This is an optimization exercise on Yosys and OpenROAD, whose aim is small area, not a production implementation. At most, simulation tests tie the RTL to the original design; equivalence was not proved. The series may have gaps, and a smaller design here may also do less where the tests do not look. For run 4, only the layout was checked, not whether the RTL still works.

File: config.mk
export PLATFORM = sky130hd
export DESIGN_NAME = MazeRunner
export DESIGN_NICKNAME = MazeRunner
export VERILOG_FILES = /design/flow/design.v
export SDC_FILE = /design/flow/constraint.sdc
export NUM_CORES = 4
export LEC_CHECK = 0
export CAP_MARGIN = 20
export CORE_MARGIN = 2
export CORE_UTILIZATION = 40
export SLEW_MARGIN = 20
File: constraint.sdc
create_clock -name core_clock -period 20.0 [get_ports {clk}]
set_input_delay 4.0000 -clock core_clock [delete_from_list [all_inputs] [get_ports {clk}]]
set_output_delay 4.0000 -clock core_clock [all_outputs]
set_load 0.01 [all_outputs]
File: design.v
module reset_synch (
	input clk,     
	input RST_n,   
	output logic rst_n
);
	logic inter_val;
	always_ff @(posedge clk or negedge RST_n) begin : FF1
		if(~RST_n) begin
			inter_val <= 0;
		end else begin
			inter_val <= 1;
		end
	end
	always_ff @(posedge clk or negedge RST_n) begin : FF2
		if(~RST_n) begin
			rst_n <= 0;
		end else begin
			rst_n <= inter_val;
		end
	end
endmodule : reset_synch
module UART_tx (
	input clk, rst_n, trmt,
	input [7:0] tx_data,
	output logic TX,
	output logic tx_done
);
	logic [11:0] baud_cnt;
	logic [8:0] tx_shft_reg, tx_shft_reg_input;
	logic [3:0] bit_cnt;
	logic shift;
	logic init, transmit, set_done, clr_done;  
	typedef enum reg {IDLE, RUNNING} state_t;
	state_t state, nxt_state;
	always_ff @(posedge clk, negedge rst_n)
		if(!rst_n)
			state <= IDLE;
		else
			state <= nxt_state;
	always_comb begin
		init = 0;
		transmit = 0;
		set_done = 0;
		clr_done = 0;
		nxt_state = state;
		case (state)
		RUNNING: begin
			if(bit_cnt == 4'hA) begin
				set_done = 1;
				nxt_state = IDLE;
			end else
				transmit = 1;
		end
		default: begin
			if(trmt) begin
				init = 1;
				clr_done = 1;
				transmit = 1;
				nxt_state = RUNNING;
			end
		end
		endcase
	end 
	always_ff @(posedge clk, negedge rst_n) begin
		if(!rst_n)
			tx_done <= 0;
		else if (init)
			tx_done <= 0;
		else if(set_done)
			tx_done <= 1'b1;
	end
	always_ff @(posedge clk)  
		if(init)
			bit_cnt <= 0;
		else if(shift)
			bit_cnt <= bit_cnt + 1;
	always_ff @(posedge clk)  
		if(init | shift)
			baud_cnt <= 0;
		else if(transmit)
			baud_cnt <= baud_cnt + 1;
	always_ff @(posedge clk) begin  
		if (baud_cnt == 12'hA2C)
			shift <= 1;
		else
			shift <= 0;
	end	
	always_ff @(posedge clk, negedge rst_n)  
		if(!rst_n)
			tx_shft_reg <= 8'hFF;
		else if(init)
			tx_shft_reg <= {tx_data, 1'b0};
		else if(shift)
			tx_shft_reg <= {1'b1, tx_shft_reg[8:1]};
	always_ff @(posedge clk) begin
		TX <= tx_shft_reg[0];
	end	
endmodule
module UART_rx (
	input clk, rst_n, RX, clr_rdy,		 
	output [7:0] rx_data,
	output logic rdy
);
	logic [11:0] baud_cnt;
	logic [11:0] init_baud_cnt;
	logic [8:0] rx_shft_reg;
	logic [3:0] bit_cnt;
	logic shift;
	logic RX_meta, RX_stable;
	logic start, receiving, set_rdy;  
	typedef enum reg {IDLE, RUNNING} state_t;
	state_t state, nxt_state;
	assign rx_data = rx_shft_reg[7:0];
	assign init_baud_cnt = (start) ? 12'h516 : 12'hA2C;
	always_ff @(posedge clk, negedge rst_n) begin  
		if(!rst_n) begin
			RX_meta <= 1;
			RX_stable <= 1;
		end else begin
			RX_meta <= RX;
			RX_stable <= RX_meta;
		end
	end		
	always_ff @(posedge clk) begin  
		if(start)
			bit_cnt <= 0;
		else if(shift)
			bit_cnt <= bit_cnt + 1'b1;
	end
	always_ff @(posedge clk) begin
		if(start | shift)
			baud_cnt <= init_baud_cnt;
		else if(receiving)
			baud_cnt <= baud_cnt - 1'b1;	
	end
	assign shift = (baud_cnt == 0) ? 1 : 0;  
	always_ff @(posedge clk)  
		if(shift)
			rx_shft_reg <= {RX_stable, rx_shft_reg[8:1]};
	always_ff@(posedge clk, negedge rst_n)  
		if(!rst_n)
			state <= IDLE;
		else
			state <= nxt_state;
	always_ff @(posedge clk, negedge rst_n)
		if(!rst_n)
			rdy <= 0;
		else if(clr_rdy)
			rdy <= 0;
		else if(start)
			rdy <= 0;
		else if(set_rdy)
			rdy <= 1;
	always_comb begin
		start = 0;
		receiving = 0;
		set_rdy = 0;
		nxt_state = state;
		case (state) 
			RUNNING: begin
				if(bit_cnt == 4'hA) begin
					set_rdy = 1;
					nxt_state = IDLE;
				end	else
					receiving = 1;
			end
			default: begin
				if(!RX_stable) begin
					start = 1;
					receiving = 1;
					nxt_state = RUNNING;
				end
			end
		endcase
	end
endmodule
module UART(
  input clk, rst_n,		 
  input RX, trmt,		 
  input clr_rx_rdy,		 
  input [7:0] tx_data,		 
  output TX, rx_rdy, tx_done,	 
  output [7:0] rx_data		 
);
UART_tx iTX(.clk(clk), .rst_n(rst_n), .TX(TX), .trmt(trmt),
        .tx_data(tx_data), .tx_done(tx_done));
UART_rx iRX(.clk(clk), .rst_n(rst_n), .RX(RX), .rdy(rx_rdy),
            .clr_rdy(clr_rx_rdy), .rx_data(rx_data));
endmodule
module UART_wrapper(
	input clk, rst_n, RX, trmt,
	input [7:0] resp,
	output logic cmd_rdy, clr_cmd_rdy, tx_done, TX,
	output [15:0] cmd
);
	logic rx_rdy, clr_rx_rdy, store_data;
	logic [7:0] rx_data;
	logic [7:0] high_byte;
	typedef enum reg {IDLE, RUN} state_t;
	state_t state, nstate;
	UART iUART(.clk(clk), .rst_n(rst_n), .RX(RX), .TX(TX), .tx_data(resp), .trmt(trmt),
						.tx_done(tx_done), .rx_data(rx_data), .rx_rdy(rx_rdy), .clr_rx_rdy(clr_rx_rdy));
	always_ff @(posedge clk) begin
		if(store_data)
			high_byte <= rx_data;
	end
	assign cmd = {high_byte, rx_data};
	always_ff @(posedge clk, negedge rst_n)
		if (!rst_n)
			state <= IDLE;
		else
			state <= nstate;
  always_comb begin
	store_data = 0;
	clr_rx_rdy = 0;
	cmd_rdy = 0;
	nstate = state;
	case (state)
		RUN: begin
			if(rx_rdy) begin
				clr_rx_rdy = 1;
				cmd_rdy = 1;
				store_data = 0;
				nstate = IDLE;
			end
		end
		default: begin
			if(rx_rdy) begin
				cmd_rdy = 0;
				clr_rx_rdy = 1;
				store_data = 1;
				nstate = RUN;
			end
		end
	endcase
end
endmodule
module cmd_proc (
	input clk,     
	input rst_n,   
	input [15:0] cmd,
	input cmd_rdy,
	output logic clr_cmd_rdy,
	output logic send_resp,
	output logic strt_cal,
	input cal_done,
	output logic in_cal,
	input sol_cmplt,
	output logic strt_hdng,
	output logic strt_mv,
	output logic stp_lft,
	output logic stp_rght,
	output logic [11:0] dsrd_hdng,
	input mv_cmplt,
	output logic cmd_md
);
logic [11:0] dsrd_hdng_val;
logic stp_lft_ff, stp_rght_ff;
always_ff @(posedge clk, negedge rst_n) begin
	if (!rst_n) begin
		dsrd_hdng <= 12'h000;
	end else if (strt_hdng)
		dsrd_hdng <= dsrd_hdng_val;
end
always_ff @(posedge clk) begin
	if(strt_mv) begin
		stp_lft <= stp_lft_ff;
		stp_rght <= stp_rght_ff;
	end
end
typedef enum logic [2:0] {IDLE, HEADING, CAL, MAZE_SOLVE, MOVE} state_t;
state_t state, nxt_state;
always_ff @(posedge clk or negedge rst_n) begin
	if(~rst_n) 
		state <= IDLE;
	else 
		state <= nxt_state;
end
always_comb begin
	send_resp = 0;
	cmd_md = 1;
	strt_cal = 0;
	clr_cmd_rdy = 0;
	in_cal = 0;
	dsrd_hdng_val = 0;
	strt_hdng = 0;
	strt_mv = 0;
	stp_lft_ff = 0;
	stp_rght_ff = 0;
	nxt_state = state;
	case (state)
		HEADING: begin
			if(mv_cmplt) begin
				send_resp = 1;
				nxt_state = IDLE;
			end
		end
		CAL: begin
			if(cal_done) begin
				send_resp = 1;
				nxt_state = IDLE;
			end
		end
		MOVE: begin
			if(mv_cmplt) begin
				send_resp = 1;
				nxt_state = IDLE;
			end
		end
		MAZE_SOLVE: begin
			if(sol_cmplt) begin
				send_resp = 1;
				nxt_state = IDLE;
			end else
				cmd_md = 0;
		end
		default: begin
			if(cmd_rdy) begin
				clr_cmd_rdy = 1;
				casez (cmd)
					16'b000?????????????: begin
						strt_cal = 1;
						in_cal = 1;
						nxt_state = CAL;
					end 
					16'b001?????????????: begin
						dsrd_hdng_val = cmd[11:0];
						strt_hdng = 1;
						nxt_state = HEADING;
					end
					16'b010?????????????: begin
						strt_mv = 1;
						nxt_state = MOVE;
						if(cmd[1])
							stp_lft_ff = 1;
						if(cmd[0])
							stp_rght_ff = 1;
					end
					16'b011?????????????: begin
						cmd_md = 0;
						nxt_state = MAZE_SOLVE;
					end
				endcase
			end 
		end
	endcase
end
endmodule : cmd_proc
module maze_solve (
	input clk,     
	input rst_n,   
	input cmd_md,
	input cmd0,
	input lft_opn,
	input rght_opn,
	input mv_cmplt,
	input sol_cmplt,
	output logic strt_hdng,
	output logic [11:0] dsrd_hdng,
	output logic strt_mv,
	output logic stp_lft,
	output logic stp_rght
);
logic hdng_en;
logic [11:0] dsrd_hdng_val;
always_ff @(posedge clk or negedge rst_n) begin : dsrd_hdng_register
	if(~rst_n) begin
		dsrd_hdng <= 12'h000;
	end else if (hdng_en) begin
		dsrd_hdng <= dsrd_hdng_val;
	end
end
typedef enum logic [2:0] {IDLE, FRWD, HDNG_WAIT, ROTATE_WAIT, FRWD_WAIT} state_t;
state_t state, nxt_state;
always_ff @(posedge clk or negedge rst_n) begin : state_ff
	if(~rst_n) begin
		state <= IDLE;
	end else begin
		state <= nxt_state;
	end
end
always_comb begin : state_machine
	dsrd_hdng_val = 0;
	strt_mv = 0;
	strt_hdng = 0;
	hdng_en = 0;
	nxt_state = state;
	case (state)
		default : begin
			if(!cmd_md) begin
				strt_mv = 1;
				nxt_state = FRWD;
			end
		end
		FRWD : begin
			if(mv_cmplt && sol_cmplt)
				nxt_state = IDLE;
			else if(mv_cmplt & cmd0) begin  
				if(lft_opn) begin
					case (dsrd_hdng)  
						12'h000: 
							dsrd_hdng_val = 12'h3FF;
						12'h3FF:  	
							dsrd_hdng_val = 12'h7FF;
						12'h7FF: 	
							dsrd_hdng_val = 12'hC00;
						default: 	
							dsrd_hdng_val = 12'h000;
					endcase
				end else if (rght_opn) begin
					case (dsrd_hdng)  
						12'h000: 	
							dsrd_hdng_val = 12'hC00;
						12'h3FF:  	
							dsrd_hdng_val = 12'h000;
						12'h7FF: 	
							dsrd_hdng_val = 12'h3FF;
						default: 	
							dsrd_hdng_val = 12'h7FF;
					endcase
				end else begin
					case (dsrd_hdng)  
						12'h000: 	
							dsrd_hdng_val = 12'h7FF;
						12'h3FF:  	
							dsrd_hdng_val = 12'hC00;
						12'h7FF: 	
							dsrd_hdng_val = 12'h000;
						default: 	
							dsrd_hdng_val = 12'h3FF;
					endcase
				end
				hdng_en = 1;
				nxt_state = HDNG_WAIT;
			end else if(mv_cmplt & !cmd0) begin  
				if(rght_opn) begin
					case (dsrd_hdng)  
						12'h000: 	
							dsrd_hdng_val = 12'hC00;
						12'h3FF:  	
							dsrd_hdng_val = 12'h000;
						12'h7FF: 	
							dsrd_hdng_val = 12'h3FF;
						default: 	
							dsrd_hdng_val = 12'h7FF;
					endcase
				end else if (lft_opn) begin
					case (dsrd_hdng)  
						12'h000: 
							dsrd_hdng_val = 12'h3FF;
						12'h3FF:  	
							dsrd_hdng_val = 12'h7FF;
						12'h7FF: 	
							dsrd_hdng_val = 12'hC00;
						default: 	
							dsrd_hdng_val = 12'h000;
					endcase
				end else begin
					case (dsrd_hdng)  
						12'h000: 	
							dsrd_hdng_val = 12'h7FF;
						12'h3FF:  	
							dsrd_hdng_val = 12'hC00;
						12'h7FF: 	
							dsrd_hdng_val = 12'h000;
						default: 	
							dsrd_hdng_val = 12'h3FF;
					endcase
				end
				hdng_en = 1;
				nxt_state = HDNG_WAIT;
			end
		end
		HDNG_WAIT : begin 
			strt_hdng = 1;
			nxt_state = ROTATE_WAIT;
		end
		ROTATE_WAIT : begin 
			if(mv_cmplt) begin
				nxt_state = FRWD_WAIT;
			end
		end
		FRWD_WAIT : begin
			strt_mv = 1;
			nxt_state = FRWD;
		end
	endcase
end
assign stp_lft = cmd0;
assign stp_rght = ~cmd0;
endmodule : maze_solve
module navigate(clk,rst_n,strt_hdng,strt_mv,stp_lft,stp_rght,mv_cmplt,hdng_rdy,moving,
                en_fusion,at_hdng,lft_opn,rght_opn,frwrd_opn,frwrd_spd);
  parameter FAST_SIM = 1;		 
  input clk,rst_n;					 
  input strt_hdng;					 
  input strt_mv;					 
  input stp_lft;					 
  input stp_rght;					 
  input hdng_rdy;					 
  output logic mv_cmplt;			 
  output logic moving;				 
  output en_fusion;					 
  input at_hdng;					 
  input lft_opn,rght_opn,frwrd_opn;	 
  output reg [10:0] frwrd_spd;		 
  logic lft_opn_rise, lft_ff, rght_opn_rise, rght_ff;
  logic [5:0] frwrd_inc;
  logic init_frwrd;
  logic inc_frwrd;
  logic dec_frwrd;
  logic dec_frwrd_fast;
  typedef enum reg [2:0] {IDLE, HEADING, MOVING, DECELERATE_NORM, DECELERATE_FAST} state_t;
  state_t state, nxt_state;
  localparam MAX_FRWRD = 11'h2A0;		 
  localparam MIN_FRWRD = 11'h0D0;		 
  always_ff @(posedge clk, negedge rst_n)
    if (!rst_n)
	  frwrd_spd <= 11'h000;
	else if (init_frwrd)		 
	  frwrd_spd <= MIN_FRWRD;									 
	else if (hdng_rdy && inc_frwrd && (frwrd_spd<MAX_FRWRD))	 
	  frwrd_spd <= frwrd_spd + {5'h00,frwrd_inc};				 
	else if (hdng_rdy && (frwrd_spd>11'h000) && (dec_frwrd | dec_frwrd_fast))
	  frwrd_spd <= ((dec_frwrd_fast) && (frwrd_spd>{2'h0,frwrd_inc,3'b000})) ? frwrd_spd - {2'h0,frwrd_inc,3'b000} :  
                    (dec_frwrd_fast) ? 11'h000 :	   
	                (frwrd_spd>{4'h0,frwrd_inc,1'b0}) ? frwrd_spd - {4'h0,frwrd_inc,1'b0} :  
					11'h000;
  assign en_fusion = (frwrd_spd > (MAX_FRWRD/2)) ? 1'b1 : 1'b0;
  assign frwrd_inc = (FAST_SIM) ? 6'h18 : 6'h02;
  assign lft_opn_rise = (lft_opn && !lft_ff) ? 1'b1 : 1'b0;
  assign rght_opn_rise = (rght_opn && !rght_ff) ? 1'b1 : 1'b0; 
  always_ff @(posedge clk, negedge rst_n) begin
    if (!rst_n)
      lft_ff <= 0;
    else
      lft_ff <= lft_opn;
  end
  always_ff @(posedge clk, negedge rst_n) begin
    if (!rst_n)
      rght_ff <= 0;
    else
      rght_ff <= rght_opn;
  end	
  always_ff @(posedge clk, negedge rst_n) begin
    if (!rst_n)
      state <= IDLE;
    else
      state <= nxt_state;
  end
  always_comb begin
    moving = 0;
    init_frwrd = 0;
    inc_frwrd = 0;
    dec_frwrd = 0;
    dec_frwrd_fast = 0;
    mv_cmplt = 0;
    nxt_state = state;
    case(state)
      MOVING: begin
        moving = 1;
        inc_frwrd = 1;
        if (!frwrd_opn)
          nxt_state = DECELERATE_FAST;         
        else if ((lft_opn_rise & stp_lft) ||   
                  (rght_opn_rise & stp_rght))  
          nxt_state = DECELERATE_NORM;
      end
      HEADING: begin
        moving = 1;              
        if (at_hdng) begin       
          mv_cmplt = 1;          
          nxt_state = IDLE;
        end 
      end
      DECELERATE_FAST: begin
        moving = 1;              
        dec_frwrd_fast = 1;      
        if (!frwrd_spd) begin    
          mv_cmplt = 1;
          nxt_state = IDLE;
        end
      end
      DECELERATE_NORM: begin
        moving = 1;              
        dec_frwrd = 1;
        if (!frwrd_spd) begin
          mv_cmplt = 1;
          nxt_state = IDLE;
        end
      end
      default: begin            
        if (strt_hdng) begin     
          moving = 1; 
          nxt_state = HEADING;
        end else if (strt_mv) begin
          init_frwrd = 1;
          nxt_state = MOVING;
        end 
      end
    endcase    
  end
endmodule
module SPI_mnrch(
  input clk, rst_n, wrt, MISO,
  input [15:0] wt_data,
  output logic done, SS_n, SCLK, MOSI,
  output [15:0] rd_data
);
logic init, set_done, ld_SCLK, MISO_smpl, done15, shft_imm, shft, smpl;
logic [15:0] shft_reg;
logic [4:0] SCLK_div;
logic [3:0] bit_cnt;
typedef enum reg [2:0] {IDLE, NOT_SHIFT, WORKHORSE, BACKPORCH} state_t;
state_t state, nxt_state;
assign MOSI = shft_reg[15];
assign SCLK = SCLK_div[4];
assign shft_imm = (SCLK_div == 5'b11111) ? 1'b1 : 1'b0;
assign smpl = (SCLK_div == 5'b01111) ? 1'b1 : 1'b0;
assign done15 = &bit_cnt;
assign rd_data = shft_reg;
always_ff @(posedge clk) begin
  if (ld_SCLK)
    SCLK_div <= 5'b10111;
  else
    SCLK_div <= SCLK_div + 1;
end
always_ff @(posedge clk) begin
  if (init)
    bit_cnt <= 4'h0;
  else if (shft)
    bit_cnt <= bit_cnt + 1;
end
always_ff @(posedge clk, negedge rst_n) begin
  if (!rst_n)
    state <= IDLE;
  else
    state <= nxt_state;
end
always_ff @(posedge clk) begin
  if (smpl)
    MISO_smpl <= MISO;
end
always_ff @(posedge clk) begin
  if (init)
    shft_reg <= wt_data;
  else if (shft)
    shft_reg <= {shft_reg[14:0], MISO_smpl};
end
always_ff @(posedge clk, negedge rst_n) begin
  if (!rst_n) begin
    done <= 0;
    SS_n <= 1;
  end else if (init) begin
    done <= 0;
    SS_n <= 0;
  end else if (set_done) begin
    done <= 1;
    SS_n <= 1;
  end
end
always_comb begin
  set_done = 0;
  init = 0;
  ld_SCLK = 0;
  shft = 0;
  nxt_state = state;
  case(state)
    NOT_SHIFT: if (shft_imm)
      nxt_state = WORKHORSE;
    WORKHORSE: if (done15)
      nxt_state = BACKPORCH;
      else if (shft_imm)
      shft = 1;
    BACKPORCH: if (shft_imm) begin
      shft = 1;
      ld_SCLK = 1;
      set_done = 1;
      nxt_state = IDLE;
    end
    default: if (wrt) begin
      init = 1;
      nxt_state = NOT_SHIFT;
      ld_SCLK = 1;
    end
  endcase
end
endmodule
module inertial_integrator(clk,rst_n,strt_cal,cal_done,vld,rdy,yaw_rt,
                           IR_Dtrm,heading,moving,en_fusion);
  parameter FAST_SIM = 1;		 
  input clk, rst_n;
  input strt_cal;						 
  input vld;							 
  input signed [15:0] yaw_rt;			 
  input [8:0] IR_Dtrm;					 
  input moving;							 
  input en_fusion;						 
  output logic cal_done;				 
  output reg rdy;
  output signed [11:0] heading;
  reg signed [18:0] yaw_comp;			 
  reg signed [18:0] yaw_scaled;			 
  reg vld_ff1,vld_ff2;				 
  logic clr_integrator;
  logic clr_smpl_cntr;
  logic en_smpl_cntr;
  logic compensate_offset;
  typedef enum reg[1:0] {IDLE,CALIBRATING,RUNNING} state_t;
  state_t state,nstate;
  reg signed [26:0] yaw_int;						 
  reg signed [18:0] yaw_off;						 
  reg [11:0] smpl_cntr;								 
  wire signed [24:0] prod_rate;		 
  wire enough_smpls;		 
  wire signed [18:0] yaw_fusion;
  always_ff @(posedge clk, negedge rst_n)
    if (!rst_n)
	   state <= IDLE;
	 else
	   state <= nstate;
  always_comb begin
	 cal_done = 0;
	 clr_integrator = 0;
	 clr_smpl_cntr = 0;
	 en_smpl_cntr = 0;
	 compensate_offset = 0;
	 nstate = IDLE;
	 case (state)
	   IDLE : begin
		  if (strt_cal) begin				 
		    clr_integrator = 1;			 
			clr_smpl_cntr = 1;				 
		    nstate = CALIBRATING;			 
		  end else
		    nstate = IDLE;
		end
		CALIBRATING : begin
		  en_smpl_cntr = vld_ff1;			 
		  if (enough_smpls) begin			 
		    cal_done = 1;
			clr_integrator = 1;
			nstate = RUNNING;
		  end else
			nstate = CALIBRATING;
		end
		default : begin		 
		  compensate_offset = 1;
		  if (strt_cal) begin				 
			 clr_smpl_cntr = 1;
			 clr_integrator = 1;
			 nstate = CALIBRATING;
		  end else
		    nstate = RUNNING;
		end
	 endcase
  end
  always_ff @(posedge clk) begin
    yaw_comp <= (compensate_offset) ? {yaw_rt,3'b000}-yaw_off : {{3{yaw_rt[15]}},yaw_rt};
  end
  always_ff @(posedge clk)
    if (vld_ff1)
      yaw_scaled <= yaw_comp;		 
  always @(posedge clk, negedge rst_n)
    if (!rst_n)
	  smpl_cntr <= 0;
	else if (clr_smpl_cntr)
	  smpl_cntr <= 0;
	else if (en_smpl_cntr)
	  smpl_cntr <= smpl_cntr + 1;
  generate if (FAST_SIM)
    assign enough_smpls = (smpl_cntr==12'h008) ? 1'b1 : 1'b0;
  else
    assign enough_smpls = (smpl_cntr==12'h800) ? 1'b1 : 1'b0;
  endgenerate	
  always_ff @(posedge clk, negedge rst_n) begin
    if (!rst_n) begin
      vld_ff1 <= 1'b0;
      vld_ff2 <= 1'b0;
      rdy <= 1'b0;
	  end else begin
      vld_ff1 <= vld;
      vld_ff2 <= vld_ff1;
	    rdy <= vld_ff2;
	  end end
	assign yaw_fusion = (en_fusion) ? -{{3{IR_Dtrm[8]}},IR_Dtrm,7'h00} + {{7{IR_Dtrm[8]}},IR_Dtrm,3'h0} :  
                                      19'h00000;
  always @(posedge clk, negedge rst_n)
    if (!rst_n) begin
	  yaw_int <= 0;
	end else if (clr_integrator) begin
	  yaw_int <= 0;
	end else if ((vld_ff2) && ((!compensate_offset) || (moving))) begin
	  if (FAST_SIM)	 
	    yaw_int  <= yaw_int + {{6{yaw_scaled[18]}},yaw_scaled,2'b00} +
	                          {{7{yaw_fusion[18]}},yaw_fusion,1'b0};
      else							
	    yaw_int  <= yaw_int + {{8{yaw_scaled[18]}},yaw_scaled} + 
	                          {{8{yaw_fusion[18]}},yaw_fusion};
	end
  always @(posedge clk, negedge rst_n)
    if (!rst_n) begin
	  yaw_off <= 19'h00000;
	end else if (cal_done) begin
	  if (FAST_SIM) begin
		yaw_off <= yaw_int[21:0];
      end else begin
		yaw_off <= yaw_int[26:8];
	  end
	end
	assign heading = yaw_int[26:15];
endmodule
module inert_intf(clk,rst_n,strt_cal,cal_done,heading,rdy,IR_Dtrm,
                  SS_n,SCLK,MOSI,MISO,INT,moving,en_fusion);
  parameter FAST_SIM = 1;	 
  input clk, rst_n;
  input MISO;							 
  input INT;							 
  input strt_cal;						 
  input moving;							 
  input en_fusion;						 
  input [8:0] IR_Dtrm;					 
  output cal_done;				 
  output signed [11:0] heading;	 
  output rdy;					 
  output SS_n,SCLK,MOSI;		 
   logic int_ff1, int_ff2;
   logic [15:0] timer, cmd;
  logic vld_pre, wrt, C_Y_L, C_Y_H, vld;
  wire done;
  wire [15:0] inert_data;		 
  wire signed [15:0] yaw_rt;
  logic [7:0] yaw_H, yaw_L;
  assign yaw_rt = {yaw_H, yaw_L};
  always_ff @(posedge clk, negedge rst_n) begin
    if (!rst_n) begin
      yaw_H <= '0;
      yaw_L <= '0;
    end else if (C_Y_H)
      yaw_H <= inert_data[7:0];
    else if (C_Y_L)
      yaw_L <= inert_data[7:0];
   end
  typedef enum reg [3:0] {INIT1, INIT2, INIT3, READING, YAWL, YAWH} state_t;
  state_t state, nxt_state;
  SPI_mnrch iSPI(.clk(clk),.rst_n(rst_n),.SS_n(SS_n),.SCLK(SCLK),
                 .MISO(MISO),.MOSI(MOSI),.wrt(wrt),.done(done),
				 .rd_data(inert_data),.wt_data(cmd));
  inertial_integrator #(FAST_SIM) iINT(.clk(clk), .rst_n(rst_n), .strt_cal(strt_cal),
                        .vld(vld),.rdy(rdy),.cal_done(cal_done), .yaw_rt(yaw_rt),.moving(moving),
						.en_fusion(en_fusion),.IR_Dtrm(IR_Dtrm),.heading(heading));
  always_ff @(posedge clk, negedge rst_n) begin
    if (!rst_n)
      state <= INIT1;
    else
      state <= nxt_state;
  end
  always_comb begin
    wrt = 0;
    C_Y_L = 0;
    C_Y_H = 0;
    vld_pre = 0;
    nxt_state = state;
    cmd = '0;
    case(state)
      default: if (&timer) begin
        wrt = 1;                       
        cmd = 16'h0D02;                
        nxt_state = INIT2;
      end
      INIT2: if (done) begin
        wrt = 1;                       
        cmd = 16'h1160;
        nxt_state = INIT3;
      end
      INIT3: if (done) begin
        wrt = 1;                       
        cmd = 16'h1440;
        nxt_state = READING;
      end
      READING: if (int_ff2) begin
        wrt = 1;                       
        cmd = 16'hA600;
        nxt_state = YAWL;
      end
      YAWL: if (done) begin
        wrt = 1;                       
        C_Y_L = 1;                     
        cmd = 16'hA700;
        nxt_state = YAWH;
      end
      YAWH: if (done) begin
        vld_pre = 1;                   
        C_Y_H = 1;                     
        nxt_state = READING;
      end
    endcase   
  end
  always_ff @(posedge clk) begin 
    if (!rst_n) begin
      int_ff1 <= 0;
      int_ff2 <= 0;
    end else
      int_ff1 <= INT;
      int_ff2 <= int_ff1;
  end
  always_ff @(posedge clk, negedge rst_n) begin
    if (!rst_n)
      timer <= '0;
    else
      timer <= timer + 1;
  end
  always_ff @(posedge clk, negedge rst_n) begin
    if (!rst_n)
      vld <= '0;
    else
      vld <= vld_pre;
  end
endmodule
module A2D_intf(clk,rst_n,strt_cnv,cnv_cmplt,chnnl,res,SS_n,SCLK,MOSI,MISO);
  input clk,rst_n;			 
  input strt_cnv;			 
  input [2:0] chnnl;		 
  input MISO;				 
  output [11:0] res;		 
  output logic cnv_cmplt;	 
  output SS_n;				 
  output SCLK,MOSI;			 
  typedef enum reg[1:0] {IDLE,CMD,WAIT,RSP} state_t;
  state_t state, nxt_state;
  reg [7:0] wait_cnt;
  wire [15:0] rspns;		 
  wire [15:0] cmd;
  wire done;
  logic wrt,clr_cnt;
  assign cmd = {2'b00,chnnl,11'h000};		 
  always_ff @(posedge clk, negedge rst_n)
    if (!rst_n)
	  state <= IDLE;
	else
	  state <= nxt_state;
  always_ff @(posedge clk)
    if (clr_cnt)
	  wait_cnt <= 8'h00;
	else
	  wait_cnt <= wait_cnt + 1;
  always_comb begin
	wrt = 0;
	cnv_cmplt = 1'b0;
	clr_cnt = 0;
	nxt_state = IDLE;
	case (state)
	  IDLE:
	    if (strt_cnv) begin
		  nxt_state = CMD;
		  wrt = 1;
		end
	  CMD: begin
	    if (done) begin
		  clr_cnt = 1;
		  nxt_state = WAIT;
		end else
		  nxt_state = CMD;
	  end
	  WAIT: begin			 
		wrt = 1;
		nxt_state = RSP;
	  end
	  RSP: begin
	    if (done) begin
		  cnv_cmplt = 1;
		  nxt_state = IDLE;
		end else
		  nxt_state = RSP;
	  end
	endcase
  end
  SPI_mnrch iSPI(.clk(clk),.rst_n(rst_n),.SS_n(SS_n),.SCLK(SCLK),.MISO(MISO),.MOSI(MOSI),.wrt(wrt),
                  .done(done),.wt_data(cmd),.rd_data(rspns));
  assign res = rspns[11:0];		 
endmodule
module PWM8(clk,rst_n,duty,PWM_sig);
  input clk,rst_n;		 
  input [7:0] duty;	 
  output reg PWM_sig;
  wire set, reset;
  reg [7:0] cnt;
  always_ff @(posedge clk, negedge rst_n) 
    if (!rst_n)
	  cnt <= 8'h0;
	else
	  cnt <= cnt + 1;
  assign set = ~|cnt;		 
  assign reset = (cnt>=duty) ? 1'b1 : 1'b0;
  always_ff @(posedge clk, negedge rst_n)
    if (!rst_n)
	  PWM_sig <= 1'b0;
	else if (reset)
	  PWM_sig <= 1'b0;
	else if (set)
	  PWM_sig <= 1'b1;
endmodule
module sensor_intf(clk,rst_n,IR_lft_en,IR_cntr_en,IR_rght_en,lft_IR,
                   rght_IR,IR_Dtrm,vbatt,lft_opn,rght_opn,strt_cal,
				   frwrd_opn,batt_low,A2D_SS_n,
				   A2D_SCLK,A2D_MOSI,A2D_MISO,LED);
  parameter FAST_SIM = 1'b1;
  parameter NOM_IR = 12'h900;		 
  input clk,rst_n;					 
  input A2D_MISO;
  input strt_cal;					 
  output IR_lft_en;					 
  output IR_cntr_en;
  output IR_rght_en;
  output reg [11:0] lft_IR;				 
  output reg [11:0] rght_IR;			 
  output reg [8:0] IR_Dtrm;					 
  output [11:0] vbatt;					 
  output lft_opn,frwrd_opn,rght_opn;	 
  output batt_low;						 
  output A2D_SS_n;						 
  output A2D_MOSI, A2D_SCLK;			 
  output [6:0] LED;
  typedef enum reg [2:0] {LFT_STTL,LFT_CPTR,CNTR_STTL,CNTR_CPTR,RGHT_STTL,
                          RGHT_CPTR,BATT_STTL,BATT_CPTR} state_t;
  typedef enum reg {IDLE,CAL} cal_state_t;
  state_t state,nxt_state;
  cal_state_t cal_state, nxt_cal_state;
  wire [11:0] res;
  wire cnv_cmplt;
  wire IR_duty;
  wire signed [8:0] lft_IR_Dtrm,rght_IR_Dtrm;
  wire signed [12:0] lft_IR_diff,rght_IR_diff;
  wire signed [9:0] IR_Dtrm_sum;
  wire sttl_ovr;				 
  wire [13:0] vbatt_accum;		 
  wire [11:0] IR_err;			 
  logic strt_cnv;
  logic capture_batt,capture_rght,capture_lft,capture_cntr;
  logic [2:0] chnnl;
  logic [1:0] IR_sel;
  logic clr_avg_accums;
  logic accum_lft,accum_rght;
  logic ld_offs;
  reg [11:0] cntr_IR;
  reg [15:0] tmr;			 
  reg [11:0] lft_IR_prev1,rght_IR_prev1;	 
  reg [11:0] lft_IR_prev2,rght_IR_prev2;	 
  reg [11:0] lft_IR_prev3,rght_IR_prev3;	 
  reg [11:0] vbatt1,vbatt2,vbatt3,vbatt4;	 
  reg [11:0] lft_off_reg,rght_off_reg;		 
  reg [14:0] lft_accum,rght_accum;			 
  reg [3:0] smpl_cnt;
  localparam OPEN_THRES = 12'hD30;
  localparam OPEN_THRES_FRNT = 12'hDC0;
  localparam HUG = 12'h0E0;			 
  generate if (FAST_SIM)
	assign sttl_ovr = &tmr[10:0];
  else
	assign sttl_ovr = &tmr;
  endgenerate
  always_ff @(posedge clk, negedge rst_n)
    if (!rst_n)
	  tmr <= 16'h0000;
	else
	  tmr <= tmr + 1;
  always_ff @(posedge clk, negedge rst_n)
    if (!rst_n) begin
      vbatt1 <= 12'hC00;
	  vbatt2 <= 12'hC00;
	  vbatt3 <= 12'hC00;
	  vbatt4 <= 12'hC00;
    end else if (capture_batt) begin
      vbatt1 <= res;
	  vbatt2 <= vbatt1;
	  vbatt3 <= vbatt2;
	  vbatt4 <= vbatt3;
	end
  assign vbatt_accum = vbatt1 + vbatt2 + vbatt3 + vbatt4;
  assign vbatt = vbatt_accum[13:2];				 
  assign LED = vbatt[11:5];
  assign batt_low = (vbatt[11:4]<8'hD9)? 1'b1 : 1'b0;	 
  always_ff @(posedge clk, negedge rst_n)
    if (!rst_n)
      cntr_IR <= 12'h0000;
    else if (capture_cntr)
      cntr_IR <= res;
  always_ff @(posedge clk, negedge rst_n)
    if (!rst_n) begin
      rght_IR <= 12'h000;
	  rght_IR_prev1 <= 12'h000;
	  rght_IR_prev2 <= 12'h000;
	  rght_IR_prev3 <= 12'h000;
    end else if (capture_rght) begin
      rght_IR <= res - rght_off_reg;
	  rght_IR_prev1 <= rght_IR;
	  rght_IR_prev2 <= rght_IR_prev1;
	  rght_IR_prev3 <= rght_IR_prev2;
    end
  always_ff @(posedge clk, negedge rst_n)
    if (!rst_n) begin
      lft_IR <= 12'h000;
	  lft_IR_prev1 <= 12'h000;
	  lft_IR_prev2 <= 12'h000;
	  lft_IR_prev3 <= 12'h000;
    end else if (capture_lft) begin
      lft_IR <= res - lft_off_reg;
	  lft_IR_prev1 <= lft_IR;
	  lft_IR_prev2 <= lft_IR_prev1;
	  lft_IR_prev3 <= lft_IR_prev2;
	end
  assign lft_IR_diff = {1'b0,lft_IR} - {1'b0,lft_IR_prev3};
  assign rght_IR_diff = {1'b0,rght_IR} - {1'b0,rght_IR_prev3};
  assign lft_IR_Dtrm = (lft_IR_diff[12] & ~&lft_IR_diff[11:8]) ? 9'h100 :
                       (~lft_IR_diff[12] & |lft_IR_diff[11:8]) ? 9'h0FF :
					   lft_IR_diff[8:0];
  assign rght_IR_Dtrm = (rght_IR_diff[12] & ~&rght_IR_diff[11:8]) ? 9'h100 :
                        (~rght_IR_diff[12] & |rght_IR_diff[11:8]) ? 9'h0FF :
						rght_IR_diff[8:0]; 
  assign IR_Dtrm_sum = {lft_IR_Dtrm[8],lft_IR_Dtrm} - {rght_IR_Dtrm[8],rght_IR_Dtrm};
  always_ff @(posedge clk)
    IR_Dtrm = ((lft_opn) && (rght_opn)) ? 9'h000 :		 
              (lft_opn) ? ~{rght_IR_Dtrm[8],rght_IR_Dtrm[8:1]} :				 
	      (rght_opn) ? {lft_IR_Dtrm[8],lft_IR_Dtrm[8:1]} :				 
	      IR_Dtrm_sum[9:1];
  always_ff @(posedge clk, negedge rst_n)
    if (!rst_n)
      state <= LFT_STTL;
    else
      state <= nxt_state;
  always_comb begin
    strt_cnv = 0;
    capture_batt = 0;
    capture_rght = 0;
    capture_lft = 0;
    capture_cntr = 0;
    chnnl = 3'b000;
    IR_sel = 2'b00;		 
    nxt_state = state;
    case (state)
      LFT_STTL : begin
	    IR_sel = 2'b01;				 
	    if (sttl_ovr) begin
	      chnnl = 3'b101;			 
	      strt_cnv = 1;
	      nxt_state = LFT_CPTR;
		end
	  end
	  LFT_CPTR : begin
	    IR_sel = 2'b01;				 
		if (cnv_cmplt) begin
		  capture_lft = 1;
		  nxt_state = CNTR_STTL;
		end
	  end
      CNTR_STTL : begin
	    IR_sel = 2'b10;				 
	    if (sttl_ovr) begin
	      chnnl = 3'b111;			 
	      strt_cnv = 1;
	      nxt_state = CNTR_CPTR;
		end
	  end	    
	  CNTR_CPTR : begin
	    IR_sel = 2'b10;				 
		if (cnv_cmplt) begin
		  capture_cntr = 1;
		  nxt_state = RGHT_STTL;
		end
	  end
      RGHT_STTL : begin
	    IR_sel = 2'b11;				 
	    if (sttl_ovr) begin
	      chnnl = 3'b010;			 
	      strt_cnv = 1;
	      nxt_state = RGHT_CPTR;
		end
	  end
	  RGHT_CPTR : begin
	    IR_sel = 2'b11;				 
		if (cnv_cmplt) begin
		  capture_rght = 1;
		  nxt_state = BATT_STTL;
		end
	  end
	  BATT_STTL : begin
	    if (sttl_ovr) begin
	      chnnl = 3'b000;			 
	      strt_cnv = 1;
	      nxt_state = BATT_CPTR;
		end
	  end
	  BATT_CPTR : begin
	    if (cnv_cmplt) begin
	      capture_batt = 1;
		  nxt_state = LFT_STTL;
	    end
	  end
    endcase
  end
  assign IR_err = res - NOM_IR - HUG;	 
  always_ff @(posedge clk)
    if (clr_avg_accums)
	  lft_accum <= 15'h0000;
	else if (accum_lft)
	  lft_accum <= lft_accum + {{3{IR_err[11]}},IR_err};
  always_ff @(posedge clk)
    if (clr_avg_accums)
	  rght_accum <= 15'h0000;
	else if (accum_rght)
	  rght_accum <= rght_accum + {{3{IR_err[11]}},IR_err};
  always_ff @(posedge clk)
    if (clr_avg_accums)
	  smpl_cnt <= 4'h0;
	else if (accum_rght)	 
	  smpl_cnt <= smpl_cnt + 1;
  always_ff @(posedge clk, negedge rst_n)
    if (!rst_n) begin
	  lft_off_reg <= 12'h000;
	  rght_off_reg <= 12'h000;
	end else if (clr_avg_accums) begin
	  lft_off_reg <= 12'h000;
	  rght_off_reg <= 12'h000;
	end else if (ld_offs) begin
	  lft_off_reg <= lft_accum[14:3];
	  rght_off_reg <= rght_accum[14:3];
	end
  always_ff @(posedge clk, negedge rst_n)
    if (!rst_n)
      cal_state <= IDLE;
    else
      cal_state <= nxt_cal_state;
  always_comb begin
    clr_avg_accums = 0;
    accum_lft = 0;
	accum_rght = 0;
	ld_offs = 0;
    nxt_cal_state = cal_state;
	case (cal_state)
	  IDLE : begin
	    if (strt_cal) begin
		  clr_avg_accums = 1;
		  nxt_cal_state = CAL;
		end
	  end
	  CAL : begin
	    accum_lft = capture_lft;
		accum_rght = capture_rght;
		if (smpl_cnt == 4'h8) begin
		  ld_offs = 1;
		  nxt_cal_state = IDLE;
		end
	  end
	endcase
  end
  assign lft_opn = (lft_IR>OPEN_THRES) ? 1'b1 : 1'b0;
  assign frwrd_opn = (cntr_IR>OPEN_THRES_FRNT) ? 1'b1 : 1'b0;
  assign rght_opn = (rght_IR>OPEN_THRES) ? 1'b1 : 1'b0;
  A2D_intf iA2D(.clk(clk),.rst_n(rst_n),.strt_cnv(strt_cnv),.cnv_cmplt(cnv_cmplt),
                .chnnl(chnnl),.res(res),.SS_n(A2D_SS_n),.SCLK(A2D_SCLK),.MOSI(A2D_MOSI),
  			    .MISO(A2D_MISO));
  PWM8 iDRV(.clk(clk),.rst_n(rst_n),.duty(8'hC0),.PWM_sig(IR_duty));
  assign IR_lft_en = (IR_sel==2'b01) ? IR_duty : 1'b0;
  assign IR_cntr_en = (IR_sel==2'b10) ? IR_duty : 1'b0;
  assign IR_rght_en = (IR_sel==2'b11) ? IR_duty : 1'b0;
endmodule
module IR_math (clk, rst_n, lft_opn, rght_opn, lft_IR, rght_IR, IR_Dtrm, en_fusion, dsrd_hdng, dsrd_hdng_adj);
parameter NOM_IR = 12'h900;
input lft_opn, rght_opn, clk, rst_n;
input [11:0] lft_IR, rght_IR;
input signed [8:0] IR_Dtrm;
input en_fusion;
input signed [11:0] dsrd_hdng;
output signed [11:0] dsrd_hdng_adj;
logic signed [12:0] IR_diff;
logic signed [11:0] IR_diff_adj;
logic signed [11:0] IR_adj;
logic signed [11:0] lft_IR_only;
logic signed [11:0] rght_IR_only;
logic signed [12:0] calculated_heading;
assign IR_diff = {1'b0, lft_IR} - {1'b0, rght_IR};
assign IR_diff_adj = IR_diff[12:1];
always_ff @(posedge clk) begin : proc_lft_IR_only
	lft_IR_only <= lft_IR - NOM_IR;
end
always_ff @(posedge clk) begin : proc_rght_IR_only
	rght_IR_only <= NOM_IR - rght_IR;
end
assign IR_adj = (lft_opn && rght_opn) ? 12'h000 :
				(lft_opn) ? rght_IR_only :
				(rght_opn) ? lft_IR_only :
				IR_diff_adj;
assign calculated_heading = { {2{IR_Dtrm[8]}}, IR_Dtrm[8:0], 2'b00 } + { {8{IR_adj[11]}}, IR_adj[10:5] };
assign dsrd_hdng_adj = (en_fusion) ? (calculated_heading[12:1] + dsrd_hdng) : dsrd_hdng;
endmodule
module P_term ( 
	input signed [11:0] error,
	output signed [13:0] P_term,
	output [9:0] err_sat
);
localparam signed [3:0] P_COEFF = 4'h3;
logic signed [9:0] saturated_error;
assign saturated_error = (!error[11] && |error[10:9]) ? 10'h1FF :
						 (error[11] && !(&error[10:9])) ? 10'h200 :
						 error[9:0];
assign err_sat = saturated_error;
assign P_term = saturated_error * P_COEFF;
endmodule
module I_term (
input clk,
input rst_n,
input hdng_vld, 
input moving,
input [9:0] err_sat,
output [11:0] I_term
);
logic [15:0] sign_extended_err, sum, nxt_integrator, integrator, hdng_vld_value;
logic ov;
assign sign_extended_err = { {6{err_sat[9]}}, err_sat[9:0] };  
assign sum = sign_extended_err + integrator; 
assign ov = ((sign_extended_err[15] == integrator[15]) && (sum[15] != integrator[15])) ? 1 : 0; 
assign I_term = integrator[15:4];
assign nxt_integrator = (!moving) ? 16'h0000 :
						(hdng_vld & (!ov)) ? sum :
						integrator;
always_ff @(posedge clk, negedge rst_n)
	if(!rst_n)
		integrator <= 16'h0000;
	else
		integrator <= nxt_integrator;
endmodule
module Dterm(clk, rst_n, hdng_vld, err_sat, D_term);
input clk, hdng_vld, rst_n; 
input signed [9:0] err_sat;
output signed [12:0] D_term;
logic signed [9:0] q1, prev_err;
logic signed [7:0] D_diff_saturated;
logic signed [10:0] D_diff_value;
localparam signed [4:0] D_COEFF = 5'h0E;
always_ff @(posedge clk) begin : proc_D_diff_value
	D_diff_value <= err_sat - prev_err;
end
assign D_diff_saturated = (!D_diff_value[10] && |D_diff_value[9:7]) ? 8'h7F :
						  (D_diff_value[10] && !(&D_diff_value[9:7])) ? 8'h80 :
				          D_diff_value[7:0];
assign D_term[12:0] = D_diff_saturated * D_COEFF;
always_ff@(posedge clk, negedge rst_n) begin
	if(!rst_n) begin
		q1 <= 0;
		prev_err <= 0;
	end
	else if(hdng_vld) begin
		q1 <= err_sat;
		prev_err <= q1;
	end
end
endmodule
module PID (clk, rst_n, moving, dsrd_hdng, actl_hdng, hdng_vld, frwrd_spd, at_hdng, lft_spd, rght_spd);
input clk, rst_n, moving;
input signed [11:0] dsrd_hdng;
input signed [11:0] actl_hdng;
input hdng_vld;
input [10:0] frwrd_spd;
output at_hdng;
output logic [11:0] lft_spd;
output logic [11:0] rght_spd;
logic [11:0] error;
logic [13:0] pterm_out;
logic [11:0] iterm_out;
logic [12:0] dterm_out;
logic [14:0] pterm_out_ext, iterm_out_ext, dterm_out_ext;
logic signed [9:0] err_sat;
logic [9:0] abs_err_sat;
logic [14:0] pid_term;
logic [11:0] pid_term_div8;
logic moving_ff;
localparam COMPARE_VAL = 10'd30;
assign error = actl_hdng - dsrd_hdng;
P_term pterm1 (.error(error), .P_term(pterm_out), .err_sat(err_sat));
I_term iterm1 (.clk(clk), .rst_n(rst_n), .hdng_vld(hdng_vld), .moving(moving), .err_sat(err_sat), .I_term(iterm_out));
Dterm dterm1 (.clk(clk), .rst_n(rst_n), .hdng_vld(hdng_vld), .err_sat(err_sat), .D_term(dterm_out));
always_ff @(posedge clk) begin : proc_pterm_out_ext
	pterm_out_ext <= {{1{pterm_out[13]}}, pterm_out[13:0]};
end
always_ff @(posedge clk) begin : proc_iterm_out_ext
	iterm_out_ext <= {{3{iterm_out[11]}}, iterm_out[11:0]}; 
end
always_ff @(posedge clk) begin : proc_dterm_out_ext
	dterm_out_ext <= {{2{dterm_out[12]}}, dterm_out[12:0]}; ;
end
assign abs_err_sat = !err_sat[9] ? err_sat : -err_sat;
assign at_hdng = ((abs_err_sat) < COMPARE_VAL) ? 1 : 0;
assign pid_term = pterm_out_ext + iterm_out_ext + dterm_out_ext;
always_ff @(posedge clk) begin : proc_pid_term_div8
	pid_term_div8 <= pid_term[14:3];
end
always_ff @(posedge clk) begin : proc_moving_ff
	moving_ff <= moving;
end
assign rght_spd = (moving_ff) ? {1'b0, frwrd_spd[10:0]} - pid_term_div8 : 12'h000;
assign lft_spd = (moving_ff) ? {1'b0, frwrd_spd[10:0]} + pid_term_div8 : 12'h000;  
endmodule
module DutyScaleROM(clk,batt_level,scale);
  input clk;
  input [5:0] batt_level;
  output [12:0] scale;
  reg [11:0]scaleMem[0:63];
  reg [11:0] entry;
  assign scale = {1'b0,entry};	 
 always_ff @(posedge clk) begin
   case(batt_level)
     8'h00 : entry <= 12'h91B;
     8'h01 : entry <= 12'h90F;
     8'h02 : entry <= 12'h903;
     8'h03 : entry <= 12'h8F8;
     8'h04 : entry <= 12'h8EC;
     8'h05 : entry <= 12'h8E0;
     8'h06 : entry <= 12'h8D5;
     8'h07 : entry <= 12'h8C9;
     8'h08 : entry <= 12'h8BE;
     8'h09 : entry <= 12'h8B3;
     8'h0A : entry <= 12'h8A8;
     8'h0B : entry <= 12'h89D;
     8'h0C : entry <= 12'h892;
     8'h0D : entry <= 12'h888;
     8'h0E : entry <= 12'h87D;
     8'h0F : entry <= 12'h872;
     8'h10 : entry <= 12'h868;
     8'h11 : entry <= 12'h85E;
     8'h12 : entry <= 12'h854;
     8'h13 : entry <= 12'h849;
     8'h14 : entry <= 12'h83F;
     8'h15 : entry <= 12'h836;
     8'h16 : entry <= 12'h82C;
     8'h17 : entry <= 12'h822;
     8'h18 : entry <= 12'h818;
     8'h19 : entry <= 12'h80F;
     8'h1A : entry <= 12'h805;
     8'h1B : entry <= 12'h7FC;
     8'h1C : entry <= 12'h7F3;
     8'h1D : entry <= 12'h7E9;
     8'h1E : entry <= 12'h7E0;
     8'h1F : entry <= 12'h7D7;
     8'h20 : entry <= 12'h7CE;
     8'h21 : entry <= 12'h7C5;
     8'h22 : entry <= 12'h7BD;
     8'h23 : entry <= 12'h7B4;
     8'h24 : entry <= 12'h7AB;
     8'h25 : entry <= 12'h7A3;
     8'h26 : entry <= 12'h79A;
     8'h27 : entry <= 12'h792;
     8'h28 : entry <= 12'h789;
     8'h29 : entry <= 12'h781;
     8'h2A : entry <= 12'h779;
     8'h2B : entry <= 12'h771;
     8'h2C : entry <= 12'h769;
     8'h2D : entry <= 12'h761;
     8'h2E : entry <= 12'h759;
     8'h2F : entry <= 12'h751;
     8'h30 : entry <= 12'h749;
     8'h31 : entry <= 12'h741;
     8'h32 : entry <= 12'h73A;
     8'h33 : entry <= 12'h732;
     8'h34 : entry <= 12'h72B;
     8'h35 : entry <= 12'h723;
     8'h36 : entry <= 12'h71C;
     8'h37 : entry <= 12'h714;
     8'h38 : entry <= 12'h70D;
     8'h39 : entry <= 12'h706;
     8'h3A : entry <= 12'h6FF;
     8'h3B : entry <= 12'h6F7;
     8'h3C : entry <= 12'h6F0;
     8'h3D : entry <= 12'h6E9;
     8'h3E : entry <= 12'h6E2;
     8'h3F : entry <= 12'h6DB;
   endcase
 end
endmodule
module PWM12(
  input clk, rst_n,  
  input unsigned [11:0] duty, 
  output logic PWM1, PWM2
);
  logic signed [11:0] cnt;
  localparam NONOVERLAP = 12'h02C;
  always_ff @(posedge clk, negedge rst_n) begin
    if (!rst_n)
      cnt <= '0;
    else
      cnt <= cnt + 1;
  end
  always_ff @(posedge clk, negedge rst_n) begin
    if (!rst_n)
      PWM1 <= 1'b0;
    else if (cnt>=duty)
      PWM1 <= 1'b0;
    else if (cnt>=NONOVERLAP)
      PWM1 <= 1'b1;
  end
  always_ff @(posedge clk, negedge rst_n) begin
    if (!rst_n)
      PWM2 <= 1'b0;
    else if (&cnt)
      PWM2 <= 1'b0;
    else if (cnt>=(duty+NONOVERLAP))
      PWM2 <= 1'b1;
  end
endmodule
module MtrDrv(
  input clk, rst_n,
  input signed [11:0] lft_spd, rght_spd, vbatt,
  output lftPWM1, lftPWM2, rghtPWM1, rghtPWM2
);
logic signed [12:0] scale_factor, lft_sat, rght_sat;
logic signed [24:0] lft_prod, rght_prod;
logic signed [11:0] lft_scaled, rght_scaled;
logic signed [11:0] lft_duty, rght_duty;
DutyScaleROM iDUT(.clk(clk), .batt_level(vbatt[9:4]), .scale(scale_factor));
PWM12 iDUTlft(.clk(clk), .rst_n(rst_n), .duty(lft_duty), .PWM1(lftPWM1), .PWM2(lftPWM2));
PWM12 iDUTrght(.clk(clk), .rst_n(rst_n), .duty(rght_duty), .PWM1(rghtPWM1), .PWM2(rghtPWM2));
always_ff @(posedge clk) begin : proc_lft_prod
  lft_prod <= lft_spd*$signed(scale_factor);;
end
always_ff @(posedge clk) begin : proc_rght_prod
  rght_prod <= rght_spd*$signed(scale_factor);
end
assign lft_sat = lft_prod[23:11];
assign rght_sat = rght_prod[23:11];
assign lft_scaled = (~lft_sat[12] && lft_sat[11]) ? 12'h7FF :
                 (lft_sat[12] && ~lft_sat[11]) ? 12'h800 :
                 lft_sat[11:0];
assign rght_scaled = (~rght_sat[12] && rght_sat[11]) ? 12'h7FF :
                 (rght_sat[12] && ~rght_sat[11]) ? 12'h800 :
                 rght_sat[11:0];
always_ff @(posedge clk) begin : proc_lft_duty
  lft_duty <= lft_scaled + $signed(12'h800);
end
always_ff @(posedge clk) begin : proc_rght_duty
  rght_duty <= $signed(12'h800) - rght_scaled;
end
endmodule
module piezo_drv (
	input clk,     
	input rst_n,   
	input batt_low, 
	input fanfare, 
	output logic piezo, 
	output logic piezo_n
);
	parameter FAST_SIM = 1;  
	typedef enum reg [4:0] {IDLE, FF_G6, FF_C7, FF_E7, FF_G7, FF_E7Q, FF_G7H, LOW_G6, LOW_C7, LOW_E7} state_t;
	state_t state, nstate;
	logic strt_frq, strt_dur;
	logic [24:0] SM_duration_tmr;
	logic [15:0] SM_frequency_tmr;
	logic [24:0] duration_tmr, Check_duration_tmr;
	logic [15:0] frequency_tmr, Check_frequency_tmr;
	logic [4:0] cntr;
	logic frq_done, dur_done, dur_done_ff;
	assign cntr = (FAST_SIM) ? 10'd16 : 1'b1;
	always_ff @(posedge clk, negedge rst_n) begin : proc_frequency_tmr
		if (~rst_n) begin
			frequency_tmr <= 0;
		end
		else if(strt_frq || frq_done) begin
			frequency_tmr <= 0;
		end else begin
			frequency_tmr <= frequency_tmr + 1;
		end
	end
	always_ff @(posedge clk, negedge rst_n) begin : proc_duration_tmr
		if (~rst_n) begin
			duration_tmr <= 0;
		end
		else if(strt_dur || dur_done_ff) begin
			duration_tmr <= 0;
		end else begin
			duration_tmr <= duration_tmr + cntr;
		end
	end
	always_ff @(posedge clk) begin : proc_check_frequency
		if (strt_frq || frq_done)
			Check_frequency_tmr <= SM_frequency_tmr;
	end
	always_ff @(posedge clk) begin : proc_check_duration
		if (strt_dur || dur_done_ff)
			Check_duration_tmr <= SM_duration_tmr;
	end
	assign frq_done = (frequency_tmr == Check_frequency_tmr) ? 1'b1 : 1'b0;
	assign dur_done = (duration_tmr == Check_duration_tmr) ? 1'b1 : 1'b0;
	always_ff @(posedge clk, negedge rst_n) begin
		if (~rst_n)
			dur_done_ff <= 0;
		else if (dur_done)
			dur_done_ff <= 1;
		else
			dur_done_ff <= 0;
	end
	always_ff @(posedge clk or negedge rst_n) begin : proc_piezo
		if(~rst_n) begin
			piezo <= 0;
		end else if (frq_done) begin
			piezo <= ~piezo;
		end
	end
	assign piezo_n = ~piezo;
	always_ff @(posedge clk, negedge rst_n) begin : SM_flop
		if (!rst_n)
			state <= IDLE;
		else
			state <= nstate;
	end : SM_flop
  always_comb begin
		strt_dur = 0;
		strt_frq = 0;
		SM_duration_tmr = 0;
		SM_frequency_tmr = 0;
		nstate = state;
		case (state)
			default : begin
				if(batt_low) begin
					nstate = LOW_G6;
					SM_frequency_tmr = 16'h3E48;
					SM_duration_tmr = 25'h0800000;
					strt_dur = 1;
					strt_frq = 1;
				end else if (fanfare) begin
					nstate = FF_G6;
					SM_frequency_tmr = 16'h3E48;
					SM_duration_tmr = 25'h0800000;
					strt_dur = 1;
					strt_frq = 1;
				end
			end
			FF_G6 : begin
				SM_frequency_tmr = 16'h3E48;
				SM_duration_tmr = 25'h0800000;
				if(dur_done) begin
					nstate = FF_C7;
				end
			end
			FF_C7 : begin
				SM_frequency_tmr = 16'h2EA9;
				SM_duration_tmr = 25'h0800000;
				if(dur_done) begin
					nstate = FF_E7;
				end
			end
			FF_E7 : begin
				SM_frequency_tmr = 16'h2508;
				SM_duration_tmr = 25'h0800000;
				if(dur_done) begin
					nstate = FF_G7;
				end
			end
			FF_G7 : begin
				SM_frequency_tmr = 16'h1F24;
				SM_duration_tmr = 25'h0C00000;
				if(dur_done) begin
					nstate = FF_E7Q;
				end
			end
			FF_E7Q : begin
				SM_frequency_tmr = 16'h2508;
				SM_duration_tmr = 25'h0400000;
				if(dur_done) begin
					nstate = FF_G7H;
				end
			end
			FF_G7H : begin
				SM_frequency_tmr = 16'h1F24;
				SM_duration_tmr = 25'h1000000;
				if(dur_done) begin
					nstate = IDLE;
				end
			end
			LOW_G6 : begin
				SM_frequency_tmr = 16'h3E48;
				SM_duration_tmr = 25'h0800000;
				if(dur_done) begin
					nstate = LOW_C7;
				end
			end
			LOW_C7 : begin
				SM_frequency_tmr = 16'h2EA9;
				SM_duration_tmr = 25'h0800000;
				if(dur_done) begin
					nstate = LOW_E7;
				end
			end
			LOW_E7 : begin
				SM_frequency_tmr = 16'h2508;
				SM_duration_tmr = 25'h0800000;
				if(dur_done) begin
					nstate = IDLE;
				end
			end
		endcase
	end
endmodule : piezo_drv
module MazeRunner(
  input clk, RST_n,						 
  output INRT_SS_n,INRT_SCLK,INRT_MOSI,	 
  input INRT_MISO,						 
  input INRT_INT,						 
  output A2D_SS_n,A2D_SCLK,A2D_MOSI,	 
  input A2D_MISO,						 
  output lftPWM1,lftPWM2,				 
  output rghtPWM1,rghtPWM2,				 
  input RX,								 
  input hall_n,							 
  output TX,							 
  output piezo,piezo_n,					 
  output IR_lft_en,						 
  output IR_cntr_en,					 
  output IR_rght_en,					 
  output [7:0] LED
);
  localparam FAST_SIM = 1;
  localparam NOM_IR = 12'h900;			 
  wire rst_n;							 
  wire strt_cal;						 
  wire cal_done;						 
  wire signed [11:0] lft_spd, rght_spd;	 
  wire signed [11:0] actl_hdng;			 
  wire signed [11:0] dsrd_hdng_cmd;		 
  wire signed [11:0] dsrd_hdng_slv;		 
  wire signed [11:0] dsrd_hdng;			 
  wire signed [11:0] dsrd_hdng_adj;		 
  wire strt_hdng_cmd,strt_hdng_slv;		 
  wire strt_mv_cmd,strt_mv_slv;			 
  wire strt_mv,strt_hdng;				 
  wire stp_lft_cmd,stp_rght_cmd;		 
  wire stp_lft_slv,stp_rght_slv;		 
  wire stp_lft,stp_rght;				 
  wire [11:0] lft_IR,rght_IR;			 
  wire [8:0] IR_Dtrm; 					 
  wire [11:0] vbatt;					 
  wire lft_opn,rght_opn,frwrd_opn;		 
  wire hdng_rdy;						 
  wire moving;							 
  wire en_fusion;						 
  wire at_hdng;							 
  wire send_resp;						 
  wire mv_cmplt;						 
  wire sol_cmplt;						 
  wire resp_sent;
  wire [10:0] frwrd_spd;				 
  wire [15:0] cmd;						 
  wire cmd_rdy;							 
  wire clr_cmd_rdy;						 
  wire batt_low;
  wire cmd_md;							 
  assign sol_cmplt = ~hall_n;			 
  reset_synch iRST(.*);
  UART_wrapper iWRAP(.clk(clk), .rst_n(rst_n), .RX(RX), .TX(TX), .resp(8'hA5), 
               .trmt(send_resp), .tx_done(resp_sent),
			   .cmd_rdy(cmd_rdy), .cmd(cmd), .clr_cmd_rdy(clr_cmd_rdy));
  cmd_proc iCMD(.clk(clk),.rst_n(rst_n),.cmd(cmd),.cmd_rdy(cmd_rdy),
           .clr_cmd_rdy(clr_cmd_rdy),.send_resp(send_resp),.strt_cal(strt_cal),
		   .cal_done(cal_done),.cmd_md(cmd_md),.dsrd_hdng(dsrd_hdng_cmd),
		   .strt_hdng(strt_hdng_cmd),.strt_mv(strt_mv_cmd),.stp_lft(stp_lft_cmd),
		   .stp_rght(stp_rght_cmd),.mv_cmplt(mv_cmplt),.sol_cmplt(sol_cmplt),
		   .in_cal(LED[0]));
  maze_solve iSLV(.clk(clk),.rst_n(rst_n),.cmd0(cmd[0]),.cmd_md(cmd_md),
             .lft_opn(lft_opn),.rght_opn(rght_opn),.dsrd_hdng(dsrd_hdng_slv),
			 .strt_hdng(strt_hdng_slv),.strt_mv(strt_mv_slv),
			 .stp_lft(stp_lft_slv),.stp_rght(stp_rght_slv),.mv_cmplt(mv_cmplt)
			 ,.sol_cmplt(sol_cmplt));
  assign dsrd_hdng = (cmd_md) ? dsrd_hdng_cmd : dsrd_hdng_slv;
  assign strt_hdng = (cmd_md) ? strt_hdng_cmd : strt_hdng_slv;
  assign strt_mv = (cmd_md) ? strt_mv_cmd : strt_mv_slv;
  assign stp_lft = (cmd_md) ? stp_lft_cmd : stp_lft_slv;
  assign stp_rght = (cmd_md) ? stp_rght_cmd : stp_rght_slv;
  navigate #(FAST_SIM) iNAV(.clk(clk),.rst_n(rst_n),.strt_hdng(strt_hdng),.strt_mv(strt_mv),
                .stp_lft(stp_lft),.stp_rght(stp_rght),.mv_cmplt(mv_cmplt),.hdng_rdy(hdng_rdy),
				.moving(moving),.en_fusion(en_fusion),.at_hdng(at_hdng),.lft_opn(lft_opn),
				.rght_opn(rght_opn),.frwrd_opn(frwrd_opn),.frwrd_spd(frwrd_spd));
  assign LED[7:1] = 7'h00;	 
  inert_intf #(FAST_SIM) iNEMO(.clk(clk),.rst_n(rst_n),.strt_cal(strt_cal),
             .cal_done(cal_done),.heading(actl_hdng),.rdy(hdng_rdy),.IR_Dtrm(IR_Dtrm),   
			 .SS_n(INRT_SS_n),.SCLK(INRT_SCLK),.MOSI(INRT_MOSI),.MISO(INRT_MISO),
			 .INT(INRT_INT),.moving(moving),.en_fusion(en_fusion));
  IR_math #(NOM_IR) iIR_adj(.clk(clk), .rst_n(rst_n), .lft_opn(lft_opn),.rght_opn(rght_opn),.lft_IR(lft_IR),.rght_IR(rght_IR),
                            .IR_Dtrm(IR_Dtrm),.en_fusion(en_fusion),.dsrd_hdng(dsrd_hdng),
				            .dsrd_hdng_adj(dsrd_hdng_adj));
  PID iCNTRL(.clk(clk),.rst_n(rst_n),.moving(moving),.dsrd_hdng(dsrd_hdng_adj),.actl_hdng(actl_hdng),
             .hdng_vld(hdng_rdy),.at_hdng(at_hdng),.frwrd_spd(frwrd_spd),.lft_spd(lft_spd),
			 .rght_spd(rght_spd));
  MtrDrv iMTR(.clk(clk),.rst_n(rst_n),.lft_spd(lft_spd),.rght_spd(rght_spd),
              .vbatt(vbatt),.lftPWM1(lftPWM1),.lftPWM2(lftPWM2),
				  .rghtPWM1(rghtPWM1),.rghtPWM2(rghtPWM2));
  sensor_intf #(FAST_SIM,NOM_IR) iIR(.clk(clk),.rst_n(rst_n),
                          .IR_lft_en(IR_lft_en),.strt_cal(strt_cal),
                          .IR_cntr_en(IR_cntr_en),.IR_rght_en(IR_rght_en),
						  .lft_IR(lft_IR),.rght_IR(rght_IR),.IR_Dtrm(IR_Dtrm),
						  .vbatt(vbatt),.lft_opn(lft_opn),.rght_opn(rght_opn),
						  .frwrd_opn(frwrd_opn),.batt_low(batt_low),
						  .A2D_SS_n(A2D_SS_n),.A2D_SCLK(A2D_SCLK),
						  .A2D_MOSI(A2D_MOSI),.A2D_MISO(A2D_MISO),.LED());
  piezo_drv #(FAST_SIM) iCHRG(.clk(clk),.rst_n(rst_n),.batt_low(batt_low),.fanfare(sol_cmplt),
                           .piezo(piezo),.piezo_n(piezo_n));
endmodule
File: run.sh
#!/bin/bash
# synth_recipe.tcl (not shown) runs the flow's synth.tcl, then flattens the netlist and writes it again
# the make line also repeats each setting of config.mk as NAME=value (left out here)
make -C /OpenROAD-flow-scripts/flow DESIGN_CONFIG=/design/flow/config.mk WORK_HOME=/design/flow/orfs CLKGATE_MAP_FILE= SYNTH_SCRIPT=/design/flow/synth_recipe.tcl finish
==> impl_metrics.py, run 1 <==
metrics = {
    "outcome": {
        "run_status": "finished clean",
    },
    "worst_setup_path": {
        "path_common_cell": "a21o_1",
        "cp_max_fo": 23,
        "cpPeakStageDelay_ns": 0.61,
        "cp.arrival_ns": 13.74,
        "path_buf_inv": 5,
        "critPathLaunchType": "primary input",
        "critPathRequiredTime_ns": 20.64,
        "critPathKind": "in2reg",
        "crit_slowest_cell": "o21ai_0",
        "path_delay_family": "compound AO/OA/AOI/OAI gates",
        "critPathCaptureType": "flop",
        "ff2ff_setup_slack_ns": 8.31,
    },
    "placed_design": {
        "place_congestion": 0.853,
        "dpl.hpwl_um": 86400,
        "place_ws_ns": 6.24,
        "dpl_cell_area_um2": 57000,
        "portBuffers": 23,
    },
    "layout": {
        "final_cell_mix": "nand2_1 (744), inv_1 (593), ha_1 (551)",
        "area_growth_pct": 9.69,
        "post-route-util_pct": 44.1,
        "top_register": "iNEMO.iINT.yaw_int",
        "nNetsFinal": 6699,
        "reg.largest.list": "iNEMO.iINT.yaw_int: 25 flops, iCHRG.duration_tmr: 21 flops",
        "largest_reg_flops": 25,
        "final_common_cell": "nand2_1",
        "final.fill_count": 13126,
        "multiInputGateArea_um2": 32800,
        "final_area_um2": 60400,
        "antennaDiodeCount": 0,
        "seqCellArea_um2": 19200,
        "drive_gt1_share_pct": 5.91,
    },
    "timing": {
        "min_period_ns": 13.10,
        "fin_crit_sh_pct": 65.5,
        "fmax_mhz": 76.3,
        "finalSetupViolCount": 0,
        "slew_violations": 0,
        "finClkSkew_ns": 0.0613,
        "setup_tns_ns": 0,
        "relSlewSlack_pct": 26.8,
        "timing.final.ws_setup_ns": 6.90,
        "finalHoldViolCount": 0,
        "worstMarginPinSlew_ns": 1.10,
        "rsz0062_at_grt": "false",
    },
    "global_route": {
        "grt_max_degree": 154,
        "antenna_found_initial": 1,
        "first_global_vias": 39804,
        "gr-total-overflow": 0,
        "grt_pass1_wl_um": 199000,
    },
    "clocking": {
        "cts_post_setup_buffers_inserted": 0,
        "cts_buffers": 93,
        "root_buffer": "clkbuf_16",
        "cts_tree": "yes",
        "postCtsResizedCells": 0,
        "hold_buffers": 0,
        "ctsLongestPathBuffers": 3,
        "cts_max_level": 3,
        "cts_sinks": 800,
        "cts.clk_slew.worst_paths_ns": 0.06,
    },
    "detailed_routing": {
        "drc": 0,
        "wl_per_cell_um": 15.2,
        "vias_per_cell": 5.10,
        "ant_nets": 0,
        "first_pass_iters": 5,
        "dr.first_iter.drc_count": 1925,
    },
    "min_path": {
        "hold_class": "reg2reg",
    },
    "synth": {
        "synthTopCellsByCount": "nand2_1 (744), inv_1 (593), ha_1 (551), dfrtp_1 (447), nor2_1 (442)",
        "ys_ff_latch": 800,
        "synth.cell_area_um2": 55100,
        "avgSynthCellArea_um2": 9.28,
        "synthesis.instances": 5931,
        "yosysTopAreaCellShare_pct": 20.3,
        "yosysTopAreaCell": "dfrtp_1",
        "synth_seq_area_share_pct": 34.9,
        "synth_ff_type": "dfrtp_1",
        "yosys_warnings": 21,
        "async_reset_ff_share_pct": 58.4,
        "ys_top_cells_by_area": "dfrtp_1 (20%), ha_1 (13%), fa_1 (9.6%)",
        "yosys.cell_count.top_type": "nand2_1",
        "synthDistinctLibCells": 107,
        "synth_edf_count": 82,
    },
    "die": {
        "fp-row-count": 136,
        "dieArea_um2": 141000,
        "die_h_um": 375,
        "start_util_pct": 40.2,
        "pin_count": 31,
        "die_w_um": 375,
        "coreArea_um2": 137000,
    },
    "run": {
        "drv_cap": 0,
    },
}
-- run 1: cells by family (layout without fill, tap and decap cells) --
family                   after synthesis  after routing  synth area share [%]
other                                  2              8                0.0136
flip-flops                           800            800                  34.9
buffers and inverters                810            829                  5.64
XOR/XNOR                             399            399                  6.41
multiplexers                         126            126                  2.51
adder cells (fa/ha/maj)              827            827                  22.3
AO/OA/AOI/OAI                       1078           1078                  12.4
AND/OR/NAND/NOR                     1889           1889                  15.8
-- run 1: worst paths after layout --
kind / from / end / cells after the start
max: hall_n / iCNTRL.iterm1.integrator[14] / 43
min: iNEMO.int_ff1 / iNEMO.int_ff2 / 0
max reg2reg: iIR.rght_IR[1] / iCNTRL.iterm1.integrator[14] / 50
min reg2reg: iNEMO.int_ff1 / iNEMO.int_ff2 / 0
max in group asynchronous: RST_n / iRST.rst_n / 1
min in group asynchronous: iRST.rst_n / iIR.iDRV.cnt[7] / 0
-- run 1: area by class of cell --
| cell class | count | share of cell area (%) |
|---|---|---|
| clock buffer | 129 | 4.48 |
| multi-input combinational | 4327 | 54.4 |
| clock inverter | 45 | 1.10 |
| timing repair buffer | 56 | 0.812 |
| inverter | 599 | 3.72 |
| tap | 1794 | 3.72 |
| sequential | 800 | 31.8 |
-- run 1: metrics by stage --
| stage | hold WS, ns | instances |
|---|---|---|
| finish | 0.329 | 7750 |
| global route | 0.340 | 7750 |
| CTS | 0.333 | 7749 |
| detailed placement | 0.318 | 7575 |
| global placement | 0.311 | 7575 |
| floorplan | 0.310 | 5937 |
-- run 1: worst reg2reg max path, delay by kind of cell (launching register included) --
family	cells	cell delay, ns
buf+inv	8	1.61
fa+ha+maj	5	1.79
xor+xnor	3	0.43
flops	1	0.43
compound gates	21	5.00
simple gates	12	2.25
mux	1	0.10
-- run 1: metal layers --
| layer | GRT usage [%] | routed length, um | vias up |
|---|---|---|---|
| met5 | 0 | 0 | - |
| met1 | 22.2 | 54400 | 19113 |
| met2 | 29.6 | 57400 | 444 |
| li1 | - | - | 19833 |
| met3 | 2.20 | 3560 | 146 |
| met4 | 3.69 | 2140 | 0 |
Figure 1. Signal wires on met3 (run 1).
Scale: 1 px per um.
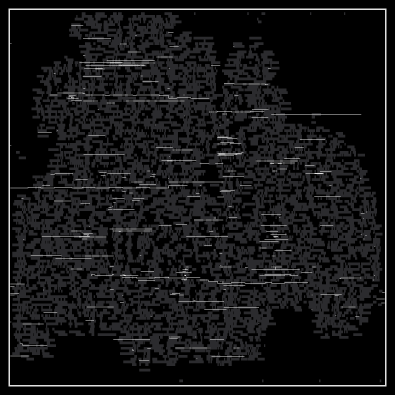
wire length on this layer	3,560 um
nets with wire on the layer	155
share of all routed wire	3.0%
main direction	horizontal
DR vias: 39,536
GRT met3 Usage: 2.20%
Final Routed Wirelength: 118,000 um

Figure 2. Routing congestion map (run 1).
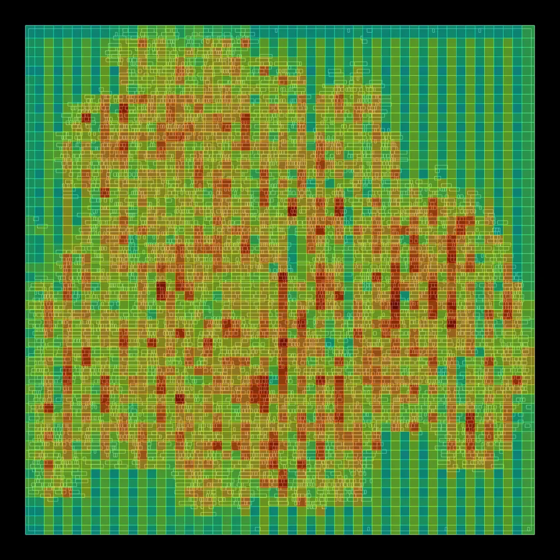
met2 usage: 29.6%
GR peak layer: met2
GRT Util Overall: 16.9%

Figure 3. Clock wires, drivers and flops (run 1).
Scale: 1 px per um.
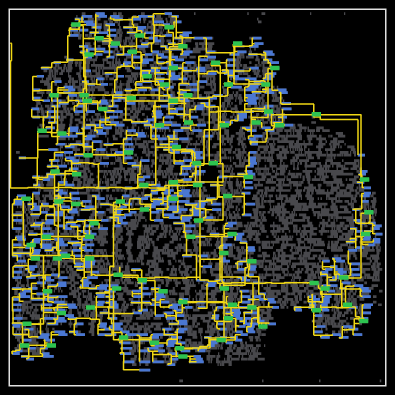
[green] clock drivers | count: 93
[yellow] clock wires | length: 11,700 um
[blue] flip-flops | count: 800
flops lie	all over the die
routed clock nets	94
Skew-Pair Late Insertion Delay: 0.71 ns

Figure 4. Logic cells by family (run 1).
Scale: 2 px per um.
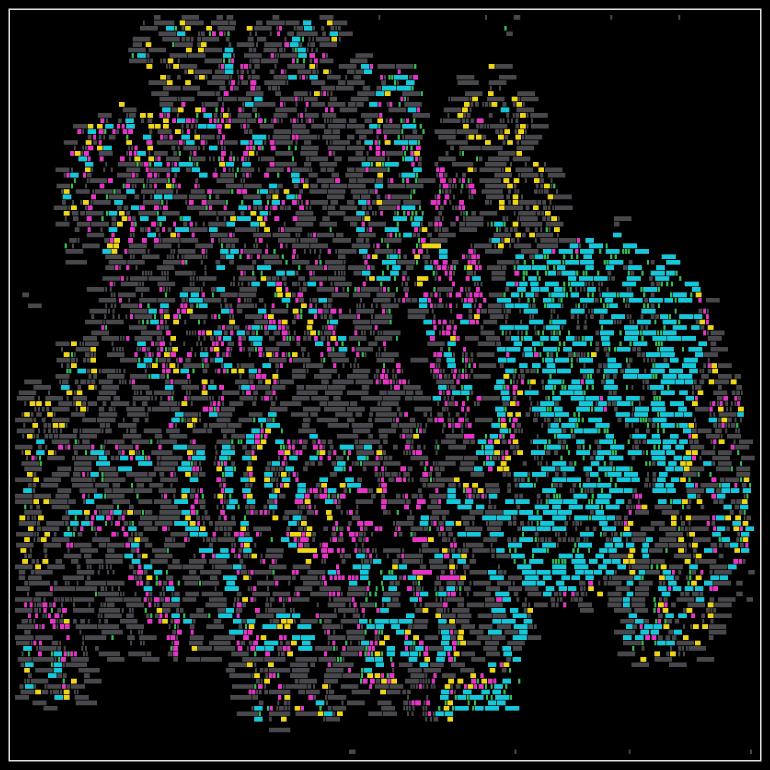

--- run 2 (changed files replaced; the others as in run 1) ---
==> design.v <==
module reset_synch (
	input clk,     
	input RST_n,   
	output logic rst_n
);
	logic inter_val;
	always_ff @(posedge clk or negedge RST_n) begin : FF1
		if(~RST_n) begin
			inter_val <= 0;
		end else begin
			inter_val <= 1;
		end
	end
	always_ff @(posedge clk or negedge RST_n) begin : FF2
		if(~RST_n) begin
			rst_n <= 0;
		end else begin
			rst_n <= inter_val;
		end
	end
endmodule : reset_synch
module UART_tx (
	input clk, rst_n, trmt,
	output logic TX
);
	logic [11:0] baud_cnt;
	logic [3:0] bit_cnt;
	logic shift;
	logic init, transmit;
	logic frame_bit;
	typedef enum reg {IDLE, RUNNING} state_t;
	state_t state, nxt_state;
	always_ff @(posedge clk, negedge rst_n)
		if(!rst_n)
			state <= IDLE;
		else
			state <= nxt_state;
	always_comb begin
		init = 0;
		transmit = 0;
		nxt_state = state;
		case (state)
		RUNNING: begin
			if(bit_cnt == 4'hA) begin
				nxt_state = IDLE;
			end else
				transmit = 1;
		end
		default: begin
			if(trmt) begin
				init = 1;
				transmit = 1;
				nxt_state = RUNNING;
			end
		end
		endcase
	end 
	always_ff @(posedge clk)  
		if(init)
			bit_cnt <= 0;
		else if(shift)
			bit_cnt <= bit_cnt + 1;
	always_ff @(posedge clk)  
		if(init | shift)
			baud_cnt <= 0;
		else if(transmit)
			baud_cnt <= baud_cnt + 1;
	always_ff @(posedge clk) begin  
		if (baud_cnt == 12'hA2C)
			shift <= 1;
		else
			shift <= 0;
	end	
	always_comb
		case (bit_cnt)
			4'd0: frame_bit = 1'b0;
			4'd1: frame_bit = 1'b1;
			4'd2: frame_bit = 1'b0;
			4'd3: frame_bit = 1'b1;
			4'd4: frame_bit = 1'b0;
			4'd5: frame_bit = 1'b0;
			4'd6: frame_bit = 1'b1;
			4'd7: frame_bit = 1'b0;
			default: frame_bit = 1'b1;
		endcase
	always_ff @(posedge clk) begin
		TX <= (state == IDLE) | frame_bit;
	end	
endmodule
module UART_rx (
	input clk, rst_n, RX, clr_rdy,		 
	output [7:0] rx_data,
	output logic rdy
);
	logic [11:0] baud_cnt;
	logic [11:0] init_baud_cnt;
	logic [8:0] rx_shft_reg;
	logic [3:0] bit_cnt;
	logic shift;
	logic RX_meta, RX_stable;
	logic start, receiving, set_rdy;  
	typedef enum reg {IDLE, RUNNING} state_t;
	state_t state, nxt_state;
	assign rx_data = rx_shft_reg[7:0];
	assign init_baud_cnt = (start) ? 12'h516 : 12'hA2C;
	always_ff @(posedge clk, negedge rst_n) begin  
		if(!rst_n) begin
			RX_meta <= 1;
			RX_stable <= 1;
		end else begin
			RX_meta <= RX;
			RX_stable <= RX_meta;
		end
	end		
	always_ff @(posedge clk) begin  
		if(start)
			bit_cnt <= 0;
		else if(shift)
			bit_cnt <= bit_cnt + 1'b1;
	end
	always_ff @(posedge clk) begin
		if(start | shift)
			baud_cnt <= init_baud_cnt;
		else if(receiving)
			baud_cnt <= baud_cnt - 1'b1;	
	end
	assign shift = (baud_cnt == 0) ? 1 : 0;  
	always_ff @(posedge clk)  
		if(shift)
			rx_shft_reg <= {RX_stable, rx_shft_reg[8:1]};
	always_ff@(posedge clk, negedge rst_n)  
		if(!rst_n)
			state <= IDLE;
		else
			state <= nxt_state;
	always_ff @(posedge clk, negedge rst_n)
		if(!rst_n)
			rdy <= 0;
		else if(clr_rdy)
			rdy <= 0;
		else if(start)
			rdy <= 0;
		else if(set_rdy)
			rdy <= 1;
	always_comb begin
		start = 0;
		receiving = 0;
		set_rdy = 0;
		nxt_state = state;
		case (state) 
			RUNNING: begin
				if(bit_cnt == 4'hA) begin
					set_rdy = 1;
					nxt_state = IDLE;
				end	else
					receiving = 1;
			end
			default: begin
				if(!RX_stable) begin
					start = 1;
					receiving = 1;
					nxt_state = RUNNING;
				end
			end
		endcase
	end
endmodule
module UART(
  input clk, rst_n,		 
  input RX, trmt,		 
  input clr_rx_rdy,		 
  output TX, rx_rdy,		 
  output [7:0] rx_data		 
);
UART_tx iTX(.clk(clk), .rst_n(rst_n), .TX(TX), .trmt(trmt));
UART_rx iRX(.clk(clk), .rst_n(rst_n), .RX(RX), .rdy(rx_rdy),
            .clr_rdy(clr_rx_rdy), .rx_data(rx_data));
endmodule
module UART_wrapper(
	input clk, rst_n, RX, trmt,
	output logic cmd_rdy, clr_cmd_rdy, TX,
	output [15:0] cmd
);
	logic rx_rdy, clr_rx_rdy, store_data;
	logic [7:0] rx_data;
	logic [7:0] high_byte;
	typedef enum reg {IDLE, RUN} state_t;
	state_t state, nstate;
	UART iUART(.clk(clk), .rst_n(rst_n), .RX(RX), .TX(TX), .trmt(trmt),
						.rx_data(rx_data), .rx_rdy(rx_rdy), .clr_rx_rdy(clr_rx_rdy));
	always_ff @(posedge clk) begin
		if(store_data)
			high_byte <= rx_data;
	end
	assign cmd = {high_byte, rx_data};
	always_ff @(posedge clk, negedge rst_n)
		if (!rst_n)
			state <= IDLE;
		else
			state <= nstate;
  always_comb begin
	store_data = 0;
	clr_rx_rdy = 0;
	cmd_rdy = 0;
	nstate = state;
	case (state)
		RUN: begin
			if(rx_rdy) begin
				clr_rx_rdy = 1;
				cmd_rdy = 1;
				store_data = 0;
				nstate = IDLE;
			end
		end
		default: begin
			if(rx_rdy) begin
				cmd_rdy = 0;
				clr_rx_rdy = 1;
				store_data = 1;
				nstate = RUN;
			end
		end
	endcase
end
endmodule
module cmd_proc (
	input clk,     
	input rst_n,   
	input [15:0] cmd,
	input cmd_rdy,
	output logic clr_cmd_rdy,
	output logic send_resp,
	output logic strt_cal,
	input cal_done,
	output logic in_cal,
	input sol_cmplt,
	output logic strt_hdng,
	output logic strt_mv,
	output logic stp_lft,
	output logic stp_rght,
	output logic [11:0] dsrd_hdng,
	input mv_cmplt,
	output logic cmd_md
);
logic [11:0] dsrd_hdng_val;
logic stp_lft_ff, stp_rght_ff;
always_ff @(posedge clk, negedge rst_n) begin
	if (!rst_n) begin
		dsrd_hdng <= 12'h000;
	end else if (strt_hdng)
		dsrd_hdng <= dsrd_hdng_val;
end
always_ff @(posedge clk) begin
	if(strt_mv) begin
		stp_lft <= stp_lft_ff;
		stp_rght <= stp_rght_ff;
	end
end
typedef enum logic [2:0] {IDLE, HEADING, CAL, MAZE_SOLVE, MOVE} state_t;
state_t state, nxt_state;
always_ff @(posedge clk or negedge rst_n) begin
	if(~rst_n) 
		state <= IDLE;
	else 
		state <= nxt_state;
end
always_comb begin
	send_resp = 0;
	cmd_md = 1;
	strt_cal = 0;
	clr_cmd_rdy = 0;
	in_cal = 0;
	dsrd_hdng_val = 0;
	strt_hdng = 0;
	strt_mv = 0;
	stp_lft_ff = 0;
	stp_rght_ff = 0;
	nxt_state = state;
	case (state)
		HEADING: begin
			if(mv_cmplt) begin
				send_resp = 1;
				nxt_state = IDLE;
			end
		end
		CAL: begin
			if(cal_done) begin
				send_resp = 1;
				nxt_state = IDLE;
			end
		end
		MOVE: begin
			if(mv_cmplt) begin
				send_resp = 1;
				nxt_state = IDLE;
			end
		end
		MAZE_SOLVE: begin
			if(sol_cmplt) begin
				send_resp = 1;
				nxt_state = IDLE;
			end else
				cmd_md = 0;
		end
		default: begin
			if(cmd_rdy) begin
				clr_cmd_rdy = 1;
				casez (cmd)
					16'b000?????????????: begin
						strt_cal = 1;
						in_cal = 1;
						nxt_state = CAL;
					end 
					16'b001?????????????: begin
						dsrd_hdng_val = cmd[11:0];
						strt_hdng = 1;
						nxt_state = HEADING;
					end
					16'b010?????????????: begin
						strt_mv = 1;
						nxt_state = MOVE;
						if(cmd[1])
							stp_lft_ff = 1;
						if(cmd[0])
							stp_rght_ff = 1;
					end
					16'b011?????????????: begin
						cmd_md = 0;
						nxt_state = MAZE_SOLVE;
					end
				endcase
			end 
		end
	endcase
end
endmodule : cmd_proc
module maze_solve (
	input clk,     
	input rst_n,   
	input cmd_md,
	input cmd0,
	input lft_opn,
	input rght_opn,
	input mv_cmplt,
	input sol_cmplt,
	output logic strt_hdng,
	output logic [11:0] dsrd_hdng,
	output logic strt_mv,
	output logic stp_lft,
	output logic stp_rght
);
logic [1:0] hdng_code;
logic hdng_en;
logic [1:0] hdng_code_val;
always_ff @(posedge clk or negedge rst_n) begin : dsrd_hdng_register
	if(~rst_n) begin
		hdng_code <= 2'b00;
	end else if (hdng_en) begin
		hdng_code <= hdng_code_val;
	end
end
assign dsrd_hdng = {hdng_code[1] & hdng_code[0], hdng_code[1], {10{hdng_code[1] ^ hdng_code[0]}}};
typedef enum logic [2:0] {IDLE, FRWD, HDNG_WAIT, ROTATE_WAIT, FRWD_WAIT} state_t;
state_t state, nxt_state;
always_ff @(posedge clk or negedge rst_n) begin : state_ff
	if(~rst_n) begin
		state <= IDLE;
	end else begin
		state <= nxt_state;
	end
end
always_comb begin : state_machine
	hdng_code_val = hdng_code;
	strt_mv = 0;
	strt_hdng = 0;
	hdng_en = 0;
	nxt_state = state;
	case (state)
		default : begin
			if(!cmd_md) begin
				strt_mv = 1;
				nxt_state = FRWD;
			end
		end
		FRWD : begin
			if(mv_cmplt && sol_cmplt)
				nxt_state = IDLE;
			else if(mv_cmplt) begin
				if (cmd0 ? lft_opn : rght_opn)		 
					hdng_code_val = cmd0 ? hdng_code + 2'd1 : hdng_code - 2'd1;
				else if (cmd0 ? rght_opn : lft_opn)	 
					hdng_code_val = cmd0 ? hdng_code - 2'd1 : hdng_code + 2'd1;
				else								 
					hdng_code_val = hdng_code + 2'd2;
				hdng_en = 1;
				nxt_state = HDNG_WAIT;
			end
		end
		HDNG_WAIT : begin 
			strt_hdng = 1;
			nxt_state = ROTATE_WAIT;
		end
		ROTATE_WAIT : begin 
			if(mv_cmplt) begin
				nxt_state = FRWD_WAIT;
			end
		end
		FRWD_WAIT : begin
			strt_mv = 1;
			nxt_state = FRWD;
		end
	endcase
end
assign stp_lft = cmd0;
assign stp_rght = ~cmd0;
endmodule : maze_solve
module navigate(clk,rst_n,strt_hdng,strt_mv,stp_lft,stp_rght,mv_cmplt,hdng_rdy,moving,
                en_fusion,at_hdng,lft_opn,rght_opn,frwrd_opn,frwrd_spd);
  parameter FAST_SIM = 1;		 
  input clk,rst_n;					 
  input strt_hdng;					 
  input strt_mv;					 
  input stp_lft;					 
  input stp_rght;					 
  input hdng_rdy;					 
  output logic mv_cmplt;			 
  output logic moving;				 
  output en_fusion;					 
  input at_hdng;					 
  input lft_opn,rght_opn,frwrd_opn;	 
  output [10:0] frwrd_spd;		 
  logic lft_opn_rise, lft_ff, rght_opn_rise, rght_ff;
  logic init_frwrd;
  logic inc_frwrd;
  logic dec_frwrd;
  logic dec_frwrd_fast;
  typedef enum reg [2:0] {IDLE, HEADING, MOVING, DECELERATE_NORM, DECELERATE_FAST} state_t;
  state_t state, nxt_state;
  logic [6:0] fs;
  always_ff @(posedge clk, negedge rst_n)
    if (!rst_n)
	  fs <= 7'h00;
	else if (init_frwrd)
	  fs <= 7'h1A;									 
	else if (hdng_rdy && inc_frwrd && (fs<7'h54))	 
	  fs <= fs + 7'h03;								 
	else if (hdng_rdy && (fs!=7'h00) && (dec_frwrd | dec_frwrd_fast))
	  fs <= ((dec_frwrd_fast) && (fs>7'h18)) ? fs - 7'h18 :	 
                    (dec_frwrd_fast) ? 7'h00 :
	                (fs>7'h06) ? fs - 7'h06 :			 
					7'h00;
  assign frwrd_spd = {1'b0, fs, 3'b000};
  assign en_fusion = (fs > 7'h2A) ? 1'b1 : 1'b0;	 
  assign lft_opn_rise = (lft_opn && !lft_ff) ? 1'b1 : 1'b0;
  assign rght_opn_rise = (rght_opn && !rght_ff) ? 1'b1 : 1'b0; 
  always_ff @(posedge clk, negedge rst_n) begin
    if (!rst_n)
      lft_ff <= 0;
    else
      lft_ff <= lft_opn;
  end
  always_ff @(posedge clk, negedge rst_n) begin
    if (!rst_n)
      rght_ff <= 0;
    else
      rght_ff <= rght_opn;
  end	
  always_ff @(posedge clk, negedge rst_n) begin
    if (!rst_n)
      state <= IDLE;
    else
      state <= nxt_state;
  end
  always_comb begin
    moving = 0;
    init_frwrd = 0;
    inc_frwrd = 0;
    dec_frwrd = 0;
    dec_frwrd_fast = 0;
    mv_cmplt = 0;
    nxt_state = state;
    case(state)
      MOVING: begin
        moving = 1;
        inc_frwrd = 1;
        if (!frwrd_opn)
          nxt_state = DECELERATE_FAST;         
        else if ((lft_opn_rise & stp_lft) ||   
                  (rght_opn_rise & stp_rght))  
          nxt_state = DECELERATE_NORM;
      end
      HEADING: begin
        moving = 1;              
        if (at_hdng) begin       
          mv_cmplt = 1;          
          nxt_state = IDLE;
        end 
      end
      DECELERATE_FAST: begin
        moving = 1;              
        dec_frwrd_fast = 1;      
        if (fs == 7'h00) begin    
          mv_cmplt = 1;
          nxt_state = IDLE;
        end
      end
      DECELERATE_NORM: begin
        moving = 1;              
        dec_frwrd = 1;
        if (fs == 7'h00) begin
          mv_cmplt = 1;
          nxt_state = IDLE;
        end
      end
      default: begin            
        if (strt_hdng) begin     
          moving = 1; 
          nxt_state = HEADING;
        end else if (strt_mv) begin
          init_frwrd = 1;
          nxt_state = MOVING;
        end 
      end
    endcase    
  end
endmodule
module SPI_mnrch(
  input clk, rst_n, wrt, MISO,
  input [15:0] wt_data,
  output logic done, SS_n, SCLK, MOSI,
  output [15:0] rd_data
);
logic init, set_done, ld_SCLK, MISO_smpl, done15, shft_imm, shft, smpl;
logic [15:0] shft_reg;
logic [4:0] SCLK_div;
logic [3:0] bit_cnt;
typedef enum reg [2:0] {IDLE, NOT_SHIFT, WORKHORSE, BACKPORCH} state_t;
state_t state, nxt_state;
assign MOSI = shft_reg[15];
assign SCLK = SCLK_div[4];
assign shft_imm = (SCLK_div == 5'b11111) ? 1'b1 : 1'b0;
assign smpl = (SCLK_div == 5'b01111) ? 1'b1 : 1'b0;
assign done15 = &bit_cnt;
assign rd_data = shft_reg;
always_ff @(posedge clk) begin
  if (ld_SCLK)
    SCLK_div <= 5'b10111;
  else
    SCLK_div <= SCLK_div + 1;
end
always_ff @(posedge clk) begin
  if (init)
    bit_cnt <= 4'h0;
  else if (shft)
    bit_cnt <= bit_cnt + 1;
end
always_ff @(posedge clk, negedge rst_n) begin
  if (!rst_n)
    state <= IDLE;
  else
    state <= nxt_state;
end
always_ff @(posedge clk) begin
  if (smpl)
    MISO_smpl <= MISO;
end
always_ff @(posedge clk) begin
  if (init)
    shft_reg <= wt_data;
  else if (shft)
    shft_reg <= {shft_reg[14:0], MISO_smpl};
end
always_ff @(posedge clk, negedge rst_n) begin
  if (!rst_n) begin
    done <= 0;
    SS_n <= 1;
  end else if (init) begin
    done <= 0;
    SS_n <= 0;
  end else if (set_done) begin
    done <= 1;
    SS_n <= 1;
  end
end
always_comb begin
  set_done = 0;
  init = 0;
  ld_SCLK = 0;
  shft = 0;
  nxt_state = state;
  case(state)
    NOT_SHIFT: if (shft_imm)
      nxt_state = WORKHORSE;
    WORKHORSE: if (done15)
      nxt_state = BACKPORCH;
      else if (shft_imm)
      shft = 1;
    BACKPORCH: if (shft_imm) begin
      shft = 1;
      ld_SCLK = 1;
      set_done = 1;
      nxt_state = IDLE;
    end
    default: if (wrt) begin
      init = 1;
      nxt_state = NOT_SHIFT;
      ld_SCLK = 1;
    end
  endcase
end
endmodule
module inertial_integrator(clk,rst_n,strt_cal,cal_done,vld,rdy,yaw_rt,
                           IR_Dtrm,heading,moving,en_fusion);
  parameter FAST_SIM = 1;		 
  input clk, rst_n;
  input strt_cal;						 
  input vld;							 
  input signed [15:0] yaw_rt;			 
  input [8:0] IR_Dtrm;					 
  input moving;							 
  input en_fusion;						 
  output logic cal_done;				 
  output reg rdy;
  output signed [11:0] heading;
  reg vld_ff1,vld_ff2;				 
  reg comp_d1, comp_d2;				 
  logic clr_integrator;
  logic clr_smpl_cntr;
  logic en_smpl_cntr;
  logic compensate_offset;
  typedef enum reg[1:0] {IDLE,CALIBRATING,RUNNING} state_t;
  state_t state,nstate;
  reg [24:0] yi;						 
  reg [16:0] yo;						 
  reg [3:0] smpl_cntr;					 
  wire enough_smpls;
  wire signed [18:0] yaw_fusion;
  wire signed [26:0] yaw_int;
  wire signed [18:0] yaw_off;
  wire signed [18:0] yaw_scaled;
  assign yaw_int = {yi, 2'b00};
  assign yaw_off = {yo, 2'b00};
  always_ff @(posedge clk, negedge rst_n)
    if (!rst_n)
	   state <= IDLE;
	 else
	   state <= nstate;
  always_comb begin
	 cal_done = 0;
	 clr_integrator = 0;
	 clr_smpl_cntr = 0;
	 en_smpl_cntr = 0;
	 compensate_offset = 0;
	 nstate = IDLE;
	 case (state)
	   IDLE : begin
		  if (strt_cal) begin
		    clr_integrator = 1;
			clr_smpl_cntr = 1;
		    nstate = CALIBRATING;
		  end else
		    nstate = IDLE;
		end
		CALIBRATING : begin
		  en_smpl_cntr = vld_ff1;
		  if (enough_smpls) begin
		    cal_done = 1;
			clr_integrator = 1;
			nstate = RUNNING;
		  end else
			nstate = CALIBRATING;
		end
		default : begin		 
		  compensate_offset = 1;
		  if (strt_cal) begin
			 clr_smpl_cntr = 1;
			 clr_integrator = 1;
			 nstate = CALIBRATING;
		  end else
		    nstate = RUNNING;
		end
	 endcase
  end
  always_ff @(posedge clk) begin
    comp_d1 <= compensate_offset;
    comp_d2 <= comp_d1;
  end
  assign yaw_scaled = (comp_d2) ? {yaw_rt,3'b000}-yaw_off : {{3{yaw_rt[15]}},yaw_rt};
  always @(posedge clk, negedge rst_n)
    if (!rst_n)
	  smpl_cntr <= 0;
	else if (clr_smpl_cntr)
	  smpl_cntr <= 0;
	else if (en_smpl_cntr)
	  smpl_cntr <= smpl_cntr + 1;
  assign enough_smpls = (smpl_cntr==4'h8) ? 1'b1 : 1'b0;
  always_ff @(posedge clk, negedge rst_n) begin
    if (!rst_n) begin
      vld_ff1 <= 1'b0;
      vld_ff2 <= 1'b0;
      rdy <= 1'b0;
	  end else begin
      vld_ff1 <= vld;
      vld_ff2 <= vld_ff1;
	    rdy <= vld_ff2;
	  end end
  assign yaw_fusion = (en_fusion) ? -{{3{IR_Dtrm[8]}},IR_Dtrm,7'h00} + {{7{IR_Dtrm[8]}},IR_Dtrm,3'h0} :
                                      19'h00000;
  wire [26:0] yaw_int_nxt = yaw_int + {{6{yaw_scaled[18]}},yaw_scaled,2'b00} +
	                          {{7{yaw_fusion[18]}},yaw_fusion,1'b0};
  always @(posedge clk, negedge rst_n)
    if (!rst_n) begin
	  yi <= 0;
	end else if (clr_integrator) begin
	  yi <= 0;
	end else if ((vld_ff2) && ((!compensate_offset) || (moving))) begin
	  yi <= yaw_int_nxt[26:2];
	end
  always @(posedge clk, negedge rst_n)
    if (!rst_n) begin
	  yo <= 17'h00000;
	end else if (cal_done) begin
	  yo <= yi[16:0];			 
	end
	assign heading = yaw_int[26:15];
endmodule
module inert_intf(clk,rst_n,strt_cal,cal_done,heading,rdy,IR_Dtrm,
                  SS_n,SCLK,MOSI,MISO,INT,moving,en_fusion,timer);
  parameter FAST_SIM = 1;	 
  input clk, rst_n;
  input MISO;							 
  input INT;							 
  input strt_cal;						 
  input moving;							 
  input en_fusion;						 
  input [8:0] IR_Dtrm;					 
  input [15:0] timer;					 
  output cal_done;				 
  output signed [11:0] heading;	 
  output rdy;					 
  output SS_n,SCLK,MOSI;		 
   logic int_ff1, int_ff2;
   logic [15:0] cmd;
  logic vld_pre, wrt, C_Y_L, C_Y_H, vld;
  wire done;
  wire [15:0] inert_data;		 
  wire signed [15:0] yaw_rt;
  logic [7:0] yaw_H, yaw_L;
  assign yaw_rt = {yaw_H, yaw_L};
  always_ff @(posedge clk, negedge rst_n) begin
    if (!rst_n) begin
      yaw_H <= '0;
      yaw_L <= '0;
    end else if (C_Y_H)
      yaw_H <= inert_data[7:0];
    else if (C_Y_L)
      yaw_L <= inert_data[7:0];
   end
  typedef enum reg [3:0] {INIT1, INIT2, INIT3, READING, YAWL, YAWH} state_t;
  state_t state, nxt_state;
  SPI_mnrch iSPI(.clk(clk),.rst_n(rst_n),.SS_n(SS_n),.SCLK(SCLK),
                 .MISO(MISO),.MOSI(MOSI),.wrt(wrt),.done(done),
				 .rd_data(inert_data),.wt_data(cmd));
  inertial_integrator #(FAST_SIM) iINT(.clk(clk), .rst_n(rst_n), .strt_cal(strt_cal),
                        .vld(vld),.rdy(rdy),.cal_done(cal_done), .yaw_rt(yaw_rt),.moving(moving),
						.en_fusion(en_fusion),.IR_Dtrm(IR_Dtrm),.heading(heading));
  always_ff @(posedge clk, negedge rst_n) begin
    if (!rst_n)
      state <= INIT1;
    else
      state <= nxt_state;
  end
  always_comb begin
    wrt = 0;
    C_Y_L = 0;
    C_Y_H = 0;
    vld_pre = 0;
    nxt_state = state;
    cmd = '0;
    case(state)
      default: if (&timer) begin
        wrt = 1;                       
        cmd = 16'h0D02;                
        nxt_state = INIT2;
      end
      INIT2: if (done) begin
        wrt = 1;                       
        cmd = 16'h1160;
        nxt_state = INIT3;
      end
      INIT3: if (done) begin
        wrt = 1;                       
        cmd = 16'h1440;
        nxt_state = READING;
      end
      READING: if (int_ff2) begin
        wrt = 1;                       
        cmd = 16'hA600;
        nxt_state = YAWL;
      end
      YAWL: if (done) begin
        wrt = 1;                       
        C_Y_L = 1;                     
        cmd = 16'hA700;
        nxt_state = YAWH;
      end
      YAWH: if (done) begin
        vld_pre = 1;                   
        C_Y_H = 1;                     
        nxt_state = READING;
      end
    endcase   
  end
  always_ff @(posedge clk) begin 
    if (!rst_n) begin
      int_ff1 <= 0;
      int_ff2 <= 0;
    end else
      int_ff1 <= INT;
      int_ff2 <= int_ff1;
  end
  always_ff @(posedge clk, negedge rst_n) begin
    if (!rst_n)
      vld <= '0;
    else
      vld <= vld_pre;
  end
endmodule
module A2D_intf(clk,rst_n,strt_cnv,cnv_cmplt,chnnl,res,SS_n,SCLK,MOSI,MISO);
  input clk,rst_n;			 
  input strt_cnv;			 
  input [2:0] chnnl;		 
  input MISO;				 
  output [11:0] res;		 
  output logic cnv_cmplt;	 
  output SS_n;				 
  output SCLK,MOSI;			 
  typedef enum reg[1:0] {IDLE,CMD,WAIT,RSP} state_t;
  state_t state, nxt_state;
  wire done;
  logic wrt;
  always_ff @(posedge clk, negedge rst_n)
    if (!rst_n)
	  state <= IDLE;
	else
	  state <= nxt_state;
  always_comb begin
	wrt = 0;
	cnv_cmplt = 1'b0;
	nxt_state = IDLE;
	case (state)
	  IDLE:
	    if (strt_cnv) begin
		  nxt_state = CMD;
		  wrt = 1;
		end
	  CMD: begin
	    if (done) begin
		  nxt_state = WAIT;
		end else
		  nxt_state = CMD;
	  end
	  WAIT: begin			 
		wrt = 1;
		nxt_state = RSP;
	  end
	  RSP: begin
	    if (done) begin
		  cnv_cmplt = 1;
		  nxt_state = IDLE;
		end else
		  nxt_state = RSP;
	  end
	endcase
  end
  SPI_a2d iSPI(.clk(clk),.rst_n(rst_n),.SS_n(SS_n),.SCLK(SCLK),.MISO(MISO),.MOSI(MOSI),.wrt(wrt),
                  .done(done),.chnnl(chnnl),.rd_data(res));
endmodule
module SPI_a2d(
  input clk, rst_n, wrt, MISO,
  input [2:0] chnnl,
  output logic done, SS_n, SCLK, MOSI,
  output [11:0] rd_data
);
logic init, set_done, ld_SCLK, MISO_smpl, done15, shft_imm, shft, smpl;
logic [11:0] shft_reg;
logic [4:0] SCLK_div;
logic [3:0] bit_cnt;
typedef enum reg [2:0] {IDLE, NOT_SHIFT, WORKHORSE, BACKPORCH} state_t;
state_t state, nxt_state;
assign MOSI = shft_reg[11] & ~(bit_cnt[3] & bit_cnt[2]);
assign SCLK = SCLK_div[4];
assign shft_imm = (SCLK_div == 5'b11111) ? 1'b1 : 1'b0;
assign smpl = (SCLK_div == 5'b01111) ? 1'b1 : 1'b0;
assign done15 = &bit_cnt;
assign rd_data = shft_reg;
always_ff @(posedge clk) begin
  if (ld_SCLK)
    SCLK_div <= 5'b10111;
  else
    SCLK_div <= SCLK_div + 1;
end
always_ff @(posedge clk) begin
  if (init)
    bit_cnt <= 4'h0;
  else if (shft)
    bit_cnt <= bit_cnt + 1;
end
always_ff @(posedge clk, negedge rst_n) begin
  if (!rst_n)
    state <= IDLE;
  else
    state <= nxt_state;
end
always_ff @(posedge clk) begin
  if (smpl)
    MISO_smpl <= MISO;
end
always_ff @(posedge clk) begin
  if (init)
    shft_reg <= {2'b00, chnnl, 7'h00};
  else if (shft)
    shft_reg <= {shft_reg[10:0], MISO_smpl};
end
always_ff @(posedge clk, negedge rst_n) begin
  if (!rst_n) begin
    done <= 0;
    SS_n <= 1;
  end else if (init) begin
    done <= 0;
    SS_n <= 0;
  end else if (set_done) begin
    done <= 1;
    SS_n <= 1;
  end
end
always_comb begin
  set_done = 0;
  init = 0;
  ld_SCLK = 0;
  shft = 0;
  nxt_state = state;
  case(state)
    NOT_SHIFT: if (shft_imm)
      nxt_state = WORKHORSE;
    WORKHORSE: if (done15)
      nxt_state = BACKPORCH;
      else if (shft_imm)
      shft = 1;
    BACKPORCH: if (shft_imm) begin
      shft = 1;
      ld_SCLK = 1;
      set_done = 1;
      nxt_state = IDLE;
    end
    default: if (wrt) begin
      init = 1;
      nxt_state = NOT_SHIFT;
      ld_SCLK = 1;
    end
  endcase
end
endmodule
module PWM8(cnt,PWM_sig);
  input [7:0] cnt;
  output PWM_sig;
  assign PWM_sig = (cnt != 8'h00) && (cnt <= 8'hC0);
endmodule
module sensor_intf(clk,rst_n,IR_lft_en,IR_cntr_en,IR_rght_en,lft_IR,
                   rght_IR,IR_Dtrm,vbatt,lft_opn,rght_opn,strt_cal,
				   frwrd_opn,batt_low,A2D_SS_n,
				   A2D_SCLK,A2D_MOSI,A2D_MISO,tmr,cnt8);
  parameter FAST_SIM = 1'b1;		 
  parameter NOM_IR = 12'h900;		 
  input clk,rst_n;					 
  input A2D_MISO;
  input strt_cal;					 
  input [10:0] tmr;					 
  input [7:0] cnt8;					 
  output IR_lft_en;					 
  output IR_cntr_en;
  output IR_rght_en;
  output reg [11:0] lft_IR;				 
  output reg [11:0] rght_IR;			 
  output reg [8:0] IR_Dtrm;					 
  output [11:0] vbatt;					 
  output lft_opn,frwrd_opn,rght_opn;	 
  output batt_low;						 
  output A2D_SS_n;						 
  output A2D_MOSI, A2D_SCLK;			 
  typedef enum reg [2:0] {LFT_STTL,LFT_CPTR,CNTR_STTL,CNTR_CPTR,RGHT_STTL,
                          RGHT_CPTR,BATT_STTL,BATT_CPTR} state_t;
  typedef enum reg {IDLE,CAL} cal_state_t;
  state_t state,nxt_state;
  cal_state_t cal_state, nxt_cal_state;
  wire [11:0] res;
  wire cnv_cmplt;
  wire IR_duty;
  wire signed [9:0] IR_Dtrm_sum;
  wire sttl_ovr;
  wire [13:0] vbatt_accum;
  wire [11:0] IR_err;
  logic strt_cnv;
  logic capture_batt,capture_rght,capture_lft,capture_cntr;
  logic [2:0] chnnl;
  logic [1:0] IR_sel;
  logic clr_avg_accums;
  logic accum_lft,accum_rght;
  logic ld_offs;
  reg cntr_opn;
  reg [11:0] lft_IR_prev1,rght_IR_prev1;
  reg [11:0] lft_IR_prev2,rght_IR_prev2;
  reg [8:0] lft_D,rght_D;
  reg [11:0] vbatt1,vbatt2,vbatt3,vbatt4;
  reg [11:0] lft_off_reg,rght_off_reg;
  reg [14:0] lft_accum,rght_accum;
  reg [3:0] smpl_cnt;
  localparam OPEN_THRES = 12'hD30;
  localparam OPEN_THRES_FRNT = 12'hDC0;
  localparam HUG = 12'h0E0;
  assign sttl_ovr = &tmr[10:0];
  always_ff @(posedge clk, negedge rst_n)
    if (!rst_n) begin
      vbatt1 <= 12'hC00;
	  vbatt2 <= 12'hC00;
	  vbatt3 <= 12'hC00;
	  vbatt4 <= 12'hC00;
    end else if (capture_batt) begin
      vbatt1 <= res;
	  vbatt2 <= vbatt1;
	  vbatt3 <= vbatt2;
	  vbatt4 <= vbatt3;
	end
  assign vbatt_accum = vbatt1 + vbatt2 + vbatt3 + vbatt4;
  assign vbatt = vbatt_accum[13:2];
  assign batt_low = (vbatt[11:4]<8'hD9)? 1'b1 : 1'b0;
  always_ff @(posedge clk, negedge rst_n)
    if (!rst_n)
      cntr_opn <= 1'b0;
    else if (capture_cntr)
      cntr_opn <= (res>OPEN_THRES_FRNT);
  wire [11:0] off_sel = capture_lft ? lft_off_reg : rght_off_reg;
  wire [11:0] prev2_sel = capture_lft ? lft_IR_prev2 : rght_IR_prev2;
  wire [11:0] IR_new = res - off_sel;
  wire [12:0] IR_diff = {1'b0,IR_new} - {1'b0,prev2_sel};
  wire [8:0] D_new = (IR_diff[12] & ~&IR_diff[11:8]) ? 9'h100 :
                     (~IR_diff[12] & |IR_diff[11:8]) ? 9'h0FF :
					 IR_diff[8:0];
  always_ff @(posedge clk, negedge rst_n)
    if (!rst_n) begin
      rght_IR <= 12'h000;
	  rght_IR_prev1 <= 12'h000;
	  rght_IR_prev2 <= 12'h000;
	  rght_D <= 9'h000;
    end else if (capture_rght) begin
      rght_IR <= IR_new;
	  rght_IR_prev1 <= rght_IR;
	  rght_IR_prev2 <= rght_IR_prev1;
	  rght_D <= D_new;
    end
  always_ff @(posedge clk, negedge rst_n)
    if (!rst_n) begin
      lft_IR <= 12'h000;
	  lft_IR_prev1 <= 12'h000;
	  lft_IR_prev2 <= 12'h000;
	  lft_D <= 9'h000;
    end else if (capture_lft) begin
      lft_IR <= IR_new;
	  lft_IR_prev1 <= lft_IR;
	  lft_IR_prev2 <= lft_IR_prev1;
	  lft_D <= D_new;
	end
  assign IR_Dtrm_sum = {lft_D[8],lft_D} - {rght_D[8],rght_D};
  always_ff @(posedge clk)
    IR_Dtrm <= ((lft_opn) && (rght_opn)) ? 9'h000 :
              (lft_opn) ? ~{rght_D[8],rght_D[8:1]} :
	      (rght_opn) ? {lft_D[8],lft_D[8:1]} :
	      IR_Dtrm_sum[9:1];
  always_ff @(posedge clk, negedge rst_n)
    if (!rst_n)
      state <= LFT_STTL;
    else
      state <= nxt_state;
  always_comb begin
    strt_cnv = 0;
    capture_batt = 0;
    capture_rght = 0;
    capture_lft = 0;
    capture_cntr = 0;
    chnnl = 3'b000;
    IR_sel = 2'b00;
    nxt_state = state;
    case (state)
      LFT_STTL : begin
	    IR_sel = 2'b01;
	    if (sttl_ovr) begin
	      chnnl = 3'b101;
	      strt_cnv = 1;
	      nxt_state = LFT_CPTR;
		end
	  end
	  LFT_CPTR : begin
	    IR_sel = 2'b01;
		if (cnv_cmplt) begin
		  capture_lft = 1;
		  nxt_state = CNTR_STTL;
		end
	  end
      CNTR_STTL : begin
	    IR_sel = 2'b10;
	    if (sttl_ovr) begin
	      chnnl = 3'b111;
	      strt_cnv = 1;
	      nxt_state = CNTR_CPTR;
		end
	  end	    
	  CNTR_CPTR : begin
	    IR_sel = 2'b10;
		if (cnv_cmplt) begin
		  capture_cntr = 1;
		  nxt_state = RGHT_STTL;
		end
	  end
      RGHT_STTL : begin
	    IR_sel = 2'b11;
	    if (sttl_ovr) begin
	      chnnl = 3'b010;
	      strt_cnv = 1;
	      nxt_state = RGHT_CPTR;
		end
	  end
	  RGHT_CPTR : begin
	    IR_sel = 2'b11;
		if (cnv_cmplt) begin
		  capture_rght = 1;
		  nxt_state = BATT_STTL;
		end
	  end
	  BATT_STTL : begin
	    if (sttl_ovr) begin
	      chnnl = 3'b000;
	      strt_cnv = 1;
	      nxt_state = BATT_CPTR;
		end
	  end
	  BATT_CPTR : begin
	    if (cnv_cmplt) begin
	      capture_batt = 1;
		  nxt_state = LFT_STTL;
	    end
	  end
    endcase
  end
  assign IR_err = res - NOM_IR - HUG;
  wire [14:0] accum_sum = (accum_lft ? lft_accum : rght_accum) + {{3{IR_err[11]}},IR_err};
  always_ff @(posedge clk)
    if (clr_avg_accums)
	  lft_accum <= 15'h0000;
	else if (accum_lft)
	  lft_accum <= accum_sum;
  always_ff @(posedge clk)
    if (clr_avg_accums)
	  rght_accum <= 15'h0000;
	else if (accum_rght)
	  rght_accum <= accum_sum;
  always_ff @(posedge clk)
    if (clr_avg_accums)
	  smpl_cnt <= 4'h0;
	else if (accum_rght)
	  smpl_cnt <= smpl_cnt + 1;
  always_ff @(posedge clk, negedge rst_n)
    if (!rst_n) begin
	  lft_off_reg <= 12'h000;
	  rght_off_reg <= 12'h000;
	end else if (clr_avg_accums) begin
	  lft_off_reg <= 12'h000;
	  rght_off_reg <= 12'h000;
	end else if (ld_offs) begin
	  lft_off_reg <= lft_accum[14:3];
	  rght_off_reg <= rght_accum[14:3];
	end
  always_ff @(posedge clk, negedge rst_n)
    if (!rst_n)
      cal_state <= IDLE;
    else
      cal_state <= nxt_cal_state;
  always_comb begin
    clr_avg_accums = 0;
    accum_lft = 0;
	accum_rght = 0;
	ld_offs = 0;
    nxt_cal_state = cal_state;
	case (cal_state)
	  IDLE : begin
	    if (strt_cal) begin
		  clr_avg_accums = 1;
		  nxt_cal_state = CAL;
		end
	  end
	  CAL : begin
	    accum_lft = capture_lft;
		accum_rght = capture_rght;
		if (smpl_cnt == 4'h8) begin
		  ld_offs = 1;
		  nxt_cal_state = IDLE;
		end
	  end
	endcase
  end
  assign lft_opn = (lft_IR>OPEN_THRES) ? 1'b1 : 1'b0;
  assign frwrd_opn = cntr_opn;
  assign rght_opn = (rght_IR>OPEN_THRES) ? 1'b1 : 1'b0;
  A2D_intf iA2D(.clk(clk),.rst_n(rst_n),.strt_cnv(strt_cnv),.cnv_cmplt(cnv_cmplt),
                .chnnl(chnnl),.res(res),.SS_n(A2D_SS_n),.SCLK(A2D_SCLK),.MOSI(A2D_MOSI),
  			    .MISO(A2D_MISO));
  PWM8 iDRV(.cnt(cnt8),.PWM_sig(IR_duty));
  assign IR_lft_en = (IR_sel==2'b01) ? IR_duty : 1'b0;
  assign IR_cntr_en = (IR_sel==2'b10) ? IR_duty : 1'b0;
  assign IR_rght_en = (IR_sel==2'b11) ? IR_duty : 1'b0;
endmodule
module IR_math (clk, rst_n, lft_opn, rght_opn, lft_IR, rght_IR, IR_Dtrm, en_fusion, dsrd_hdng, dsrd_hdng_adj);
parameter NOM_IR = 12'h900;
input lft_opn, rght_opn, clk, rst_n;
input [11:0] lft_IR, rght_IR;
input signed [8:0] IR_Dtrm;
input en_fusion;
input signed [11:0] dsrd_hdng;
output signed [11:0] dsrd_hdng_adj;
logic signed [12:0] IR_diff;
logic signed [11:0] IR_diff_adj;
logic signed [11:0] IR_adj;
logic signed [11:0] lft_IR_only;
logic signed [11:0] rght_IR_only;
logic signed [12:0] calculated_heading;
assign IR_diff = {1'b0, lft_IR} - {1'b0, rght_IR};
assign IR_diff_adj = IR_diff[12:1];
always_ff @(posedge clk) begin : proc_lft_IR_only
	lft_IR_only <= lft_IR - NOM_IR;
end
always_ff @(posedge clk) begin : proc_rght_IR_only
	rght_IR_only <= NOM_IR - rght_IR;
end
assign IR_adj = (lft_opn && rght_opn) ? 12'h000 :
				(lft_opn) ? rght_IR_only :
				(rght_opn) ? lft_IR_only :
				IR_diff_adj;
assign calculated_heading = { {2{IR_Dtrm[8]}}, IR_Dtrm[8:0], 2'b00 } + { {8{IR_adj[11]}}, IR_adj[10:5] };
assign dsrd_hdng_adj = (en_fusion) ? (calculated_heading[12:1] + dsrd_hdng) : dsrd_hdng;
endmodule
module P_term ( 
	input signed [11:0] error,
	output [9:0] err_sat
);
assign err_sat = (!error[11] && |error[10:9]) ? 10'h1FF :
				 (error[11] && !(&error[10:9])) ? 10'h200 :
				 error[9:0];
endmodule
module I_term (
input clk,
input rst_n,
input hdng_vld, 
input moving,
input [9:0] err_sat,
output [11:0] I_term
);
logic [15:0] sign_extended_err, sum, nxt_integrator, integrator, hdng_vld_value;
logic ov;
assign sign_extended_err = { {6{err_sat[9]}}, err_sat[9:0] };  
assign sum = sign_extended_err + integrator; 
assign ov = ((sign_extended_err[15] == integrator[15]) && (sum[15] != integrator[15])) ? 1 : 0; 
assign I_term = integrator[15:4];
assign nxt_integrator = (!moving) ? 16'h0000 :
						(hdng_vld & (!ov)) ? sum :
						integrator;
always_ff @(posedge clk, negedge rst_n)
	if(!rst_n)
		integrator <= 16'h0000;
	else
		integrator <= nxt_integrator;
endmodule
module Dterm(clk, rst_n, hdng_vld, err_sat, D_sat);
input clk, hdng_vld, rst_n; 
input signed [9:0] err_sat;
output logic signed [7:0] D_sat;		 
logic signed [9:0] q1, prev_err;
logic signed [10:0] D_diff_value;
assign D_diff_value = err_sat - prev_err;
always_ff @(posedge clk) begin : proc_D_sat
	D_sat <= (!D_diff_value[10] && |D_diff_value[9:7]) ? 8'h7F :
			 (D_diff_value[10] && !(&D_diff_value[9:7])) ? 8'h80 :
			 D_diff_value[7:0];
end
always_ff@(posedge clk, negedge rst_n) begin
	if(!rst_n) begin
		q1 <= 0;
		prev_err <= 0;
	end
	else if(hdng_vld) begin
		q1 <= err_sat;
		prev_err <= q1;
	end
end
endmodule
module PID (clk, rst_n, moving, dsrd_hdng, actl_hdng, hdng_vld, frwrd_spd, at_hdng, lft_spd, rght_spd);
input clk, rst_n, moving;
input signed [11:0] dsrd_hdng;
input signed [11:0] actl_hdng;
input hdng_vld;
input [10:0] frwrd_spd;
output at_hdng;
output logic [11:0] lft_spd;
output logic [11:0] rght_spd;
logic [11:0] error;
logic [11:0] iterm_out;
logic signed [7:0] D_sat;
logic signed [9:0] err_sat;
logic [9:0] abs_err_sat;
logic [14:0] pid_sum;
logic [11:0] pid_sum_div8;		 
logic [11:0] pid_term_div8;
logic moving_ff;
localparam COMPARE_VAL = 10'd30;
assign error = actl_hdng - dsrd_hdng;
P_term pterm1 (.error(error), .err_sat(err_sat));
I_term iterm1 (.clk(clk), .rst_n(rst_n), .hdng_vld(hdng_vld), .moving(moving), .err_sat(err_sat), .I_term(iterm_out));
Dterm dterm1 (.clk(clk), .rst_n(rst_n), .hdng_vld(hdng_vld), .err_sat(err_sat), .D_sat(D_sat));
assign pid_sum = {{3{err_sat[9]}}, err_sat, 2'b00} - {{5{err_sat[9]}}, err_sat}	 
               + {{3{iterm_out[11]}}, iterm_out}
               + {{3{D_sat[7]}}, D_sat, 4'b0000} - {{6{D_sat[7]}}, D_sat, 1'b0};	 
always_ff @(posedge clk) begin : proc_pid_sum
	pid_sum_div8 <= pid_sum[14:3];
end
always_ff @(posedge clk) begin : proc_pid_term_div8
	pid_term_div8 <= pid_sum_div8;
end
assign abs_err_sat = !err_sat[9] ? err_sat : -err_sat;
assign at_hdng = ((abs_err_sat) < COMPARE_VAL) ? 1 : 0;
always_ff @(posedge clk) begin : proc_moving_ff
	moving_ff <= moving;
end
assign rght_spd = (moving_ff) ? {1'b0, frwrd_spd[10:0]} - pid_term_div8 : 12'h000;
assign lft_spd = (moving_ff) ? {1'b0, frwrd_spd[10:0]} + pid_term_div8 : 12'h000;  
endmodule
module DutyScaleROM(clk,batt_level,delta);
  input clk;
  input [5:0] batt_level;
  output logic signed [9:0] delta;
  reg [5:0] level_ff;
  always_ff @(posedge clk)
    level_ff <= batt_level;
 always_comb begin
   case(level_ff)
     6'h00 : delta = 10'sd283;
     6'h01 : delta = 10'sd271;
     6'h02 : delta = 10'sd259;
     6'h03 : delta = 10'sd248;
     6'h04 : delta = 10'sd236;
     6'h05 : delta = 10'sd224;
     6'h06 : delta = 10'sd213;
     6'h07 : delta = 10'sd201;
     6'h08 : delta = 10'sd190;
     6'h09 : delta = 10'sd179;
     6'h0A : delta = 10'sd168;
     6'h0B : delta = 10'sd157;
     6'h0C : delta = 10'sd146;
     6'h0D : delta = 10'sd136;
     6'h0E : delta = 10'sd125;
     6'h0F : delta = 10'sd114;
     6'h10 : delta = 10'sd104;
     6'h11 : delta = 10'sd94;
     6'h12 : delta = 10'sd84;
     6'h13 : delta = 10'sd73;
     6'h14 : delta = 10'sd63;
     6'h15 : delta = 10'sd54;
     6'h16 : delta = 10'sd44;
     6'h17 : delta = 10'sd34;
     6'h18 : delta = 10'sd24;
     6'h19 : delta = 10'sd15;
     6'h1A : delta = 10'sd5;
     6'h1B : delta = -10'sd4;
     6'h1C : delta = -10'sd13;
     6'h1D : delta = -10'sd23;
     6'h1E : delta = -10'sd32;
     6'h1F : delta = -10'sd41;
     6'h20 : delta = -10'sd50;
     6'h21 : delta = -10'sd59;
     6'h22 : delta = -10'sd67;
     6'h23 : delta = -10'sd76;
     6'h24 : delta = -10'sd85;
     6'h25 : delta = -10'sd93;
     6'h26 : delta = -10'sd102;
     6'h27 : delta = -10'sd110;
     6'h28 : delta = -10'sd119;
     6'h29 : delta = -10'sd127;
     6'h2A : delta = -10'sd135;
     6'h2B : delta = -10'sd143;
     6'h2C : delta = -10'sd151;
     6'h2D : delta = -10'sd159;
     6'h2E : delta = -10'sd167;
     6'h2F : delta = -10'sd175;
     6'h30 : delta = -10'sd183;
     6'h31 : delta = -10'sd191;
     6'h32 : delta = -10'sd198;
     6'h33 : delta = -10'sd206;
     6'h34 : delta = -10'sd213;
     6'h35 : delta = -10'sd221;
     6'h36 : delta = -10'sd228;
     6'h37 : delta = -10'sd236;
     6'h38 : delta = -10'sd243;
     6'h39 : delta = -10'sd250;
     6'h3A : delta = -10'sd257;
     6'h3B : delta = -10'sd265;
     6'h3C : delta = -10'sd272;
     6'h3D : delta = -10'sd279;
     6'h3E : delta = -10'sd286;
     6'h3F : delta = -10'sd293;
     default : delta = 10'sd0;
   endcase
 end
endmodule
module PWM12(
  input clk, rst_n,  
  input [11:0] cnt,	 
  input unsigned [11:0] duty, 
  output logic PWM1, PWM2
);
  localparam NONOVERLAP = 12'h02C;
  always_ff @(posedge clk, negedge rst_n) begin
    if (!rst_n)
      PWM1 <= 1'b0;
    else if (cnt>=duty)
      PWM1 <= 1'b0;
    else if (cnt>=NONOVERLAP)
      PWM1 <= 1'b1;
  end
  always_ff @(posedge clk, negedge rst_n) begin
    if (!rst_n)
      PWM2 <= 1'b0;
    else if (&cnt)
      PWM2 <= 1'b0;
    else if (cnt>=(duty+NONOVERLAP))
      PWM2 <= 1'b1;
  end
endmodule
module MtrDrv(
  input clk, rst_n,
  input [11:0] cnt,				 
  input signed [11:0] lft_spd, rght_spd, vbatt,
  output lftPWM1, lftPWM2, rghtPWM1, rghtPWM2
);
logic signed [9:0] delta;				 
logic signed [12:0] lft_sat, rght_sat;
logic signed [21:0] lft_dprod, rght_dprod;
logic signed [12:0] lft_hi, rght_hi;
logic signed [11:0] lft_scaled, rght_scaled;
logic signed [11:0] lft_duty, rght_duty;
DutyScaleROM iDUT(.clk(clk), .batt_level(vbatt[9:4]), .delta(delta));
PWM12 iDUTlft(.clk(clk), .rst_n(rst_n), .cnt(cnt), .duty(lft_duty), .PWM1(lftPWM1), .PWM2(lftPWM2));
PWM12 iDUTrght(.clk(clk), .rst_n(rst_n), .cnt(cnt), .duty(rght_duty), .PWM1(rghtPWM1), .PWM2(rghtPWM2));
assign lft_dprod = lft_spd * delta;
assign rght_dprod = rght_spd * delta;
always_ff @(posedge clk) begin : proc_lft_prod
  lft_sat <= {lft_spd[11], lft_spd} + {{2{lft_dprod[21]}}, lft_dprod[21:11]};
end
always_ff @(posedge clk) begin : proc_rght_prod
  rght_sat <= {rght_spd[11], rght_spd} + {{2{rght_dprod[21]}}, rght_dprod[21:11]};
end
assign lft_scaled = (~lft_sat[12] && lft_sat[11]) ? 12'h7FF :
                 (lft_sat[12] && ~lft_sat[11]) ? 12'h800 :
                 lft_sat[11:0];
assign rght_scaled = (~rght_sat[12] && rght_sat[11]) ? 12'h7FF :
                 (rght_sat[12] && ~rght_sat[11]) ? 12'h800 :
                 rght_sat[11:0];
always_ff @(posedge clk) begin : proc_lft_duty
  lft_duty <= lft_scaled + $signed(12'h800);
end
always_ff @(posedge clk) begin : proc_rght_duty
  rght_duty <= $signed(12'h800) - rght_scaled;
end
endmodule
module piezo_drv (
	input clk,     
	input rst_n,   
	input batt_low, 
	input fanfare, 
	output logic piezo, 
	output logic piezo_n
);
	parameter FAST_SIM = 1;  
	localparam [2:0] F_0 = 3'd0, F_G6 = 3'd1, F_C7 = 3'd2, F_E7 = 3'd3, F_G7 = 3'd4;
	localparam [2:0] D_0 = 3'd0, D_THIRD = 3'd1, D_QUARTER = 3'd2, D_SIXTEENTH = 3'd3, D_HALF = 3'd4;
	typedef enum reg [3:0] {IDLE, FF_G6, FF_C7, FF_E7, FF_G7, FF_E7Q, FF_G7H, LOW_G6, LOW_C7, LOW_E7} state_t;
	state_t state, nstate;
	logic strt_frq, strt_dur;
	logic [2:0] SM_dur_code;
	logic [2:0] SM_frq_code;
	logic [20:0] duration_tmr;			 
	logic [13:0] frequency_tmr;
	logic [2:0] Check_dur_code, Check_frq_code;
	logic [20:0] Check_duration_tmr;
	logic [13:0] Check_frequency_tmr;
	logic frq_done, dur_done, dur_done_ff;
	always_ff @(posedge clk, negedge rst_n) begin : proc_frequency_tmr
		if (~rst_n) begin
			frequency_tmr <= 0;
		end
		else if(strt_frq || frq_done) begin
			frequency_tmr <= 0;
		end else begin
			frequency_tmr <= frequency_tmr + 1;
		end
	end
	always_ff @(posedge clk, negedge rst_n) begin : proc_duration_tmr
		if (~rst_n) begin
			duration_tmr <= 0;
		end
		else if(strt_dur || dur_done_ff) begin
			duration_tmr <= 0;
		end else begin
			duration_tmr <= duration_tmr + 1;
		end
	end
	always_ff @(posedge clk) begin : proc_check_frequency
		if (strt_frq || frq_done)
			Check_frq_code <= SM_frq_code;
	end
	always_ff @(posedge clk) begin : proc_check_duration
		if (strt_dur || dur_done_ff)
			Check_dur_code <= SM_dur_code;
	end
	always_comb
		case (Check_frq_code)
			F_G6: Check_frequency_tmr = 14'h3E48;
			F_C7: Check_frequency_tmr = 14'h2EA9;
			F_E7: Check_frequency_tmr = 14'h2508;
			F_G7: Check_frequency_tmr = 14'h1F24;
			default: Check_frequency_tmr = 14'h0000;
		endcase
	always_comb
		case (Check_dur_code)
			D_THIRD: Check_duration_tmr = 21'h080000;
			D_QUARTER: Check_duration_tmr = 21'h0C0000;
			D_SIXTEENTH: Check_duration_tmr = 21'h040000;
			D_HALF: Check_duration_tmr = 21'h100000;
			default: Check_duration_tmr = 21'h000000;
		endcase
	assign frq_done = (frequency_tmr == Check_frequency_tmr) ? 1'b1 : 1'b0;
	assign dur_done = (duration_tmr == Check_duration_tmr) ? 1'b1 : 1'b0;
	always_ff @(posedge clk, negedge rst_n) begin
		if (~rst_n)
			dur_done_ff <= 0;
		else
			dur_done_ff <= dur_done;
	end
	always_ff @(posedge clk or negedge rst_n) begin : proc_piezo
		if(~rst_n) begin
			piezo <= 0;
		end else if (frq_done) begin
			piezo <= ~piezo;
		end
	end
	assign piezo_n = ~piezo;
	always_ff @(posedge clk, negedge rst_n) begin : SM_flop
		if (!rst_n)
			state <= IDLE;
		else
			state <= nstate;
	end : SM_flop
  always_comb begin
		strt_dur = 0;
		strt_frq = 0;
		SM_dur_code = D_0;
		SM_frq_code = F_0;
		nstate = state;
		case (state)
			default : begin
				if(batt_low) begin
					nstate = LOW_G6;
					SM_frq_code = F_G6;
					SM_dur_code = D_THIRD;
					strt_dur = 1;
					strt_frq = 1;
				end else if (fanfare) begin
					nstate = FF_G6;
					SM_frq_code = F_G6;
					SM_dur_code = D_THIRD;
					strt_dur = 1;
					strt_frq = 1;
				end
			end
			FF_G6 : begin
				SM_frq_code = F_G6;
				SM_dur_code = D_THIRD;
				if(dur_done) nstate = FF_C7;
			end
			FF_C7 : begin
				SM_frq_code = F_C7;
				SM_dur_code = D_THIRD;
				if(dur_done) nstate = FF_E7;
			end
			FF_E7 : begin
				SM_frq_code = F_E7;
				SM_dur_code = D_THIRD;
				if(dur_done) nstate = FF_G7;
			end
			FF_G7 : begin
				SM_frq_code = F_G7;
				SM_dur_code = D_QUARTER;
				if(dur_done) nstate = FF_E7Q;
			end
			FF_E7Q : begin
				SM_frq_code = F_E7;
				SM_dur_code = D_SIXTEENTH;
				if(dur_done) nstate = FF_G7H;
			end
			FF_G7H : begin
				SM_frq_code = F_G7;
				SM_dur_code = D_HALF;
				if(dur_done) nstate = IDLE;
			end
			LOW_G6 : begin
				SM_frq_code = F_G6;
				SM_dur_code = D_THIRD;
				if(dur_done) nstate = LOW_C7;
			end
			LOW_C7 : begin
				SM_frq_code = F_C7;
				SM_dur_code = D_THIRD;
				if(dur_done) nstate = LOW_E7;
			end
			LOW_E7 : begin
				SM_frq_code = F_E7;
				SM_dur_code = D_THIRD;
				if(dur_done) nstate = IDLE;
			end
		endcase
	end
endmodule : piezo_drv
module MazeRunner(
  input clk, RST_n,						 
  output INRT_SS_n,INRT_SCLK,INRT_MOSI,	 
  input INRT_MISO,						 
  input INRT_INT,						 
  output A2D_SS_n,A2D_SCLK,A2D_MOSI,	 
  input A2D_MISO,						 
  output lftPWM1,lftPWM2,				 
  output rghtPWM1,rghtPWM2,				 
  input RX,								 
  input hall_n,							 
  output TX,							 
  output piezo,piezo_n,					 
  output IR_lft_en,						 
  output IR_cntr_en,					 
  output IR_rght_en,					 
  output [7:0] LED
);
  localparam FAST_SIM = 1;
  localparam NOM_IR = 12'h900;			 
  wire rst_n;							 
  wire strt_cal;						 
  wire cal_done;						 
  wire signed [11:0] lft_spd, rght_spd;	 
  wire signed [11:0] actl_hdng;			 
  wire signed [11:0] dsrd_hdng_cmd;		 
  wire signed [11:0] dsrd_hdng_slv;		 
  wire signed [11:0] dsrd_hdng;			 
  wire signed [11:0] dsrd_hdng_adj;		 
  wire strt_hdng_cmd,strt_hdng_slv;		 
  wire strt_mv_cmd,strt_mv_slv;			 
  wire strt_mv,strt_hdng;				 
  wire stp_lft_cmd,stp_rght_cmd;		 
  wire stp_lft_slv,stp_rght_slv;		 
  wire stp_lft,stp_rght;				 
  wire [11:0] lft_IR,rght_IR;			 
  wire [8:0] IR_Dtrm; 					 
  wire [11:0] vbatt;					 
  wire lft_opn,rght_opn,frwrd_opn;		 
  wire hdng_rdy;						 
  wire moving;							 
  wire en_fusion;						 
  wire at_hdng;							 
  wire send_resp;						 
  wire mv_cmplt;						 
  wire sol_cmplt;						 
  wire [10:0] frwrd_spd;				 
  wire [15:0] cmd;						 
  wire cmd_rdy;							 
  wire clr_cmd_rdy;						 
  wire batt_low;
  wire cmd_md;							 
  wire [15:0] tmr;						 
  assign sol_cmplt = ~hall_n;			 
  reset_synch iRST(.*);
  logic [15:0] tmr_q;
  always_ff @(posedge clk, negedge rst_n)
    if (!rst_n)
      tmr_q <= 16'h0000;
    else
      tmr_q <= tmr_q + 1'b1;
  assign tmr = tmr_q;
  UART_wrapper iWRAP(.clk(clk), .rst_n(rst_n), .RX(RX), .TX(TX),
               .trmt(send_resp),
			   .cmd_rdy(cmd_rdy), .cmd(cmd), .clr_cmd_rdy(clr_cmd_rdy));
  cmd_proc iCMD(.clk(clk),.rst_n(rst_n),.cmd(cmd),.cmd_rdy(cmd_rdy),
           .clr_cmd_rdy(clr_cmd_rdy),.send_resp(send_resp),.strt_cal(strt_cal),
		   .cal_done(cal_done),.cmd_md(cmd_md),.dsrd_hdng(dsrd_hdng_cmd),
		   .strt_hdng(strt_hdng_cmd),.strt_mv(strt_mv_cmd),.stp_lft(stp_lft_cmd),
		   .stp_rght(stp_rght_cmd),.mv_cmplt(mv_cmplt),.sol_cmplt(sol_cmplt),
		   .in_cal(LED[0]));
  maze_solve iSLV(.clk(clk),.rst_n(rst_n),.cmd0(cmd[0]),.cmd_md(cmd_md),
             .lft_opn(lft_opn),.rght_opn(rght_opn),.dsrd_hdng(dsrd_hdng_slv),
			 .strt_hdng(strt_hdng_slv),.strt_mv(strt_mv_slv),
			 .stp_lft(stp_lft_slv),.stp_rght(stp_rght_slv),.mv_cmplt(mv_cmplt)
			 ,.sol_cmplt(sol_cmplt));
  assign dsrd_hdng = (cmd_md) ? dsrd_hdng_cmd : dsrd_hdng_slv;
  assign strt_hdng = (cmd_md) ? strt_hdng_cmd : strt_hdng_slv;
  assign strt_mv = (cmd_md) ? strt_mv_cmd : strt_mv_slv;
  assign stp_lft = (cmd_md) ? stp_lft_cmd : stp_lft_slv;
  assign stp_rght = (cmd_md) ? stp_rght_cmd : stp_rght_slv;
  navigate #(FAST_SIM) iNAV(.clk(clk),.rst_n(rst_n),.strt_hdng(strt_hdng),.strt_mv(strt_mv),
                .stp_lft(stp_lft),.stp_rght(stp_rght),.mv_cmplt(mv_cmplt),.hdng_rdy(hdng_rdy),
				.moving(moving),.en_fusion(en_fusion),.at_hdng(at_hdng),.lft_opn(lft_opn),
				.rght_opn(rght_opn),.frwrd_opn(frwrd_opn),.frwrd_spd(frwrd_spd));
  assign LED[7:1] = 7'h00;	 
  inert_intf #(FAST_SIM) iNEMO(.clk(clk),.rst_n(rst_n),.strt_cal(strt_cal),
             .cal_done(cal_done),.heading(actl_hdng),.rdy(hdng_rdy),.IR_Dtrm(IR_Dtrm),   
			 .SS_n(INRT_SS_n),.SCLK(INRT_SCLK),.MOSI(INRT_MOSI),.MISO(INRT_MISO),
			 .INT(INRT_INT),.moving(moving),.en_fusion(en_fusion),.timer(tmr));
  IR_math #(NOM_IR) iIR_adj(.clk(clk), .rst_n(rst_n), .lft_opn(lft_opn),.rght_opn(rght_opn),.lft_IR(lft_IR),.rght_IR(rght_IR),
                            .IR_Dtrm(IR_Dtrm),.en_fusion(en_fusion),.dsrd_hdng(dsrd_hdng),
				            .dsrd_hdng_adj(dsrd_hdng_adj));
  PID iCNTRL(.clk(clk),.rst_n(rst_n),.moving(moving),.dsrd_hdng(dsrd_hdng_adj),.actl_hdng(actl_hdng),
             .hdng_vld(hdng_rdy),.at_hdng(at_hdng),.frwrd_spd(frwrd_spd),.lft_spd(lft_spd),
			 .rght_spd(rght_spd));
  MtrDrv iMTR(.clk(clk),.rst_n(rst_n),.cnt(tmr[11:0]),.lft_spd(lft_spd),.rght_spd(rght_spd),
              .vbatt(vbatt),.lftPWM1(lftPWM1),.lftPWM2(lftPWM2),
				  .rghtPWM1(rghtPWM1),.rghtPWM2(rghtPWM2));
  sensor_intf #(FAST_SIM,NOM_IR) iIR(.clk(clk),.rst_n(rst_n),
                          .IR_lft_en(IR_lft_en),.strt_cal(strt_cal),
                          .IR_cntr_en(IR_cntr_en),.IR_rght_en(IR_rght_en),
						  .lft_IR(lft_IR),.rght_IR(rght_IR),.IR_Dtrm(IR_Dtrm),
						  .vbatt(vbatt),.lft_opn(lft_opn),.rght_opn(rght_opn),
						  .frwrd_opn(frwrd_opn),.batt_low(batt_low),
						  .A2D_SS_n(A2D_SS_n),.A2D_SCLK(A2D_SCLK),
						  .A2D_MOSI(A2D_MOSI),.A2D_MISO(A2D_MISO),.tmr(tmr[10:0]),.cnt8(tmr[7:0]));
  piezo_drv #(FAST_SIM) iCHRG(.clk(clk),.rst_n(rst_n),.batt_low(batt_low),.fanfare(sol_cmplt),
                           .piezo(piezo),.piezo_n(piezo_n));
endmodule
Figure 5. Logic cells by family (run 2).
Scale: 2 px per um.
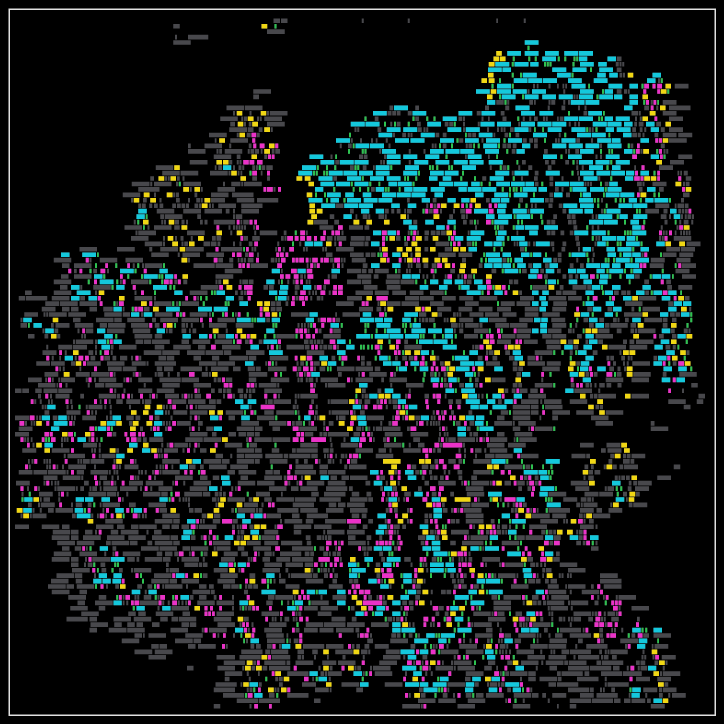
color	family	cells	most used
cyan	fa/ha/maj cells	750	ha_1
yellow	xor and xnor cells	351	xnor2_1
magenta	aoi and oai cells	809	a21oi_1
green	inv cells	600	inv_1
final cell count without fillers: 6,920
multi-input combinational area share: 56.7%
commonest non-fill, non-tap cell in the layout: nand2_1

Figure 6. Routing congestion map (run 2).
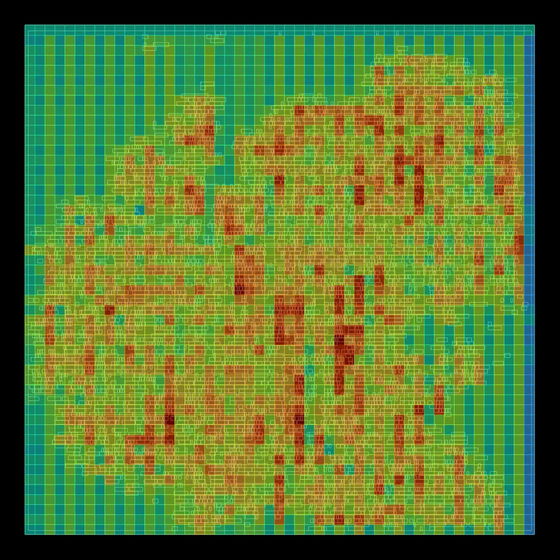
GRT Util Overall: 17.1%
drt wl/cell: 15.3 um
fin util: 44.2%
GRT met3 Usage: 2.12%

Figure 7. Signal metal coverage by tile (run 2).
Scale: 1 px per um. 35 x 35 tiles, from dark purple (low) to yellow (high), scaled to the fullest tile. Values are wire area over tile area, all layers added.
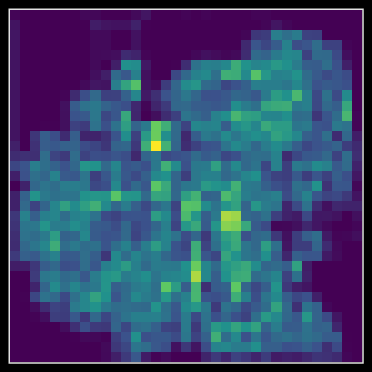
fullest tile	0.52
nearly empty tiles	22%
tiles over half the peak	10%
mean over tiles	0.13
densest ninth of the die	center
DR vias: 35,249
Final Routed Wirelength: 106,000 um

==> run 2 against run 1 <==
  * Synthesized cell count fell by 11%
  * Sequential share of layout area down 2.8 points
  * Worst hold slack got worse by 0.15 ns
  * Still clean on timing, DRC and antenna
==> impl_metrics.py, run 2 <==
metrics = {
    "layout": {
        "final_cell_mix": "nand2_1 (610), inv_1 (598), ha_1 (457)",
        "antennaDiodeCount": 0,
        "drive_gt1_share_pct": 7.16,
        "nNetsFinal": 5986,
    },
    "global_route": {
        "grt_pass1_wl_um": 178000,
        "antenna_found_initial": 1,
        "first_global_vias": 35175,
        "gr-total-overflow": 0,
    },
    "die": {
        "start_util_pct": 40.4,
        "die_w_um": 352,
        "dieArea_um2": 124000,
        "pin_count": 31,
        "fp-row-count": 127,
        "coreArea_um2": 120000,
    },
    "synth": {
        "synthesis.instances": 5288,
        "async_reset_ff_share_pct": 59.8,
        "yosysTopAreaCellShare_pct": 19.2,
        "synthTopCellsByCount": "nand2_1 (610), inv_1 (598), ha_1 (457), dfrtp_1 (373), nor2_1 (362)",
        "synth_seq_area_share_pct": 31.8,
        "synthDistinctLibCells": 94,
        "synth_ff_type": "dfrtp_1",
        "synth.cell_area_um2": 48500,
        "ys_top_cells_by_area": "dfrtp_1 (19%), ha_1 (12%), fa_1 (12%)",
    },
    "worst_setup_path": {
        "ff2ff_setup_slack_ns": 8.32,
        "critPathCaptureType": "flop",
        "r2r_cells": 47,
        "critPathRequiredTime_ns": 20.52,
        "crit_slowest_cell": "xor2_1",
        "path_common_cell": "ha_1",
        "critPathKind": "in2reg",
        "critPathLaunchType": "primary input",
    },
    "timing": {
        "min_period_ns": 13.30,
        "fin_crit_sh_pct": 66.5,
        "finalHoldViolCount": 0,
        "finalSetupViolCount": 0,
        "fmax_mhz": 75.2,
        "rsz0062_at_grt": "false",
        "worstMarginPinSlew_ns": 1.02,
        "relSlewSlack_pct": 32.2,
    },
    "detailed_routing": {
        "dr.first_iter.drc_count": 2099,
        "drc": 0,
        "ant_nets": 0,
        "first_pass_iters": 5,
        "vias_per_cell": 5.09,
    },
    "clocking": {
        "cts.clk_slew.worst_paths_ns": 0.06,
        "ctsLongestPathBuffers": 3,
        "cts_max_level": 3,
        "insertion_delay_ns": 0.66,
        "cts_buffers": 77,
        "postCtsResizedCells": 0,
    },
    "placed_design": {
        "portBuffers": 23,
        "dpl.hpwl_um": 78700,
        "place_inst": 6776,
        "place_ws_ns": 6.09,
        "place_congestion": 0.835,
    },
    "min_path": {
        "hold_class": "reg2async",
    },
    "run": {
        "drv_cap": 0,
    },
    "outcome": {
        "run_status": "finished clean",
    },
}
run 2: metrics by stage:
stage / instance area [um2] / hold WS [ns] / utilization [%]
after global routing: 53100 / 0.201 / 44.2
final: 53100 / 0.177 / 44.2
after floorplan: 48500 / 0.310 / -
after detailed placement: 50400 / 0.186 / 41.9
after global placement: 50400 / 0.187 / 41.9
after CTS: 53100 / 0.192 / 44.2
run 2: routing by layer:
layer  routed length (um)  global-route usage, %
met1                51700                   24.1
met2                48800                   28.1
met3                 3430                   2.12
met4                 1920                   3.77
met5                    0                      0
run 2: final cells by class:
class / count / area (um2)
Fill cell: 11680 / 67000
Multi-Input combinational cell: 3848 / 30100
Sequential cell: 644 / 15400
Clock buffer: 106 / 2270
Inverter: 600 / 2250
Tap cell: 1612 / 2020
Timing Repair Buffer: 72 / 614
Clock inverter: 38 / 438
run 2: worst max path at each step:
stage	end	slack [ns]	cells after the start
2_1_floorplan	iCNTRL.pid_sum_div8[8]	8.00	42
3_3_place_gp	iCNTRL.pid_sum_div8[9]	6.41	46
3_5_place_dp	iCNTRL.pid_sum_div8[8]	6.09	42
4_1_cts	iCNTRL.pid_sum_div8[8]	6.77	42
5_1_grt	iCNTRL.pid_sum_div8[9]	5.89	46
6_report	iCNTRL.pid_sum_div8[8]	6.70	42
run 2: logic make-up (layout without fill, tap and decap cells):
logic type / count (synthesis) / count (layout) / synth area share (%)
other: 2 / 8 / 0.0155
adders and majority gates: 750 / 750 / 23.6
muxes: 190 / 190 / 4.27
xor gates and xnor gates: 351 / 351 / 6.40
and+or+nand+nor: 1547 / 1547 / 14.7
AOI/OAI and AO/OA: 1002 / 1002 / 12.9
DFF: 644 / 644 / 31.8
buffers and inverters: 802 / 816 / 6.33
run 2: worst reg2reg max path, delay by kind of cell (launching register included):
kind | cells | cell delay (ns)
AOI/OAI and AO/OA | 26 | 5.99
adders and majority gates | 8 | 3.09
xor gates and xnor gates | 5 | 1.31
and+or+nand+nor | 6 | 0.68
DFF | 1 | 0.37
buffers and inverters | 2 | 0.11
Figure 8. Signal wires on met3 (run 2).
Scale: 1 px per um.
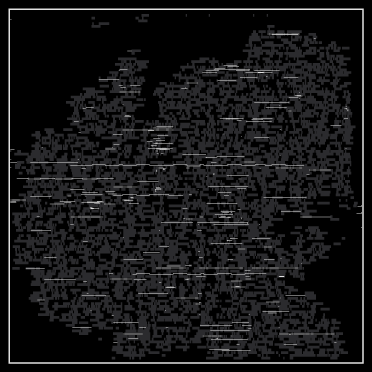

==> run 2 -> run 3 <==
--- a/config.mk
+++ b/config.mk
@@ -5,6 +5,7 @@
 export SDC_FILE = /design/flow/constraint.sdc
 export NUM_CORES = 4
 export LEC_CHECK = 0
+export ABC_AREA = 1
 export CAP_MARGIN = 20
 export CORE_MARGIN = 2
 export CORE_UTILIZATION = 40
Figure 9. Signal wires on met3 (run 3).
Scale: 1 px per um.
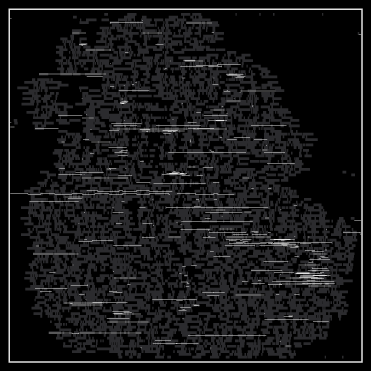
nets with wire on the layer	195
share of all routed wire	4.0%
wire length on this layer	4,430 um
DR vias: 37,324
GRT met3 Usage: 2.64%

Figure 10. Clock wires, drivers and flops (run 3).
Scale: 1.5 px per um.
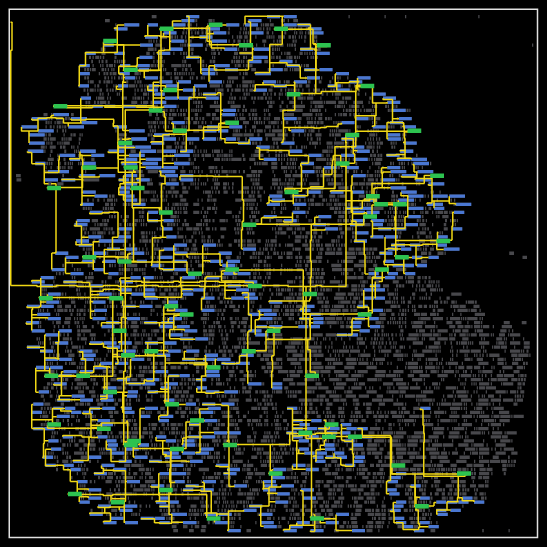
[yellow] clock wires | length: 9,770 um
[blue] flip-flops | count: 644
[green] clock drivers | count: 75
routed clock nets	76
Skew-Pair Late Insertion Delay: 0.66 ns
Fin Clk Skew: 0.0259 ns

Figure 11. Logic cells by family (run 3).
Scale: 2 px per um.
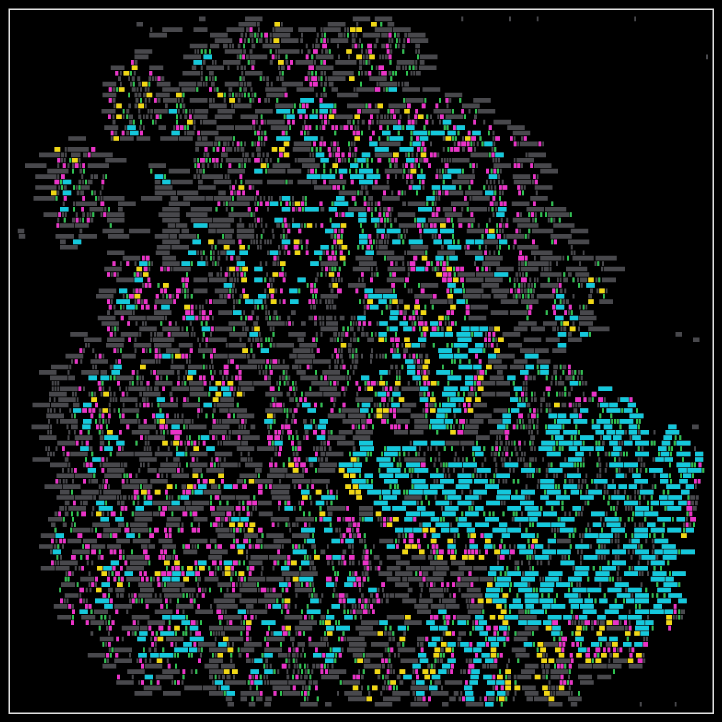
color	family	cells	most used
magenta	aoi and oai cells	1,028	o21ai_0
green	inv cells	1,121	inv_1
yellow	xor and xnor cells	281	xor2_1
cyan	fa/ha/maj cells	736	ha_1
final cell count without fillers: 7,618
commonest non-fill, non-tap cell in the layout: inv_1

==> run 3 against run 2 <==
  * Still clean
  * Clock-buffer cell count is 2 higher
  * Core utilization is 0.13 points lower
  * Synthesized cell count is 12% higher
  * Non-clock buffer count is 19 lower
  * Largest cell class unchanged
  * Sequential share of layout area is 0.16 points higher
  * Clock skew is 0.010 ns lower
  * Global-route usage is 1.3 points higher
  * Fmax is 13% higher
  * Register-to-register slack better by 1.3 ns
  * Final area is 0.55% lower
==> impl_metrics.py, run 3 <==
metrics = {
    "outcome": {
        "run_status": "finished clean",
    },
    "clocking": {
        "hold_buffers": 0,
        "cts.clk_slew.worst_paths_ns": 0.06,
        "root_buffer": "clkbuf_16",
        "cts_post_setup_buffers_inserted": 0,
        "cts_max_level": 3,
        "cts_tree": "yes",
        "ctsLongestPathBuffers": 3,
        "cts_sinks": 644,
        "cts_buffers": 75,
        "postCtsResizedCells": 0,
    },
    "timing": {
        "fin_crit_sh_pct": 59.1,
        "finalHoldViolCount": 0,
        "relSlewSlack_pct": 27.0,
        "min_period_ns": 11.82,
        "timing.final.ws_setup_ns": 8.18,
        "rsz0062_at_grt": "false",
        "setup_tns_ns": 0,
        "slew_violations": 0,
        "worstMarginPinSlew_ns": 1.09,
        "fmax_mhz": 84.6,
        "finalSetupViolCount": 0,
    },
    "detailed_routing": {
        "ant_nets": 0,
        "vias_per_cell": 4.90,
        "first_pass_iters": 5,
        "drt-total-wl_um": 110000,
        "drc": 0,
        "wl_per_cell_um": 14.5,
        "dr.first_iter.drc_count": 1965,
    },
    "placed_design": {
        "dpl.hpwl_um": 84300,
        "place_ws_ns": 7.26,
        "portBuffers": 23,
        "place_congestion": 0.885,
    },
    "synth": {
        "ys_ff_latch": 644,
        "ys_top_cells_by_area": "dfrtp_1 (19%), ha_1 (12%), fa_1 (12%)",
        "yosysTopAreaCellShare_pct": 19.4,
        "yosysTopAreaCell": "dfrtp_1",
        "synth.cell_area_um2": 48200,
        "avgSynthCellArea_um2": 8.12,
        "yosys.cell_count.top_type": "inv_1",
        "synthesis.instances": 5940,
        "synthDistinctLibCells": 65,
        "synth_seq_area_share_pct": 31.9,
        "async_reset_ff_share_pct": 59.8,
        "synth_ff_type": "dfrtp_1",
        "synthTopCellsByCount": "inv_1 (1,103), nand2_1 (1,091), o21ai_0 (463), ha_1 (457), nor2_1 (447)",
        "synth_edf_count": 57,
    },
    "layout": {
        "reg.largest.list": "iNEMO.iINT.yi: 25 flops, iCHRG.duration_tmr: 21 flops, iNEMO.iINT.yo: 17 flops",
        "nNetsFinal": 6686,
        "post-route-util_pct": 44.1,
        "largest_reg_flops": 25,
        "antennaDiodeCount": 0,
        "area_growth_pct": 9.51,
        "drive_gt1_share_pct": 4.25,
        "final_cell_mix": "inv_1 (1,103), nand2_1 (1,088), o21ai_0 (463)",
    },
    "global_route": {
        "grtUsageTotal_pct": 18.4,
        "grt_max_degree": 151,
        "gr-total-overflow": 0,
        "antenna_found_initial": 0,
        "first_global_vias": 37029,
        "grt_pass1_wl_um": 186000,
    },
    "worst_setup_path": {
        "cpPeakStageDelay_ns": 0.64,
        "critPathKind": "in2reg",
        "path_delay_family": "compound AO/OA/AOI/OAI gates",
        "critPathRequiredTime_ns": 20.48,
        "path_buf_inv": 7,
        "critPathLaunchType": "primary input",
        "cp.arrival_ns": 12.30,
        "cp_max_fo": 16,
        "crit_slowest_cell": "clkdlybuf4s50_1",
        "path_common_cell": "a21oi_1",
        "critPathCaptureType": "flop",
    },
    "run": {
        "drv_cap": 0,
    },
    "die": {
        "die_h_um": 351,
        "start_util_pct": 40.2,
        "die_w_um": 351,
        "coreArea_um2": 120000,
        "dieArea_um2": 123000,
        "fp-row-count": 127,
    },
}
run 3: final cells by class:
cell class              count  area [um2]
clock buffers             108        2210
well taps                1612        2020
clock inverters            32         369
fillers                 11966       67000
repair buffers             53         480
inverters                1121        4210
multi-input cells        4048       28100
flip-flops and latches    644       15400
run 3: per-stage QoR:
| step | instances | hold slack, ns | area [um2] |
|---|---|---|---|
| floorplan | 5946 | 0.310 | 48200 |
| global placement | 7478 | 0.311 | 50200 |
| detailed placement | 7478 | 0.312 | 50200 |
| CTS | 7618 | 0.325 | 52800 |
| global route | 7618 | 0.329 | 52800 |
| finish | 7618 | 0.324 | 52800 |
run 3: cell families (layout without fill, tap and decap cells):
family	count (synthesis)	count (layout)	synth area share [%]
flops	644	644	31.9
mux	33	33	0.716
simple gates	1928	1928	16.5
other cells	2	8	0.0156
fa+ha+maj	736	736	23.4
xor+xnor	281	281	5.10
compound gates	1062	1062	12.4
buf+inv	1254	1314	9.89
run 3: final timing paths:
check                                  startpoint                          end  slack (ns)  depth (start not counted)
min in group asynchronous              iRST.rst_n        iCHRG.duration_tmr[4]        0.40                          0
max in group asynchronous                   RST_n                   iRST.rst_n       16.33                          1
max                                        hall_n  iCNTRL.iterm1.integrator[8]        8.18                         44
min                        iCNTRL.pid_sum_div8[3]      iCNTRL.pid_term_div8[3]        0.32                          0
max reg2reg                         iIR.lft_IR[9]  iCNTRL.iterm1.integrator[8]        9.57                         56
min reg2reg                iCNTRL.pid_sum_div8[3]      iCNTRL.pid_term_div8[3]        0.32                          0
run 3: routing by layer:
layer | global-route usage, % | vias to the layer above | part of all wire (%)
li1 | - | 19007 | -
met1 | 24.7 | 17627 | 47
met2 | 30.5 | 539 | 46
met3 | 2.64 | 151 | 4.0
met4 | 5.86 | 0 | 2.7
met5 | 0 | - | 0
Figure 12. Signal metal coverage by tile (run 3).
Scale: 1 px per um. 35 x 35 tiles, from dark purple (low) to yellow (high), scaled to the fullest tile. Values are wire area over tile area, all layers added.
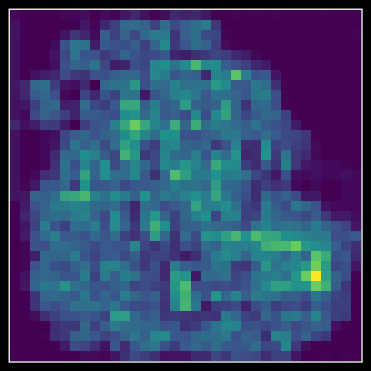

==> run 3 -> run 4 <==
--- a/design.v
+++ b/design.v
@@ -1450,20 +1450,19 @@
 );
 logic signed [9:0] delta;				 
 logic signed [12:0] lft_sat, rght_sat;
-logic signed [21:0] lft_dprod, rght_dprod;
-logic signed [12:0] lft_hi, rght_hi;
 logic signed [11:0] lft_scaled, rght_scaled;
 logic signed [11:0] lft_duty, rght_duty;
 DutyScaleROM iDUT(.clk(clk), .batt_level(vbatt[9:4]), .delta(delta));
 PWM12 iDUTlft(.clk(clk), .rst_n(rst_n), .cnt(cnt), .duty(lft_duty), .PWM1(lftPWM1), .PWM2(lftPWM2));
 PWM12 iDUTrght(.clk(clk), .rst_n(rst_n), .cnt(cnt), .duty(rght_duty), .PWM1(rghtPWM1), .PWM2(rghtPWM2));
-assign lft_dprod = lft_spd * delta;
-assign rght_dprod = rght_spd * delta;
+logic [12:0] lft_hi_w, rght_hi_w;
+bmul_hi iLMUL(.spd(lft_spd), .delta(delta), .out(lft_hi_w));
+bmul_hi iRMUL(.spd(rght_spd), .delta(delta), .out(rght_hi_w));
 always_ff @(posedge clk) begin : proc_lft_prod
-  lft_sat <= {lft_spd[11], lft_spd} + {{2{lft_dprod[21]}}, lft_dprod[21:11]};
+  lft_sat <= lft_hi_w;
 end
 always_ff @(posedge clk) begin : proc_rght_prod
-  rght_sat <= {rght_spd[11], rght_spd} + {{2{rght_dprod[21]}}, rght_dprod[21:11]};
+  rght_sat <= rght_hi_w;
 end
 assign lft_scaled = (~lft_sat[12] && lft_sat[11]) ? 12'h7FF :
                  (lft_sat[12] && ~lft_sat[11]) ? 12'h800 :
@@ -1478,6 +1477,214 @@
   rght_duty <= $signed(12'h800) - rght_scaled;
 end
 endmodule
+module bmul_hi(input signed [11:0] spd, input signed [9:0] delta, output [12:0] out);
+  wire b_one1 = delta[0] ^ 1'b0;
+  wire b_two2 = (delta[1] & ~delta[0] & ~1'b0) | (~delta[1] & delta[0] & 1'b0);
+  wire b_neg3 = delta[1];
+  wire pp4 = b_neg3 ^ ((b_one1 & spd[0]) | (b_two2 & 1'b0));
+  wire pp5 = b_neg3 ^ ((b_one1 & spd[1]) | (b_two2 & spd[0]));
+  wire pp6 = b_neg3 ^ ((b_one1 & spd[2]) | (b_two2 & spd[1]));
+  wire pp7 = b_neg3 ^ ((b_one1 & spd[3]) | (b_two2 & spd[2]));
+  wire pp8 = b_neg3 ^ ((b_one1 & spd[4]) | (b_two2 & spd[3]));
+  wire pp9 = b_neg3 ^ ((b_one1 & spd[5]) | (b_two2 & spd[4]));
+  wire pp10 = b_neg3 ^ ((b_one1 & spd[6]) | (b_two2 & spd[5]));
+  wire pp11 = b_neg3 ^ ((b_one1 & spd[7]) | (b_two2 & spd[6]));
+  wire pp12 = b_neg3 ^ ((b_one1 & spd[8]) | (b_two2 & spd[7]));
+  wire pp13 = b_neg3 ^ ((b_one1 & spd[9]) | (b_two2 & spd[8]));
+  wire pp14 = b_neg3 ^ ((b_one1 & spd[10]) | (b_two2 & spd[9]));
+  wire pp15 = b_neg3 ^ ((b_one1 & spd[11]) | (b_two2 & spd[10]));
+  wire pp16 = b_neg3 ^ ((b_one1 & spd[11]) | (b_two2 & spd[11]));
+  wire b_one17 = delta[2] ^ delta[1];
+  wire b_two18 = (delta[3] & ~delta[2] & ~delta[1]) | (~delta[3] & delta[2] & delta[1]);
+  wire b_neg19 = delta[3];
+  wire pp20 = b_neg19 ^ ((b_one17 & spd[0]) | (b_two18 & 1'b0));
+  wire pp21 = b_neg19 ^ ((b_one17 & spd[1]) | (b_two18 & spd[0]));
+  wire pp22 = b_neg19 ^ ((b_one17 & spd[2]) | (b_two18 & spd[1]));
+  wire pp23 = b_neg19 ^ ((b_one17 & spd[3]) | (b_two18 & spd[2]));
+  wire pp24 = b_neg19 ^ ((b_one17 & spd[4]) | (b_two18 & spd[3]));
+  wire pp25 = b_neg19 ^ ((b_one17 & spd[5]) | (b_two18 & spd[4]));
+  wire pp26 = b_neg19 ^ ((b_one17 & spd[6]) | (b_two18 & spd[5]));
+  wire pp27 = b_neg19 ^ ((b_one17 & spd[7]) | (b_two18 & spd[6]));
+  wire pp28 = b_neg19 ^ ((b_one17 & spd[8]) | (b_two18 & spd[7]));
+  wire pp29 = b_neg19 ^ ((b_one17 & spd[9]) | (b_two18 & spd[8]));
+  wire pp30 = b_neg19 ^ ((b_one17 & spd[10]) | (b_two18 & spd[9]));
+  wire pp31 = b_neg19 ^ ((b_one17 & spd[11]) | (b_two18 & spd[10]));
+  wire pp32 = b_neg19 ^ ((b_one17 & spd[11]) | (b_two18 & spd[11]));
+  wire b_one33 = delta[4] ^ delta[3];
+  wire b_two34 = (delta[5] & ~delta[4] & ~delta[3]) | (~delta[5] & delta[4] & delta[3]);
+  wire b_neg35 = delta[5];
+  wire pp36 = b_neg35 ^ ((b_one33 & spd[0]) | (b_two34 & 1'b0));
+  wire pp37 = b_neg35 ^ ((b_one33 & spd[1]) | (b_two34 & spd[0]));
+  wire pp38 = b_neg35 ^ ((b_one33 & spd[2]) | (b_two34 & spd[1]));
+  wire pp39 = b_neg35 ^ ((b_one33 & spd[3]) | (b_two34 & spd[2]));
+  wire pp40 = b_neg35 ^ ((b_one33 & spd[4]) | (b_two34 & spd[3]));
+  wire pp41 = b_neg35 ^ ((b_one33 & spd[5]) | (b_two34 & spd[4]));
+  wire pp42 = b_neg35 ^ ((b_one33 & spd[6]) | (b_two34 & spd[5]));
+  wire pp43 = b_neg35 ^ ((b_one33 & spd[7]) | (b_two34 & spd[6]));
+  wire pp44 = b_neg35 ^ ((b_one33 & spd[8]) | (b_two34 & spd[7]));
+  wire pp45 = b_neg35 ^ ((b_one33 & spd[9]) | (b_two34 & spd[8]));
+  wire pp46 = b_neg35 ^ ((b_one33 & spd[10]) | (b_two34 & spd[9]));
+  wire pp47 = b_neg35 ^ ((b_one33 & spd[11]) | (b_two34 & spd[10]));
+  wire pp48 = b_neg35 ^ ((b_one33 & spd[11]) | (b_two34 & spd[11]));
+  wire b_one49 = delta[6] ^ delta[5];
+  wire b_two50 = (delta[7] & ~delta[6] & ~delta[5]) | (~delta[7] & delta[6] & delta[5]);
+  wire b_neg51 = delta[7];
+  wire pp52 = b_neg51 ^ ((b_one49 & spd[0]) | (b_two50 & 1'b0));
+  wire pp53 = b_neg51 ^ ((b_one49 & spd[1]) | (b_two50 & spd[0]));
+  wire pp54 = b_neg51 ^ ((b_one49 & spd[2]) | (b_two50 & spd[1]));
+  wire pp55 = b_neg51 ^ ((b_one49 & spd[3]) | (b_two50 & spd[2]));
+  wire pp56 = b_neg51 ^ ((b_one49 & spd[4]) | (b_two50 & spd[3]));
+  wire pp57 = b_neg51 ^ ((b_one49 & spd[5]) | (b_two50 & spd[4]));
+  wire pp58 = b_neg51 ^ ((b_one49 & spd[6]) | (b_two50 & spd[5]));
+  wire pp59 = b_neg51 ^ ((b_one49 & spd[7]) | (b_two50 & spd[6]));
+  wire pp60 = b_neg51 ^ ((b_one49 & spd[8]) | (b_two50 & spd[7]));
+  wire pp61 = b_neg51 ^ ((b_one49 & spd[9]) | (b_two50 & spd[8]));
+  wire pp62 = b_neg51 ^ ((b_one49 & spd[10]) | (b_two50 & spd[9]));
+  wire pp63 = b_neg51 ^ ((b_one49 & spd[11]) | (b_two50 & spd[10]));
+  wire pp64 = b_neg51 ^ ((b_one49 & spd[11]) | (b_two50 & spd[11]));
+  wire b_one65 = delta[8] ^ delta[7];
+  wire b_two66 = (delta[9] & ~delta[8] & ~delta[7]) | (~delta[9] & delta[8] & delta[7]);
+  wire b_neg67 = delta[9];
+  wire pp68 = b_neg67 ^ ((b_one65 & spd[0]) | (b_two66 & 1'b0));
+  wire pp69 = b_neg67 ^ ((b_one65 & spd[1]) | (b_two66 & spd[0]));
+  wire pp70 = b_neg67 ^ ((b_one65 & spd[2]) | (b_two66 & spd[1]));
+  wire pp71 = b_neg67 ^ ((b_one65 & spd[3]) | (b_two66 & spd[2]));
+  wire pp72 = b_neg67 ^ ((b_one65 & spd[4]) | (b_two66 & spd[3]));
+  wire pp73 = b_neg67 ^ ((b_one65 & spd[5]) | (b_two66 & spd[4]));
+  wire pp74 = b_neg67 ^ ((b_one65 & spd[6]) | (b_two66 & spd[5]));
+  wire pp75 = b_neg67 ^ ((b_one65 & spd[7]) | (b_two66 & spd[6]));
+  wire pp76 = b_neg67 ^ ((b_one65 & spd[8]) | (b_two66 & spd[7]));
+  wire pp77 = b_neg67 ^ ((b_one65 & spd[9]) | (b_two66 & spd[8]));
+  wire pp78 = b_neg67 ^ ((b_one65 & spd[10]) | (b_two66 & spd[9]));
+  wire pp79 = b_neg67 ^ ((b_one65 & spd[11]) | (b_two66 & spd[10]));
+  wire pp80 = b_neg67 ^ ((b_one65 & spd[11]) | (b_two66 & spd[11]));
+  wire s81 = pp6 ^ pp20 ^ b_neg19;
+  wire c82 = (pp6 & pp20) | (pp6 & b_neg19) | (pp20 & b_neg19);
+  wire s83 = pp8 ^ pp22 ^ pp36;
+  wire c84 = (pp8 & pp22) | (pp8 & pp36) | (pp22 & pp36);
+  wire s85 = pp9 ^ pp23 ^ pp37;
+  wire c86 = (pp9 & pp23) | (pp9 & pp37) | (pp23 & pp37);
+  wire s87 = pp10 ^ pp24 ^ pp38;
+  wire c88 = (pp10 & pp24) | (pp10 & pp38) | (pp24 & pp38);
+  wire s89 = pp52 ^ b_neg51;
+  wire c90 = pp52 & b_neg51;
+  wire s91 = pp11 ^ pp25 ^ pp39;
+  wire c92 = (pp11 & pp25) | (pp11 & pp39) | (pp25 & pp39);
+  wire s93 = pp12 ^ pp26 ^ pp40;
+  wire c94 = (pp12 & pp26) | (pp12 & pp40) | (pp26 & pp40);
+  wire s95 = pp54 ^ pp68 ^ b_neg67;
+  wire c96 = (pp54 & pp68) | (pp54 & b_neg67) | (pp68 & b_neg67);
+  wire s97 = pp13 ^ pp27 ^ pp41;
+  wire c98 = (pp13 & pp27) | (pp13 & pp41) | (pp27 & pp41);
+  wire s99 = pp55 ^ pp69;
+  wire c100 = pp55 & pp69;
+  wire s101 = pp14 ^ pp28 ^ pp42;
+  wire c102 = (pp14 & pp28) | (pp14 & pp42) | (pp28 & pp42);
+  wire s103 = pp56 ^ pp70;
+  wire c104 = pp56 & pp70;
+  wire s105 = spd[0] ^ pp15 ^ pp29;
+  wire c106 = (spd[0] & pp15) | (spd[0] & pp29) | (pp15 & pp29);
+  wire s107 = pp43 ^ pp57 ^ pp71;
+  wire c108 = (pp43 & pp57) | (pp43 & pp71) | (pp57 & pp71);
+  wire s109 = spd[1] ^ ~pp16 ^ pp30;
+  wire c110 = (spd[1] & ~pp16) | (spd[1] & pp30) | (~pp16 & pp30);
+  wire s111 = pp44 ^ pp58 ^ pp72;
+  wire c112 = (pp44 & pp58) | (pp44 & pp72) | (pp58 & pp72);
+  wire s113 = spd[2] ^ pp31 ^ pp45;
+  wire c114 = (spd[2] & pp31) | (spd[2] & pp45) | (pp31 & pp45);
+  wire s115 = pp59 ^ pp73 ^ 1'b1;
+  wire c116 = (pp59 & pp73) | (pp59 & 1'b1) | (pp73 & 1'b1);
+  wire s117 = spd[3] ^ ~pp32 ^ pp46;
+  wire c118 = (spd[3] & ~pp32) | (spd[3] & pp46) | (~pp32 & pp46);
+  wire s119 = pp60 ^ pp74;
+  wire c120 = pp60 & pp74;
+  wire s121 = spd[4] ^ pp47 ^ pp61;
+  wire c122 = (spd[4] & pp47) | (spd[4] & pp61) | (pp47 & pp61);
+  wire s123 = pp75 ^ 1'b1;
+  wire c124 = pp75 & 1'b1;
+  wire s125 = spd[5] ^ ~pp48 ^ pp62;
+  wire c126 = (spd[5] & ~pp48) | (spd[5] & pp62) | (~pp48 & pp62);
+  wire s127 = spd[6] ^ pp63 ^ pp77;
+  wire c128 = (spd[6] & pp63) | (spd[6] & pp77) | (pp63 & pp77);
+  wire s129 = spd[7] ^ ~pp64 ^ pp78;
+  wire c130 = (spd[7] & ~pp64) | (spd[7] & pp78) | (~pp64 & pp78);
+  wire s131 = spd[8] ^ pp79 ^ 1'b1;
+  wire c132 = (spd[8] & pp79) | (spd[8] & 1'b1) | (pp79 & 1'b1);
+  wire s133 = c82 ^ pp7 ^ pp21;
+  wire c134 = (c82 & pp7) | (c82 & pp21) | (pp7 & pp21);
+  wire s135 = c86 ^ s87 ^ s89;
+  wire c136 = (c86 & s87) | (c86 & s89) | (s87 & s89);
+  wire s137 = c88 ^ c90 ^ s91;
+  wire c138 = (c88 & c90) | (c88 & s91) | (c90 & s91);
+  wire s139 = c92 ^ s93 ^ s95;
+  wire c140 = (c92 & s93) | (c92 & s95) | (s93 & s95);
+  wire s141 = c94 ^ c96 ^ s97;
+  wire c142 = (c94 & c96) | (c94 & s97) | (c96 & s97);
+  wire s143 = c98 ^ c100 ^ s101;
+  wire c144 = (c98 & c100) | (c98 & s101) | (c100 & s101);
+  wire s145 = c102 ^ c104 ^ s105;
+  wire c146 = (c102 & c104) | (c102 & s105) | (c104 & s105);
+  wire s147 = c106 ^ c108 ^ s109;
+  wire c148 = (c106 & c108) | (c106 & s109) | (c108 & s109);
+  wire s149 = s111 ^ 1'b1;
+  wire c150 = s111 & 1'b1;
+  wire s151 = c110 ^ c112 ^ s113;
+  wire c152 = (c110 & c112) | (c110 & s113) | (c112 & s113);
+  wire s153 = c114 ^ c116 ^ s117;
+  wire c154 = (c114 & c116) | (c114 & s117) | (c116 & s117);
+  wire s155 = c118 ^ c120 ^ s121;
+  wire c156 = (c118 & c120) | (c118 & s121) | (c120 & s121);
+  wire s157 = c122 ^ c124 ^ s125;
+  wire c158 = (c122 & c124) | (c122 & s125) | (c124 & s125);
+  wire s159 = c126 ^ s127 ^ 1'b1;
+  wire c160 = (c126 & s127) | (c126 & 1'b1) | (s127 & 1'b1);
+  wire s161 = c132 ^ spd[9] ^ ~pp80;
+  wire c162 = (c132 & spd[9]) | (c132 & ~pp80) | (spd[9] & ~pp80);
+  wire s163 = c134 ^ s83 ^ b_neg35;
+  wire c164 = (c134 & s83) | (c134 & b_neg35) | (s83 & b_neg35);
+  wire s165 = c136 ^ s137 ^ pp53;
+  wire c166 = (c136 & s137) | (c136 & pp53) | (s137 & pp53);
+  wire s167 = c140 ^ s141 ^ s99;
+  wire c168 = (c140 & s141) | (c140 & s99) | (s141 & s99);
+  wire s169 = c142 ^ s143 ^ s103;
+  wire c170 = (c142 & s143) | (c142 & s103) | (s143 & s103);
+  wire s171 = c144 ^ s145 ^ s107;
+  wire c172 = (c144 & s145) | (c144 & s107) | (s145 & s107);
+  wire s173 = c146 ^ s147 ^ s149;
+  wire c174 = (c146 & s147) | (c146 & s149) | (s147 & s149);
+  wire s175 = c148 ^ c150 ^ s151;
+  wire c176 = (c148 & c150) | (c148 & s151) | (c150 & s151);
+  wire s177 = c152 ^ s153 ^ s119;
+  wire c178 = (c152 & s153) | (c152 & s119) | (s153 & s119);
+  wire s179 = c154 ^ s155 ^ s123;
+  wire c180 = (c154 & s155) | (c154 & s123) | (s155 & s123);
+  wire s181 = c156 ^ s157 ^ pp76;
+  wire c182 = (c156 & s157) | (c156 & pp76) | (s157 & pp76);
+  wire s183 = c160 ^ c128 ^ s129;
+  wire c184 = (c160 & c128) | (c160 & s129) | (c128 & s129);
+  wire s185 = c162 ^ spd[10] ^ 1'b1;
+  wire c186 = (c162 & spd[10]) | (c162 & 1'b1) | (spd[10] & 1'b1);
+  wire s187 = c164 ^ c84 ^ s85;
+  wire c188 = (c164 & c84) | (c164 & s85) | (c84 & s85);
+  wire s189 = c166 ^ c138 ^ s139;
+  wire c190 = (c166 & c138) | (c166 & s139) | (c138 & s139);
+  wire s191 = c174 ^ s175 ^ s115;
+  wire c192 = (c174 & s175) | (c174 & s115) | (s175 & s115);
+  wire s193 = c182 ^ c158 ^ s159;
+  wire c194 = (c182 & c158) | (c182 & s159) | (c158 & s159);
+  wire s195 = c184 ^ c130 ^ s131;
+  wire c196 = (c184 & c130) | (c184 & s131) | (c130 & s131);
+  wire s197 = c192 ^ c176 ^ s177;
+  wire c198 = (c192 & c176) | (c192 & s177) | (c176 & s177);
+  wire s199 = c198 ^ c178 ^ s179;
+  wire c200 = (c198 & c178) | (c198 & s179) | (c178 & s179);
+  wire s201 = c200 ^ c180 ^ s181;
+  wire c202 = (c200 & c180) | (c200 & s181) | (c180 & s181);
+  wire [23:0] ra = {1'b1, c186, s185, c196, s195, c194, c202, s201, s199, s197, s191, c172, c170, c168, c190, s189, s165, c188, s187, s163, s133, s81, pp5, pp4};
+  wire [23:0] rb = {1'b0, ~spd[11], 1'b0, s161, 1'b0, s183, s193, 1'b0, 1'b0, 1'b0, 1'b0, s173, s171, s169, s167, 1'b0, 1'b0, s135, 1'b0, 1'b0, 1'b0, 1'b0, 1'b0, b_neg3};
+  wire [23:0] sum = ra + rb;
+  assign out = sum[23:11];
+endmodule
 module piezo_drv (
 	input clk,     
 	input rst_n,   
--- a/config.mk
+++ b/config.mk
@@ -9,4 +9,5 @@
 export CAP_MARGIN = 20
 export CORE_MARGIN = 2
 export CORE_UTILIZATION = 40
+export CTS_BUF_LIST = sky130_fd_sc_hd__clkbuf_2 sky130_fd_sc_hd__clkbuf_4
 export SLEW_MARGIN = 20
Figure 13. Signal metal coverage by tile (run 4).
Scale: 1 px per um. 34 x 34 tiles, from dark purple (low) to yellow (high), scaled to the fullest tile. Values are wire area over tile area, all layers added.
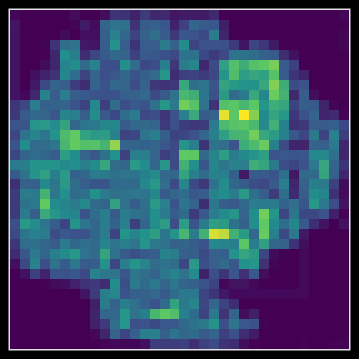
nearly empty tiles	21%
tiles over half the peak	13%
fullest tile	0.54
GRT Util Overall: 18.5%
DR vias: 36,196
drt wl/cell: 14.3 um
Final Routed Wirelength: 105,000 um

Figure 14. Routing congestion map (run 4).
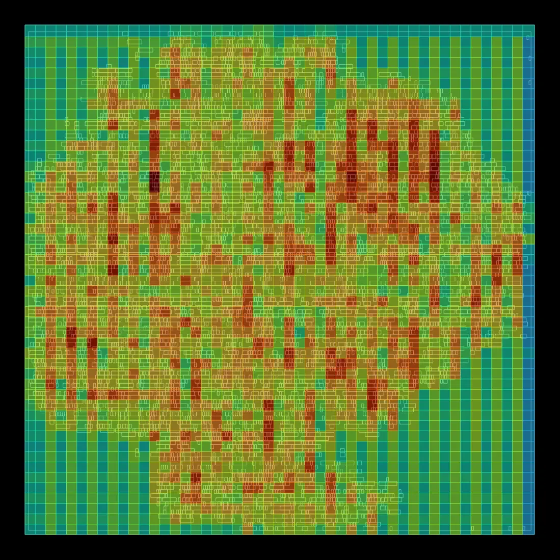
met2 usage: 30.3%
GRT met3 Usage: 2.84%
fin util: 44.2%
M1 GR Usage: 24.9%

Figure 15. Clock wires, drivers and flops (run 4).
Scale: 1.5 px per um.
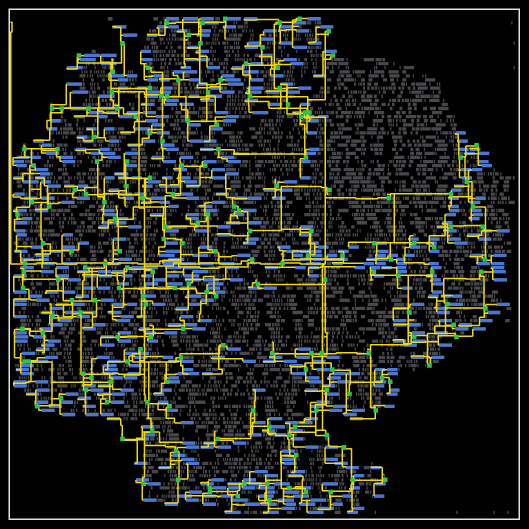
[green] clock drivers | count: 180
[blue] flip-flops | count: 644
[yellow] clock wires | length: 10,400 um
flops lie	all over the die
Fin Clk Skew: 0.0951 ns
Skew-Pair Late Insertion Delay: 1.08 ns

==> run 4 against run 3 <==
  * Critical endpoint is now iCNTRL.pid_sum_div8[8]
  * Sequential share of layout area increased by 2.2 points
  * Final area decreased by 7.1%
  * Via count decreased by 3.0%
  * Still clean
  * Largest cell class unchanged
  * Area after synthesis shrank 6.9%
  * Non-clock buffer count up 10
==> impl_metrics.py, run 4 <==
metrics = {
    "global_route": {
        "antenna_found_initial": 3,
        "first_global_vias": 36077,
        "gr-total-overflow": 0,
        "grt_pass1_wl_um": 178000,
        "grt_max_degree": 136,
    },
    "synth": {
        "synth.cell_area_um2": 44900,
        "synth_top_family_by_area": "adder cells",
        "synth.area.mux_share_pct": 0.463,
        "synthDistinctLibCells": 75,
        "ys_ff_latch": 644,
        "yosys.cell_count.top_type": "inv_1",
        "yosys.area_share.simple_pct": 16.4,
        "synth_seq_area_share_pct": 34.3,
        "synthesis.instances": 5603,
        "avgSynthCellArea_um2": 8.01,
        "synth_edf_count": 57,
        "synth-compound-area-share_pct": 14.6,
        "ys_top_cells_by_area": "dfrtp_1 (21%), ha_1 (10%), dfxtp_1 (9.0%)",
        "async_reset_ff_share_pct": 59.8,
        "yosys_warnings": 22,
        "yosysTopAreaCell": "dfrtp_1",
        "yosysTopAreaCellShare_pct": 20.8,
        "synth_ff_type": "dfrtp_1",
        "synth_adder_area_share_pct": 17.5,
        "synthTopCellsByCount": "inv_1 (960), nand2_1 (946), o21ai_0 (482), nor2_1 (402), dfrtp_1 (373)",
        "synth_xor_area_share_pct": 7.06,
    },
    "timing": {
        "finalHoldViolCount": 0,
        "rsz0062_at_grt": "false",
        "finalSetupViolCount": 0,
        "worstMarginPinSlew_ns": 0.993,
        "min_period_ns": 11.44,
        "timing.final.ws_setup_ns": 8.56,
        "slew_violations": 0,
        "fin_crit_sh_pct": 57.2,
        "relSlewSlack_pct": 33.8,
        "fmax_mhz": 87.4,
        "setup_tns_ns": 0,
        "holdWs_ns": 0.303,
    },
    "worst_setup_path": {
        "critPathRequiredTime_ns": 20.97,
        "path_common_cell": "a21oi_1",
        "crit_slowest_cell": "clkdlybuf4s50_1",
        "cpPeakStageDelay_ns": 0.56,
        "critPathKind": "in2reg",
        "path_delay_family": "compound AO/OA/AOI/OAI gates",
        "path_buf_inv": 6,
        "r2r-start": "iIR.lft_IR[9]",
        "cp_max_fo": 17,
        "cp.arrival_ns": 12.41,
        "critPathCaptureType": "flop",
        "critPathLaunchType": "primary input",
        "r2r_cells": 56,
        "reg2reg_to": "iCNTRL.pid_sum_div8[8]",
        "ff2ff_setup_slack_ns": 9.70,
    },
    "die": {
        "start_util_pct": 40.5,
        "dieArea_um2": 115000,
        "fp-row-count": 122,
        "die_w_um": 339,
        "die_h_um": 339,
        "coreArea_um2": 111000,
        "pin_count": 31,
    },
    "layout": {
        "final_cells": 7330,
        "final.fill_count": 11216,
        "area_growth_pct": 9.29,
        "final_cell_mix": "inv_1 (960), nand2_1 (945), o21ai_0 (479)",
        "drive_gt1_share_pct": 7.89,
        "nNetsFinal": 6227,
        "top_register": "iNEMO.iINT.yi",
        "reg.largest.list": "iNEMO.iINT.yi: 25 flops, iCHRG.duration_tmr: 21 flops, iNEMO.iINT.yo: 17 flops",
        "final_common_cell": "inv_1",
        "final_area_um2": 49100,
        "largest_reg_flops": 25,
    },
    "clocking": {
        "postCtsResizedCells": 0,
        "root_buffer": "clkbuf_4",
        "cts_max_level": 4,
        "cts.clk_slew.worst_paths_ns": 0.07,
        "ctsLongestPathBuffers": 3,
        "cts_buffers": 180,
        "hold_buffers": 0,
        "cts_tree": "yes",
        "cts_sinks": 644,
        "cts_post_setup_buffers_inserted": 0,
    },
    "min_path": {
        "hold_class": "reg2reg",
        "worstHoldStart": "iCNTRL.pid_sum_div8[4]",
        "worstHoldEndpoint": "iCNTRL.pid_term_div8[4]",
        "holdPathStages": 0,
    },
    "placed_design": {
        "dpl_cell_area_um2": 46700,
        "dpl.hpwl_um": 77000,
        "place_ws_ns": 7.49,
        "portBuffers": 23,
        "place_inst": 6997,
        "place_congestion": 0.887,
    },
    "detailed_routing": {
        "vias_per_cell": 4.94,
        "drc": 0,
        "ant_nets": 0,
        "first_pass_iters": 8,
        "dr.first_iter.drc_count": 1915,
    },
    "run": {
        "drv_cap": 0,
    },
    "outcome": {
        "run_status": "finished clean",
    },
}
run 4: changes by cell type after synthesis, moves of 45 or more:
cell and change:
nand2_1 -145, inv_1 -143, fa_1 -116, o22ai_1 +107, xor2_1 +94, ha_1 -91, nor2_1 -45
run 4: logic make-up (layout without fill, tap and decap cells):
group | after synthesis | count (layout)
and+or+nand+nor | 1743 | 1743
DFF | 644 | 644
xor gates and xnor gates | 361 | 361
buffers and inverters | 1142 | 1374
other | 2 | 9
AOI/OAI and AO/OA | 1162 | 1162
muxes | 20 | 20
adders and majority gates | 529 | 529
run 4: cell type report:
| type | count | area, um2 | share of cell area (%) |
|---|---|---|---|
| multi-input cells | 3823 | 25200 | 51.3 |
| flip-flops and latches | 644 | 15400 | 31.4 |
| inverters | 979 | 3680 | 7.49 |
| clock buffers | 267 | 2000 | 4.08 |
| well taps | 1488 | 1860 | 3.79 |
| repair buffers | 63 | 543 | 1.11 |
| clock inverters | 65 | 379 | 0.773 |
| diodes | 1 | 2.50 | 0.00510 |
run 4: layer usage:
| metal | routed length [um] | vias to the layer above | GRT usage, % |
|---|---|---|---|
| li1 | - | 18442 | - |
| met1 | 50100 | 16846 | 24.9 |
| met2 | 47800 | 716 | 30.3 |
| met3 | 4560 | 190 | 2.84 |
| met4 | 2450 | 2 | 6.18 |
| met5 | 9 | - | 0 |
run 4: worst max-delay path by stage:
stage                          start                          end  slack, ns  cells past startpoint
after floorplan           iRST.rst_n            iCHRG.dur_done_ff       8.48                      0
after global placement        hall_n  iCNTRL.iterm1.integrator[0]       7.83                     46
after detailed placement      hall_n  iCNTRL.iterm1.integrator[0]       7.49                     45
after CTS                     hall_n  iCNTRL.iterm1.integrator[0]       8.69                     45
after global routing          hall_n       iCNTRL.pid_sum_div8[8]       7.82                     45
final                         hall_n       iCNTRL.pid_sum_div8[8]       8.56                     45
Figure 16. Signal wires on met3 (run 4).
Scale: 1 px per um.
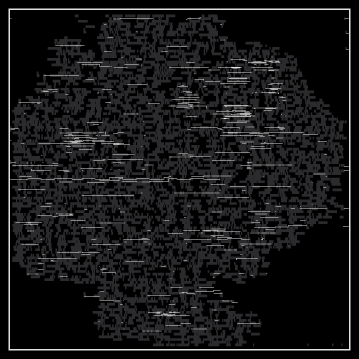

==> run 4 -> run 5 <==
--- a/design.v
+++ b/design.v
@@ -528,15 +528,19 @@
   input clk, rst_n, wrt, MISO,
   input [15:0] wt_data,
   output logic done, SS_n, SCLK, MOSI,
-  output [15:0] rd_data
+  output [7:0] rd_data
 );
 logic init, set_done, ld_SCLK, MISO_smpl, done15, shft_imm, shft, smpl;
-logic [15:0] shft_reg;
+logic [7:0] shft_reg;
+logic lb6, lb5, lb1;
 logic [4:0] SCLK_div;
 logic [3:0] bit_cnt;
 typedef enum reg [2:0] {IDLE, NOT_SHIFT, WORKHORSE, BACKPORCH} state_t;
 state_t state, nxt_state;
-assign MOSI = shft_reg[15];
+assign MOSI = ~bit_cnt[3] ? shft_reg[7] :
+              (bit_cnt == 4'd9) ? lb6 :
+              (bit_cnt == 4'd10) ? lb5 :
+              (bit_cnt == 4'd14) ? lb1 : 1'b0;
 assign SCLK = SCLK_div[4];
 assign shft_imm = (SCLK_div == 5'b11111) ? 1'b1 : 1'b0;
 assign smpl = (SCLK_div == 5'b01111) ? 1'b1 : 1'b0;
@@ -565,10 +569,17 @@
     MISO_smpl <= MISO;
 end
 always_ff @(posedge clk) begin
+  if (init) begin
+    lb6 <= wt_data[6];
+    lb5 <= wt_data[5];
+    lb1 <= wt_data[1];
+  end
+end
+always_ff @(posedge clk) begin
   if (init)
-    shft_reg <= wt_data;
+    shft_reg <= wt_data[15:8];
   else if (shft)
-    shft_reg <= {shft_reg[14:0], MISO_smpl};
+    shft_reg <= {shft_reg[6:0], MISO_smpl};
 end
 always_ff @(posedge clk, negedge rst_n) begin
   if (!rst_n) begin
@@ -686,10 +697,8 @@
     comp_d2 <= comp_d1;
   end
   assign yaw_scaled = (comp_d2) ? {yaw_rt,3'b000}-yaw_off : {{3{yaw_rt[15]}},yaw_rt};
-  always @(posedge clk, negedge rst_n)
-    if (!rst_n)
-	  smpl_cntr <= 0;
-	else if (clr_smpl_cntr)
+  always @(posedge clk)
+    if (clr_smpl_cntr)
 	  smpl_cntr <= 0;
 	else if (en_smpl_cntr)
 	  smpl_cntr <= smpl_cntr + 1;
@@ -716,10 +725,8 @@
 	end else if ((vld_ff2) && ((!compensate_offset) || (moving))) begin
 	  yi <= yaw_int_nxt[26:2];
 	end
-  always @(posedge clk, negedge rst_n)
-    if (!rst_n) begin
-	  yo <= 17'h00000;
-	end else if (cal_done) begin
+  always @(posedge clk)
+    if (cal_done) begin
 	  yo <= yi[16:0];			 
 	end
 	assign heading = yaw_int[26:15];
@@ -743,15 +750,12 @@
    logic [15:0] cmd;
   logic vld_pre, wrt, C_Y_L, C_Y_H, vld;
   wire done;
-  wire [15:0] inert_data;		 
+  wire [7:0] inert_data;		 
   wire signed [15:0] yaw_rt;
   logic [7:0] yaw_H, yaw_L;
   assign yaw_rt = {yaw_H, yaw_L};
-  always_ff @(posedge clk, negedge rst_n) begin
-    if (!rst_n) begin
-      yaw_H <= '0;
-      yaw_L <= '0;
-    end else if (C_Y_H)
+  always_ff @(posedge clk) begin
+    if (C_Y_H)
       yaw_H <= inert_data[7:0];
     else if (C_Y_L)
       yaw_L <= inert_data[7:0];
@@ -998,7 +1002,6 @@
   wire IR_duty;
   wire signed [9:0] IR_Dtrm_sum;
   wire sttl_ovr;
-  wire [13:0] vbatt_accum;
   wire [11:0] IR_err;
   logic strt_cnv;
   logic capture_batt,capture_rght,capture_lft,capture_cntr;
@@ -1011,7 +1014,7 @@
   reg [11:0] lft_IR_prev1,rght_IR_prev1;
   reg [11:0] lft_IR_prev2,rght_IR_prev2;
   reg [8:0] lft_D,rght_D;
-  reg [11:0] vbatt1,vbatt2,vbatt3,vbatt4;
+  reg [11:0] vbatt1,vbatt2,vbatt3;
   reg [11:0] lft_off_reg,rght_off_reg;
   reg [14:0] lft_accum,rght_accum;
   reg [3:0] smpl_cnt;
@@ -1019,20 +1022,21 @@
   localparam OPEN_THRES_FRNT = 12'hDC0;
   localparam HUG = 12'h0E0;
   assign sttl_ovr = &tmr[10:0];
+  wire [13:0] vbatt_nxt = res + vbatt1 + vbatt2 + vbatt3;
+  reg [7:0] vbatt_hi;
   always_ff @(posedge clk, negedge rst_n)
     if (!rst_n) begin
       vbatt1 <= 12'hC00;
 	  vbatt2 <= 12'hC00;
 	  vbatt3 <= 12'hC00;
-	  vbatt4 <= 12'hC00;
+	  vbatt_hi <= 8'hC0;
     end else if (capture_batt) begin
       vbatt1 <= res;
 	  vbatt2 <= vbatt1;
 	  vbatt3 <= vbatt2;
-	  vbatt4 <= vbatt3;
+	  vbatt_hi <= vbatt_nxt[13:6];
 	end
-  assign vbatt_accum = vbatt1 + vbatt2 + vbatt3 + vbatt4;
-  assign vbatt = vbatt_accum[13:2];
+  assign vbatt = {vbatt_hi, 4'h0};		 
   assign batt_low = (vbatt[11:4]<8'hD9)? 1'b1 : 1'b0;
   always_ff @(posedge clk, negedge rst_n)
     if (!rst_n)
@@ -1707,21 +1711,15 @@
 	logic [20:0] Check_duration_tmr;
 	logic [13:0] Check_frequency_tmr;
 	logic frq_done, dur_done, dur_done_ff;
-	always_ff @(posedge clk, negedge rst_n) begin : proc_frequency_tmr
-		if (~rst_n) begin
-			frequency_tmr <= 0;
-		end
-		else if(strt_frq || frq_done) begin
+	always_ff @(posedge clk) begin : proc_frequency_tmr
+		if(strt_frq || frq_done) begin
 			frequency_tmr <= 0;
 		end else begin
 			frequency_tmr <= frequency_tmr + 1;
 		end
 	end
-	always_ff @(posedge clk, negedge rst_n) begin : proc_duration_tmr
-		if (~rst_n) begin
-			duration_tmr <= 0;
-		end
-		else if(strt_dur || dur_done_ff) begin
+	always_ff @(posedge clk) begin : proc_duration_tmr
+		if(strt_dur || dur_done_ff) begin
 			duration_tmr <= 0;
 		end else begin
 			duration_tmr <= duration_tmr + 1;
@@ -1753,11 +1751,8 @@
 		endcase
 	assign frq_done = (frequency_tmr == Check_frequency_tmr) ? 1'b1 : 1'b0;
 	assign dur_done = (duration_tmr == Check_duration_tmr) ? 1'b1 : 1'b0;
-	always_ff @(posedge clk, negedge rst_n) begin
-		if (~rst_n)
-			dur_done_ff <= 0;
-		else
-			dur_done_ff <= dur_done;
+	always_ff @(posedge clk) begin
+		dur_done_ff <= dur_done;
 	end
 	always_ff @(posedge clk or negedge rst_n) begin : proc_piezo
 		if(~rst_n) begin
--- a/config.mk
+++ b/config.mk
@@ -9,5 +9,4 @@
 export CAP_MARGIN = 20
 export CORE_MARGIN = 2
 export CORE_UTILIZATION = 40
-export CTS_BUF_LIST = sky130_fd_sc_hd__clkbuf_2 sky130_fd_sc_hd__clkbuf_4
 export SLEW_MARGIN = 20
Figure 17. Signal wires on met3 (run 5).
Scale: 1 px per um.
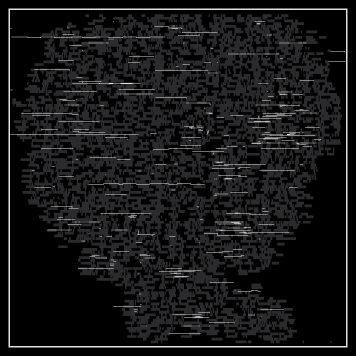
longest straight run	128 um
main direction	horizontal
wire length on this layer	3,790 um
Final Routed Wirelength: 102,000 um
DR vias: 34,470
GRT met3 Usage: 2.13%

Figure 18. Clock wires, drivers and flops (run 5).
Scale: 1.5 px per um.
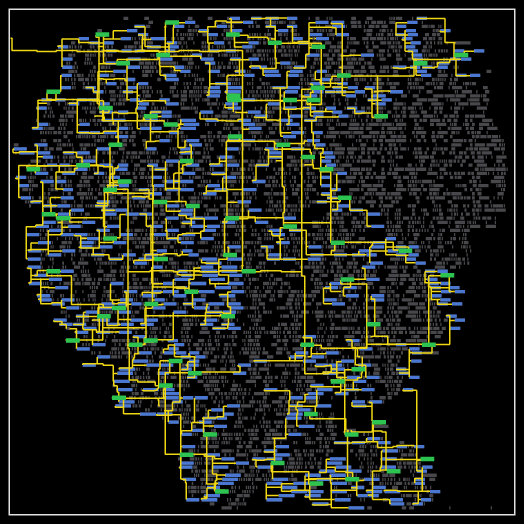
[blue] flip-flops | count: 635
[yellow] clock wires | length: 9,250 um
[green] clock drivers | count: 74
flops lie	all over the die
routed clock nets	75
Fin Clk Skew: 0.0281 ns
Skew-Pair Late Insertion Delay: 0.65 ns

==> run 5 against run 4 <==
  * Still clean
  * Sequential share of layout area fell by 0.26 points
  * Cell count fell by 5.3%
  * Register-to-register slack got worse by 0.24 ns
  * Largest cell class unchanged
==> impl_metrics.py, run 5 <==
metrics = {
    "min_path": {
        "worstHoldEndpoint": "iCNTRL.pid_term_div8[6]",
        "worstHoldStart": "iCNTRL.pid_sum_div8[6]",
        "hold_class": "reg2reg",
        "holdPathStages": 0,
    },
    "worst_setup_path": {
        "path_buf_inv": 6,
        "critPathLaunchType": "primary input",
        "crit_slowest_cell": "clkdlybuf4s50_1",
        "critPathRequiredTime_ns": 20.51,
        "critPathKind": "in2reg",
        "path_delay_family": "compound AO/OA/AOI/OAI gates",
        "critPathCaptureType": "flop",
        "reg2reg_to": "iCNTRL.pid_sum_div8[11]",
        "cpPeakStageDelay_ns": 0.60,
        "ff2ff_setup_slack_ns": 9.46,
        "cp_max_fo": 13,
        "path_common_cell": "nand2_1",
        "r2r_cells": 58,
    },
    "layout": {
        "reg.largest.list": "iNEMO.iINT.yi: 25 flops, iCHRG.duration_tmr: 21 flops, iNEMO.iINT.yo: 17 flops",
        "drive_gt1_share_pct": 5.49,
        "top_register": "iNEMO.iINT.yi",
        "final_common_cell": "nand2_1",
        "largest_reg_flops": 25,
        "final_cell_mix": "nand2_1 (941), inv_1 (893), o21ai_0 (385)",
        "area_growth_pct": 10.1,
        "multiInputGateArea_um2": 25000,
        "seqCellArea_um2": 15100,
        "antennaDiodeCount": 0,
    },
    "global_route": {
        "gr-total-overflow": 0,
        "grt_pass1_wl_um": 172000,
        "first_global_vias": 33903,
    },
    "detailed_routing": {
        "vias_per_cell": 4.96,
        "wl_per_cell_um": 14.7,
        "ant_nets": 0,
        "first_pass_iters": 6,
    },
    "clocking": {
        "cts_tree": "yes",
        "cts_sinks": 635,
        "cts_buffers": 74,
        "cts_max_level": 3,
        "hold_buffers": 0,
        "cts.clk_slew.worst_paths_ns": 0.06,
        "ctsLongestPathBuffers": 3,
    },
    "die": {
        "coreArea_um2": 109000,
        "dieArea_um2": 113000,
        "fp-row-count": 121,
        "pin_count": 31,
        "die_h_um": 336,
        "start_util_pct": 40.4,
        "die_w_um": 336,
    },
    "placed_design": {
        "portBuffers": 23,
        "place_congestion": 0.879,
        "dpl.hpwl_um": 75600,
    },
    "synth": {
        "synthTopCellsByCount": "nand2_1 (942), inv_1 (893), o21ai_0 (389), ha_1 (367), nor2_1 (351)",
        "yosys.cell_count.top_type": "nand2_1",
        "async_reset_ff_share_pct": 48.5,
        "synth_edf_count": 85,
        "yosysTopAreaCellShare_pct": 16.8,
        "synth.cell_area_um2": 44100,
        "yosysTopAreaCell": "dfrtp_1",
        "yosys_warnings": 22,
        "synthesis.instances": 5417,
        "ys_ff_latch": 635,
        "ys_top_cells_by_area": "dfrtp_1 (17%), dfxtp_1 (11%), ha_1 (10%)",
        "avgSynthCellArea_um2": 8.14,
        "synthDistinctLibCells": 77,
    },
    "timing": {
        "finalHoldViolCount": 0,
        "setup_tns_ns": 0,
        "slew_violations": 0,
        "fmax_mhz": 82.5,
        "relSlewSlack_pct": 31.7,
        "min_period_ns": 12.11,
        "worstMarginPinSlew_ns": 1.02,
        "finalSetupViolCount": 0,
        "fin_crit_sh_pct": 60.6,
    },
    "run": {
        "drv_cap": 0,
    },
    "outcome": {
        "run_status": "finished clean",
    },
}
Figure 19. Routing congestion map (run 5).
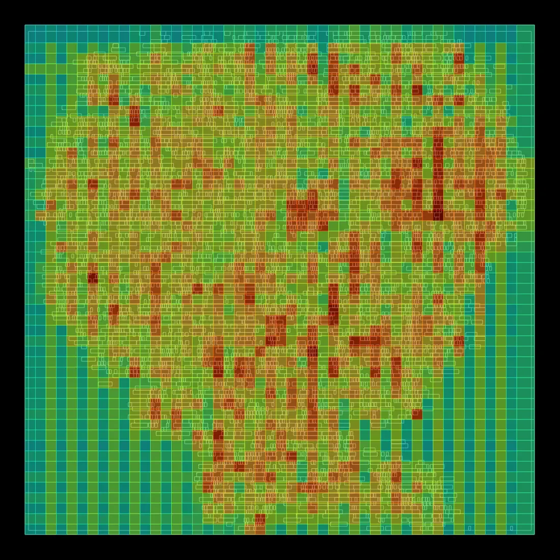
fin util: 44.5%
met2 usage: 30.2%
M1 GR Usage: 25.9%
GRT Util Overall: 18.4%

## run 5: cell count changes after synthesis, moves of 8 or more
cell,previous run,this run
a22oi_1,2,30
xnor2_1,59,46
edfxtp_1,57,85
o22ai_1,151,135
o21ai_0,482,389
dfxtp_1,202,242
clkbuf_1,137,128
nor2_1,402,351
nand3_1,165,149
mux2i_1,14,22
o21a_1,2,11
xor2_1,301,320
dfrtp_1,373,296
inv_1,960,893
## run 5: how the worst max path moves through the flow
stage                       from                 endpoint  slack (ns)  cells after the start
after floorplan           hall_n   iCNTRL.pid_sum_div8[9]        8.94                     49
after global placement    hall_n  iCNTRL.pid_sum_div8[11]        7.42                     48
after detailed placement  hall_n  iCNTRL.pid_sum_div8[11]        7.37                     48
after CTS                 hall_n  iCNTRL.pid_sum_div8[11]        8.04                     48
after global routing      hall_n  iCNTRL.pid_sum_div8[11]        6.88                     48
final                     hall_n  iCNTRL.pid_sum_div8[11]        7.89                     48
## run 5: area by class of cell
type                    instances  area share, %
inverters                     915           7.07
clock buffers                  91           4.14
multi-input cells            3717           51.4
flip-flops and latches        635           31.1
repair buffers                 65           1.15
clock inverters                46           1.28
well taps                    1476           3.80
## run 5: routing by layer
metal	vias to the layer above	track usage [%]	wire length, um
met2	500	30.2	46700
li1	17671	-	-
met5	-	0	11
met3	103	2.13	3790
met1	16194	25.9	50300
met4	2	4.36	1600
## run 5: kinds of logic after synthesis
logic type	share of synthesized area, %
and+or+nand+nor	16.2
AOI/OAI and AO/OA	14.4
buffers and inverters	9.24
DFF	34.3
adders and majority gates	17.8
xor gates and xnor gates	7.34
muxes	0.780
other	0.0170
## run 5: through the flow
step	hold WS [ns]	instances	instance area [um2]	setup WS, ns	util, %
detailed placement	0.312	6808	45900	7.37	42.1
global route	0.336	6945	48600	6.88	44.5
floorplan	0.310	5423	44100	8.94	-
finish	0.326	6945	48600	7.89	44.5
global placement	0.311	6808	45900	7.42	42.1
CTS	0.329	6945	48600	8.04	44.5
Figure 20. Signal metal coverage by tile (run 5).
Scale: 1 px per um. 34 x 34 tiles, from dark purple (low) to yellow (high), scaled to the fullest tile. Values are wire area over tile area, all layers added.
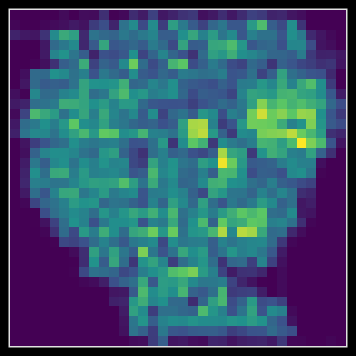

==> run 5 -> run 6 <==
--- a/design.v
+++ b/design.v
@@ -453,17 +453,11 @@
   assign en_fusion = (fs > 7'h2A) ? 1'b1 : 1'b0;	 
   assign lft_opn_rise = (lft_opn && !lft_ff) ? 1'b1 : 1'b0;
   assign rght_opn_rise = (rght_opn && !rght_ff) ? 1'b1 : 1'b0; 
-  always_ff @(posedge clk, negedge rst_n) begin
-    if (!rst_n)
-      lft_ff <= 0;
-    else
-      lft_ff <= lft_opn;
+  always_ff @(posedge clk) begin
+    lft_ff <= lft_opn;
   end
-  always_ff @(posedge clk, negedge rst_n) begin
-    if (!rst_n)
-      rght_ff <= 0;
-    else
-      rght_ff <= rght_opn;
+  always_ff @(posedge clk) begin
+    rght_ff <= rght_opn;
   end	
   always_ff @(posedge clk, negedge rst_n) begin
     if (!rst_n)
@@ -973,7 +967,8 @@
 module sensor_intf(clk,rst_n,IR_lft_en,IR_cntr_en,IR_rght_en,lft_IR,
                    rght_IR,IR_Dtrm,vbatt,lft_opn,rght_opn,strt_cal,
 				   frwrd_opn,batt_low,A2D_SS_n,
-				   A2D_SCLK,A2D_MOSI,A2D_MISO,tmr,cnt8);
+				   A2D_SCLK,A2D_MOSI,A2D_MISO,tmr,cnt8,
+                   lft_IR_prev1,rght_IR_prev1,capture_lft,capture_rght);
   parameter FAST_SIM = 1'b1;		 
   parameter NOM_IR = 12'h900;		 
   input clk,rst_n;					 
@@ -1004,14 +999,15 @@
   wire sttl_ovr;
   wire [11:0] IR_err;
   logic strt_cnv;
-  logic capture_batt,capture_rght,capture_lft,capture_cntr;
+  output logic capture_rght,capture_lft;			 
+  logic capture_batt,capture_cntr;
   logic [2:0] chnnl;
   logic [1:0] IR_sel;
   logic clr_avg_accums;
   logic accum_lft,accum_rght;
   logic ld_offs;
   reg cntr_opn;
-  reg [11:0] lft_IR_prev1,rght_IR_prev1;
+  output reg [11:0] lft_IR_prev1,rght_IR_prev1;	 
   reg [11:0] lft_IR_prev2,rght_IR_prev2;
   reg [8:0] lft_D,rght_D;
   reg [11:0] vbatt1,vbatt2,vbatt3;
@@ -1038,10 +1034,8 @@
 	end
   assign vbatt = {vbatt_hi, 4'h0};		 
   assign batt_low = (vbatt[11:4]<8'hD9)? 1'b1 : 1'b0;
-  always_ff @(posedge clk, negedge rst_n)
-    if (!rst_n)
-      cntr_opn <= 1'b0;
-    else if (capture_cntr)
+  always_ff @(posedge clk)
+    if (capture_cntr)
       cntr_opn <= (res>OPEN_THRES_FRNT);
   wire [11:0] off_sel = capture_lft ? lft_off_reg : rght_off_reg;
   wire [11:0] prev2_sel = capture_lft ? lft_IR_prev2 : rght_IR_prev2;
@@ -1050,25 +1044,15 @@
   wire [8:0] D_new = (IR_diff[12] & ~&IR_diff[11:8]) ? 9'h100 :
                      (~IR_diff[12] & |IR_diff[11:8]) ? 9'h0FF :
 					 IR_diff[8:0];
-  always_ff @(posedge clk, negedge rst_n)
-    if (!rst_n) begin
-      rght_IR <= 12'h000;
-	  rght_IR_prev1 <= 12'h000;
-	  rght_IR_prev2 <= 12'h000;
-	  rght_D <= 9'h000;
-    end else if (capture_rght) begin
+  always_ff @(posedge clk)
+    if (capture_rght) begin
       rght_IR <= IR_new;
 	  rght_IR_prev1 <= rght_IR;
 	  rght_IR_prev2 <= rght_IR_prev1;
 	  rght_D <= D_new;
     end
-  always_ff @(posedge clk, negedge rst_n)
-    if (!rst_n) begin
-      lft_IR <= 12'h000;
-	  lft_IR_prev1 <= 12'h000;
-	  lft_IR_prev2 <= 12'h000;
-	  lft_D <= 9'h000;
-    end else if (capture_lft) begin
+  always_ff @(posedge clk)
+    if (capture_lft) begin
       lft_IR <= IR_new;
 	  lft_IR_prev1 <= lft_IR;
 	  lft_IR_prev2 <= lft_IR_prev1;
@@ -1222,10 +1206,13 @@
   assign IR_cntr_en = (IR_sel==2'b10) ? IR_duty : 1'b0;
   assign IR_rght_en = (IR_sel==2'b11) ? IR_duty : 1'b0;
 endmodule
-module IR_math (clk, rst_n, lft_opn, rght_opn, lft_IR, rght_IR, IR_Dtrm, en_fusion, dsrd_hdng, dsrd_hdng_adj);
+module IR_math (clk, rst_n, lft_opn, rght_opn, lft_IR, rght_IR, IR_Dtrm, en_fusion, dsrd_hdng, dsrd_hdng_adj,
+               lft_IR_prev1, rght_IR_prev1, capture_lft, capture_rght);
 parameter NOM_IR = 12'h900;
 input lft_opn, rght_opn, clk, rst_n;
 input [11:0] lft_IR, rght_IR;
+input [11:0] lft_IR_prev1, rght_IR_prev1;	 
+input capture_lft, capture_rght;			 
 input signed [8:0] IR_Dtrm;
 input en_fusion;
 input signed [11:0] dsrd_hdng;
@@ -1238,12 +1225,13 @@
 logic signed [12:0] calculated_heading;
 assign IR_diff = {1'b0, lft_IR} - {1'b0, rght_IR};
 assign IR_diff_adj = IR_diff[12:1];
-always_ff @(posedge clk) begin : proc_lft_IR_only
-	lft_IR_only <= lft_IR - NOM_IR;
-end
-always_ff @(posedge clk) begin : proc_rght_IR_only
-	rght_IR_only <= NOM_IR - rght_IR;
+logic cap_lft_d, cap_rght_d;
+always_ff @(posedge clk) begin
+	cap_lft_d <= capture_lft;
+	cap_rght_d <= capture_rght;
 end
+assign lft_IR_only = (cap_lft_d ? lft_IR_prev1 : lft_IR) - NOM_IR;
+assign rght_IR_only = NOM_IR - (cap_rght_d ? rght_IR_prev1 : rght_IR);
 assign IR_adj = (lft_opn && rght_opn) ? 12'h000 :
 				(lft_opn) ? rght_IR_only :
 				(rght_opn) ? lft_IR_only :
@@ -1276,11 +1264,8 @@
 assign nxt_integrator = (!moving) ? 16'h0000 :
 						(hdng_vld & (!ov)) ? sum :
 						integrator;
-always_ff @(posedge clk, negedge rst_n)
-	if(!rst_n)
-		integrator <= 16'h0000;
-	else
-		integrator <= nxt_integrator;
+always_ff @(posedge clk)
+	integrator <= nxt_integrator;
 endmodule
 module Dterm(clk, rst_n, hdng_vld, err_sat, D_sat);
 input clk, hdng_vld, rst_n; 
@@ -1873,7 +1858,9 @@
   wire stp_lft_cmd,stp_rght_cmd;		 
   wire stp_lft_slv,stp_rght_slv;		 
   wire stp_lft,stp_rght;				 
-  wire [11:0] lft_IR,rght_IR;			 
+  wire [11:0] lft_IR,rght_IR;
+  wire [11:0] lft_IR_prev1,rght_IR_prev1;	 
+  wire capture_lft,capture_rght;			 
   wire [8:0] IR_Dtrm; 					 
   wire [11:0] vbatt;					 
   wire lft_opn,rght_opn,frwrd_opn;		 
@@ -1930,6 +1917,7 @@
 			 .INT(INRT_INT),.moving(moving),.en_fusion(en_fusion),.timer(tmr));
   IR_math #(NOM_IR) iIR_adj(.clk(clk), .rst_n(rst_n), .lft_opn(lft_opn),.rght_opn(rght_opn),.lft_IR(lft_IR),.rght_IR(rght_IR),
                             .IR_Dtrm(IR_Dtrm),.en_fusion(en_fusion),.dsrd_hdng(dsrd_hdng),
+                            .lft_IR_prev1(lft_IR_prev1),.rght_IR_prev1(rght_IR_prev1),.capture_lft(capture_lft),.capture_rght(capture_rght),
 				            .dsrd_hdng_adj(dsrd_hdng_adj));
   PID iCNTRL(.clk(clk),.rst_n(rst_n),.moving(moving),.dsrd_hdng(dsrd_hdng_adj),.actl_hdng(actl_hdng),
              .hdng_vld(hdng_rdy),.at_hdng(at_hdng),.frwrd_spd(frwrd_spd),.lft_spd(lft_spd),
@@ -1944,7 +1932,8 @@
 						  .vbatt(vbatt),.lft_opn(lft_opn),.rght_opn(rght_opn),
 						  .frwrd_opn(frwrd_opn),.batt_low(batt_low),
 						  .A2D_SS_n(A2D_SS_n),.A2D_SCLK(A2D_SCLK),
-						  .A2D_MOSI(A2D_MOSI),.A2D_MISO(A2D_MISO),.tmr(tmr[10:0]),.cnt8(tmr[7:0]));
+						  .A2D_MOSI(A2D_MOSI),.A2D_MISO(A2D_MISO),.tmr(tmr[10:0]),.cnt8(tmr[7:0]),
+                          .lft_IR_prev1(lft_IR_prev1),.rght_IR_prev1(rght_IR_prev1),.capture_lft(capture_lft),.capture_rght(capture_rght));
   piezo_drv #(FAST_SIM) iCHRG(.clk(clk),.rst_n(rst_n),.batt_low(batt_low),.fanfare(sol_cmplt),
                            .piezo(piezo),.piezo_n(piezo_n));
 endmodule
--- a/config.mk
+++ b/config.mk
@@ -8,5 +8,8 @@
 export ABC_AREA = 1
 export CAP_MARGIN = 20
 export CORE_MARGIN = 2
-export CORE_UTILIZATION = 40
+export CORE_UTILIZATION = 60
+export CTS_BUF_LIST = sky130_fd_sc_hd__clkbuf_16
+export CTS_CLUSTER_DIAMETER = 100
+export CTS_CLUSTER_SIZE = 24
 export SLEW_MARGIN = 20
Figure 21. Signal metal coverage by tile (run 6).
Scale: 1.5 px per um. 27 x 27 tiles, from dark purple (low) to yellow (high), scaled to the fullest tile. Values are wire area over tile area, all layers added.
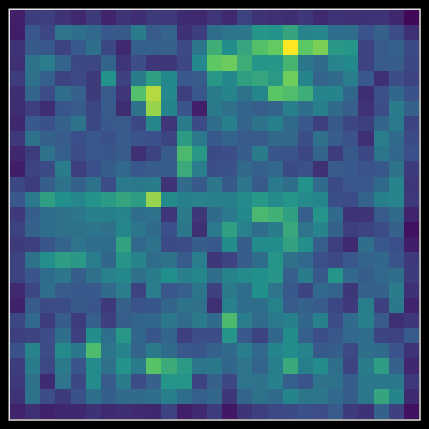
fullest tile	0.61
emptiest ninth of the die	upper left
tiles over half the peak	9.9%
mean over tiles	0.20
drt wl/cell: 15.5 um
GRT Util Overall: 25.7%
Final Routed Wirelength: 95,100 um
DR vias: 33,159

Figure 22. Routing congestion map (run 6).
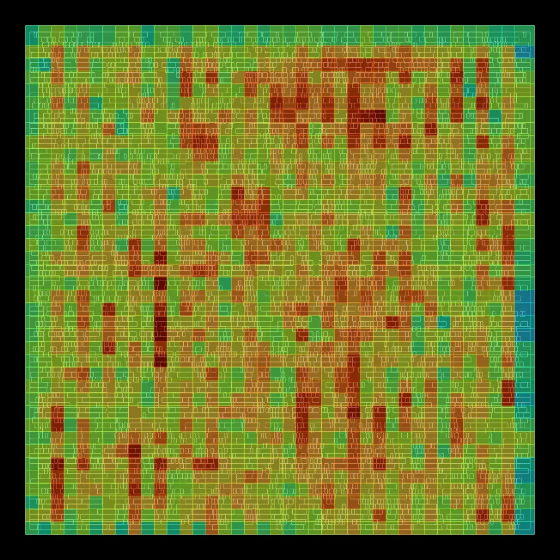
met2 usage: 43.1%
GRT met3 Usage: 2.06%
M1 GR Usage: 36.8%
fin util: 63.8%

Figure 23. Signal wires on met3 (run 6).
Scale: 1.5 px per um.
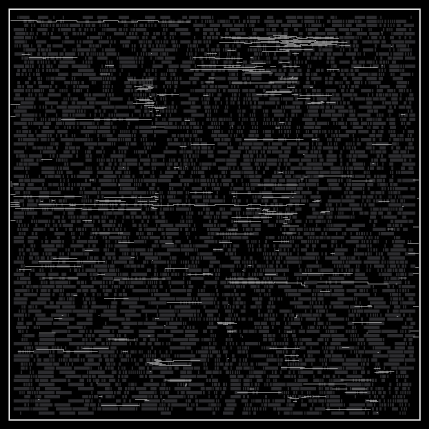
wire length on this layer	3,420 um
nets with wire on the layer	214
longest straight run	60.2 um

==> run 6 against run 5 <==
  * Worst setup slack better by 0.013 ns
  * Non-clock buffer count down 7
  * Largest cell class unchanged
  * Routed wire length down 7.1%
==> impl_metrics.py, run 6 <==
metrics = {
    "outcome": {
        "run_status": "finished clean",
    },
    "run": {
        "drv_cap": 0,
    },
    "layout": {
        "antennaDiodeCount": 0,
        "reg.largest.list": "iNEMO.iINT.yi: 25 flops, iCHRG.duration_tmr: 21 flops, iNEMO.iINT.yo: 17 flops",
        "nNetsFinal": 5701,
        "final_cell_mix": "inv_1 (922), nand2_1 (754), nor2_1 (376)",
        "final_common_cell": "inv_1",
        "largest_reg_flops": 25,
        "final.fill_count": 6316,
        "drive_gt1_share_pct": 3.76,
        "top_register": "iNEMO.iINT.yi",
        "final_area_um2": 45600,
    },
    "synth": {
        "avgSynthCellArea_um2": 8.32,
        "ys_ff_latch": 625,
        "yosys.cell_count.top_type": "inv_1",
        "synth_seq_area_share_pct": 35.3,
        "synthDistinctLibCells": 75,
        "synthesis.instances": 5207,
        "synth_edf_count": 176,
        "ys_top_cells_by_area": "edfxtp_1 (12%), dfxtp_1 (12%), dfrtp_1 (11%)",
        "yosysTopAreaCell": "edfxtp_1",
        "synth.cell_area_um2": 43300,
        "yosys_warnings": 22,
        "synthTopCellsByCount": "inv_1 (907), nand2_1 (754), nor2_1 (379), ha_1 (367), o21ai_0 (361)",
    },
    "clocking": {
        "root_buffer": "clkbuf_16",
        "insertion_delay_ns": 0.62,
        "cts.clk_slew.worst_paths_ns": 0.09,
        "postCtsResizedCells": 0,
        "cts_buffers": 35,
        "ctsLongestPathBuffers": 3,
        "cts_sinks": 625,
        "hold_buffers": 0,
        "cts_max_level": 2,
        "cts_tree": "yes",
    },
    "detailed_routing": {
        "first_pass_iters": 6,
        "dr_wl_met3_um": 3420,
        "highest_layer": "met4",
        "vias_per_cell": 5.40,
        "met1_length_um": 45900,
        "drc": 0,
        "dr.first_iter.drc_count": 2308,
        "ant_nets": 0,
    },
    "timing": {
        "finClkSkew_ns": 0.0550,
        "relSlewSlack_pct": 21.5,
        "fin_crit_sh_pct": 60.5,
        "finalHoldViolCount": 0,
        "slew_violations": 0,
        "finalSetupViolCount": 0,
        "worstMarginPinSlew_ns": 1.17,
        "rsz0062_at_grt": "false",
        "setup_tns_ns": 0,
        "min_period_ns": 12.10,
        "fmax_mhz": 82.6,
    },
    "min_path": {
        "hold_class": "reg2reg",
        "holdPathStages": 0,
    },
    "worst_setup_path": {
        "crit_slowest_cell": "clkdlybuf4s50_1",
        "critPathCaptureType": "flop",
        "critPathKind": "in2reg",
        "cp_max_fo": 17,
        "cpPeakStageDelay_ns": 0.60,
        "cp.arrival_ns": 12.56,
        "r2r_cells": 50,
        "path_common_cell": "nand2_1",
        "critPathRequiredTime_ns": 20.46,
    },
    "global_route": {
        "grt_busiest_layer": "met2",
        "grt_pass1_wl_um": 158000,
        "antenna_found_initial": 0,
        "gr-total-overflow": 0,
        "grt_max_degree": 86,
        "first_global_vias": 32019,
    },
    "placed_design": {
        "dpl_cell_area_um2": 44500,
        "portBuffers": 23,
        "place_congestion": 0.924,
    },
    "die": {
        "coreArea_um2": 71500,
        "fp-row-count": 98,
        "die_h_um": 273,
        "die_w_um": 273,
        "start_util_pct": 60.6,
        "dieArea_um2": 74400,
    },
}
==> run 6: cell families (layout without fill, tap and decap cells) <==
group                    count (synthesis)  in the layout  synth area share [%]
AND/OR/NAND/NOR                       1522           1522                  14.9
buffers and inverters                 1070           1048                  9.45
AO/OA/AOI/OAI                         1051           1051                  13.9
flip-flops                             625            625                  35.3
adder cells (fa/ha/maj)                530            530                  18.1
XOR/XNOR                               371            371                  7.50
multiplexers                            36             36                 0.846
other                                    2              8                0.0173
==> run 6: final cells by class <==
type / count / area, um2 / area share (%)
repair buffers: 58 / 493 / 1.08
well taps: 950 / 1190 / 2.61
clock inverters: 28 / 230 / 0.505
inverters: 926 / 3480 / 7.62
multi-input cells: 3518 / 24000 / 52.7
flip-flops and latches: 625 / 15300 / 33.5
clock buffers: 36 / 901 / 1.98
==> run 6: worst paths after layout <==
| path | start | to | slack [ns] |
|---|---|---|---|
| setup / recovery | hall_n | iCNTRL.pid_sum_div8[7] | 7.90 |
| setup reg to reg | iIR.rght_IR[6] | iCNTRL.pid_sum_div8[7] | 9.44 |
| hold / removal | iNEMO.iINT.comp_d1 | iNEMO.iINT.comp_d2 | 0.33 |
| min in group asynchronous | iRST.rst_n | iIR.vbatt2[2] | 0.41 |
| hold reg to reg | iNEMO.iINT.comp_d1 | iNEMO.iINT.comp_d2 | 0.33 |
| max in group asynchronous | RST_n | iRST.rst_n | 16.31 |
==> run 6: critical path: cells and delay by family <==
| kind | cells | cell delay (ns) |
|---|---|---|
| simple gates | 15 | 1.87 |
| xor+xnor | 3 | 0.53 |
| buf+inv | 5 | 1.04 |
| fa+ha+maj | 7 | 2.56 |
| compound gates | 15 | 2.52 |
==> run 6: stage by stage <==
step	setup WS (ns)	hold WS (ns)	instances
2_1_floorplan	9.17	0.310	5213
3_3_place_gp	7.64	0.312	6077
3_5_place_dp	7.46	0.313	6077
4_1_cts	8.04	0.333	6141
5_1_grt	6.94	0.340	6141
6_report	7.90	0.335	6141
Figure 24. Clock wires, drivers and flops (run 6).
Scale: 1.5 px per um.
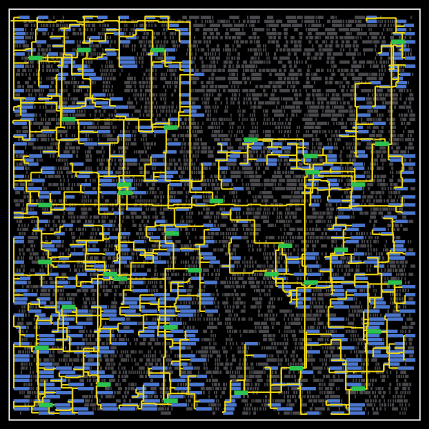

==> run 6 -> run 7 <==
--- a/config.mk
+++ b/config.mk
@@ -8,8 +8,8 @@
 export ABC_AREA = 1
 export CAP_MARGIN = 20
 export CORE_MARGIN = 2
-export CORE_UTILIZATION = 60
+export CORE_UTILIZATION = 70
 export CTS_BUF_LIST = sky130_fd_sc_hd__clkbuf_16
-export CTS_CLUSTER_DIAMETER = 100
-export CTS_CLUSTER_SIZE = 24
+export CTS_CLUSTER_DIAMETER = 80
+export CTS_CLUSTER_SIZE = 32
 export SLEW_MARGIN = 20
Figure 25. Clock wires, drivers and flops (run 7).
Scale: 2 px per um.
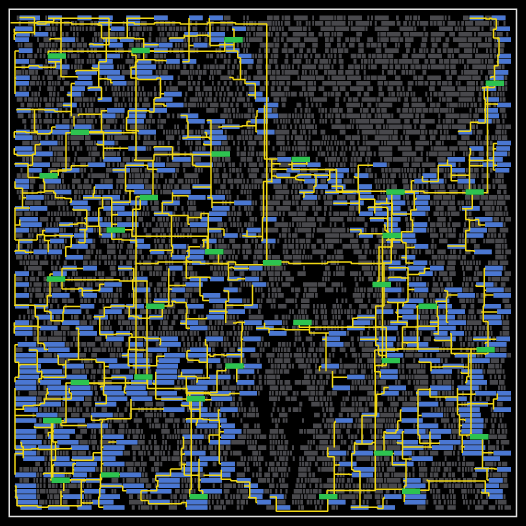
[green] clock drivers | count: 34
[yellow] clock wires | length: 6,930 um
[blue] flip-flops | count: 625
flops lie	all over the die
Skew-Pair Late Insertion Delay: 0.61 ns
Fin Clk Skew: 0.0362 ns

Figure 26. Signal wires on met3 (run 7).
Scale: 1.5 px per um.
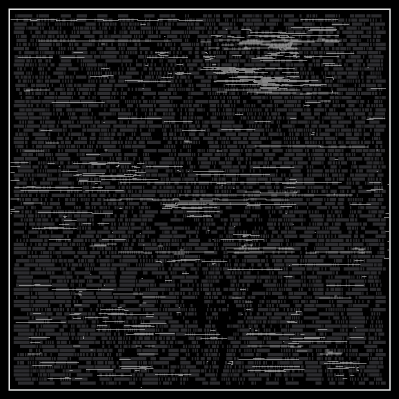
nets with wire on the layer	300
wire length on this layer	5,510 um
DR vias: 33,633
Final Routed Wirelength: 94,300 um
GRT met3 Usage: 3.61%

Figure 27. Signal metal coverage by tile (run 7).
Scale: 1.5 px per um. 25 x 25 tiles, from dark purple (low) to yellow (high), scaled to the fullest tile. Values are wire area over tile area, all layers added.
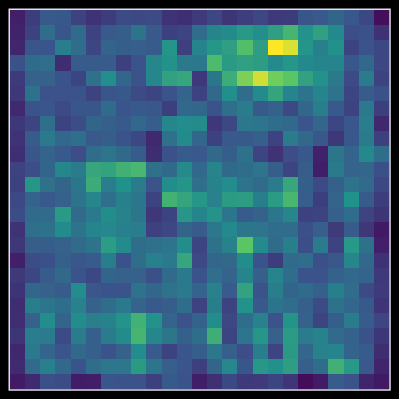
emptiest ninth of the die	upper left
fullest tile	0.71
tiles over half the peak	11%
mean over tiles	0.24
drt wl/cell: 15.8 um
GRT Util Overall: 29.9%

==> run 7 against run 6 <==
  * Register-to-register slack improved by 0.05 ns
  * Worst hold slack hardly changed
  * Global-route usage up 4.2 points
  * First-iteration DRC count rose by 17%
  * Cell count fell by 2.6%
  * Clock skew decreased by 0.019 ns
  * Worst setup slack improved by 0.16 ns
==> impl_metrics.py, run 7 <==
metrics = {
    "outcome": {
        "run_status": "finished clean",
    },
    "synth": {
        "yosysTopAreaCellShare_pct": 12.2,
        "synthesis.instances": 5207,
        "synth_seq_area_share_pct": 35.3,
        "synth.cell_area_um2": 43300,
        "ys_ff_latch": 625,
        "synthTopCellsByCount": "inv_1 (907), nand2_1 (754), nor2_1 (379), ha_1 (367), o21ai_0 (361)",
        "async_reset_ff_share_pct": 31.8,
        "ys_top_cells_by_area": "edfxtp_1 (12%), dfxtp_1 (12%), dfrtp_1 (11%)",
        "yosys.cell_count.top_type": "inv_1",
        "synthDistinctLibCells": 75,
        "synth_ff_type": "dfxtp_1",
        "avgSynthCellArea_um2": 8.32,
    },
    "layout": {
        "final.fill_count": 4813,
        "top_register": "iNEMO.iINT.yi",
        "nNetsFinal": 5699,
        "reg.largest.list": "iNEMO.iINT.yi: 25 flops, iCHRG.duration_tmr: 21 flops, iNEMO.iINT.yo: 17 flops",
        "final_cell_mix": "inv_1 (906), nand2_1 (754), nor2_1 (376)",
        "final_cells": 5979,
        "drive_gt1_share_pct": 3.99,
    },
    "timing": {
        "finalHoldViolCount": 0,
        "setup_tns_ns": 0,
        "fmax_mhz": 83.7,
        "fin_crit_sh_pct": 59.7,
        "finalSetupViolCount": 0,
        "worstMarginPinSlew_ns": 1.05,
        "slew_violations": 0,
        "min_period_ns": 11.95,
        "rsz0062_at_grt": "false",
    },
    "placed_design": {
        "place_congestion": 0.934,
        "portBuffers": 23,
        "place_inst": 5916,
        "dpl.hpwl_um": 71200,
    },
    "worst_setup_path": {
        "critPathLaunchType": "primary input",
        "path_common_cell": "nand2_1",
        "worstSetupStartpoint": "hall_n",
        "critPathKind": "in2reg",
        "cp_max_fo": 17,
        "cpPeakStageDelay_ns": 0.61,
        "critPathRequiredTime_ns": 20.49,
        "r2r_cells": 45,
        "ff2ff_setup_slack_ns": 9.49,
        "reg2reg_to": "iCNTRL.pid_sum_div8[7]",
        "r2r-start": "iIR.lft_IR[0]",
        "setup.worst_path.end": "iCNTRL.pid_sum_div8[7]",
    },
    "clocking": {
        "ctsLongestPathBuffers": 3,
        "cts_sinks": 625,
        "postCtsResizedCells": 0,
        "cts_max_level": 2,
        "root_buffer": "clkbuf_16",
        "cts_buffers": 34,
        "hold_buffers": 0,
    },
    "global_route": {
        "antenna_found_initial": 1,
        "gr-total-overflow": 0,
        "grt_pass1_wl_um": 157000,
        "first_global_vias": 32216,
        "grt_max_degree": 86,
    },
    "detailed_routing": {
        "ant_nets": 0,
        "drc": 0,
        "first_pass_iters": 6,
        "vias_per_cell": 5.63,
    },
    "die": {
        "coreArea_um2": 61500,
        "start_util_pct": 70.5,
        "pin_count": 31,
        "die_w_um": 253,
        "dieArea_um2": 63900,
    },
    "min_path": {
        "hold_class": "reg2async",
    },
    "run": {
        "drv_cap": 0,
    },
}
[run 7: worst max-delay path, delay by kind of cell]
kind | cells | cell delay [ns]
fa+ha+maj | 7 | 2.57
compound gates | 15 | 2.46
buf+inv | 5 | 1.05
xor+xnor | 3 | 0.50
simple gates | 15 | 1.84
[run 7: area by class of cell]
type | instances | area, um2 | share of cell area [%]
clock inverter | 26 | 370 | 0.813
tap | 790 | 988 | 2.17
sequential | 625 | 15300 | 33.6
antenna | 1 | 2.50 | 0.00549
clock buffer | 36 | 901 | 1.98
timing repair buffer | 57 | 485 | 1.07
multi-input combinational | 3518 | 24000 | 52.8
inverter | 926 | 3480 | 7.63
[run 7: cell families (layout without fill, tap and decap cells)]
group	Yosys count	count (layout)	synth area share [%]
AO/OA/AOI/OAI	1051	1051	13.9
XOR/XNOR	371	371	7.50
adder cells (fa/ha/maj)	530	530	18.1
buffers and inverters	1070	1045	9.45
flip-flops	625	625	35.3
multiplexers	36	36	0.846
other	2	9	0.0173
AND/OR/NAND/NOR	1522	1522	14.9
[run 7: worst min-delay path by stage]
stage | endpoint | slack [ns] | depth (start not counted)
finish | iCHRG.state[0] | 0.33 | 0
global route | iCNTRL.pid_term_div8[2] | 0.35 | 0
CTS | iCNTRL.pid_term_div8[1] | 0.34 | 0
detailed placement | iNEMO.iINT.comp_d2 | 0.31 | 0
global placement | iCNTRL.pid_term_div8[3] | 0.31 | 0
floorplan | iCNTRL.pid_term_div8[0] | 0.31 | 0
[run 7: metrics by stage]
step	hold slack (ns)	area [um2]	worst slack (ns)
2_1_floorplan	0.310	43400	9.17
3_3_place_gp	0.311	44300	7.60
3_5_place_dp	0.313	44300	7.47
4_1_cts	0.341	45500	8.09
5_1_grt	0.351	45600	7.19
6_report	0.334	45600	8.05
[run 7: per-layer routing]
layer	track usage, %	up-vias	part of all wire (%)
met5	0	-	0
met4	7.35	0	2.2
met3	3.61	118	5.8
met2	50.0	868	47
met1	41.6	15692	45
li1	-	16955	-
Figure 28. Routing congestion map (run 7).
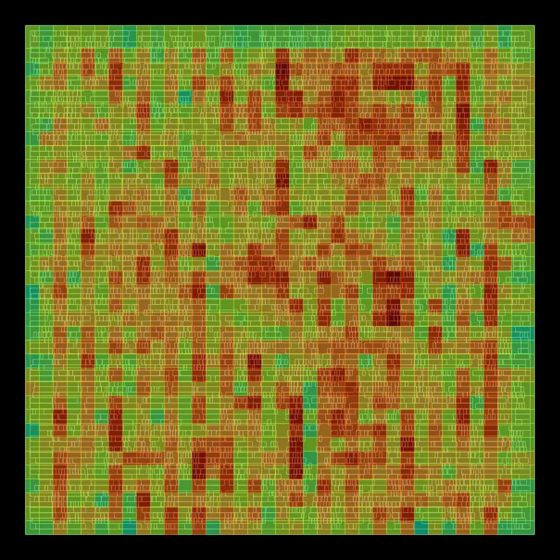

==> run 7 -> run 8 <==
--- a/config.mk
+++ b/config.mk
@@ -8,8 +8,8 @@
 export ABC_AREA = 1
 export CAP_MARGIN = 20
 export CORE_MARGIN = 2
-export CORE_UTILIZATION = 70
-export CTS_BUF_LIST = sky130_fd_sc_hd__clkbuf_16
+export CORE_UTILIZATION = 60
+export CTS_BUF_LIST = sky130_fd_sc_hd__clkbuf_8
 export CTS_CLUSTER_DIAMETER = 80
-export CTS_CLUSTER_SIZE = 32
+export CTS_CLUSTER_SIZE = 16
 export SLEW_MARGIN = 20
Figure 29. Routing congestion map (run 8).
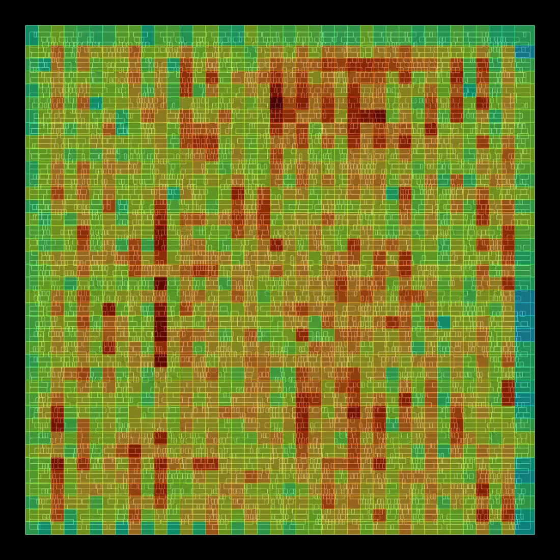
fin util: 63.6%
GRT Util Overall: 25.8%
drt wl/cell: 15.4 um

Figure 30. Signal metal coverage by tile (run 8).
Scale: 1.5 px per um. 27 x 27 tiles, from dark purple (low) to yellow (high), scaled to the fullest tile. Values are wire area over tile area, all layers added.
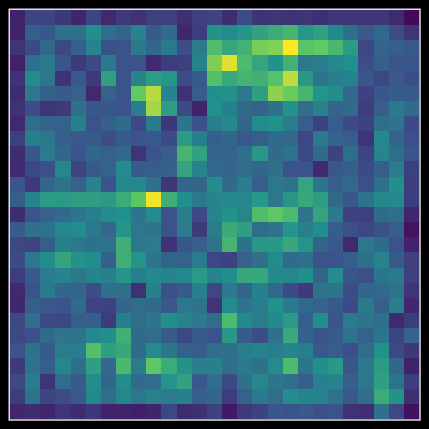
tiles over half the peak	15%
fullest tile	0.56
mean over tiles	0.20
emptiest ninth of the die	upper left
DR vias: 33,276
Final Routed Wirelength: 95,000 um

==> run 8 against run 7 <==
  * Clock skew increased by 0.057 ns
  * Die area is 16% higher
  * Sequential cell count unchanged
  * Global-route usage down 4.1 points
  * Worst hold slack barely moved
  * Sequential share of layout area grew 0.090 points
  * Critical path depth up 2
  * Routed wire length rose by 0.83%
  * Synthesized cell count is the same
  * Critical path type unchanged
  * Critical endpoint unchanged
  * Highest routed layer unchanged
==> impl_metrics.py, run 8 <==
metrics = {
    "layout": {
        "final.fill_count": 6374,
        "drive_gt1_share_pct": 3.95,
        "largest_reg_flops": 25,
        "final_cells": 6167,
        "final_cell_mix": "inv_1 (936), nand2_1 (754), nor2_1 (376)",
        "final_common_cell": "inv_1",
        "multiInputGateArea_um2": 24000,
        "top_register": "iNEMO.iINT.yi",
        "area_growth_pct": 4.81,
        "seqCellArea_um2": 15300,
        "reg.largest.list": "iNEMO.iINT.yi: 25 flops, iCHRG.duration_tmr: 21 flops, iNEMO.iINT.yo: 17 flops",
        "final_area_um2": 45400,
        "nNetsFinal": 5714,
    },
    "worst_setup_path": {
        "cpPeakStageDelay_ns": 0.60,
        "cp_max_fo": 17,
        "critPathCaptureType": "flop",
        "crit_slowest_cell": "clkdlybuf4s50_1",
        "critPathKind": "in2reg",
        "critPathLaunchType": "primary input",
        "path_common_cell": "nand2_1",
        "critPathRequiredTime_ns": 20.56,
        "cp.arrival_ns": 12.52,
    },
    "placed_design": {
        "place_congestion": 0.924,
        "place_inst": 6077,
        "dpl.hpwl_um": 72200,
        "place_ws_ns": 7.46,
        "dpl_cell_area_um2": 44500,
        "portBuffers": 23,
    },
    "clocking": {
        "root_buffer": "clkbuf_8",
        "insertion_delay_ns": 0.73,
        "cts_buffers": 48,
        "cts.clk_slew.worst_paths_ns": 0.10,
        "postCtsResizedCells": 0,
        "ctsLongestPathBuffers": 3,
        "cts_max_level": 2,
        "hold_buffers": 0,
        "cts_post_setup_buffers_inserted": 0,
        "cts_sinks": 625,
        "cts_tree": "yes",
    },
    "die": {
        "dieArea_um2": 74400,
        "fp-row-count": 98,
        "start_util_pct": 60.6,
        "pin_count": 31,
        "die_h_um": 273,
        "coreArea_um2": 71500,
        "die_w_um": 273,
    },
    "timing": {
        "fmax_mhz": 83.6,
        "holdWs_ns": 0.334,
        "relSlewSlack_pct": 21.9,
        "fin_crit_sh_pct": 59.8,
        "finClkSkew_ns": 0.0937,
        "rsz0062_at_grt": "false",
        "setup_tns_ns": 0,
        "finalSetupViolCount": 0,
        "min_period_ns": 11.96,
        "worstMarginPinSlew_ns": 1.16,
        "finalHoldViolCount": 0,
        "slew_violations": 0,
        "timing.final.ws_setup_ns": 8.04,
    },
    "synth": {
        "synth.cell_area_um2": 43300,
        "async_reset_ff_share_pct": 31.8,
        "synth_seq_area_share_pct": 35.3,
        "yosys_warnings": 22,
        "synthTopCellsByCount": "inv_1 (907), nand2_1 (754), nor2_1 (379), ha_1 (367), o21ai_0 (361)",
        "yosys.cell_count.top_type": "inv_1",
        "ys_top_cells_by_area": "edfxtp_1 (12%), dfxtp_1 (12%), dfrtp_1 (11%)",
        "synth_edf_count": 176,
        "yosysTopAreaCell": "edfxtp_1",
        "synthDistinctLibCells": 75,
        "yosysTopAreaCellShare_pct": 12.2,
        "synth_ff_type": "dfxtp_1",
        "synthesis.instances": 5207,
        "ys_ff_latch": 625,
        "avgSynthCellArea_um2": 8.32,
    },
    "run": {
        "drv_cap": 0,
    },
    "min_path": {
        "hold_class": "reg2reg",
    },
    "global_route": {
        "grt_pass1_wl_um": 158000,
        "antenna_found_initial": 1,
        "first_global_vias": 32065,
        "grt_max_degree": 86,
        "gr-total-overflow": 0,
    },
    "detailed_routing": {
        "drc": 0,
        "vias_per_cell": 5.40,
        "first_pass_iters": 6,
        "dr.first_iter.drc_count": 2349,
        "ant_nets": 0,
    },
    "outcome": {
        "run_status": "finished clean",
    },
}
Figure 31. Signal wires on met3 (run 8).
Scale: 1.5 px per um.
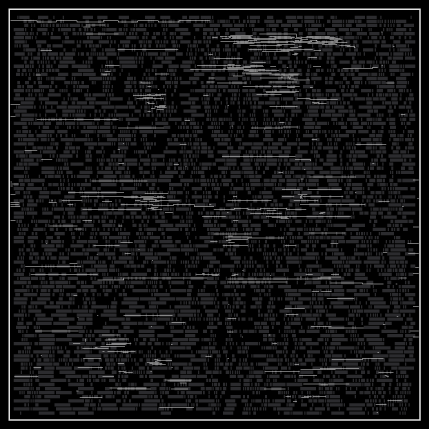
longest straight run	69.0 um
nets with wire on the layer	229
wire length on this layer	3,900 um
GRT met3 Usage: 2.27%

run 8: cell counts after synthesis:
Identical to the previous run, type by type.
run 8: layout make-up:
type	count	area share (%)
tap	950	2.62
clock buffer	49	1.48
multi-input combinational	3518	52.9
inverter	926	7.65
sequential	625	33.7
timing repair buffer	58	1.09
clock inverter	40	0.620
antenna	1	0.00551
run 8: per-layer routing:
metal | up-vias | track usage [%] | part of all wire, %
met4 | 0 | 5.34 | 1.7
met1 | 15530 | 36.7 | 48
li1 | 16987 | - | -
met5 | - | 0 | 0
met3 | 104 | 2.27 | 4.1
met2 | 655 | 43.0 | 46
run 8: kinds of logic after synthesis:
kind of cell | Yosys count | share of synthesized area [%]
and+or+nand+nor | 1522 | 14.9
buffers and inverters | 1070 | 9.45
AOI/OAI and AO/OA | 1051 | 13.9
DFF | 625 | 35.3
adders and majority gates | 530 | 18.1
xor gates and xnor gates | 371 | 7.50
muxes | 36 | 0.846
other | 2 | 0.0173
run 8: worst max-delay path: cells and delay by family:
family                     cells  cell delay [ns]
AOI/OAI and AO/OA             14             2.36
xor gates and xnor gates       3             0.53
and+or+nand+nor               17             1.98
buffers and inverters          6             1.08
adders and majority gates      7             2.56
run 8: worst paths after layout:
path / startpoint / endpoint / slack (ns) / cells after the start
min reg2reg: iCNTRL.pid_sum_div8[9] / iCNTRL.pid_term_div8[9] / 0.33 / 0
min in group asynchronous: iRST.rst_n / iIR.vbatt2[2] / 0.41 / 0
min: iCNTRL.pid_sum_div8[9] / iCNTRL.pid_term_div8[9] / 0.33 / 0
max reg2reg: iIR.rght_IR[6] / iCNTRL.pid_sum_div8[7] / 9.46 / 52
max in group asynchronous: RST_n / iRST.rst_n / 16.42 / 1
max: hall_n / iCNTRL.pid_sum_div8[7] / 8.04 / 47
Figure 32. Clock wires, drivers and flops (run 8).
Scale: 1.5 px per um.
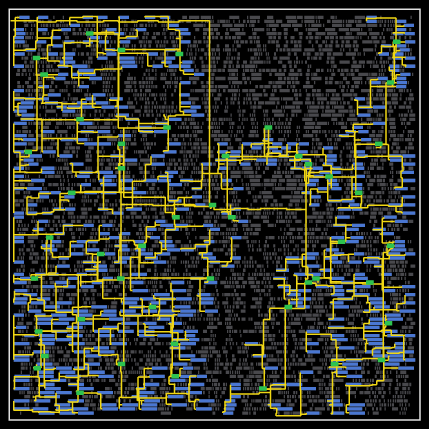

==> run 8 -> run 9 <==
--- a/design.v
+++ b/design.v
@@ -1011,8 +1011,8 @@
   reg [11:0] lft_IR_prev2,rght_IR_prev2;
   reg [8:0] lft_D,rght_D;
   reg [11:0] vbatt1,vbatt2,vbatt3;
-  reg [11:0] lft_off_reg,rght_off_reg;
-  reg [14:0] lft_accum,rght_accum;
+  wire [11:0] lft_off_reg,rght_off_reg;
+  reg [14:0] lft_acc_off,rght_acc_off;
   reg [3:0] smpl_cnt;
   localparam OPEN_THRES = 12'hD30;
   localparam OPEN_THRES_FRNT = 12'hDC0;
@@ -1140,34 +1140,43 @@
     endcase
   end
   assign IR_err = res - NOM_IR - HUG;
-  wire [14:0] accum_sum = (accum_lft ? lft_accum : rght_accum) + {{3{IR_err[11]}},IR_err};
-  always_ff @(posedge clk)
-    if (clr_avg_accums)
-	  lft_accum <= 15'h0000;
+  wire [14:0] accum_sum = (accum_lft ? lft_acc_off : rght_acc_off) + {{3{IR_err[11]}},IR_err};
+  always_ff @(posedge clk, negedge rst_n)
+    if (!rst_n)
+	  lft_acc_off[11:0] <= 12'h000;
+	else if (clr_avg_accums)
+	  lft_acc_off[11:0] <= 12'h000;
+	else if (ld_offs)
+	  lft_acc_off[11:0] <= lft_acc_off[14:3];
 	else if (accum_lft)
-	  lft_accum <= accum_sum;
+	  lft_acc_off[11:0] <= accum_sum[11:0];
   always_ff @(posedge clk)
     if (clr_avg_accums)
-	  rght_accum <= 15'h0000;
+	  lft_acc_off[14:12] <= 3'h0;
+	else if (accum_lft & ~ld_offs)
+	  lft_acc_off[14:12] <= accum_sum[14:12];
+  always_ff @(posedge clk, negedge rst_n)
+    if (!rst_n)
+	  rght_acc_off[11:0] <= 12'h000;
+	else if (clr_avg_accums)
+	  rght_acc_off[11:0] <= 12'h000;
+	else if (ld_offs)
+	  rght_acc_off[11:0] <= rght_acc_off[14:3];
 	else if (accum_rght)
-	  rght_accum <= accum_sum;
+	  rght_acc_off[11:0] <= accum_sum[11:0];
+  always_ff @(posedge clk)
+    if (clr_avg_accums)
+	  rght_acc_off[14:12] <= 3'h0;
+	else if (accum_rght & ~ld_offs)
+	  rght_acc_off[14:12] <= accum_sum[14:12];
+  assign lft_off_reg = (cal_state == CAL) ? 12'h000 : lft_acc_off[11:0];
+  assign rght_off_reg = (cal_state == CAL) ? 12'h000 : rght_acc_off[11:0];
   always_ff @(posedge clk)
     if (clr_avg_accums)
 	  smpl_cnt <= 4'h0;
 	else if (accum_rght)
 	  smpl_cnt <= smpl_cnt + 1;
   always_ff @(posedge clk, negedge rst_n)
-    if (!rst_n) begin
-	  lft_off_reg <= 12'h000;
-	  rght_off_reg <= 12'h000;
-	end else if (clr_avg_accums) begin
-	  lft_off_reg <= 12'h000;
-	  rght_off_reg <= 12'h000;
-	end else if (ld_offs) begin
-	  lft_off_reg <= lft_accum[14:3];
-	  rght_off_reg <= rght_accum[14:3];
-	end
-  always_ff @(posedge clk, negedge rst_n)
     if (!rst_n)
       cal_state <= IDLE;
     else
Figure 33. Clock wires, drivers and flops (run 9).
Scale: 1.5 px per um.
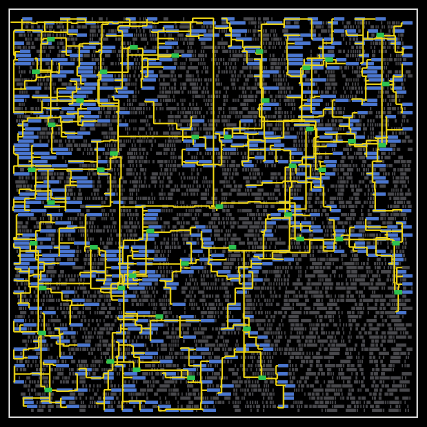
[blue] flip-flops | count: 601
[green] clock drivers | count: 46
[yellow] clock wires | length: 7,570 um
routed clock nets	47
Fin Clk Skew: 0.0412 ns
Skew-Pair Late Insertion Delay: 0.68 ns

Figure 34. Routing congestion map (run 9).
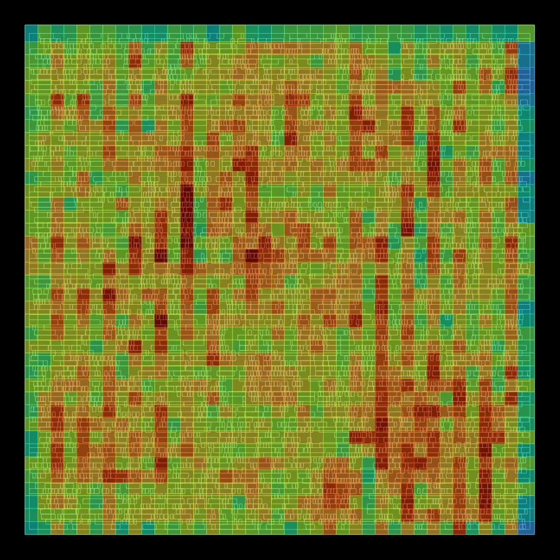
GRT Util Overall: 26.4%
GRT met3 Usage: 3.43%
fin util: 63.9%

Figure 35. Signal metal coverage by tile (run 9).
Scale: 1.5 px per um. 27 x 27 tiles, from dark purple (low) to yellow (high), scaled to the fullest tile. Values are wire area over tile area, all layers added.
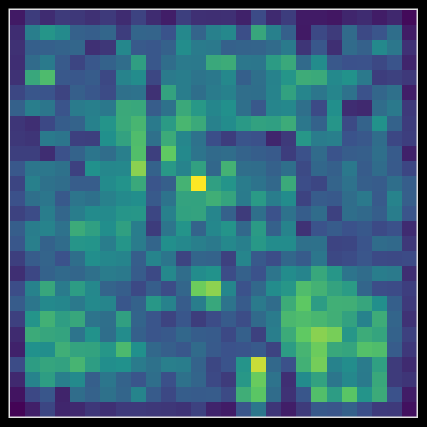
tiles over half the peak	20%
mean over tiles	0.21
nearly empty tiles	0.10%
densest ninth of the die	lower right
drt wl/cell: 15.6 um
Final Routed Wirelength: 95,700 um
DR vias: 33,286

==> run 9 against run 8 <==
  * Worst setup slack improved by 0.41 ns
  * Clock skew fell by 0.053 ns
  * Critical endpoint is now iCNTRL.iterm1.integrator[14]
  * Largest cell class unchanged
==> impl_metrics.py, run 9 <==
metrics = {
    "synth": {
        "synth.area.mux_share_pct": 0.670,
        "ys_ff_latch": 601,
        "async_reset_ff_share_pct": 33.1,
        "synth_adder_area_share_pct": 18.4,
        "ys_top_cells_by_area": "edfxtp_1 (12%), dfrtp_1 (11%), ha_1 (11%)",
        "synth_edf_count": 176,
        "synth_xor_area_share_pct": 7.31,
        "yosys.area_share.simple_pct": 15.5,
        "yosysTopAreaCellShare_pct": 12.4,
        "yosysTopAreaCell": "edfxtp_1",
        "synthesis.instances": 5180,
        "avgSynthCellArea_um2": 8.26,
        "synthTopCellsByCount": "inv_1 (895), nand2_1 (799), o21ai_0 (383), ha_1 (368), nor2_1 (361)",
        "synth_seq_area_share_pct": 34.6,
        "yosys_warnings": 22,
        "yosys.cell_count.top_type": "inv_1",
    },
    "global_route": {
        "first_global_vias": 32448,
        "grt_util_met2_pct": 43.8,
        "met1_usage_pct": 36.1,
        "grt_pass1_wl_um": 160000,
        "antenna_found_initial": 2,
        "grt_max_degree": 142,
        "gr-total-overflow": 0,
    },
    "die": {
        "die_h_um": 271,
        "dieArea_um2": 73500,
        "start_util_pct": 60.9,
        "fp-row-count": 97,
        "pin_count": 31,
        "coreArea_um2": 70300,
    },
    "detailed_routing": {
        "met2_length_um": 44200,
        "dr_wl_met3_um": 4450,
        "drc": 0,
        "dr.first_iter.drc_count": 2189,
        "vias_per_cell": 5.42,
        "first_pass_iters": 5,
        "met1_length_um": 44300,
        "highest_layer": "met5",
    },
    "clocking": {
        "cts_sinks": 601,
        "postCtsResizedCells": 0,
        "cts_max_level": 2,
        "root_buffer": "clkbuf_8",
        "cts.clk_slew.worst_paths_ns": 0.11,
        "cts_tree": "yes",
        "cts_post_setup_buffers_inserted": 0,
        "hold_buffers": 0,
        "ctsLongestPathBuffers": 3,
        "cts_buffers": 46,
    },
    "timing": {
        "worstMarginPinSlew_ns": 1.02,
        "relSlewSlack_pct": 32.1,
        "fmax_mhz": 86.5,
        "slew_violations": 0,
        "timing.final.ws_setup_ns": 8.44,
        "finalHoldViolCount": 0,
        "rsz0062_at_grt": "false",
        "min_period_ns": 11.56,
        "finalSetupViolCount": 0,
    },
    "layout": {
        "seqCellArea_um2": 14800,
        "area_growth_pct": 4.89,
        "largest_reg_flops": 25,
        "top_register": "iNEMO.iINT.yi",
        "multiInputGateArea_um2": 24000,
        "final_common_cell": "inv_1",
        "drive_gt1_share_pct": 4.06,
        "final.fill_count": 6182,
    },
    "worst_setup_path": {
        "critPathLaunchType": "primary input",
        "critPathRequiredTime_ns": 20.55,
        "cpPeakStageDelay_ns": 0.53,
        "crit_slowest_cell": "clkdlybuf4s50_1",
        "cp_max_fo": 21,
        "path_common_cell": "nand2_1",
        "cp.arrival_ns": 12.11,
        "critPathCaptureType": "flop",
    },
    "placed_design": {
        "place_ws_ns": 7.75,
        "portBuffers": 23,
        "dpl.hpwl_um": 72600,
        "place_congestion": 0.893,
    },
    "min_path": {
        "hold_class": "reg2reg",
    },
    "outcome": {
        "run_status": "finished clean",
    },
}
run 9: changes by cell type after synthesis, sizes merged, moves of 9 or more:
cell	delta
mux2i	-17
nor3b	+13
a22oi	-21
nor3	-11
nor2	-19
inv	-14
o21ai	+23
xnor2	-9
dfxtp	-24
o211ai	-10
nand2	+43
run 9: area by class of cell:
class | count | share of cell area [%]
tap | 940 | 2.62
clock buffer | 48 | 1.47
clock inverter | 37 | 0.532
inverter | 911 | 7.62
sequential | 601 | 33.0
multi-input combinational | 3539 | 53.5
timing repair buffer | 63 | 1.21
antenna | 2 | 0.0112
run 9: worst max-delay path: cells and delay by family:
family          cells  cell delay, ns
compound gates     17            2.81
simple gates       21            2.77
buf+inv             5            1.19
fa+ha+maj           3            1.20
xor+xnor            1            0.13
run 9: metrics by stage:
step / utilization (%) / hold slack, ns / cells / cell area, um2
after floorplan: - / 0.310 / 5186 / 42800
after global placement: 62.6 / 0.311 / 6054 / 44000
after detailed placement: 62.6 / 0.312 / 6054 / 44000
after CTS: 63.9 / 0.337 / 6139 / 44900
after global routing: 63.9 / 0.344 / 6141 / 44900
final: 63.9 / 0.336 / 6141 / 44900
run 9: final timing paths:
kind                                                end  slack (ns)  cells past startpoint                   start
max in group asynchronous                    iRST.rst_n       16.41                      1                   RST_n
min reg2reg                     iCNTRL.pid_term_div8[8]        0.34                      0  iCNTRL.pid_sum_div8[8]
max                        iCNTRL.iterm1.integrator[14]        8.44                     47                  hall_n
max reg2reg                iCNTRL.iterm1.integrator[14]        9.89                     55          iIR.rght_IR[4]
min                             iCNTRL.pid_term_div8[8]        0.34                      0  iCNTRL.pid_sum_div8[8]
min in group asynchronous           iIR.rght_acc_off[0]        0.44                      0              iRST.rst_n
run 9: cell families (layout without fill, tap and decap cells):
kind of cell	count (synthesis)	in the layout
AO/OA/AOI/OAI	1064	1064
XOR/XNOR	357	357
adder cells (fa/ha/maj)	531	531
buffers and inverters	1046	1059
flip-flops	601	601
multiplexers	27	27
other	2	10
AND/OR/NAND/NOR	1552	1552
Figure 36. Signal wires on met3 (run 9).
Scale: 1.5 px per um.
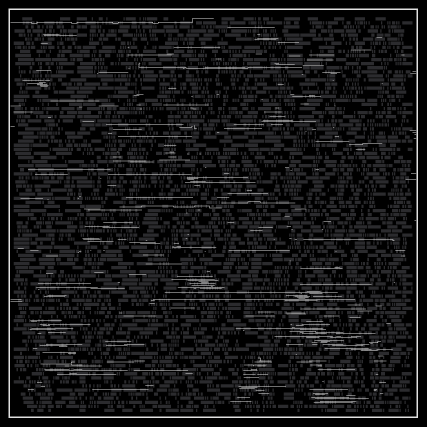

==> run 9 -> run 10 <==
--- a/design.v
+++ b/design.v
@@ -1246,7 +1246,7 @@
 				(rght_opn) ? lft_IR_only :
 				IR_diff_adj;
 assign calculated_heading = { {2{IR_Dtrm[8]}}, IR_Dtrm[8:0], 2'b00 } + { {8{IR_adj[11]}}, IR_adj[10:5] };
-assign dsrd_hdng_adj = (en_fusion) ? (calculated_heading[12:1] + dsrd_hdng) : dsrd_hdng;
+assign dsrd_hdng_adj = dsrd_hdng + (en_fusion ? calculated_heading[12:1] : 12'h000);
 endmodule
 module P_term ( 
 	input signed [11:0] error,
@@ -1314,8 +1314,8 @@
 logic signed [9:0] err_sat;
 logic [9:0] abs_err_sat;
 logic [14:0] pid_sum;
-logic [11:0] pid_sum_div8;		 
-logic [11:0] pid_term_div8;
+logic [10:0] pid_sum_div8;		 
+logic [10:0] pid_term_div8;
 logic moving_ff;
 localparam COMPARE_VAL = 10'd30;
 assign error = actl_hdng - dsrd_hdng;
@@ -1326,7 +1326,7 @@
                + {{3{iterm_out[11]}}, iterm_out}
                + {{3{D_sat[7]}}, D_sat, 4'b0000} - {{6{D_sat[7]}}, D_sat, 1'b0};	 
 always_ff @(posedge clk) begin : proc_pid_sum
-	pid_sum_div8 <= pid_sum[14:3];
+	pid_sum_div8 <= pid_sum[13:3];
 end
 always_ff @(posedge clk) begin : proc_pid_term_div8
 	pid_term_div8 <= pid_sum_div8;
@@ -1336,8 +1336,8 @@
 always_ff @(posedge clk) begin : proc_moving_ff
 	moving_ff <= moving;
 end
-assign rght_spd = (moving_ff) ? {1'b0, frwrd_spd[10:0]} - pid_term_div8 : 12'h000;
-assign lft_spd = (moving_ff) ? {1'b0, frwrd_spd[10:0]} + pid_term_div8 : 12'h000;  
+assign rght_spd = (moving_ff) ? {1'b0, frwrd_spd[10:0]} - {pid_term_div8[10], pid_term_div8} : 12'h000;
+assign lft_spd = (moving_ff) ? {1'b0, frwrd_spd[10:0]} + {pid_term_div8[10], pid_term_div8} : 12'h000;  
 endmodule
 module DutyScaleROM(clk,batt_level,delta);
   input clk;
@@ -1447,27 +1447,20 @@
   output lftPWM1, lftPWM2, rghtPWM1, rghtPWM2
 );
 logic signed [9:0] delta;				 
-logic signed [12:0] lft_sat, rght_sat;
 logic signed [11:0] lft_scaled, rght_scaled;
 logic signed [11:0] lft_duty, rght_duty;
 DutyScaleROM iDUT(.clk(clk), .batt_level(vbatt[9:4]), .delta(delta));
 PWM12 iDUTlft(.clk(clk), .rst_n(rst_n), .cnt(cnt), .duty(lft_duty), .PWM1(lftPWM1), .PWM2(lftPWM2));
 PWM12 iDUTrght(.clk(clk), .rst_n(rst_n), .cnt(cnt), .duty(rght_duty), .PWM1(rghtPWM1), .PWM2(rghtPWM2));
-logic [12:0] lft_hi_w, rght_hi_w;
+logic [11:0] lft_hi_w, rght_hi_w;
 bmul_hi iLMUL(.spd(lft_spd), .delta(delta), .out(lft_hi_w));
 bmul_hi iRMUL(.spd(rght_spd), .delta(delta), .out(rght_hi_w));
 always_ff @(posedge clk) begin : proc_lft_prod
-  lft_sat <= lft_hi_w;
+  lft_scaled <= lft_hi_w;
 end
 always_ff @(posedge clk) begin : proc_rght_prod
-  rght_sat <= rght_hi_w;
+  rght_scaled <= rght_hi_w;
 end
-assign lft_scaled = (~lft_sat[12] && lft_sat[11]) ? 12'h7FF :
-                 (lft_sat[12] && ~lft_sat[11]) ? 12'h800 :
-                 lft_sat[11:0];
-assign rght_scaled = (~rght_sat[12] && rght_sat[11]) ? 12'h7FF :
-                 (rght_sat[12] && ~rght_sat[11]) ? 12'h800 :
-                 rght_sat[11:0];
 always_ff @(posedge clk) begin : proc_lft_duty
   lft_duty <= lft_scaled + $signed(12'h800);
 end
@@ -1475,7 +1468,7 @@
   rght_duty <= $signed(12'h800) - rght_scaled;
 end
 endmodule
-module bmul_hi(input signed [11:0] spd, input signed [9:0] delta, output [12:0] out);
+module bmul_hi(input signed [11:0] spd, input signed [9:0] delta, output [11:0] out);
   wire b_one1 = delta[0] ^ 1'b0;
   wire b_two2 = (delta[1] & ~delta[0] & ~1'b0) | (~delta[1] & delta[0] & 1'b0);
   wire b_neg3 = delta[1];
@@ -1678,10 +1671,10 @@
   wire c200 = (c198 & c178) | (c198 & s179) | (c178 & s179);
   wire s201 = c200 ^ c180 ^ s181;
   wire c202 = (c200 & c180) | (c200 & s181) | (c180 & s181);
-  wire [23:0] ra = {1'b1, c186, s185, c196, s195, c194, c202, s201, s199, s197, s191, c172, c170, c168, c190, s189, s165, c188, s187, s163, s133, s81, pp5, pp4};
-  wire [23:0] rb = {1'b0, ~spd[11], 1'b0, s161, 1'b0, s183, s193, 1'b0, 1'b0, 1'b0, 1'b0, s173, s171, s169, s167, 1'b0, 1'b0, s135, 1'b0, 1'b0, 1'b0, 1'b0, 1'b0, b_neg3};
-  wire [23:0] sum = ra + rb;
-  assign out = sum[23:11];
+  wire [22:0] ra = {c186, s185, c196, s195, c194, c202, s201, s199, s197, s191, c172, c170, c168, c190, s189, s165, c188, s187, s163, s133, s81, pp5, pp4};
+  wire [22:0] rb = {~spd[11], 1'b0, s161, 1'b0, s183, s193, 1'b0, 1'b0, 1'b0, 1'b0, s173, s171, s169, s167, 1'b0, 1'b0, s135, 1'b0, 1'b0, 1'b0, 1'b0, 1'b0, b_neg3};
+  wire [22:0] sum = ra + rb;
+  assign out = sum[22:11];
 endmodule
 module piezo_drv (
 	input clk,     
Figure 37. Signal wires on met3 (run 10).
Scale: 1.5 px per um.
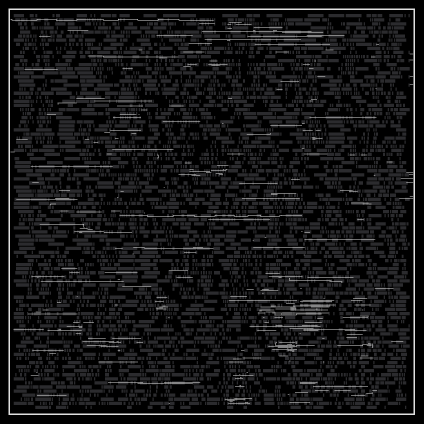
wire length on this layer	3,540 um
main direction	horizontal
Final Routed Wirelength: 93,700 um
GRT met3 Usage: 2.76%

Figure 38. Signal metal coverage by tile (run 10).
Scale: 1.5 px per um. 27 x 27 tiles, from dark purple (low) to yellow (high), scaled to the fullest tile. Values are wire area over tile area, all layers added.
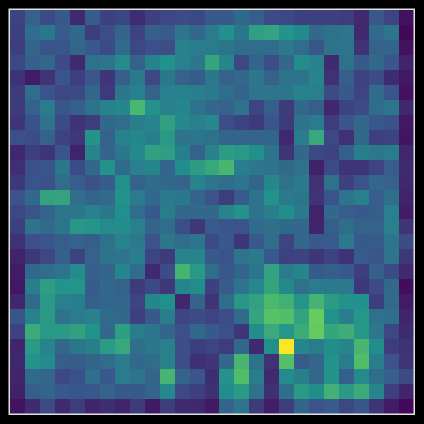
nearly empty tiles	0.10%
tiles over half the peak	11%
densest ninth of the die	lower right
mean over tiles	0.20
fullest tile	0.61
drt wl/cell: 15.6 um
GRT Util Overall: 26.3%
DR vias: 32,198

Figure 39. Logic cells by family (run 10).
Scale: 2 px per um.
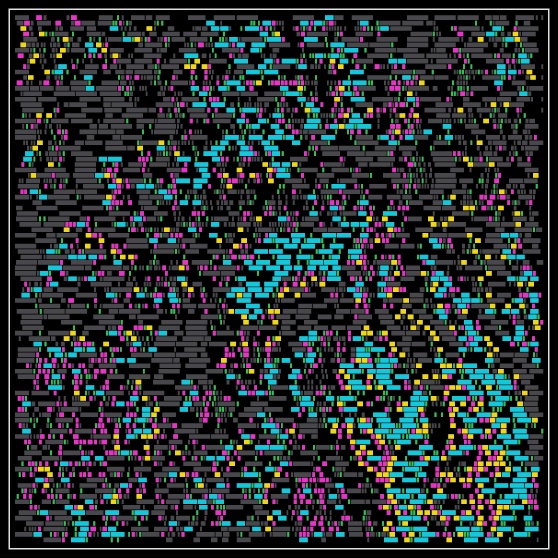
color	family	cells	most used	where
yellow	xor and xnor cells	340	xor2_1	all over the die
magenta	aoi and oai cells	974	o21ai_0	all over the die
green	inv cells	898	inv_1	all over the die
cyan	fa/ha/maj cells	531	ha_1	all over the die
final cell count without fillers: 5,996
multi-input combinational area share: 53.2%

==> run 10 against run 9 <==
  * Sequential share of layout area up 0.34 points
  * Core utilization down 0.56 points
  * Via count down 3.3%
  * Cell count down 2.4%
  * Synthesized cell count down 2.8%
  * Clock-buffer cell count unchanged
  * Area after synthesis down 1.5%
  * Register-to-register slack worse by 0.33 ns
  * Routed wire length down 2.1%
  * Die area down 1.5%
  * Critical path type unchanged
==> impl_metrics.py, run 10 <==
metrics = {
    "outcome": {
        "run_status": "finished clean",
    },
    "layout": {
        "final_cell_mix": "inv_1 (907), nand2_1 (719), nor2_1 (381)",
        "final_area_um2": 44200,
        "reg.largest.list": "iNEMO.iINT.yi: 25 flops, iCHRG.duration_tmr: 21 flops, iNEMO.iINT.yo: 17 flops",
        "drive_gt1_share_pct": 4.31,
        "largest_reg_flops": 25,
        "final_common_cell": "inv_1",
        "nNetsFinal": 5557,
        "area_growth_pct": 4.85,
        "top_register": "iNEMO.iINT.yi",
        "post-route-util_pct": 63.3,
    },
    "detailed_routing": {
        "drc": 0,
        "highest_layer": "met4",
        "met2_length_um": 42700,
        "ant_nets": 0,
        "dr.first_iter.drc_count": 2141,
        "met1_length_um": 45900,
        "dr_wl_met3_um": 3540,
        "first_pass_iters": 6,
        "vias_per_cell": 5.37,
    },
    "timing": {
        "relSlewSlack_pct": 22.3,
        "fin_crit_sh_pct": 54.4,
        "finalHoldViolCount": 0,
        "holdWs_ns": 0.235,
        "rsz0062_at_grt": "false",
        "min_period_ns": 10.88,
        "finalSetupViolCount": 0,
        "worstMarginPinSlew_ns": 1.16,
        "timing.final.ws_setup_ns": 9.12,
        "fmax_mhz": 91.9,
        "setup_tns_ns": 0,
        "slew_violations": 0,
        "finClkSkew_ns": 0.0747,
    },
    "worst_setup_path": {
        "cp_max_fo": 12,
        "critPathRequiredTime_ns": 20.64,
        "critPathCaptureType": "flop",
        "reg2reg_to": "iCNTRL.pid_sum_div8[9]",
        "path_common_cell": "inv_1",
        "path_buf_inv": 10,
        "r2r_cells": 53,
        "cp.arrival_ns": 11.52,
        "r2r-start": "iIR_adj.cap_rght_d",
        "critPathKind": "in2reg",
        "critPathLaunchType": "primary input",
        "ff2ff_setup_slack_ns": 9.56,
        "cpPeakStageDelay_ns": 0.56,
        "path_delay_family": "adder cells",
        "crit_slowest_cell": "fa_1",
    },
    "placed_design": {
        "portBuffers": 23,
        "dpl.hpwl_um": 70800,
        "dpl_cell_area_um2": 43300,
        "place_congestion": 0.898,
        "place_ws_ns": 8.45,
    },
    "synth": {
        "avgSynthCellArea_um2": 8.37,
        "yosys_warnings": 22,
        "synth_edf_count": 176,
        "yosysTopAreaCell": "edfxtp_1",
        "yosys.cell_count.top_type": "inv_1",
        "yosysTopAreaCellShare_pct": 12.5,
        "synth_seq_area_share_pct": 34.9,
        "synthDistinctLibCells": 71,
        "synth_ff_type": "dfxtp_1",
        "ys_top_cells_by_area": "edfxtp_1 (13%), dfrtp_1 (11%), dfxtp_1 (11%)",
        "ys_ff_latch": 597,
        "synth.cell_area_um2": 42100,
        "synthTopCellsByCount": "inv_1 (881), nand2_1 (719), nor2_1 (382), ha_1 (347), o21ai_0 (345)",
        "synthesis.instances": 5037,
        "async_reset_ff_share_pct": 33.3,
    },
    "global_route": {
        "grt_max_degree": 71,
        "gr-total-overflow": 0,
        "first_global_vias": 30712,
        "grt_pass1_wl_um": 155000,
        "antenna_found_initial": 1,
    },
    "run": {
        "drv_cap": 0,
    },
    "die": {
        "coreArea_um2": 69800,
        "start_util_pct": 60.4,
        "die_h_um": 269,
        "die_w_um": 269,
        "fp-row-count": 97,
        "dieArea_um2": 72400,
        "pin_count": 31,
    },
    "clocking": {
        "cts_buffers": 46,
        "cts_post_setup_buffers_inserted": 0,
        "hold_buffers": 0,
        "cts_max_level": 2,
        "cts_tree": "yes",
        "insertion_delay_ns": 0.71,
        "postCtsResizedCells": 0,
        "ctsLongestPathBuffers": 3,
        "root_buffer": "clkbuf_8",
        "cts.clk_slew.worst_paths_ns": 0.11,
        "cts_sinks": 597,
    },
    "min_path": {
        "hold_class": "reg2async",
    },
}
-- run 10: area by class of cell --
type	count	area, um2
Multi-Input combinational cell	3416	23500
Fill cell	6209	25600
Clock inverter	36	216
Inverter	898	3370
Tap cell	940	1180
Clock buffer	48	661
Antenna cell	1	2.50
Sequential cell	597	14700
Timing Repair Buffer	60	508
-- run 10: worst max path at each step --
| stage | startpoint | endpoint | depth (start not counted) |
|---|---|---|---|
| 2_1_floorplan | hall_n | iCNTRL.pid_sum_div8[9] | 42 |
| 3_3_place_gp | hall_n | iCNTRL.pid_sum_div8[9] | 40 |
| 3_5_place_dp | hall_n | iCNTRL.pid_sum_div8[9] | 40 |
| 4_1_cts | hall_n | iCNTRL.pid_sum_div8[9] | 40 |
| 5_1_grt | hall_n | iCNTRL.pid_sum_div8[9] | 40 |
| 6_report | hall_n | iCNTRL.pid_sum_div8[9] | 40 |
-- run 10: layer usage --
layer / vias to the layer above / track usage, %
met5: - / 0
met4: 0 / 5.47
met3: 113 / 2.76
met2: 543 / 43.2
met1: 15120 / 37.8
li1: 16422 / -
-- run 10: kinds of logic after synthesis --
| kind of cell | synth area share (%) |
|---|---|
| compound gates | 13.6 |
| xor+xnor | 7.07 |
| fa+ha+maj | 19.0 |
| buf+inv | 9.35 |
| flops | 34.9 |
| mux | 0.674 |
| other cells | 0.0178 |
| simple gates | 15.3 |
-- run 10: metrics by stage --
| stage | std cells |
|---|---|
| 2_1_floorplan | 5043 |
| 3_3_place_gp | 5911 |
| 3_5_place_dp | 5911 |
| 4_1_cts | 5995 |
| 5_1_grt | 5996 |
| 6_report | 5996 |
Figure 40. Clock wires, drivers and flops (run 10).
Scale: 2 px per um.
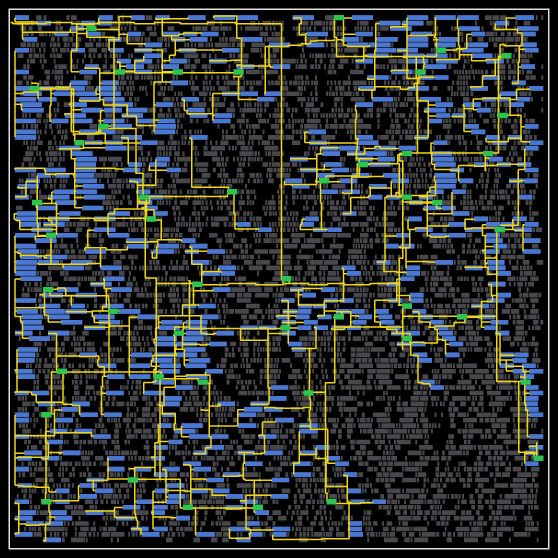

==> run 10 -> run 11 <==
==> flow/run.sh (new file) <==
#!/bin/bash
# The standard layout (standard.sh: standard synthesis, ORFS floorplan to finish),
# with clock tree synthesis told not to add dummy loads for balancing.
set -euo pipefail
export CTS_ARGS="-sink_clustering_enable -repair_clock_nets -sink_clustering_size 16 -sink_clustering_max_diameter 80 -buf_list sky130_fd_sc_hd__clkbuf_8 -dont_use_dummy_load"
bash standard.sh > standard.log 2>&1
==> standard.sh (new file) <==
#!/bin/bash
# synth_recipe.tcl (not shown) runs the flow's synth.tcl, then flattens the netlist and writes it again
# the make line also repeats each setting of config.mk as NAME=value (left out here)
make -C /OpenROAD-flow-scripts/flow DESIGN_CONFIG=/design/flow/config.mk WORK_HOME=/design/flow/orfs CLKGATE_MAP_FILE= SYNTH_SCRIPT=/design/flow/synth_recipe.tcl "${@:-finish}"
removed: run.sh
Figure 41. Clock wires, drivers and flops (run 11).
Scale: 2 px per um.
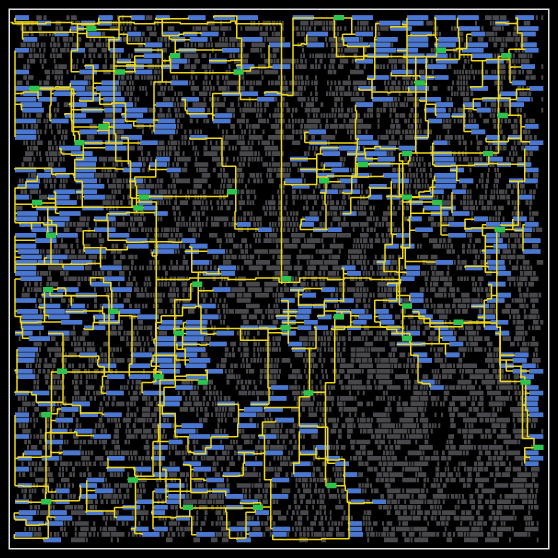
[yellow] clock wires | length: 7,560 um
[blue] flip-flops | count: 597
[green] clock drivers | count: 46
routed clock nets	47
Skew-Pair Late Insertion Delay: 0.70 ns

Figure 42. Logic cells by family (run 11).
Scale: 2 px per um.
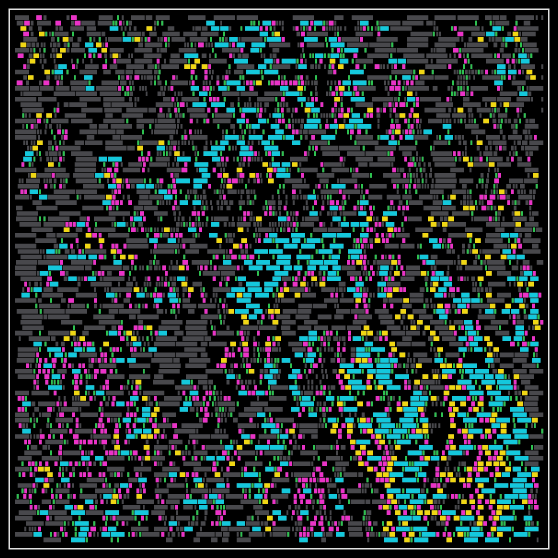
color	family	cells	most used	where
magenta	aoi and oai cells	974	o21ai_0	all over the die
yellow	xor and xnor cells	340	xor2_1	all over the die
green	inv cells	898	inv_1	all over the die
cyan	fa/ha/maj cells	531	ha_1	all over the die
multi-input combinational area share: 53.5%
final cell count without fillers: 5,958

==> run 11 against run 10 <==
  * Critical path type unchanged
  * Worst setup slack worse by 0.0042 ns
  * Critical endpoint unchanged
  * Sequential share of layout area up 0.19 points
  * Critical path depth unchanged
  * Final area down 0.55%
  * Register-to-register slack better by 0.06 ns
  * Sequential cell count unchanged
  * Clock skew up 0.051 ns
  * Largest cell class unchanged
  * Non-clock buffer count unchanged
  * Die area unchanged
  * Core utilization down 0.35 points
==> impl_metrics.py, run 11 <==
metrics = {
    "synth": {
        "async_reset_ff_share_pct": 33.3,
        "avgSynthCellArea_um2": 8.37,
        "synthDistinctLibCells": 71,
        "synth.cell_area_um2": 42100,
        "ys_ff_latch": 597,
        "synth_ff_type": "dfxtp_1",
        "yosys.cell_count.top_type": "inv_1",
        "synthTopCellsByCount": "inv_1 (881), nand2_1 (719), nor2_1 (382), ha_1 (347), o21ai_0 (345)",
        "yosysTopAreaCell": "edfxtp_1",
        "synthesis.instances": 5037,
        "synth_seq_area_share_pct": 34.9,
        "yosysTopAreaCellShare_pct": 12.5,
        "ys_top_cells_by_area": "edfxtp_1 (13%), dfrtp_1 (11%), dfxtp_1 (11%)",
        "yosys_warnings": 22,
    },
    "detailed_routing": {
        "highest_layer": "met4",
        "ant_nets": 0,
        "vias_per_cell": 5.39,
        "dr_wl_met3_um": 3780,
        "met1_length_um": 45500,
        "first_pass_iters": 7,
        "num_vias": 32085,
        "drc": 0,
        "met2_length_um": 42900,
    },
    "global_route": {
        "grtUsageTotal_pct": 26.2,
        "grt_pass1_wl_um": 155000,
        "antenna_found_initial": 1,
        "first_global_vias": 30623,
        "grt_max_degree": 71,
        "gr-total-overflow": 0,
    },
    "die": {
        "die_h_um": 269,
        "fp-row-count": 97,
        "pin_count": 31,
        "start_util_pct": 60.4,
        "dieArea_um2": 72400,
        "coreArea_um2": 69800,
        "die_w_um": 269,
    },
    "timing": {
        "relSlewSlack_pct": 25.6,
        "finalHoldViolCount": 0,
        "worstMarginPinSlew_ns": 1.11,
        "fmax_mhz": 91.9,
        "finalSetupViolCount": 0,
        "min_period_ns": 10.88,
        "setup_tns_ns": 0,
        "slew_violations": 0,
        "fin_crit_sh_pct": 54.4,
        "rsz0062_at_grt": "false",
    },
    "clocking": {
        "cts_sinks": 597,
        "cts_max_level": 2,
        "postCtsResizedCells": 0,
        "cts_buffers": 46,
        "root_buffer": "clkbuf_8",
        "ctsLongestPathBuffers": 3,
        "hold_buffers": 0,
        "cts.clk_slew.worst_paths_ns": 0.11,
        "cts_tree": "yes",
    },
    "layout": {
        "drive_gt1_share_pct": 4.13,
        "final_cell_mix": "inv_1 (880), nand2_1 (719), nor2_1 (381)",
        "largest_reg_flops": 25,
        "final_common_cell": "inv_1",
        "nNetsFinal": 5557,
        "top_register": "iNEMO.iINT.yi",
        "area_growth_pct": 4.27,
        "final_area_um2": 43900,
        "reg.largest.list": "iNEMO.iINT.yi: 25 flops, iCHRG.duration_tmr: 21 flops, iNEMO.iINT.yo: 17 flops",
    },
    "worst_setup_path": {
        "critPathCaptureType": "flop",
        "cp.arrival_ns": 11.52,
        "critPathLaunchType": "primary input",
        "crit_slowest_cell": "fa_1",
        "cp_max_fo": 12,
        "path_delay_family": "adder cells",
        "path_buf_inv": 10,
        "path_common_cell": "inv_1",
        "cpPeakStageDelay_ns": 0.56,
        "critPathRequiredTime_ns": 20.63,
    },
    "placed_design": {
        "portBuffers": 23,
        "dpl_cell_area_um2": 43300,
        "dpl.hpwl_um": 70800,
        "place_congestion": 0.898,
    },
    "run": {
        "drv_cap": 0,
    },
    "outcome": {
        "run_status": "finished clean",
    },
}
Figure 43. Signal metal coverage by tile (run 11).
Scale: 1.5 px per um. 27 x 27 tiles, from dark purple (low) to yellow (high), scaled to the fullest tile. Values are wire area over tile area, all layers added.
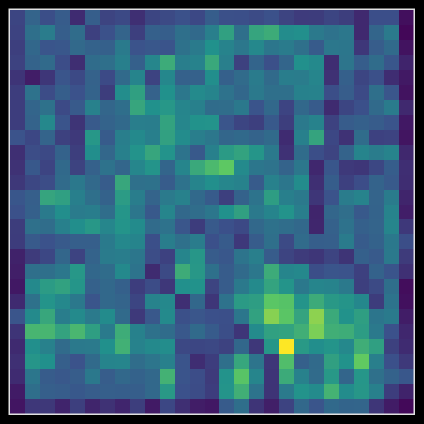
densest ninth of the die	lower right
tiles over half the peak	14%
nearly empty tiles	0.10%
mean over tiles	0.20
fullest tile	0.59
Final Routed Wirelength: 93,600 um
drt wl/cell: 15.7 um

run 11: worst register-to-register path, delay by kind of cell, from the launching register on:
family	cells	cell delay [ns]
adder cells (fa/ha/maj)	7	3.20
buffers and inverters	12	1.10
AND/OR/NAND/NOR	19	2.14
XOR/XNOR	2	0.20
AO/OA/AOI/OAI	13	3.19
flip-flops	1	0.49
run 11: worst paths after layout:
path | start | end | slack, ns | cells after the start
setup / recovery | hall_n | iCNTRL.pid_sum_div8[9] | 9.12 | 40
hold / removal | iRST.rst_n | iIR.lft_acc_off[0] | 0.24 | 0
setup reg to reg | iIR_adj.cap_rght_d | iCNTRL.pid_sum_div8[9] | 9.62 | 53
hold reg to reg | iRST.rst_n | iIR.lft_acc_off[0] | 0.24 | 0
max in group asynchronous | RST_n | iRST.rst_n | 16.35 | 1
min in group core_clock | iMTR.lft_scaled[1] | iMTR.lft_duty[1] | 0.28 | 0
run 11: area by class of cell:
class / count / area [um2]
fill: 6203 / 25800
inverter: 898 / 3370
antenna: 1 / 2.50
tap: 940 / 1180
timing repair buffer: 60 / 508
multi-input combinational: 3416 / 23500
sequential: 597 / 14700
clock buffer: 46 / 633
run 11: per-layer routing:
layer | vias up | track usage (%)
li1 | 16391 | -
met1 | 15035 | 37.7
met2 | 563 | 43.2
met3 | 96 | 2.68
met4 | 0 | 5.27
met5 | - | 0
run 11: cells by family after synthesis:
family | after synthesis | share of synthesized area (%)
buffers and inverters | 1030 | 9.35
AND/OR/NAND/NOR | 1502 | 15.3
AO/OA/AOI/OAI | 1008 | 13.6
XOR/XNOR | 340 | 7.07
flip-flops | 597 | 34.9
multiplexers | 27 | 0.674
adder cells (fa/ha/maj) | 531 | 19.0
other | 2 | 0.0178
run 11: metrics by stage:
step / util, % / setup WS, ns / hold slack [ns] / std cells
2_1_floorplan: - / 9.56 / 0.310 / 5043
3_3_place_gp: 62.0 / 8.55 / 0.240 / 5911
3_5_place_dp: 62.0 / 8.45 / 0.238 / 5911
4_1_cts: 63.0 / 9.19 / 0.249 / 5957
5_1_grt: 63.0 / 8.41 / 0.271 / 5958
6_report: 63.0 / 9.12 / 0.236 / 5958

==> separate check: timing with driven ports <==
In the flow no input, the clock included, has a driving cell. The finished layouts below were timed again as built, in two steps.
Step 1, drivers: a clkbuf_16 drives clk and a buf_2 each remaining input, both assumed.
Step 2 also shifts input and output timing later by t, the mid clock arrival at the registers, as if the neighbouring blocks saw the same clock.
Slacks: ideal ports / drivers / drivers and shift; pairs: ideal ports / drivers.
| run | t, ns | setup WS [ns] | worst setup path at the end | worst data-port slew with drivers (ns) | pins driven straight from the clock port |
|---|---|---|---|---|---|
| run 1 | 0.748 | 6.899 / 6.866 / 6.118 | input to register | 0.10 | 1 |
| run 2 | 0.716 | 6.695 / 6.741 / 6.025 | input to register | 0.03 | 1 |
| run 3 | 0.712 | 8.180 / 8.202 / 7.490 | input to register | 0.07 | 1 |
| run 4 | 1.094 | 8.558 / 8.511 / 7.418 | input to register | 0.11 | 1 |
| run 5 | 0.710 | 7.885 / 7.823 / 7.114 | input to register | 0.13 | 1 |
| run 6 | 0.655 | 7.899 / 7.875 / 7.221 | input to register | 0.08 | 1 |
| run 7 | 0.663 | 8.054 / 8.030 / 7.367 | input to register | 0.09 | 1 |
| run 8 | 0.742 | 8.035 / 8.013 / 7.271 | input to register | 0.08 | 1 |
| run 9 | 0.723 | 8.442 / 8.473 / 7.750 | input to register | 0.08 | 1 |
| run 10 | 0.739 | 9.123 / 9.156 / 8.417 | input to register | 0.04 | 1 |
| run 11 | 0.708 | 9.119 / 9.153 / 8.445 | input to register | 0.04 | 1 |
After both steps every run listed still meets setup and hold. For run 4, which loses most, drivers alone change the setup slack by -0.047 ns; drivers and shift together by -1.140 ns.
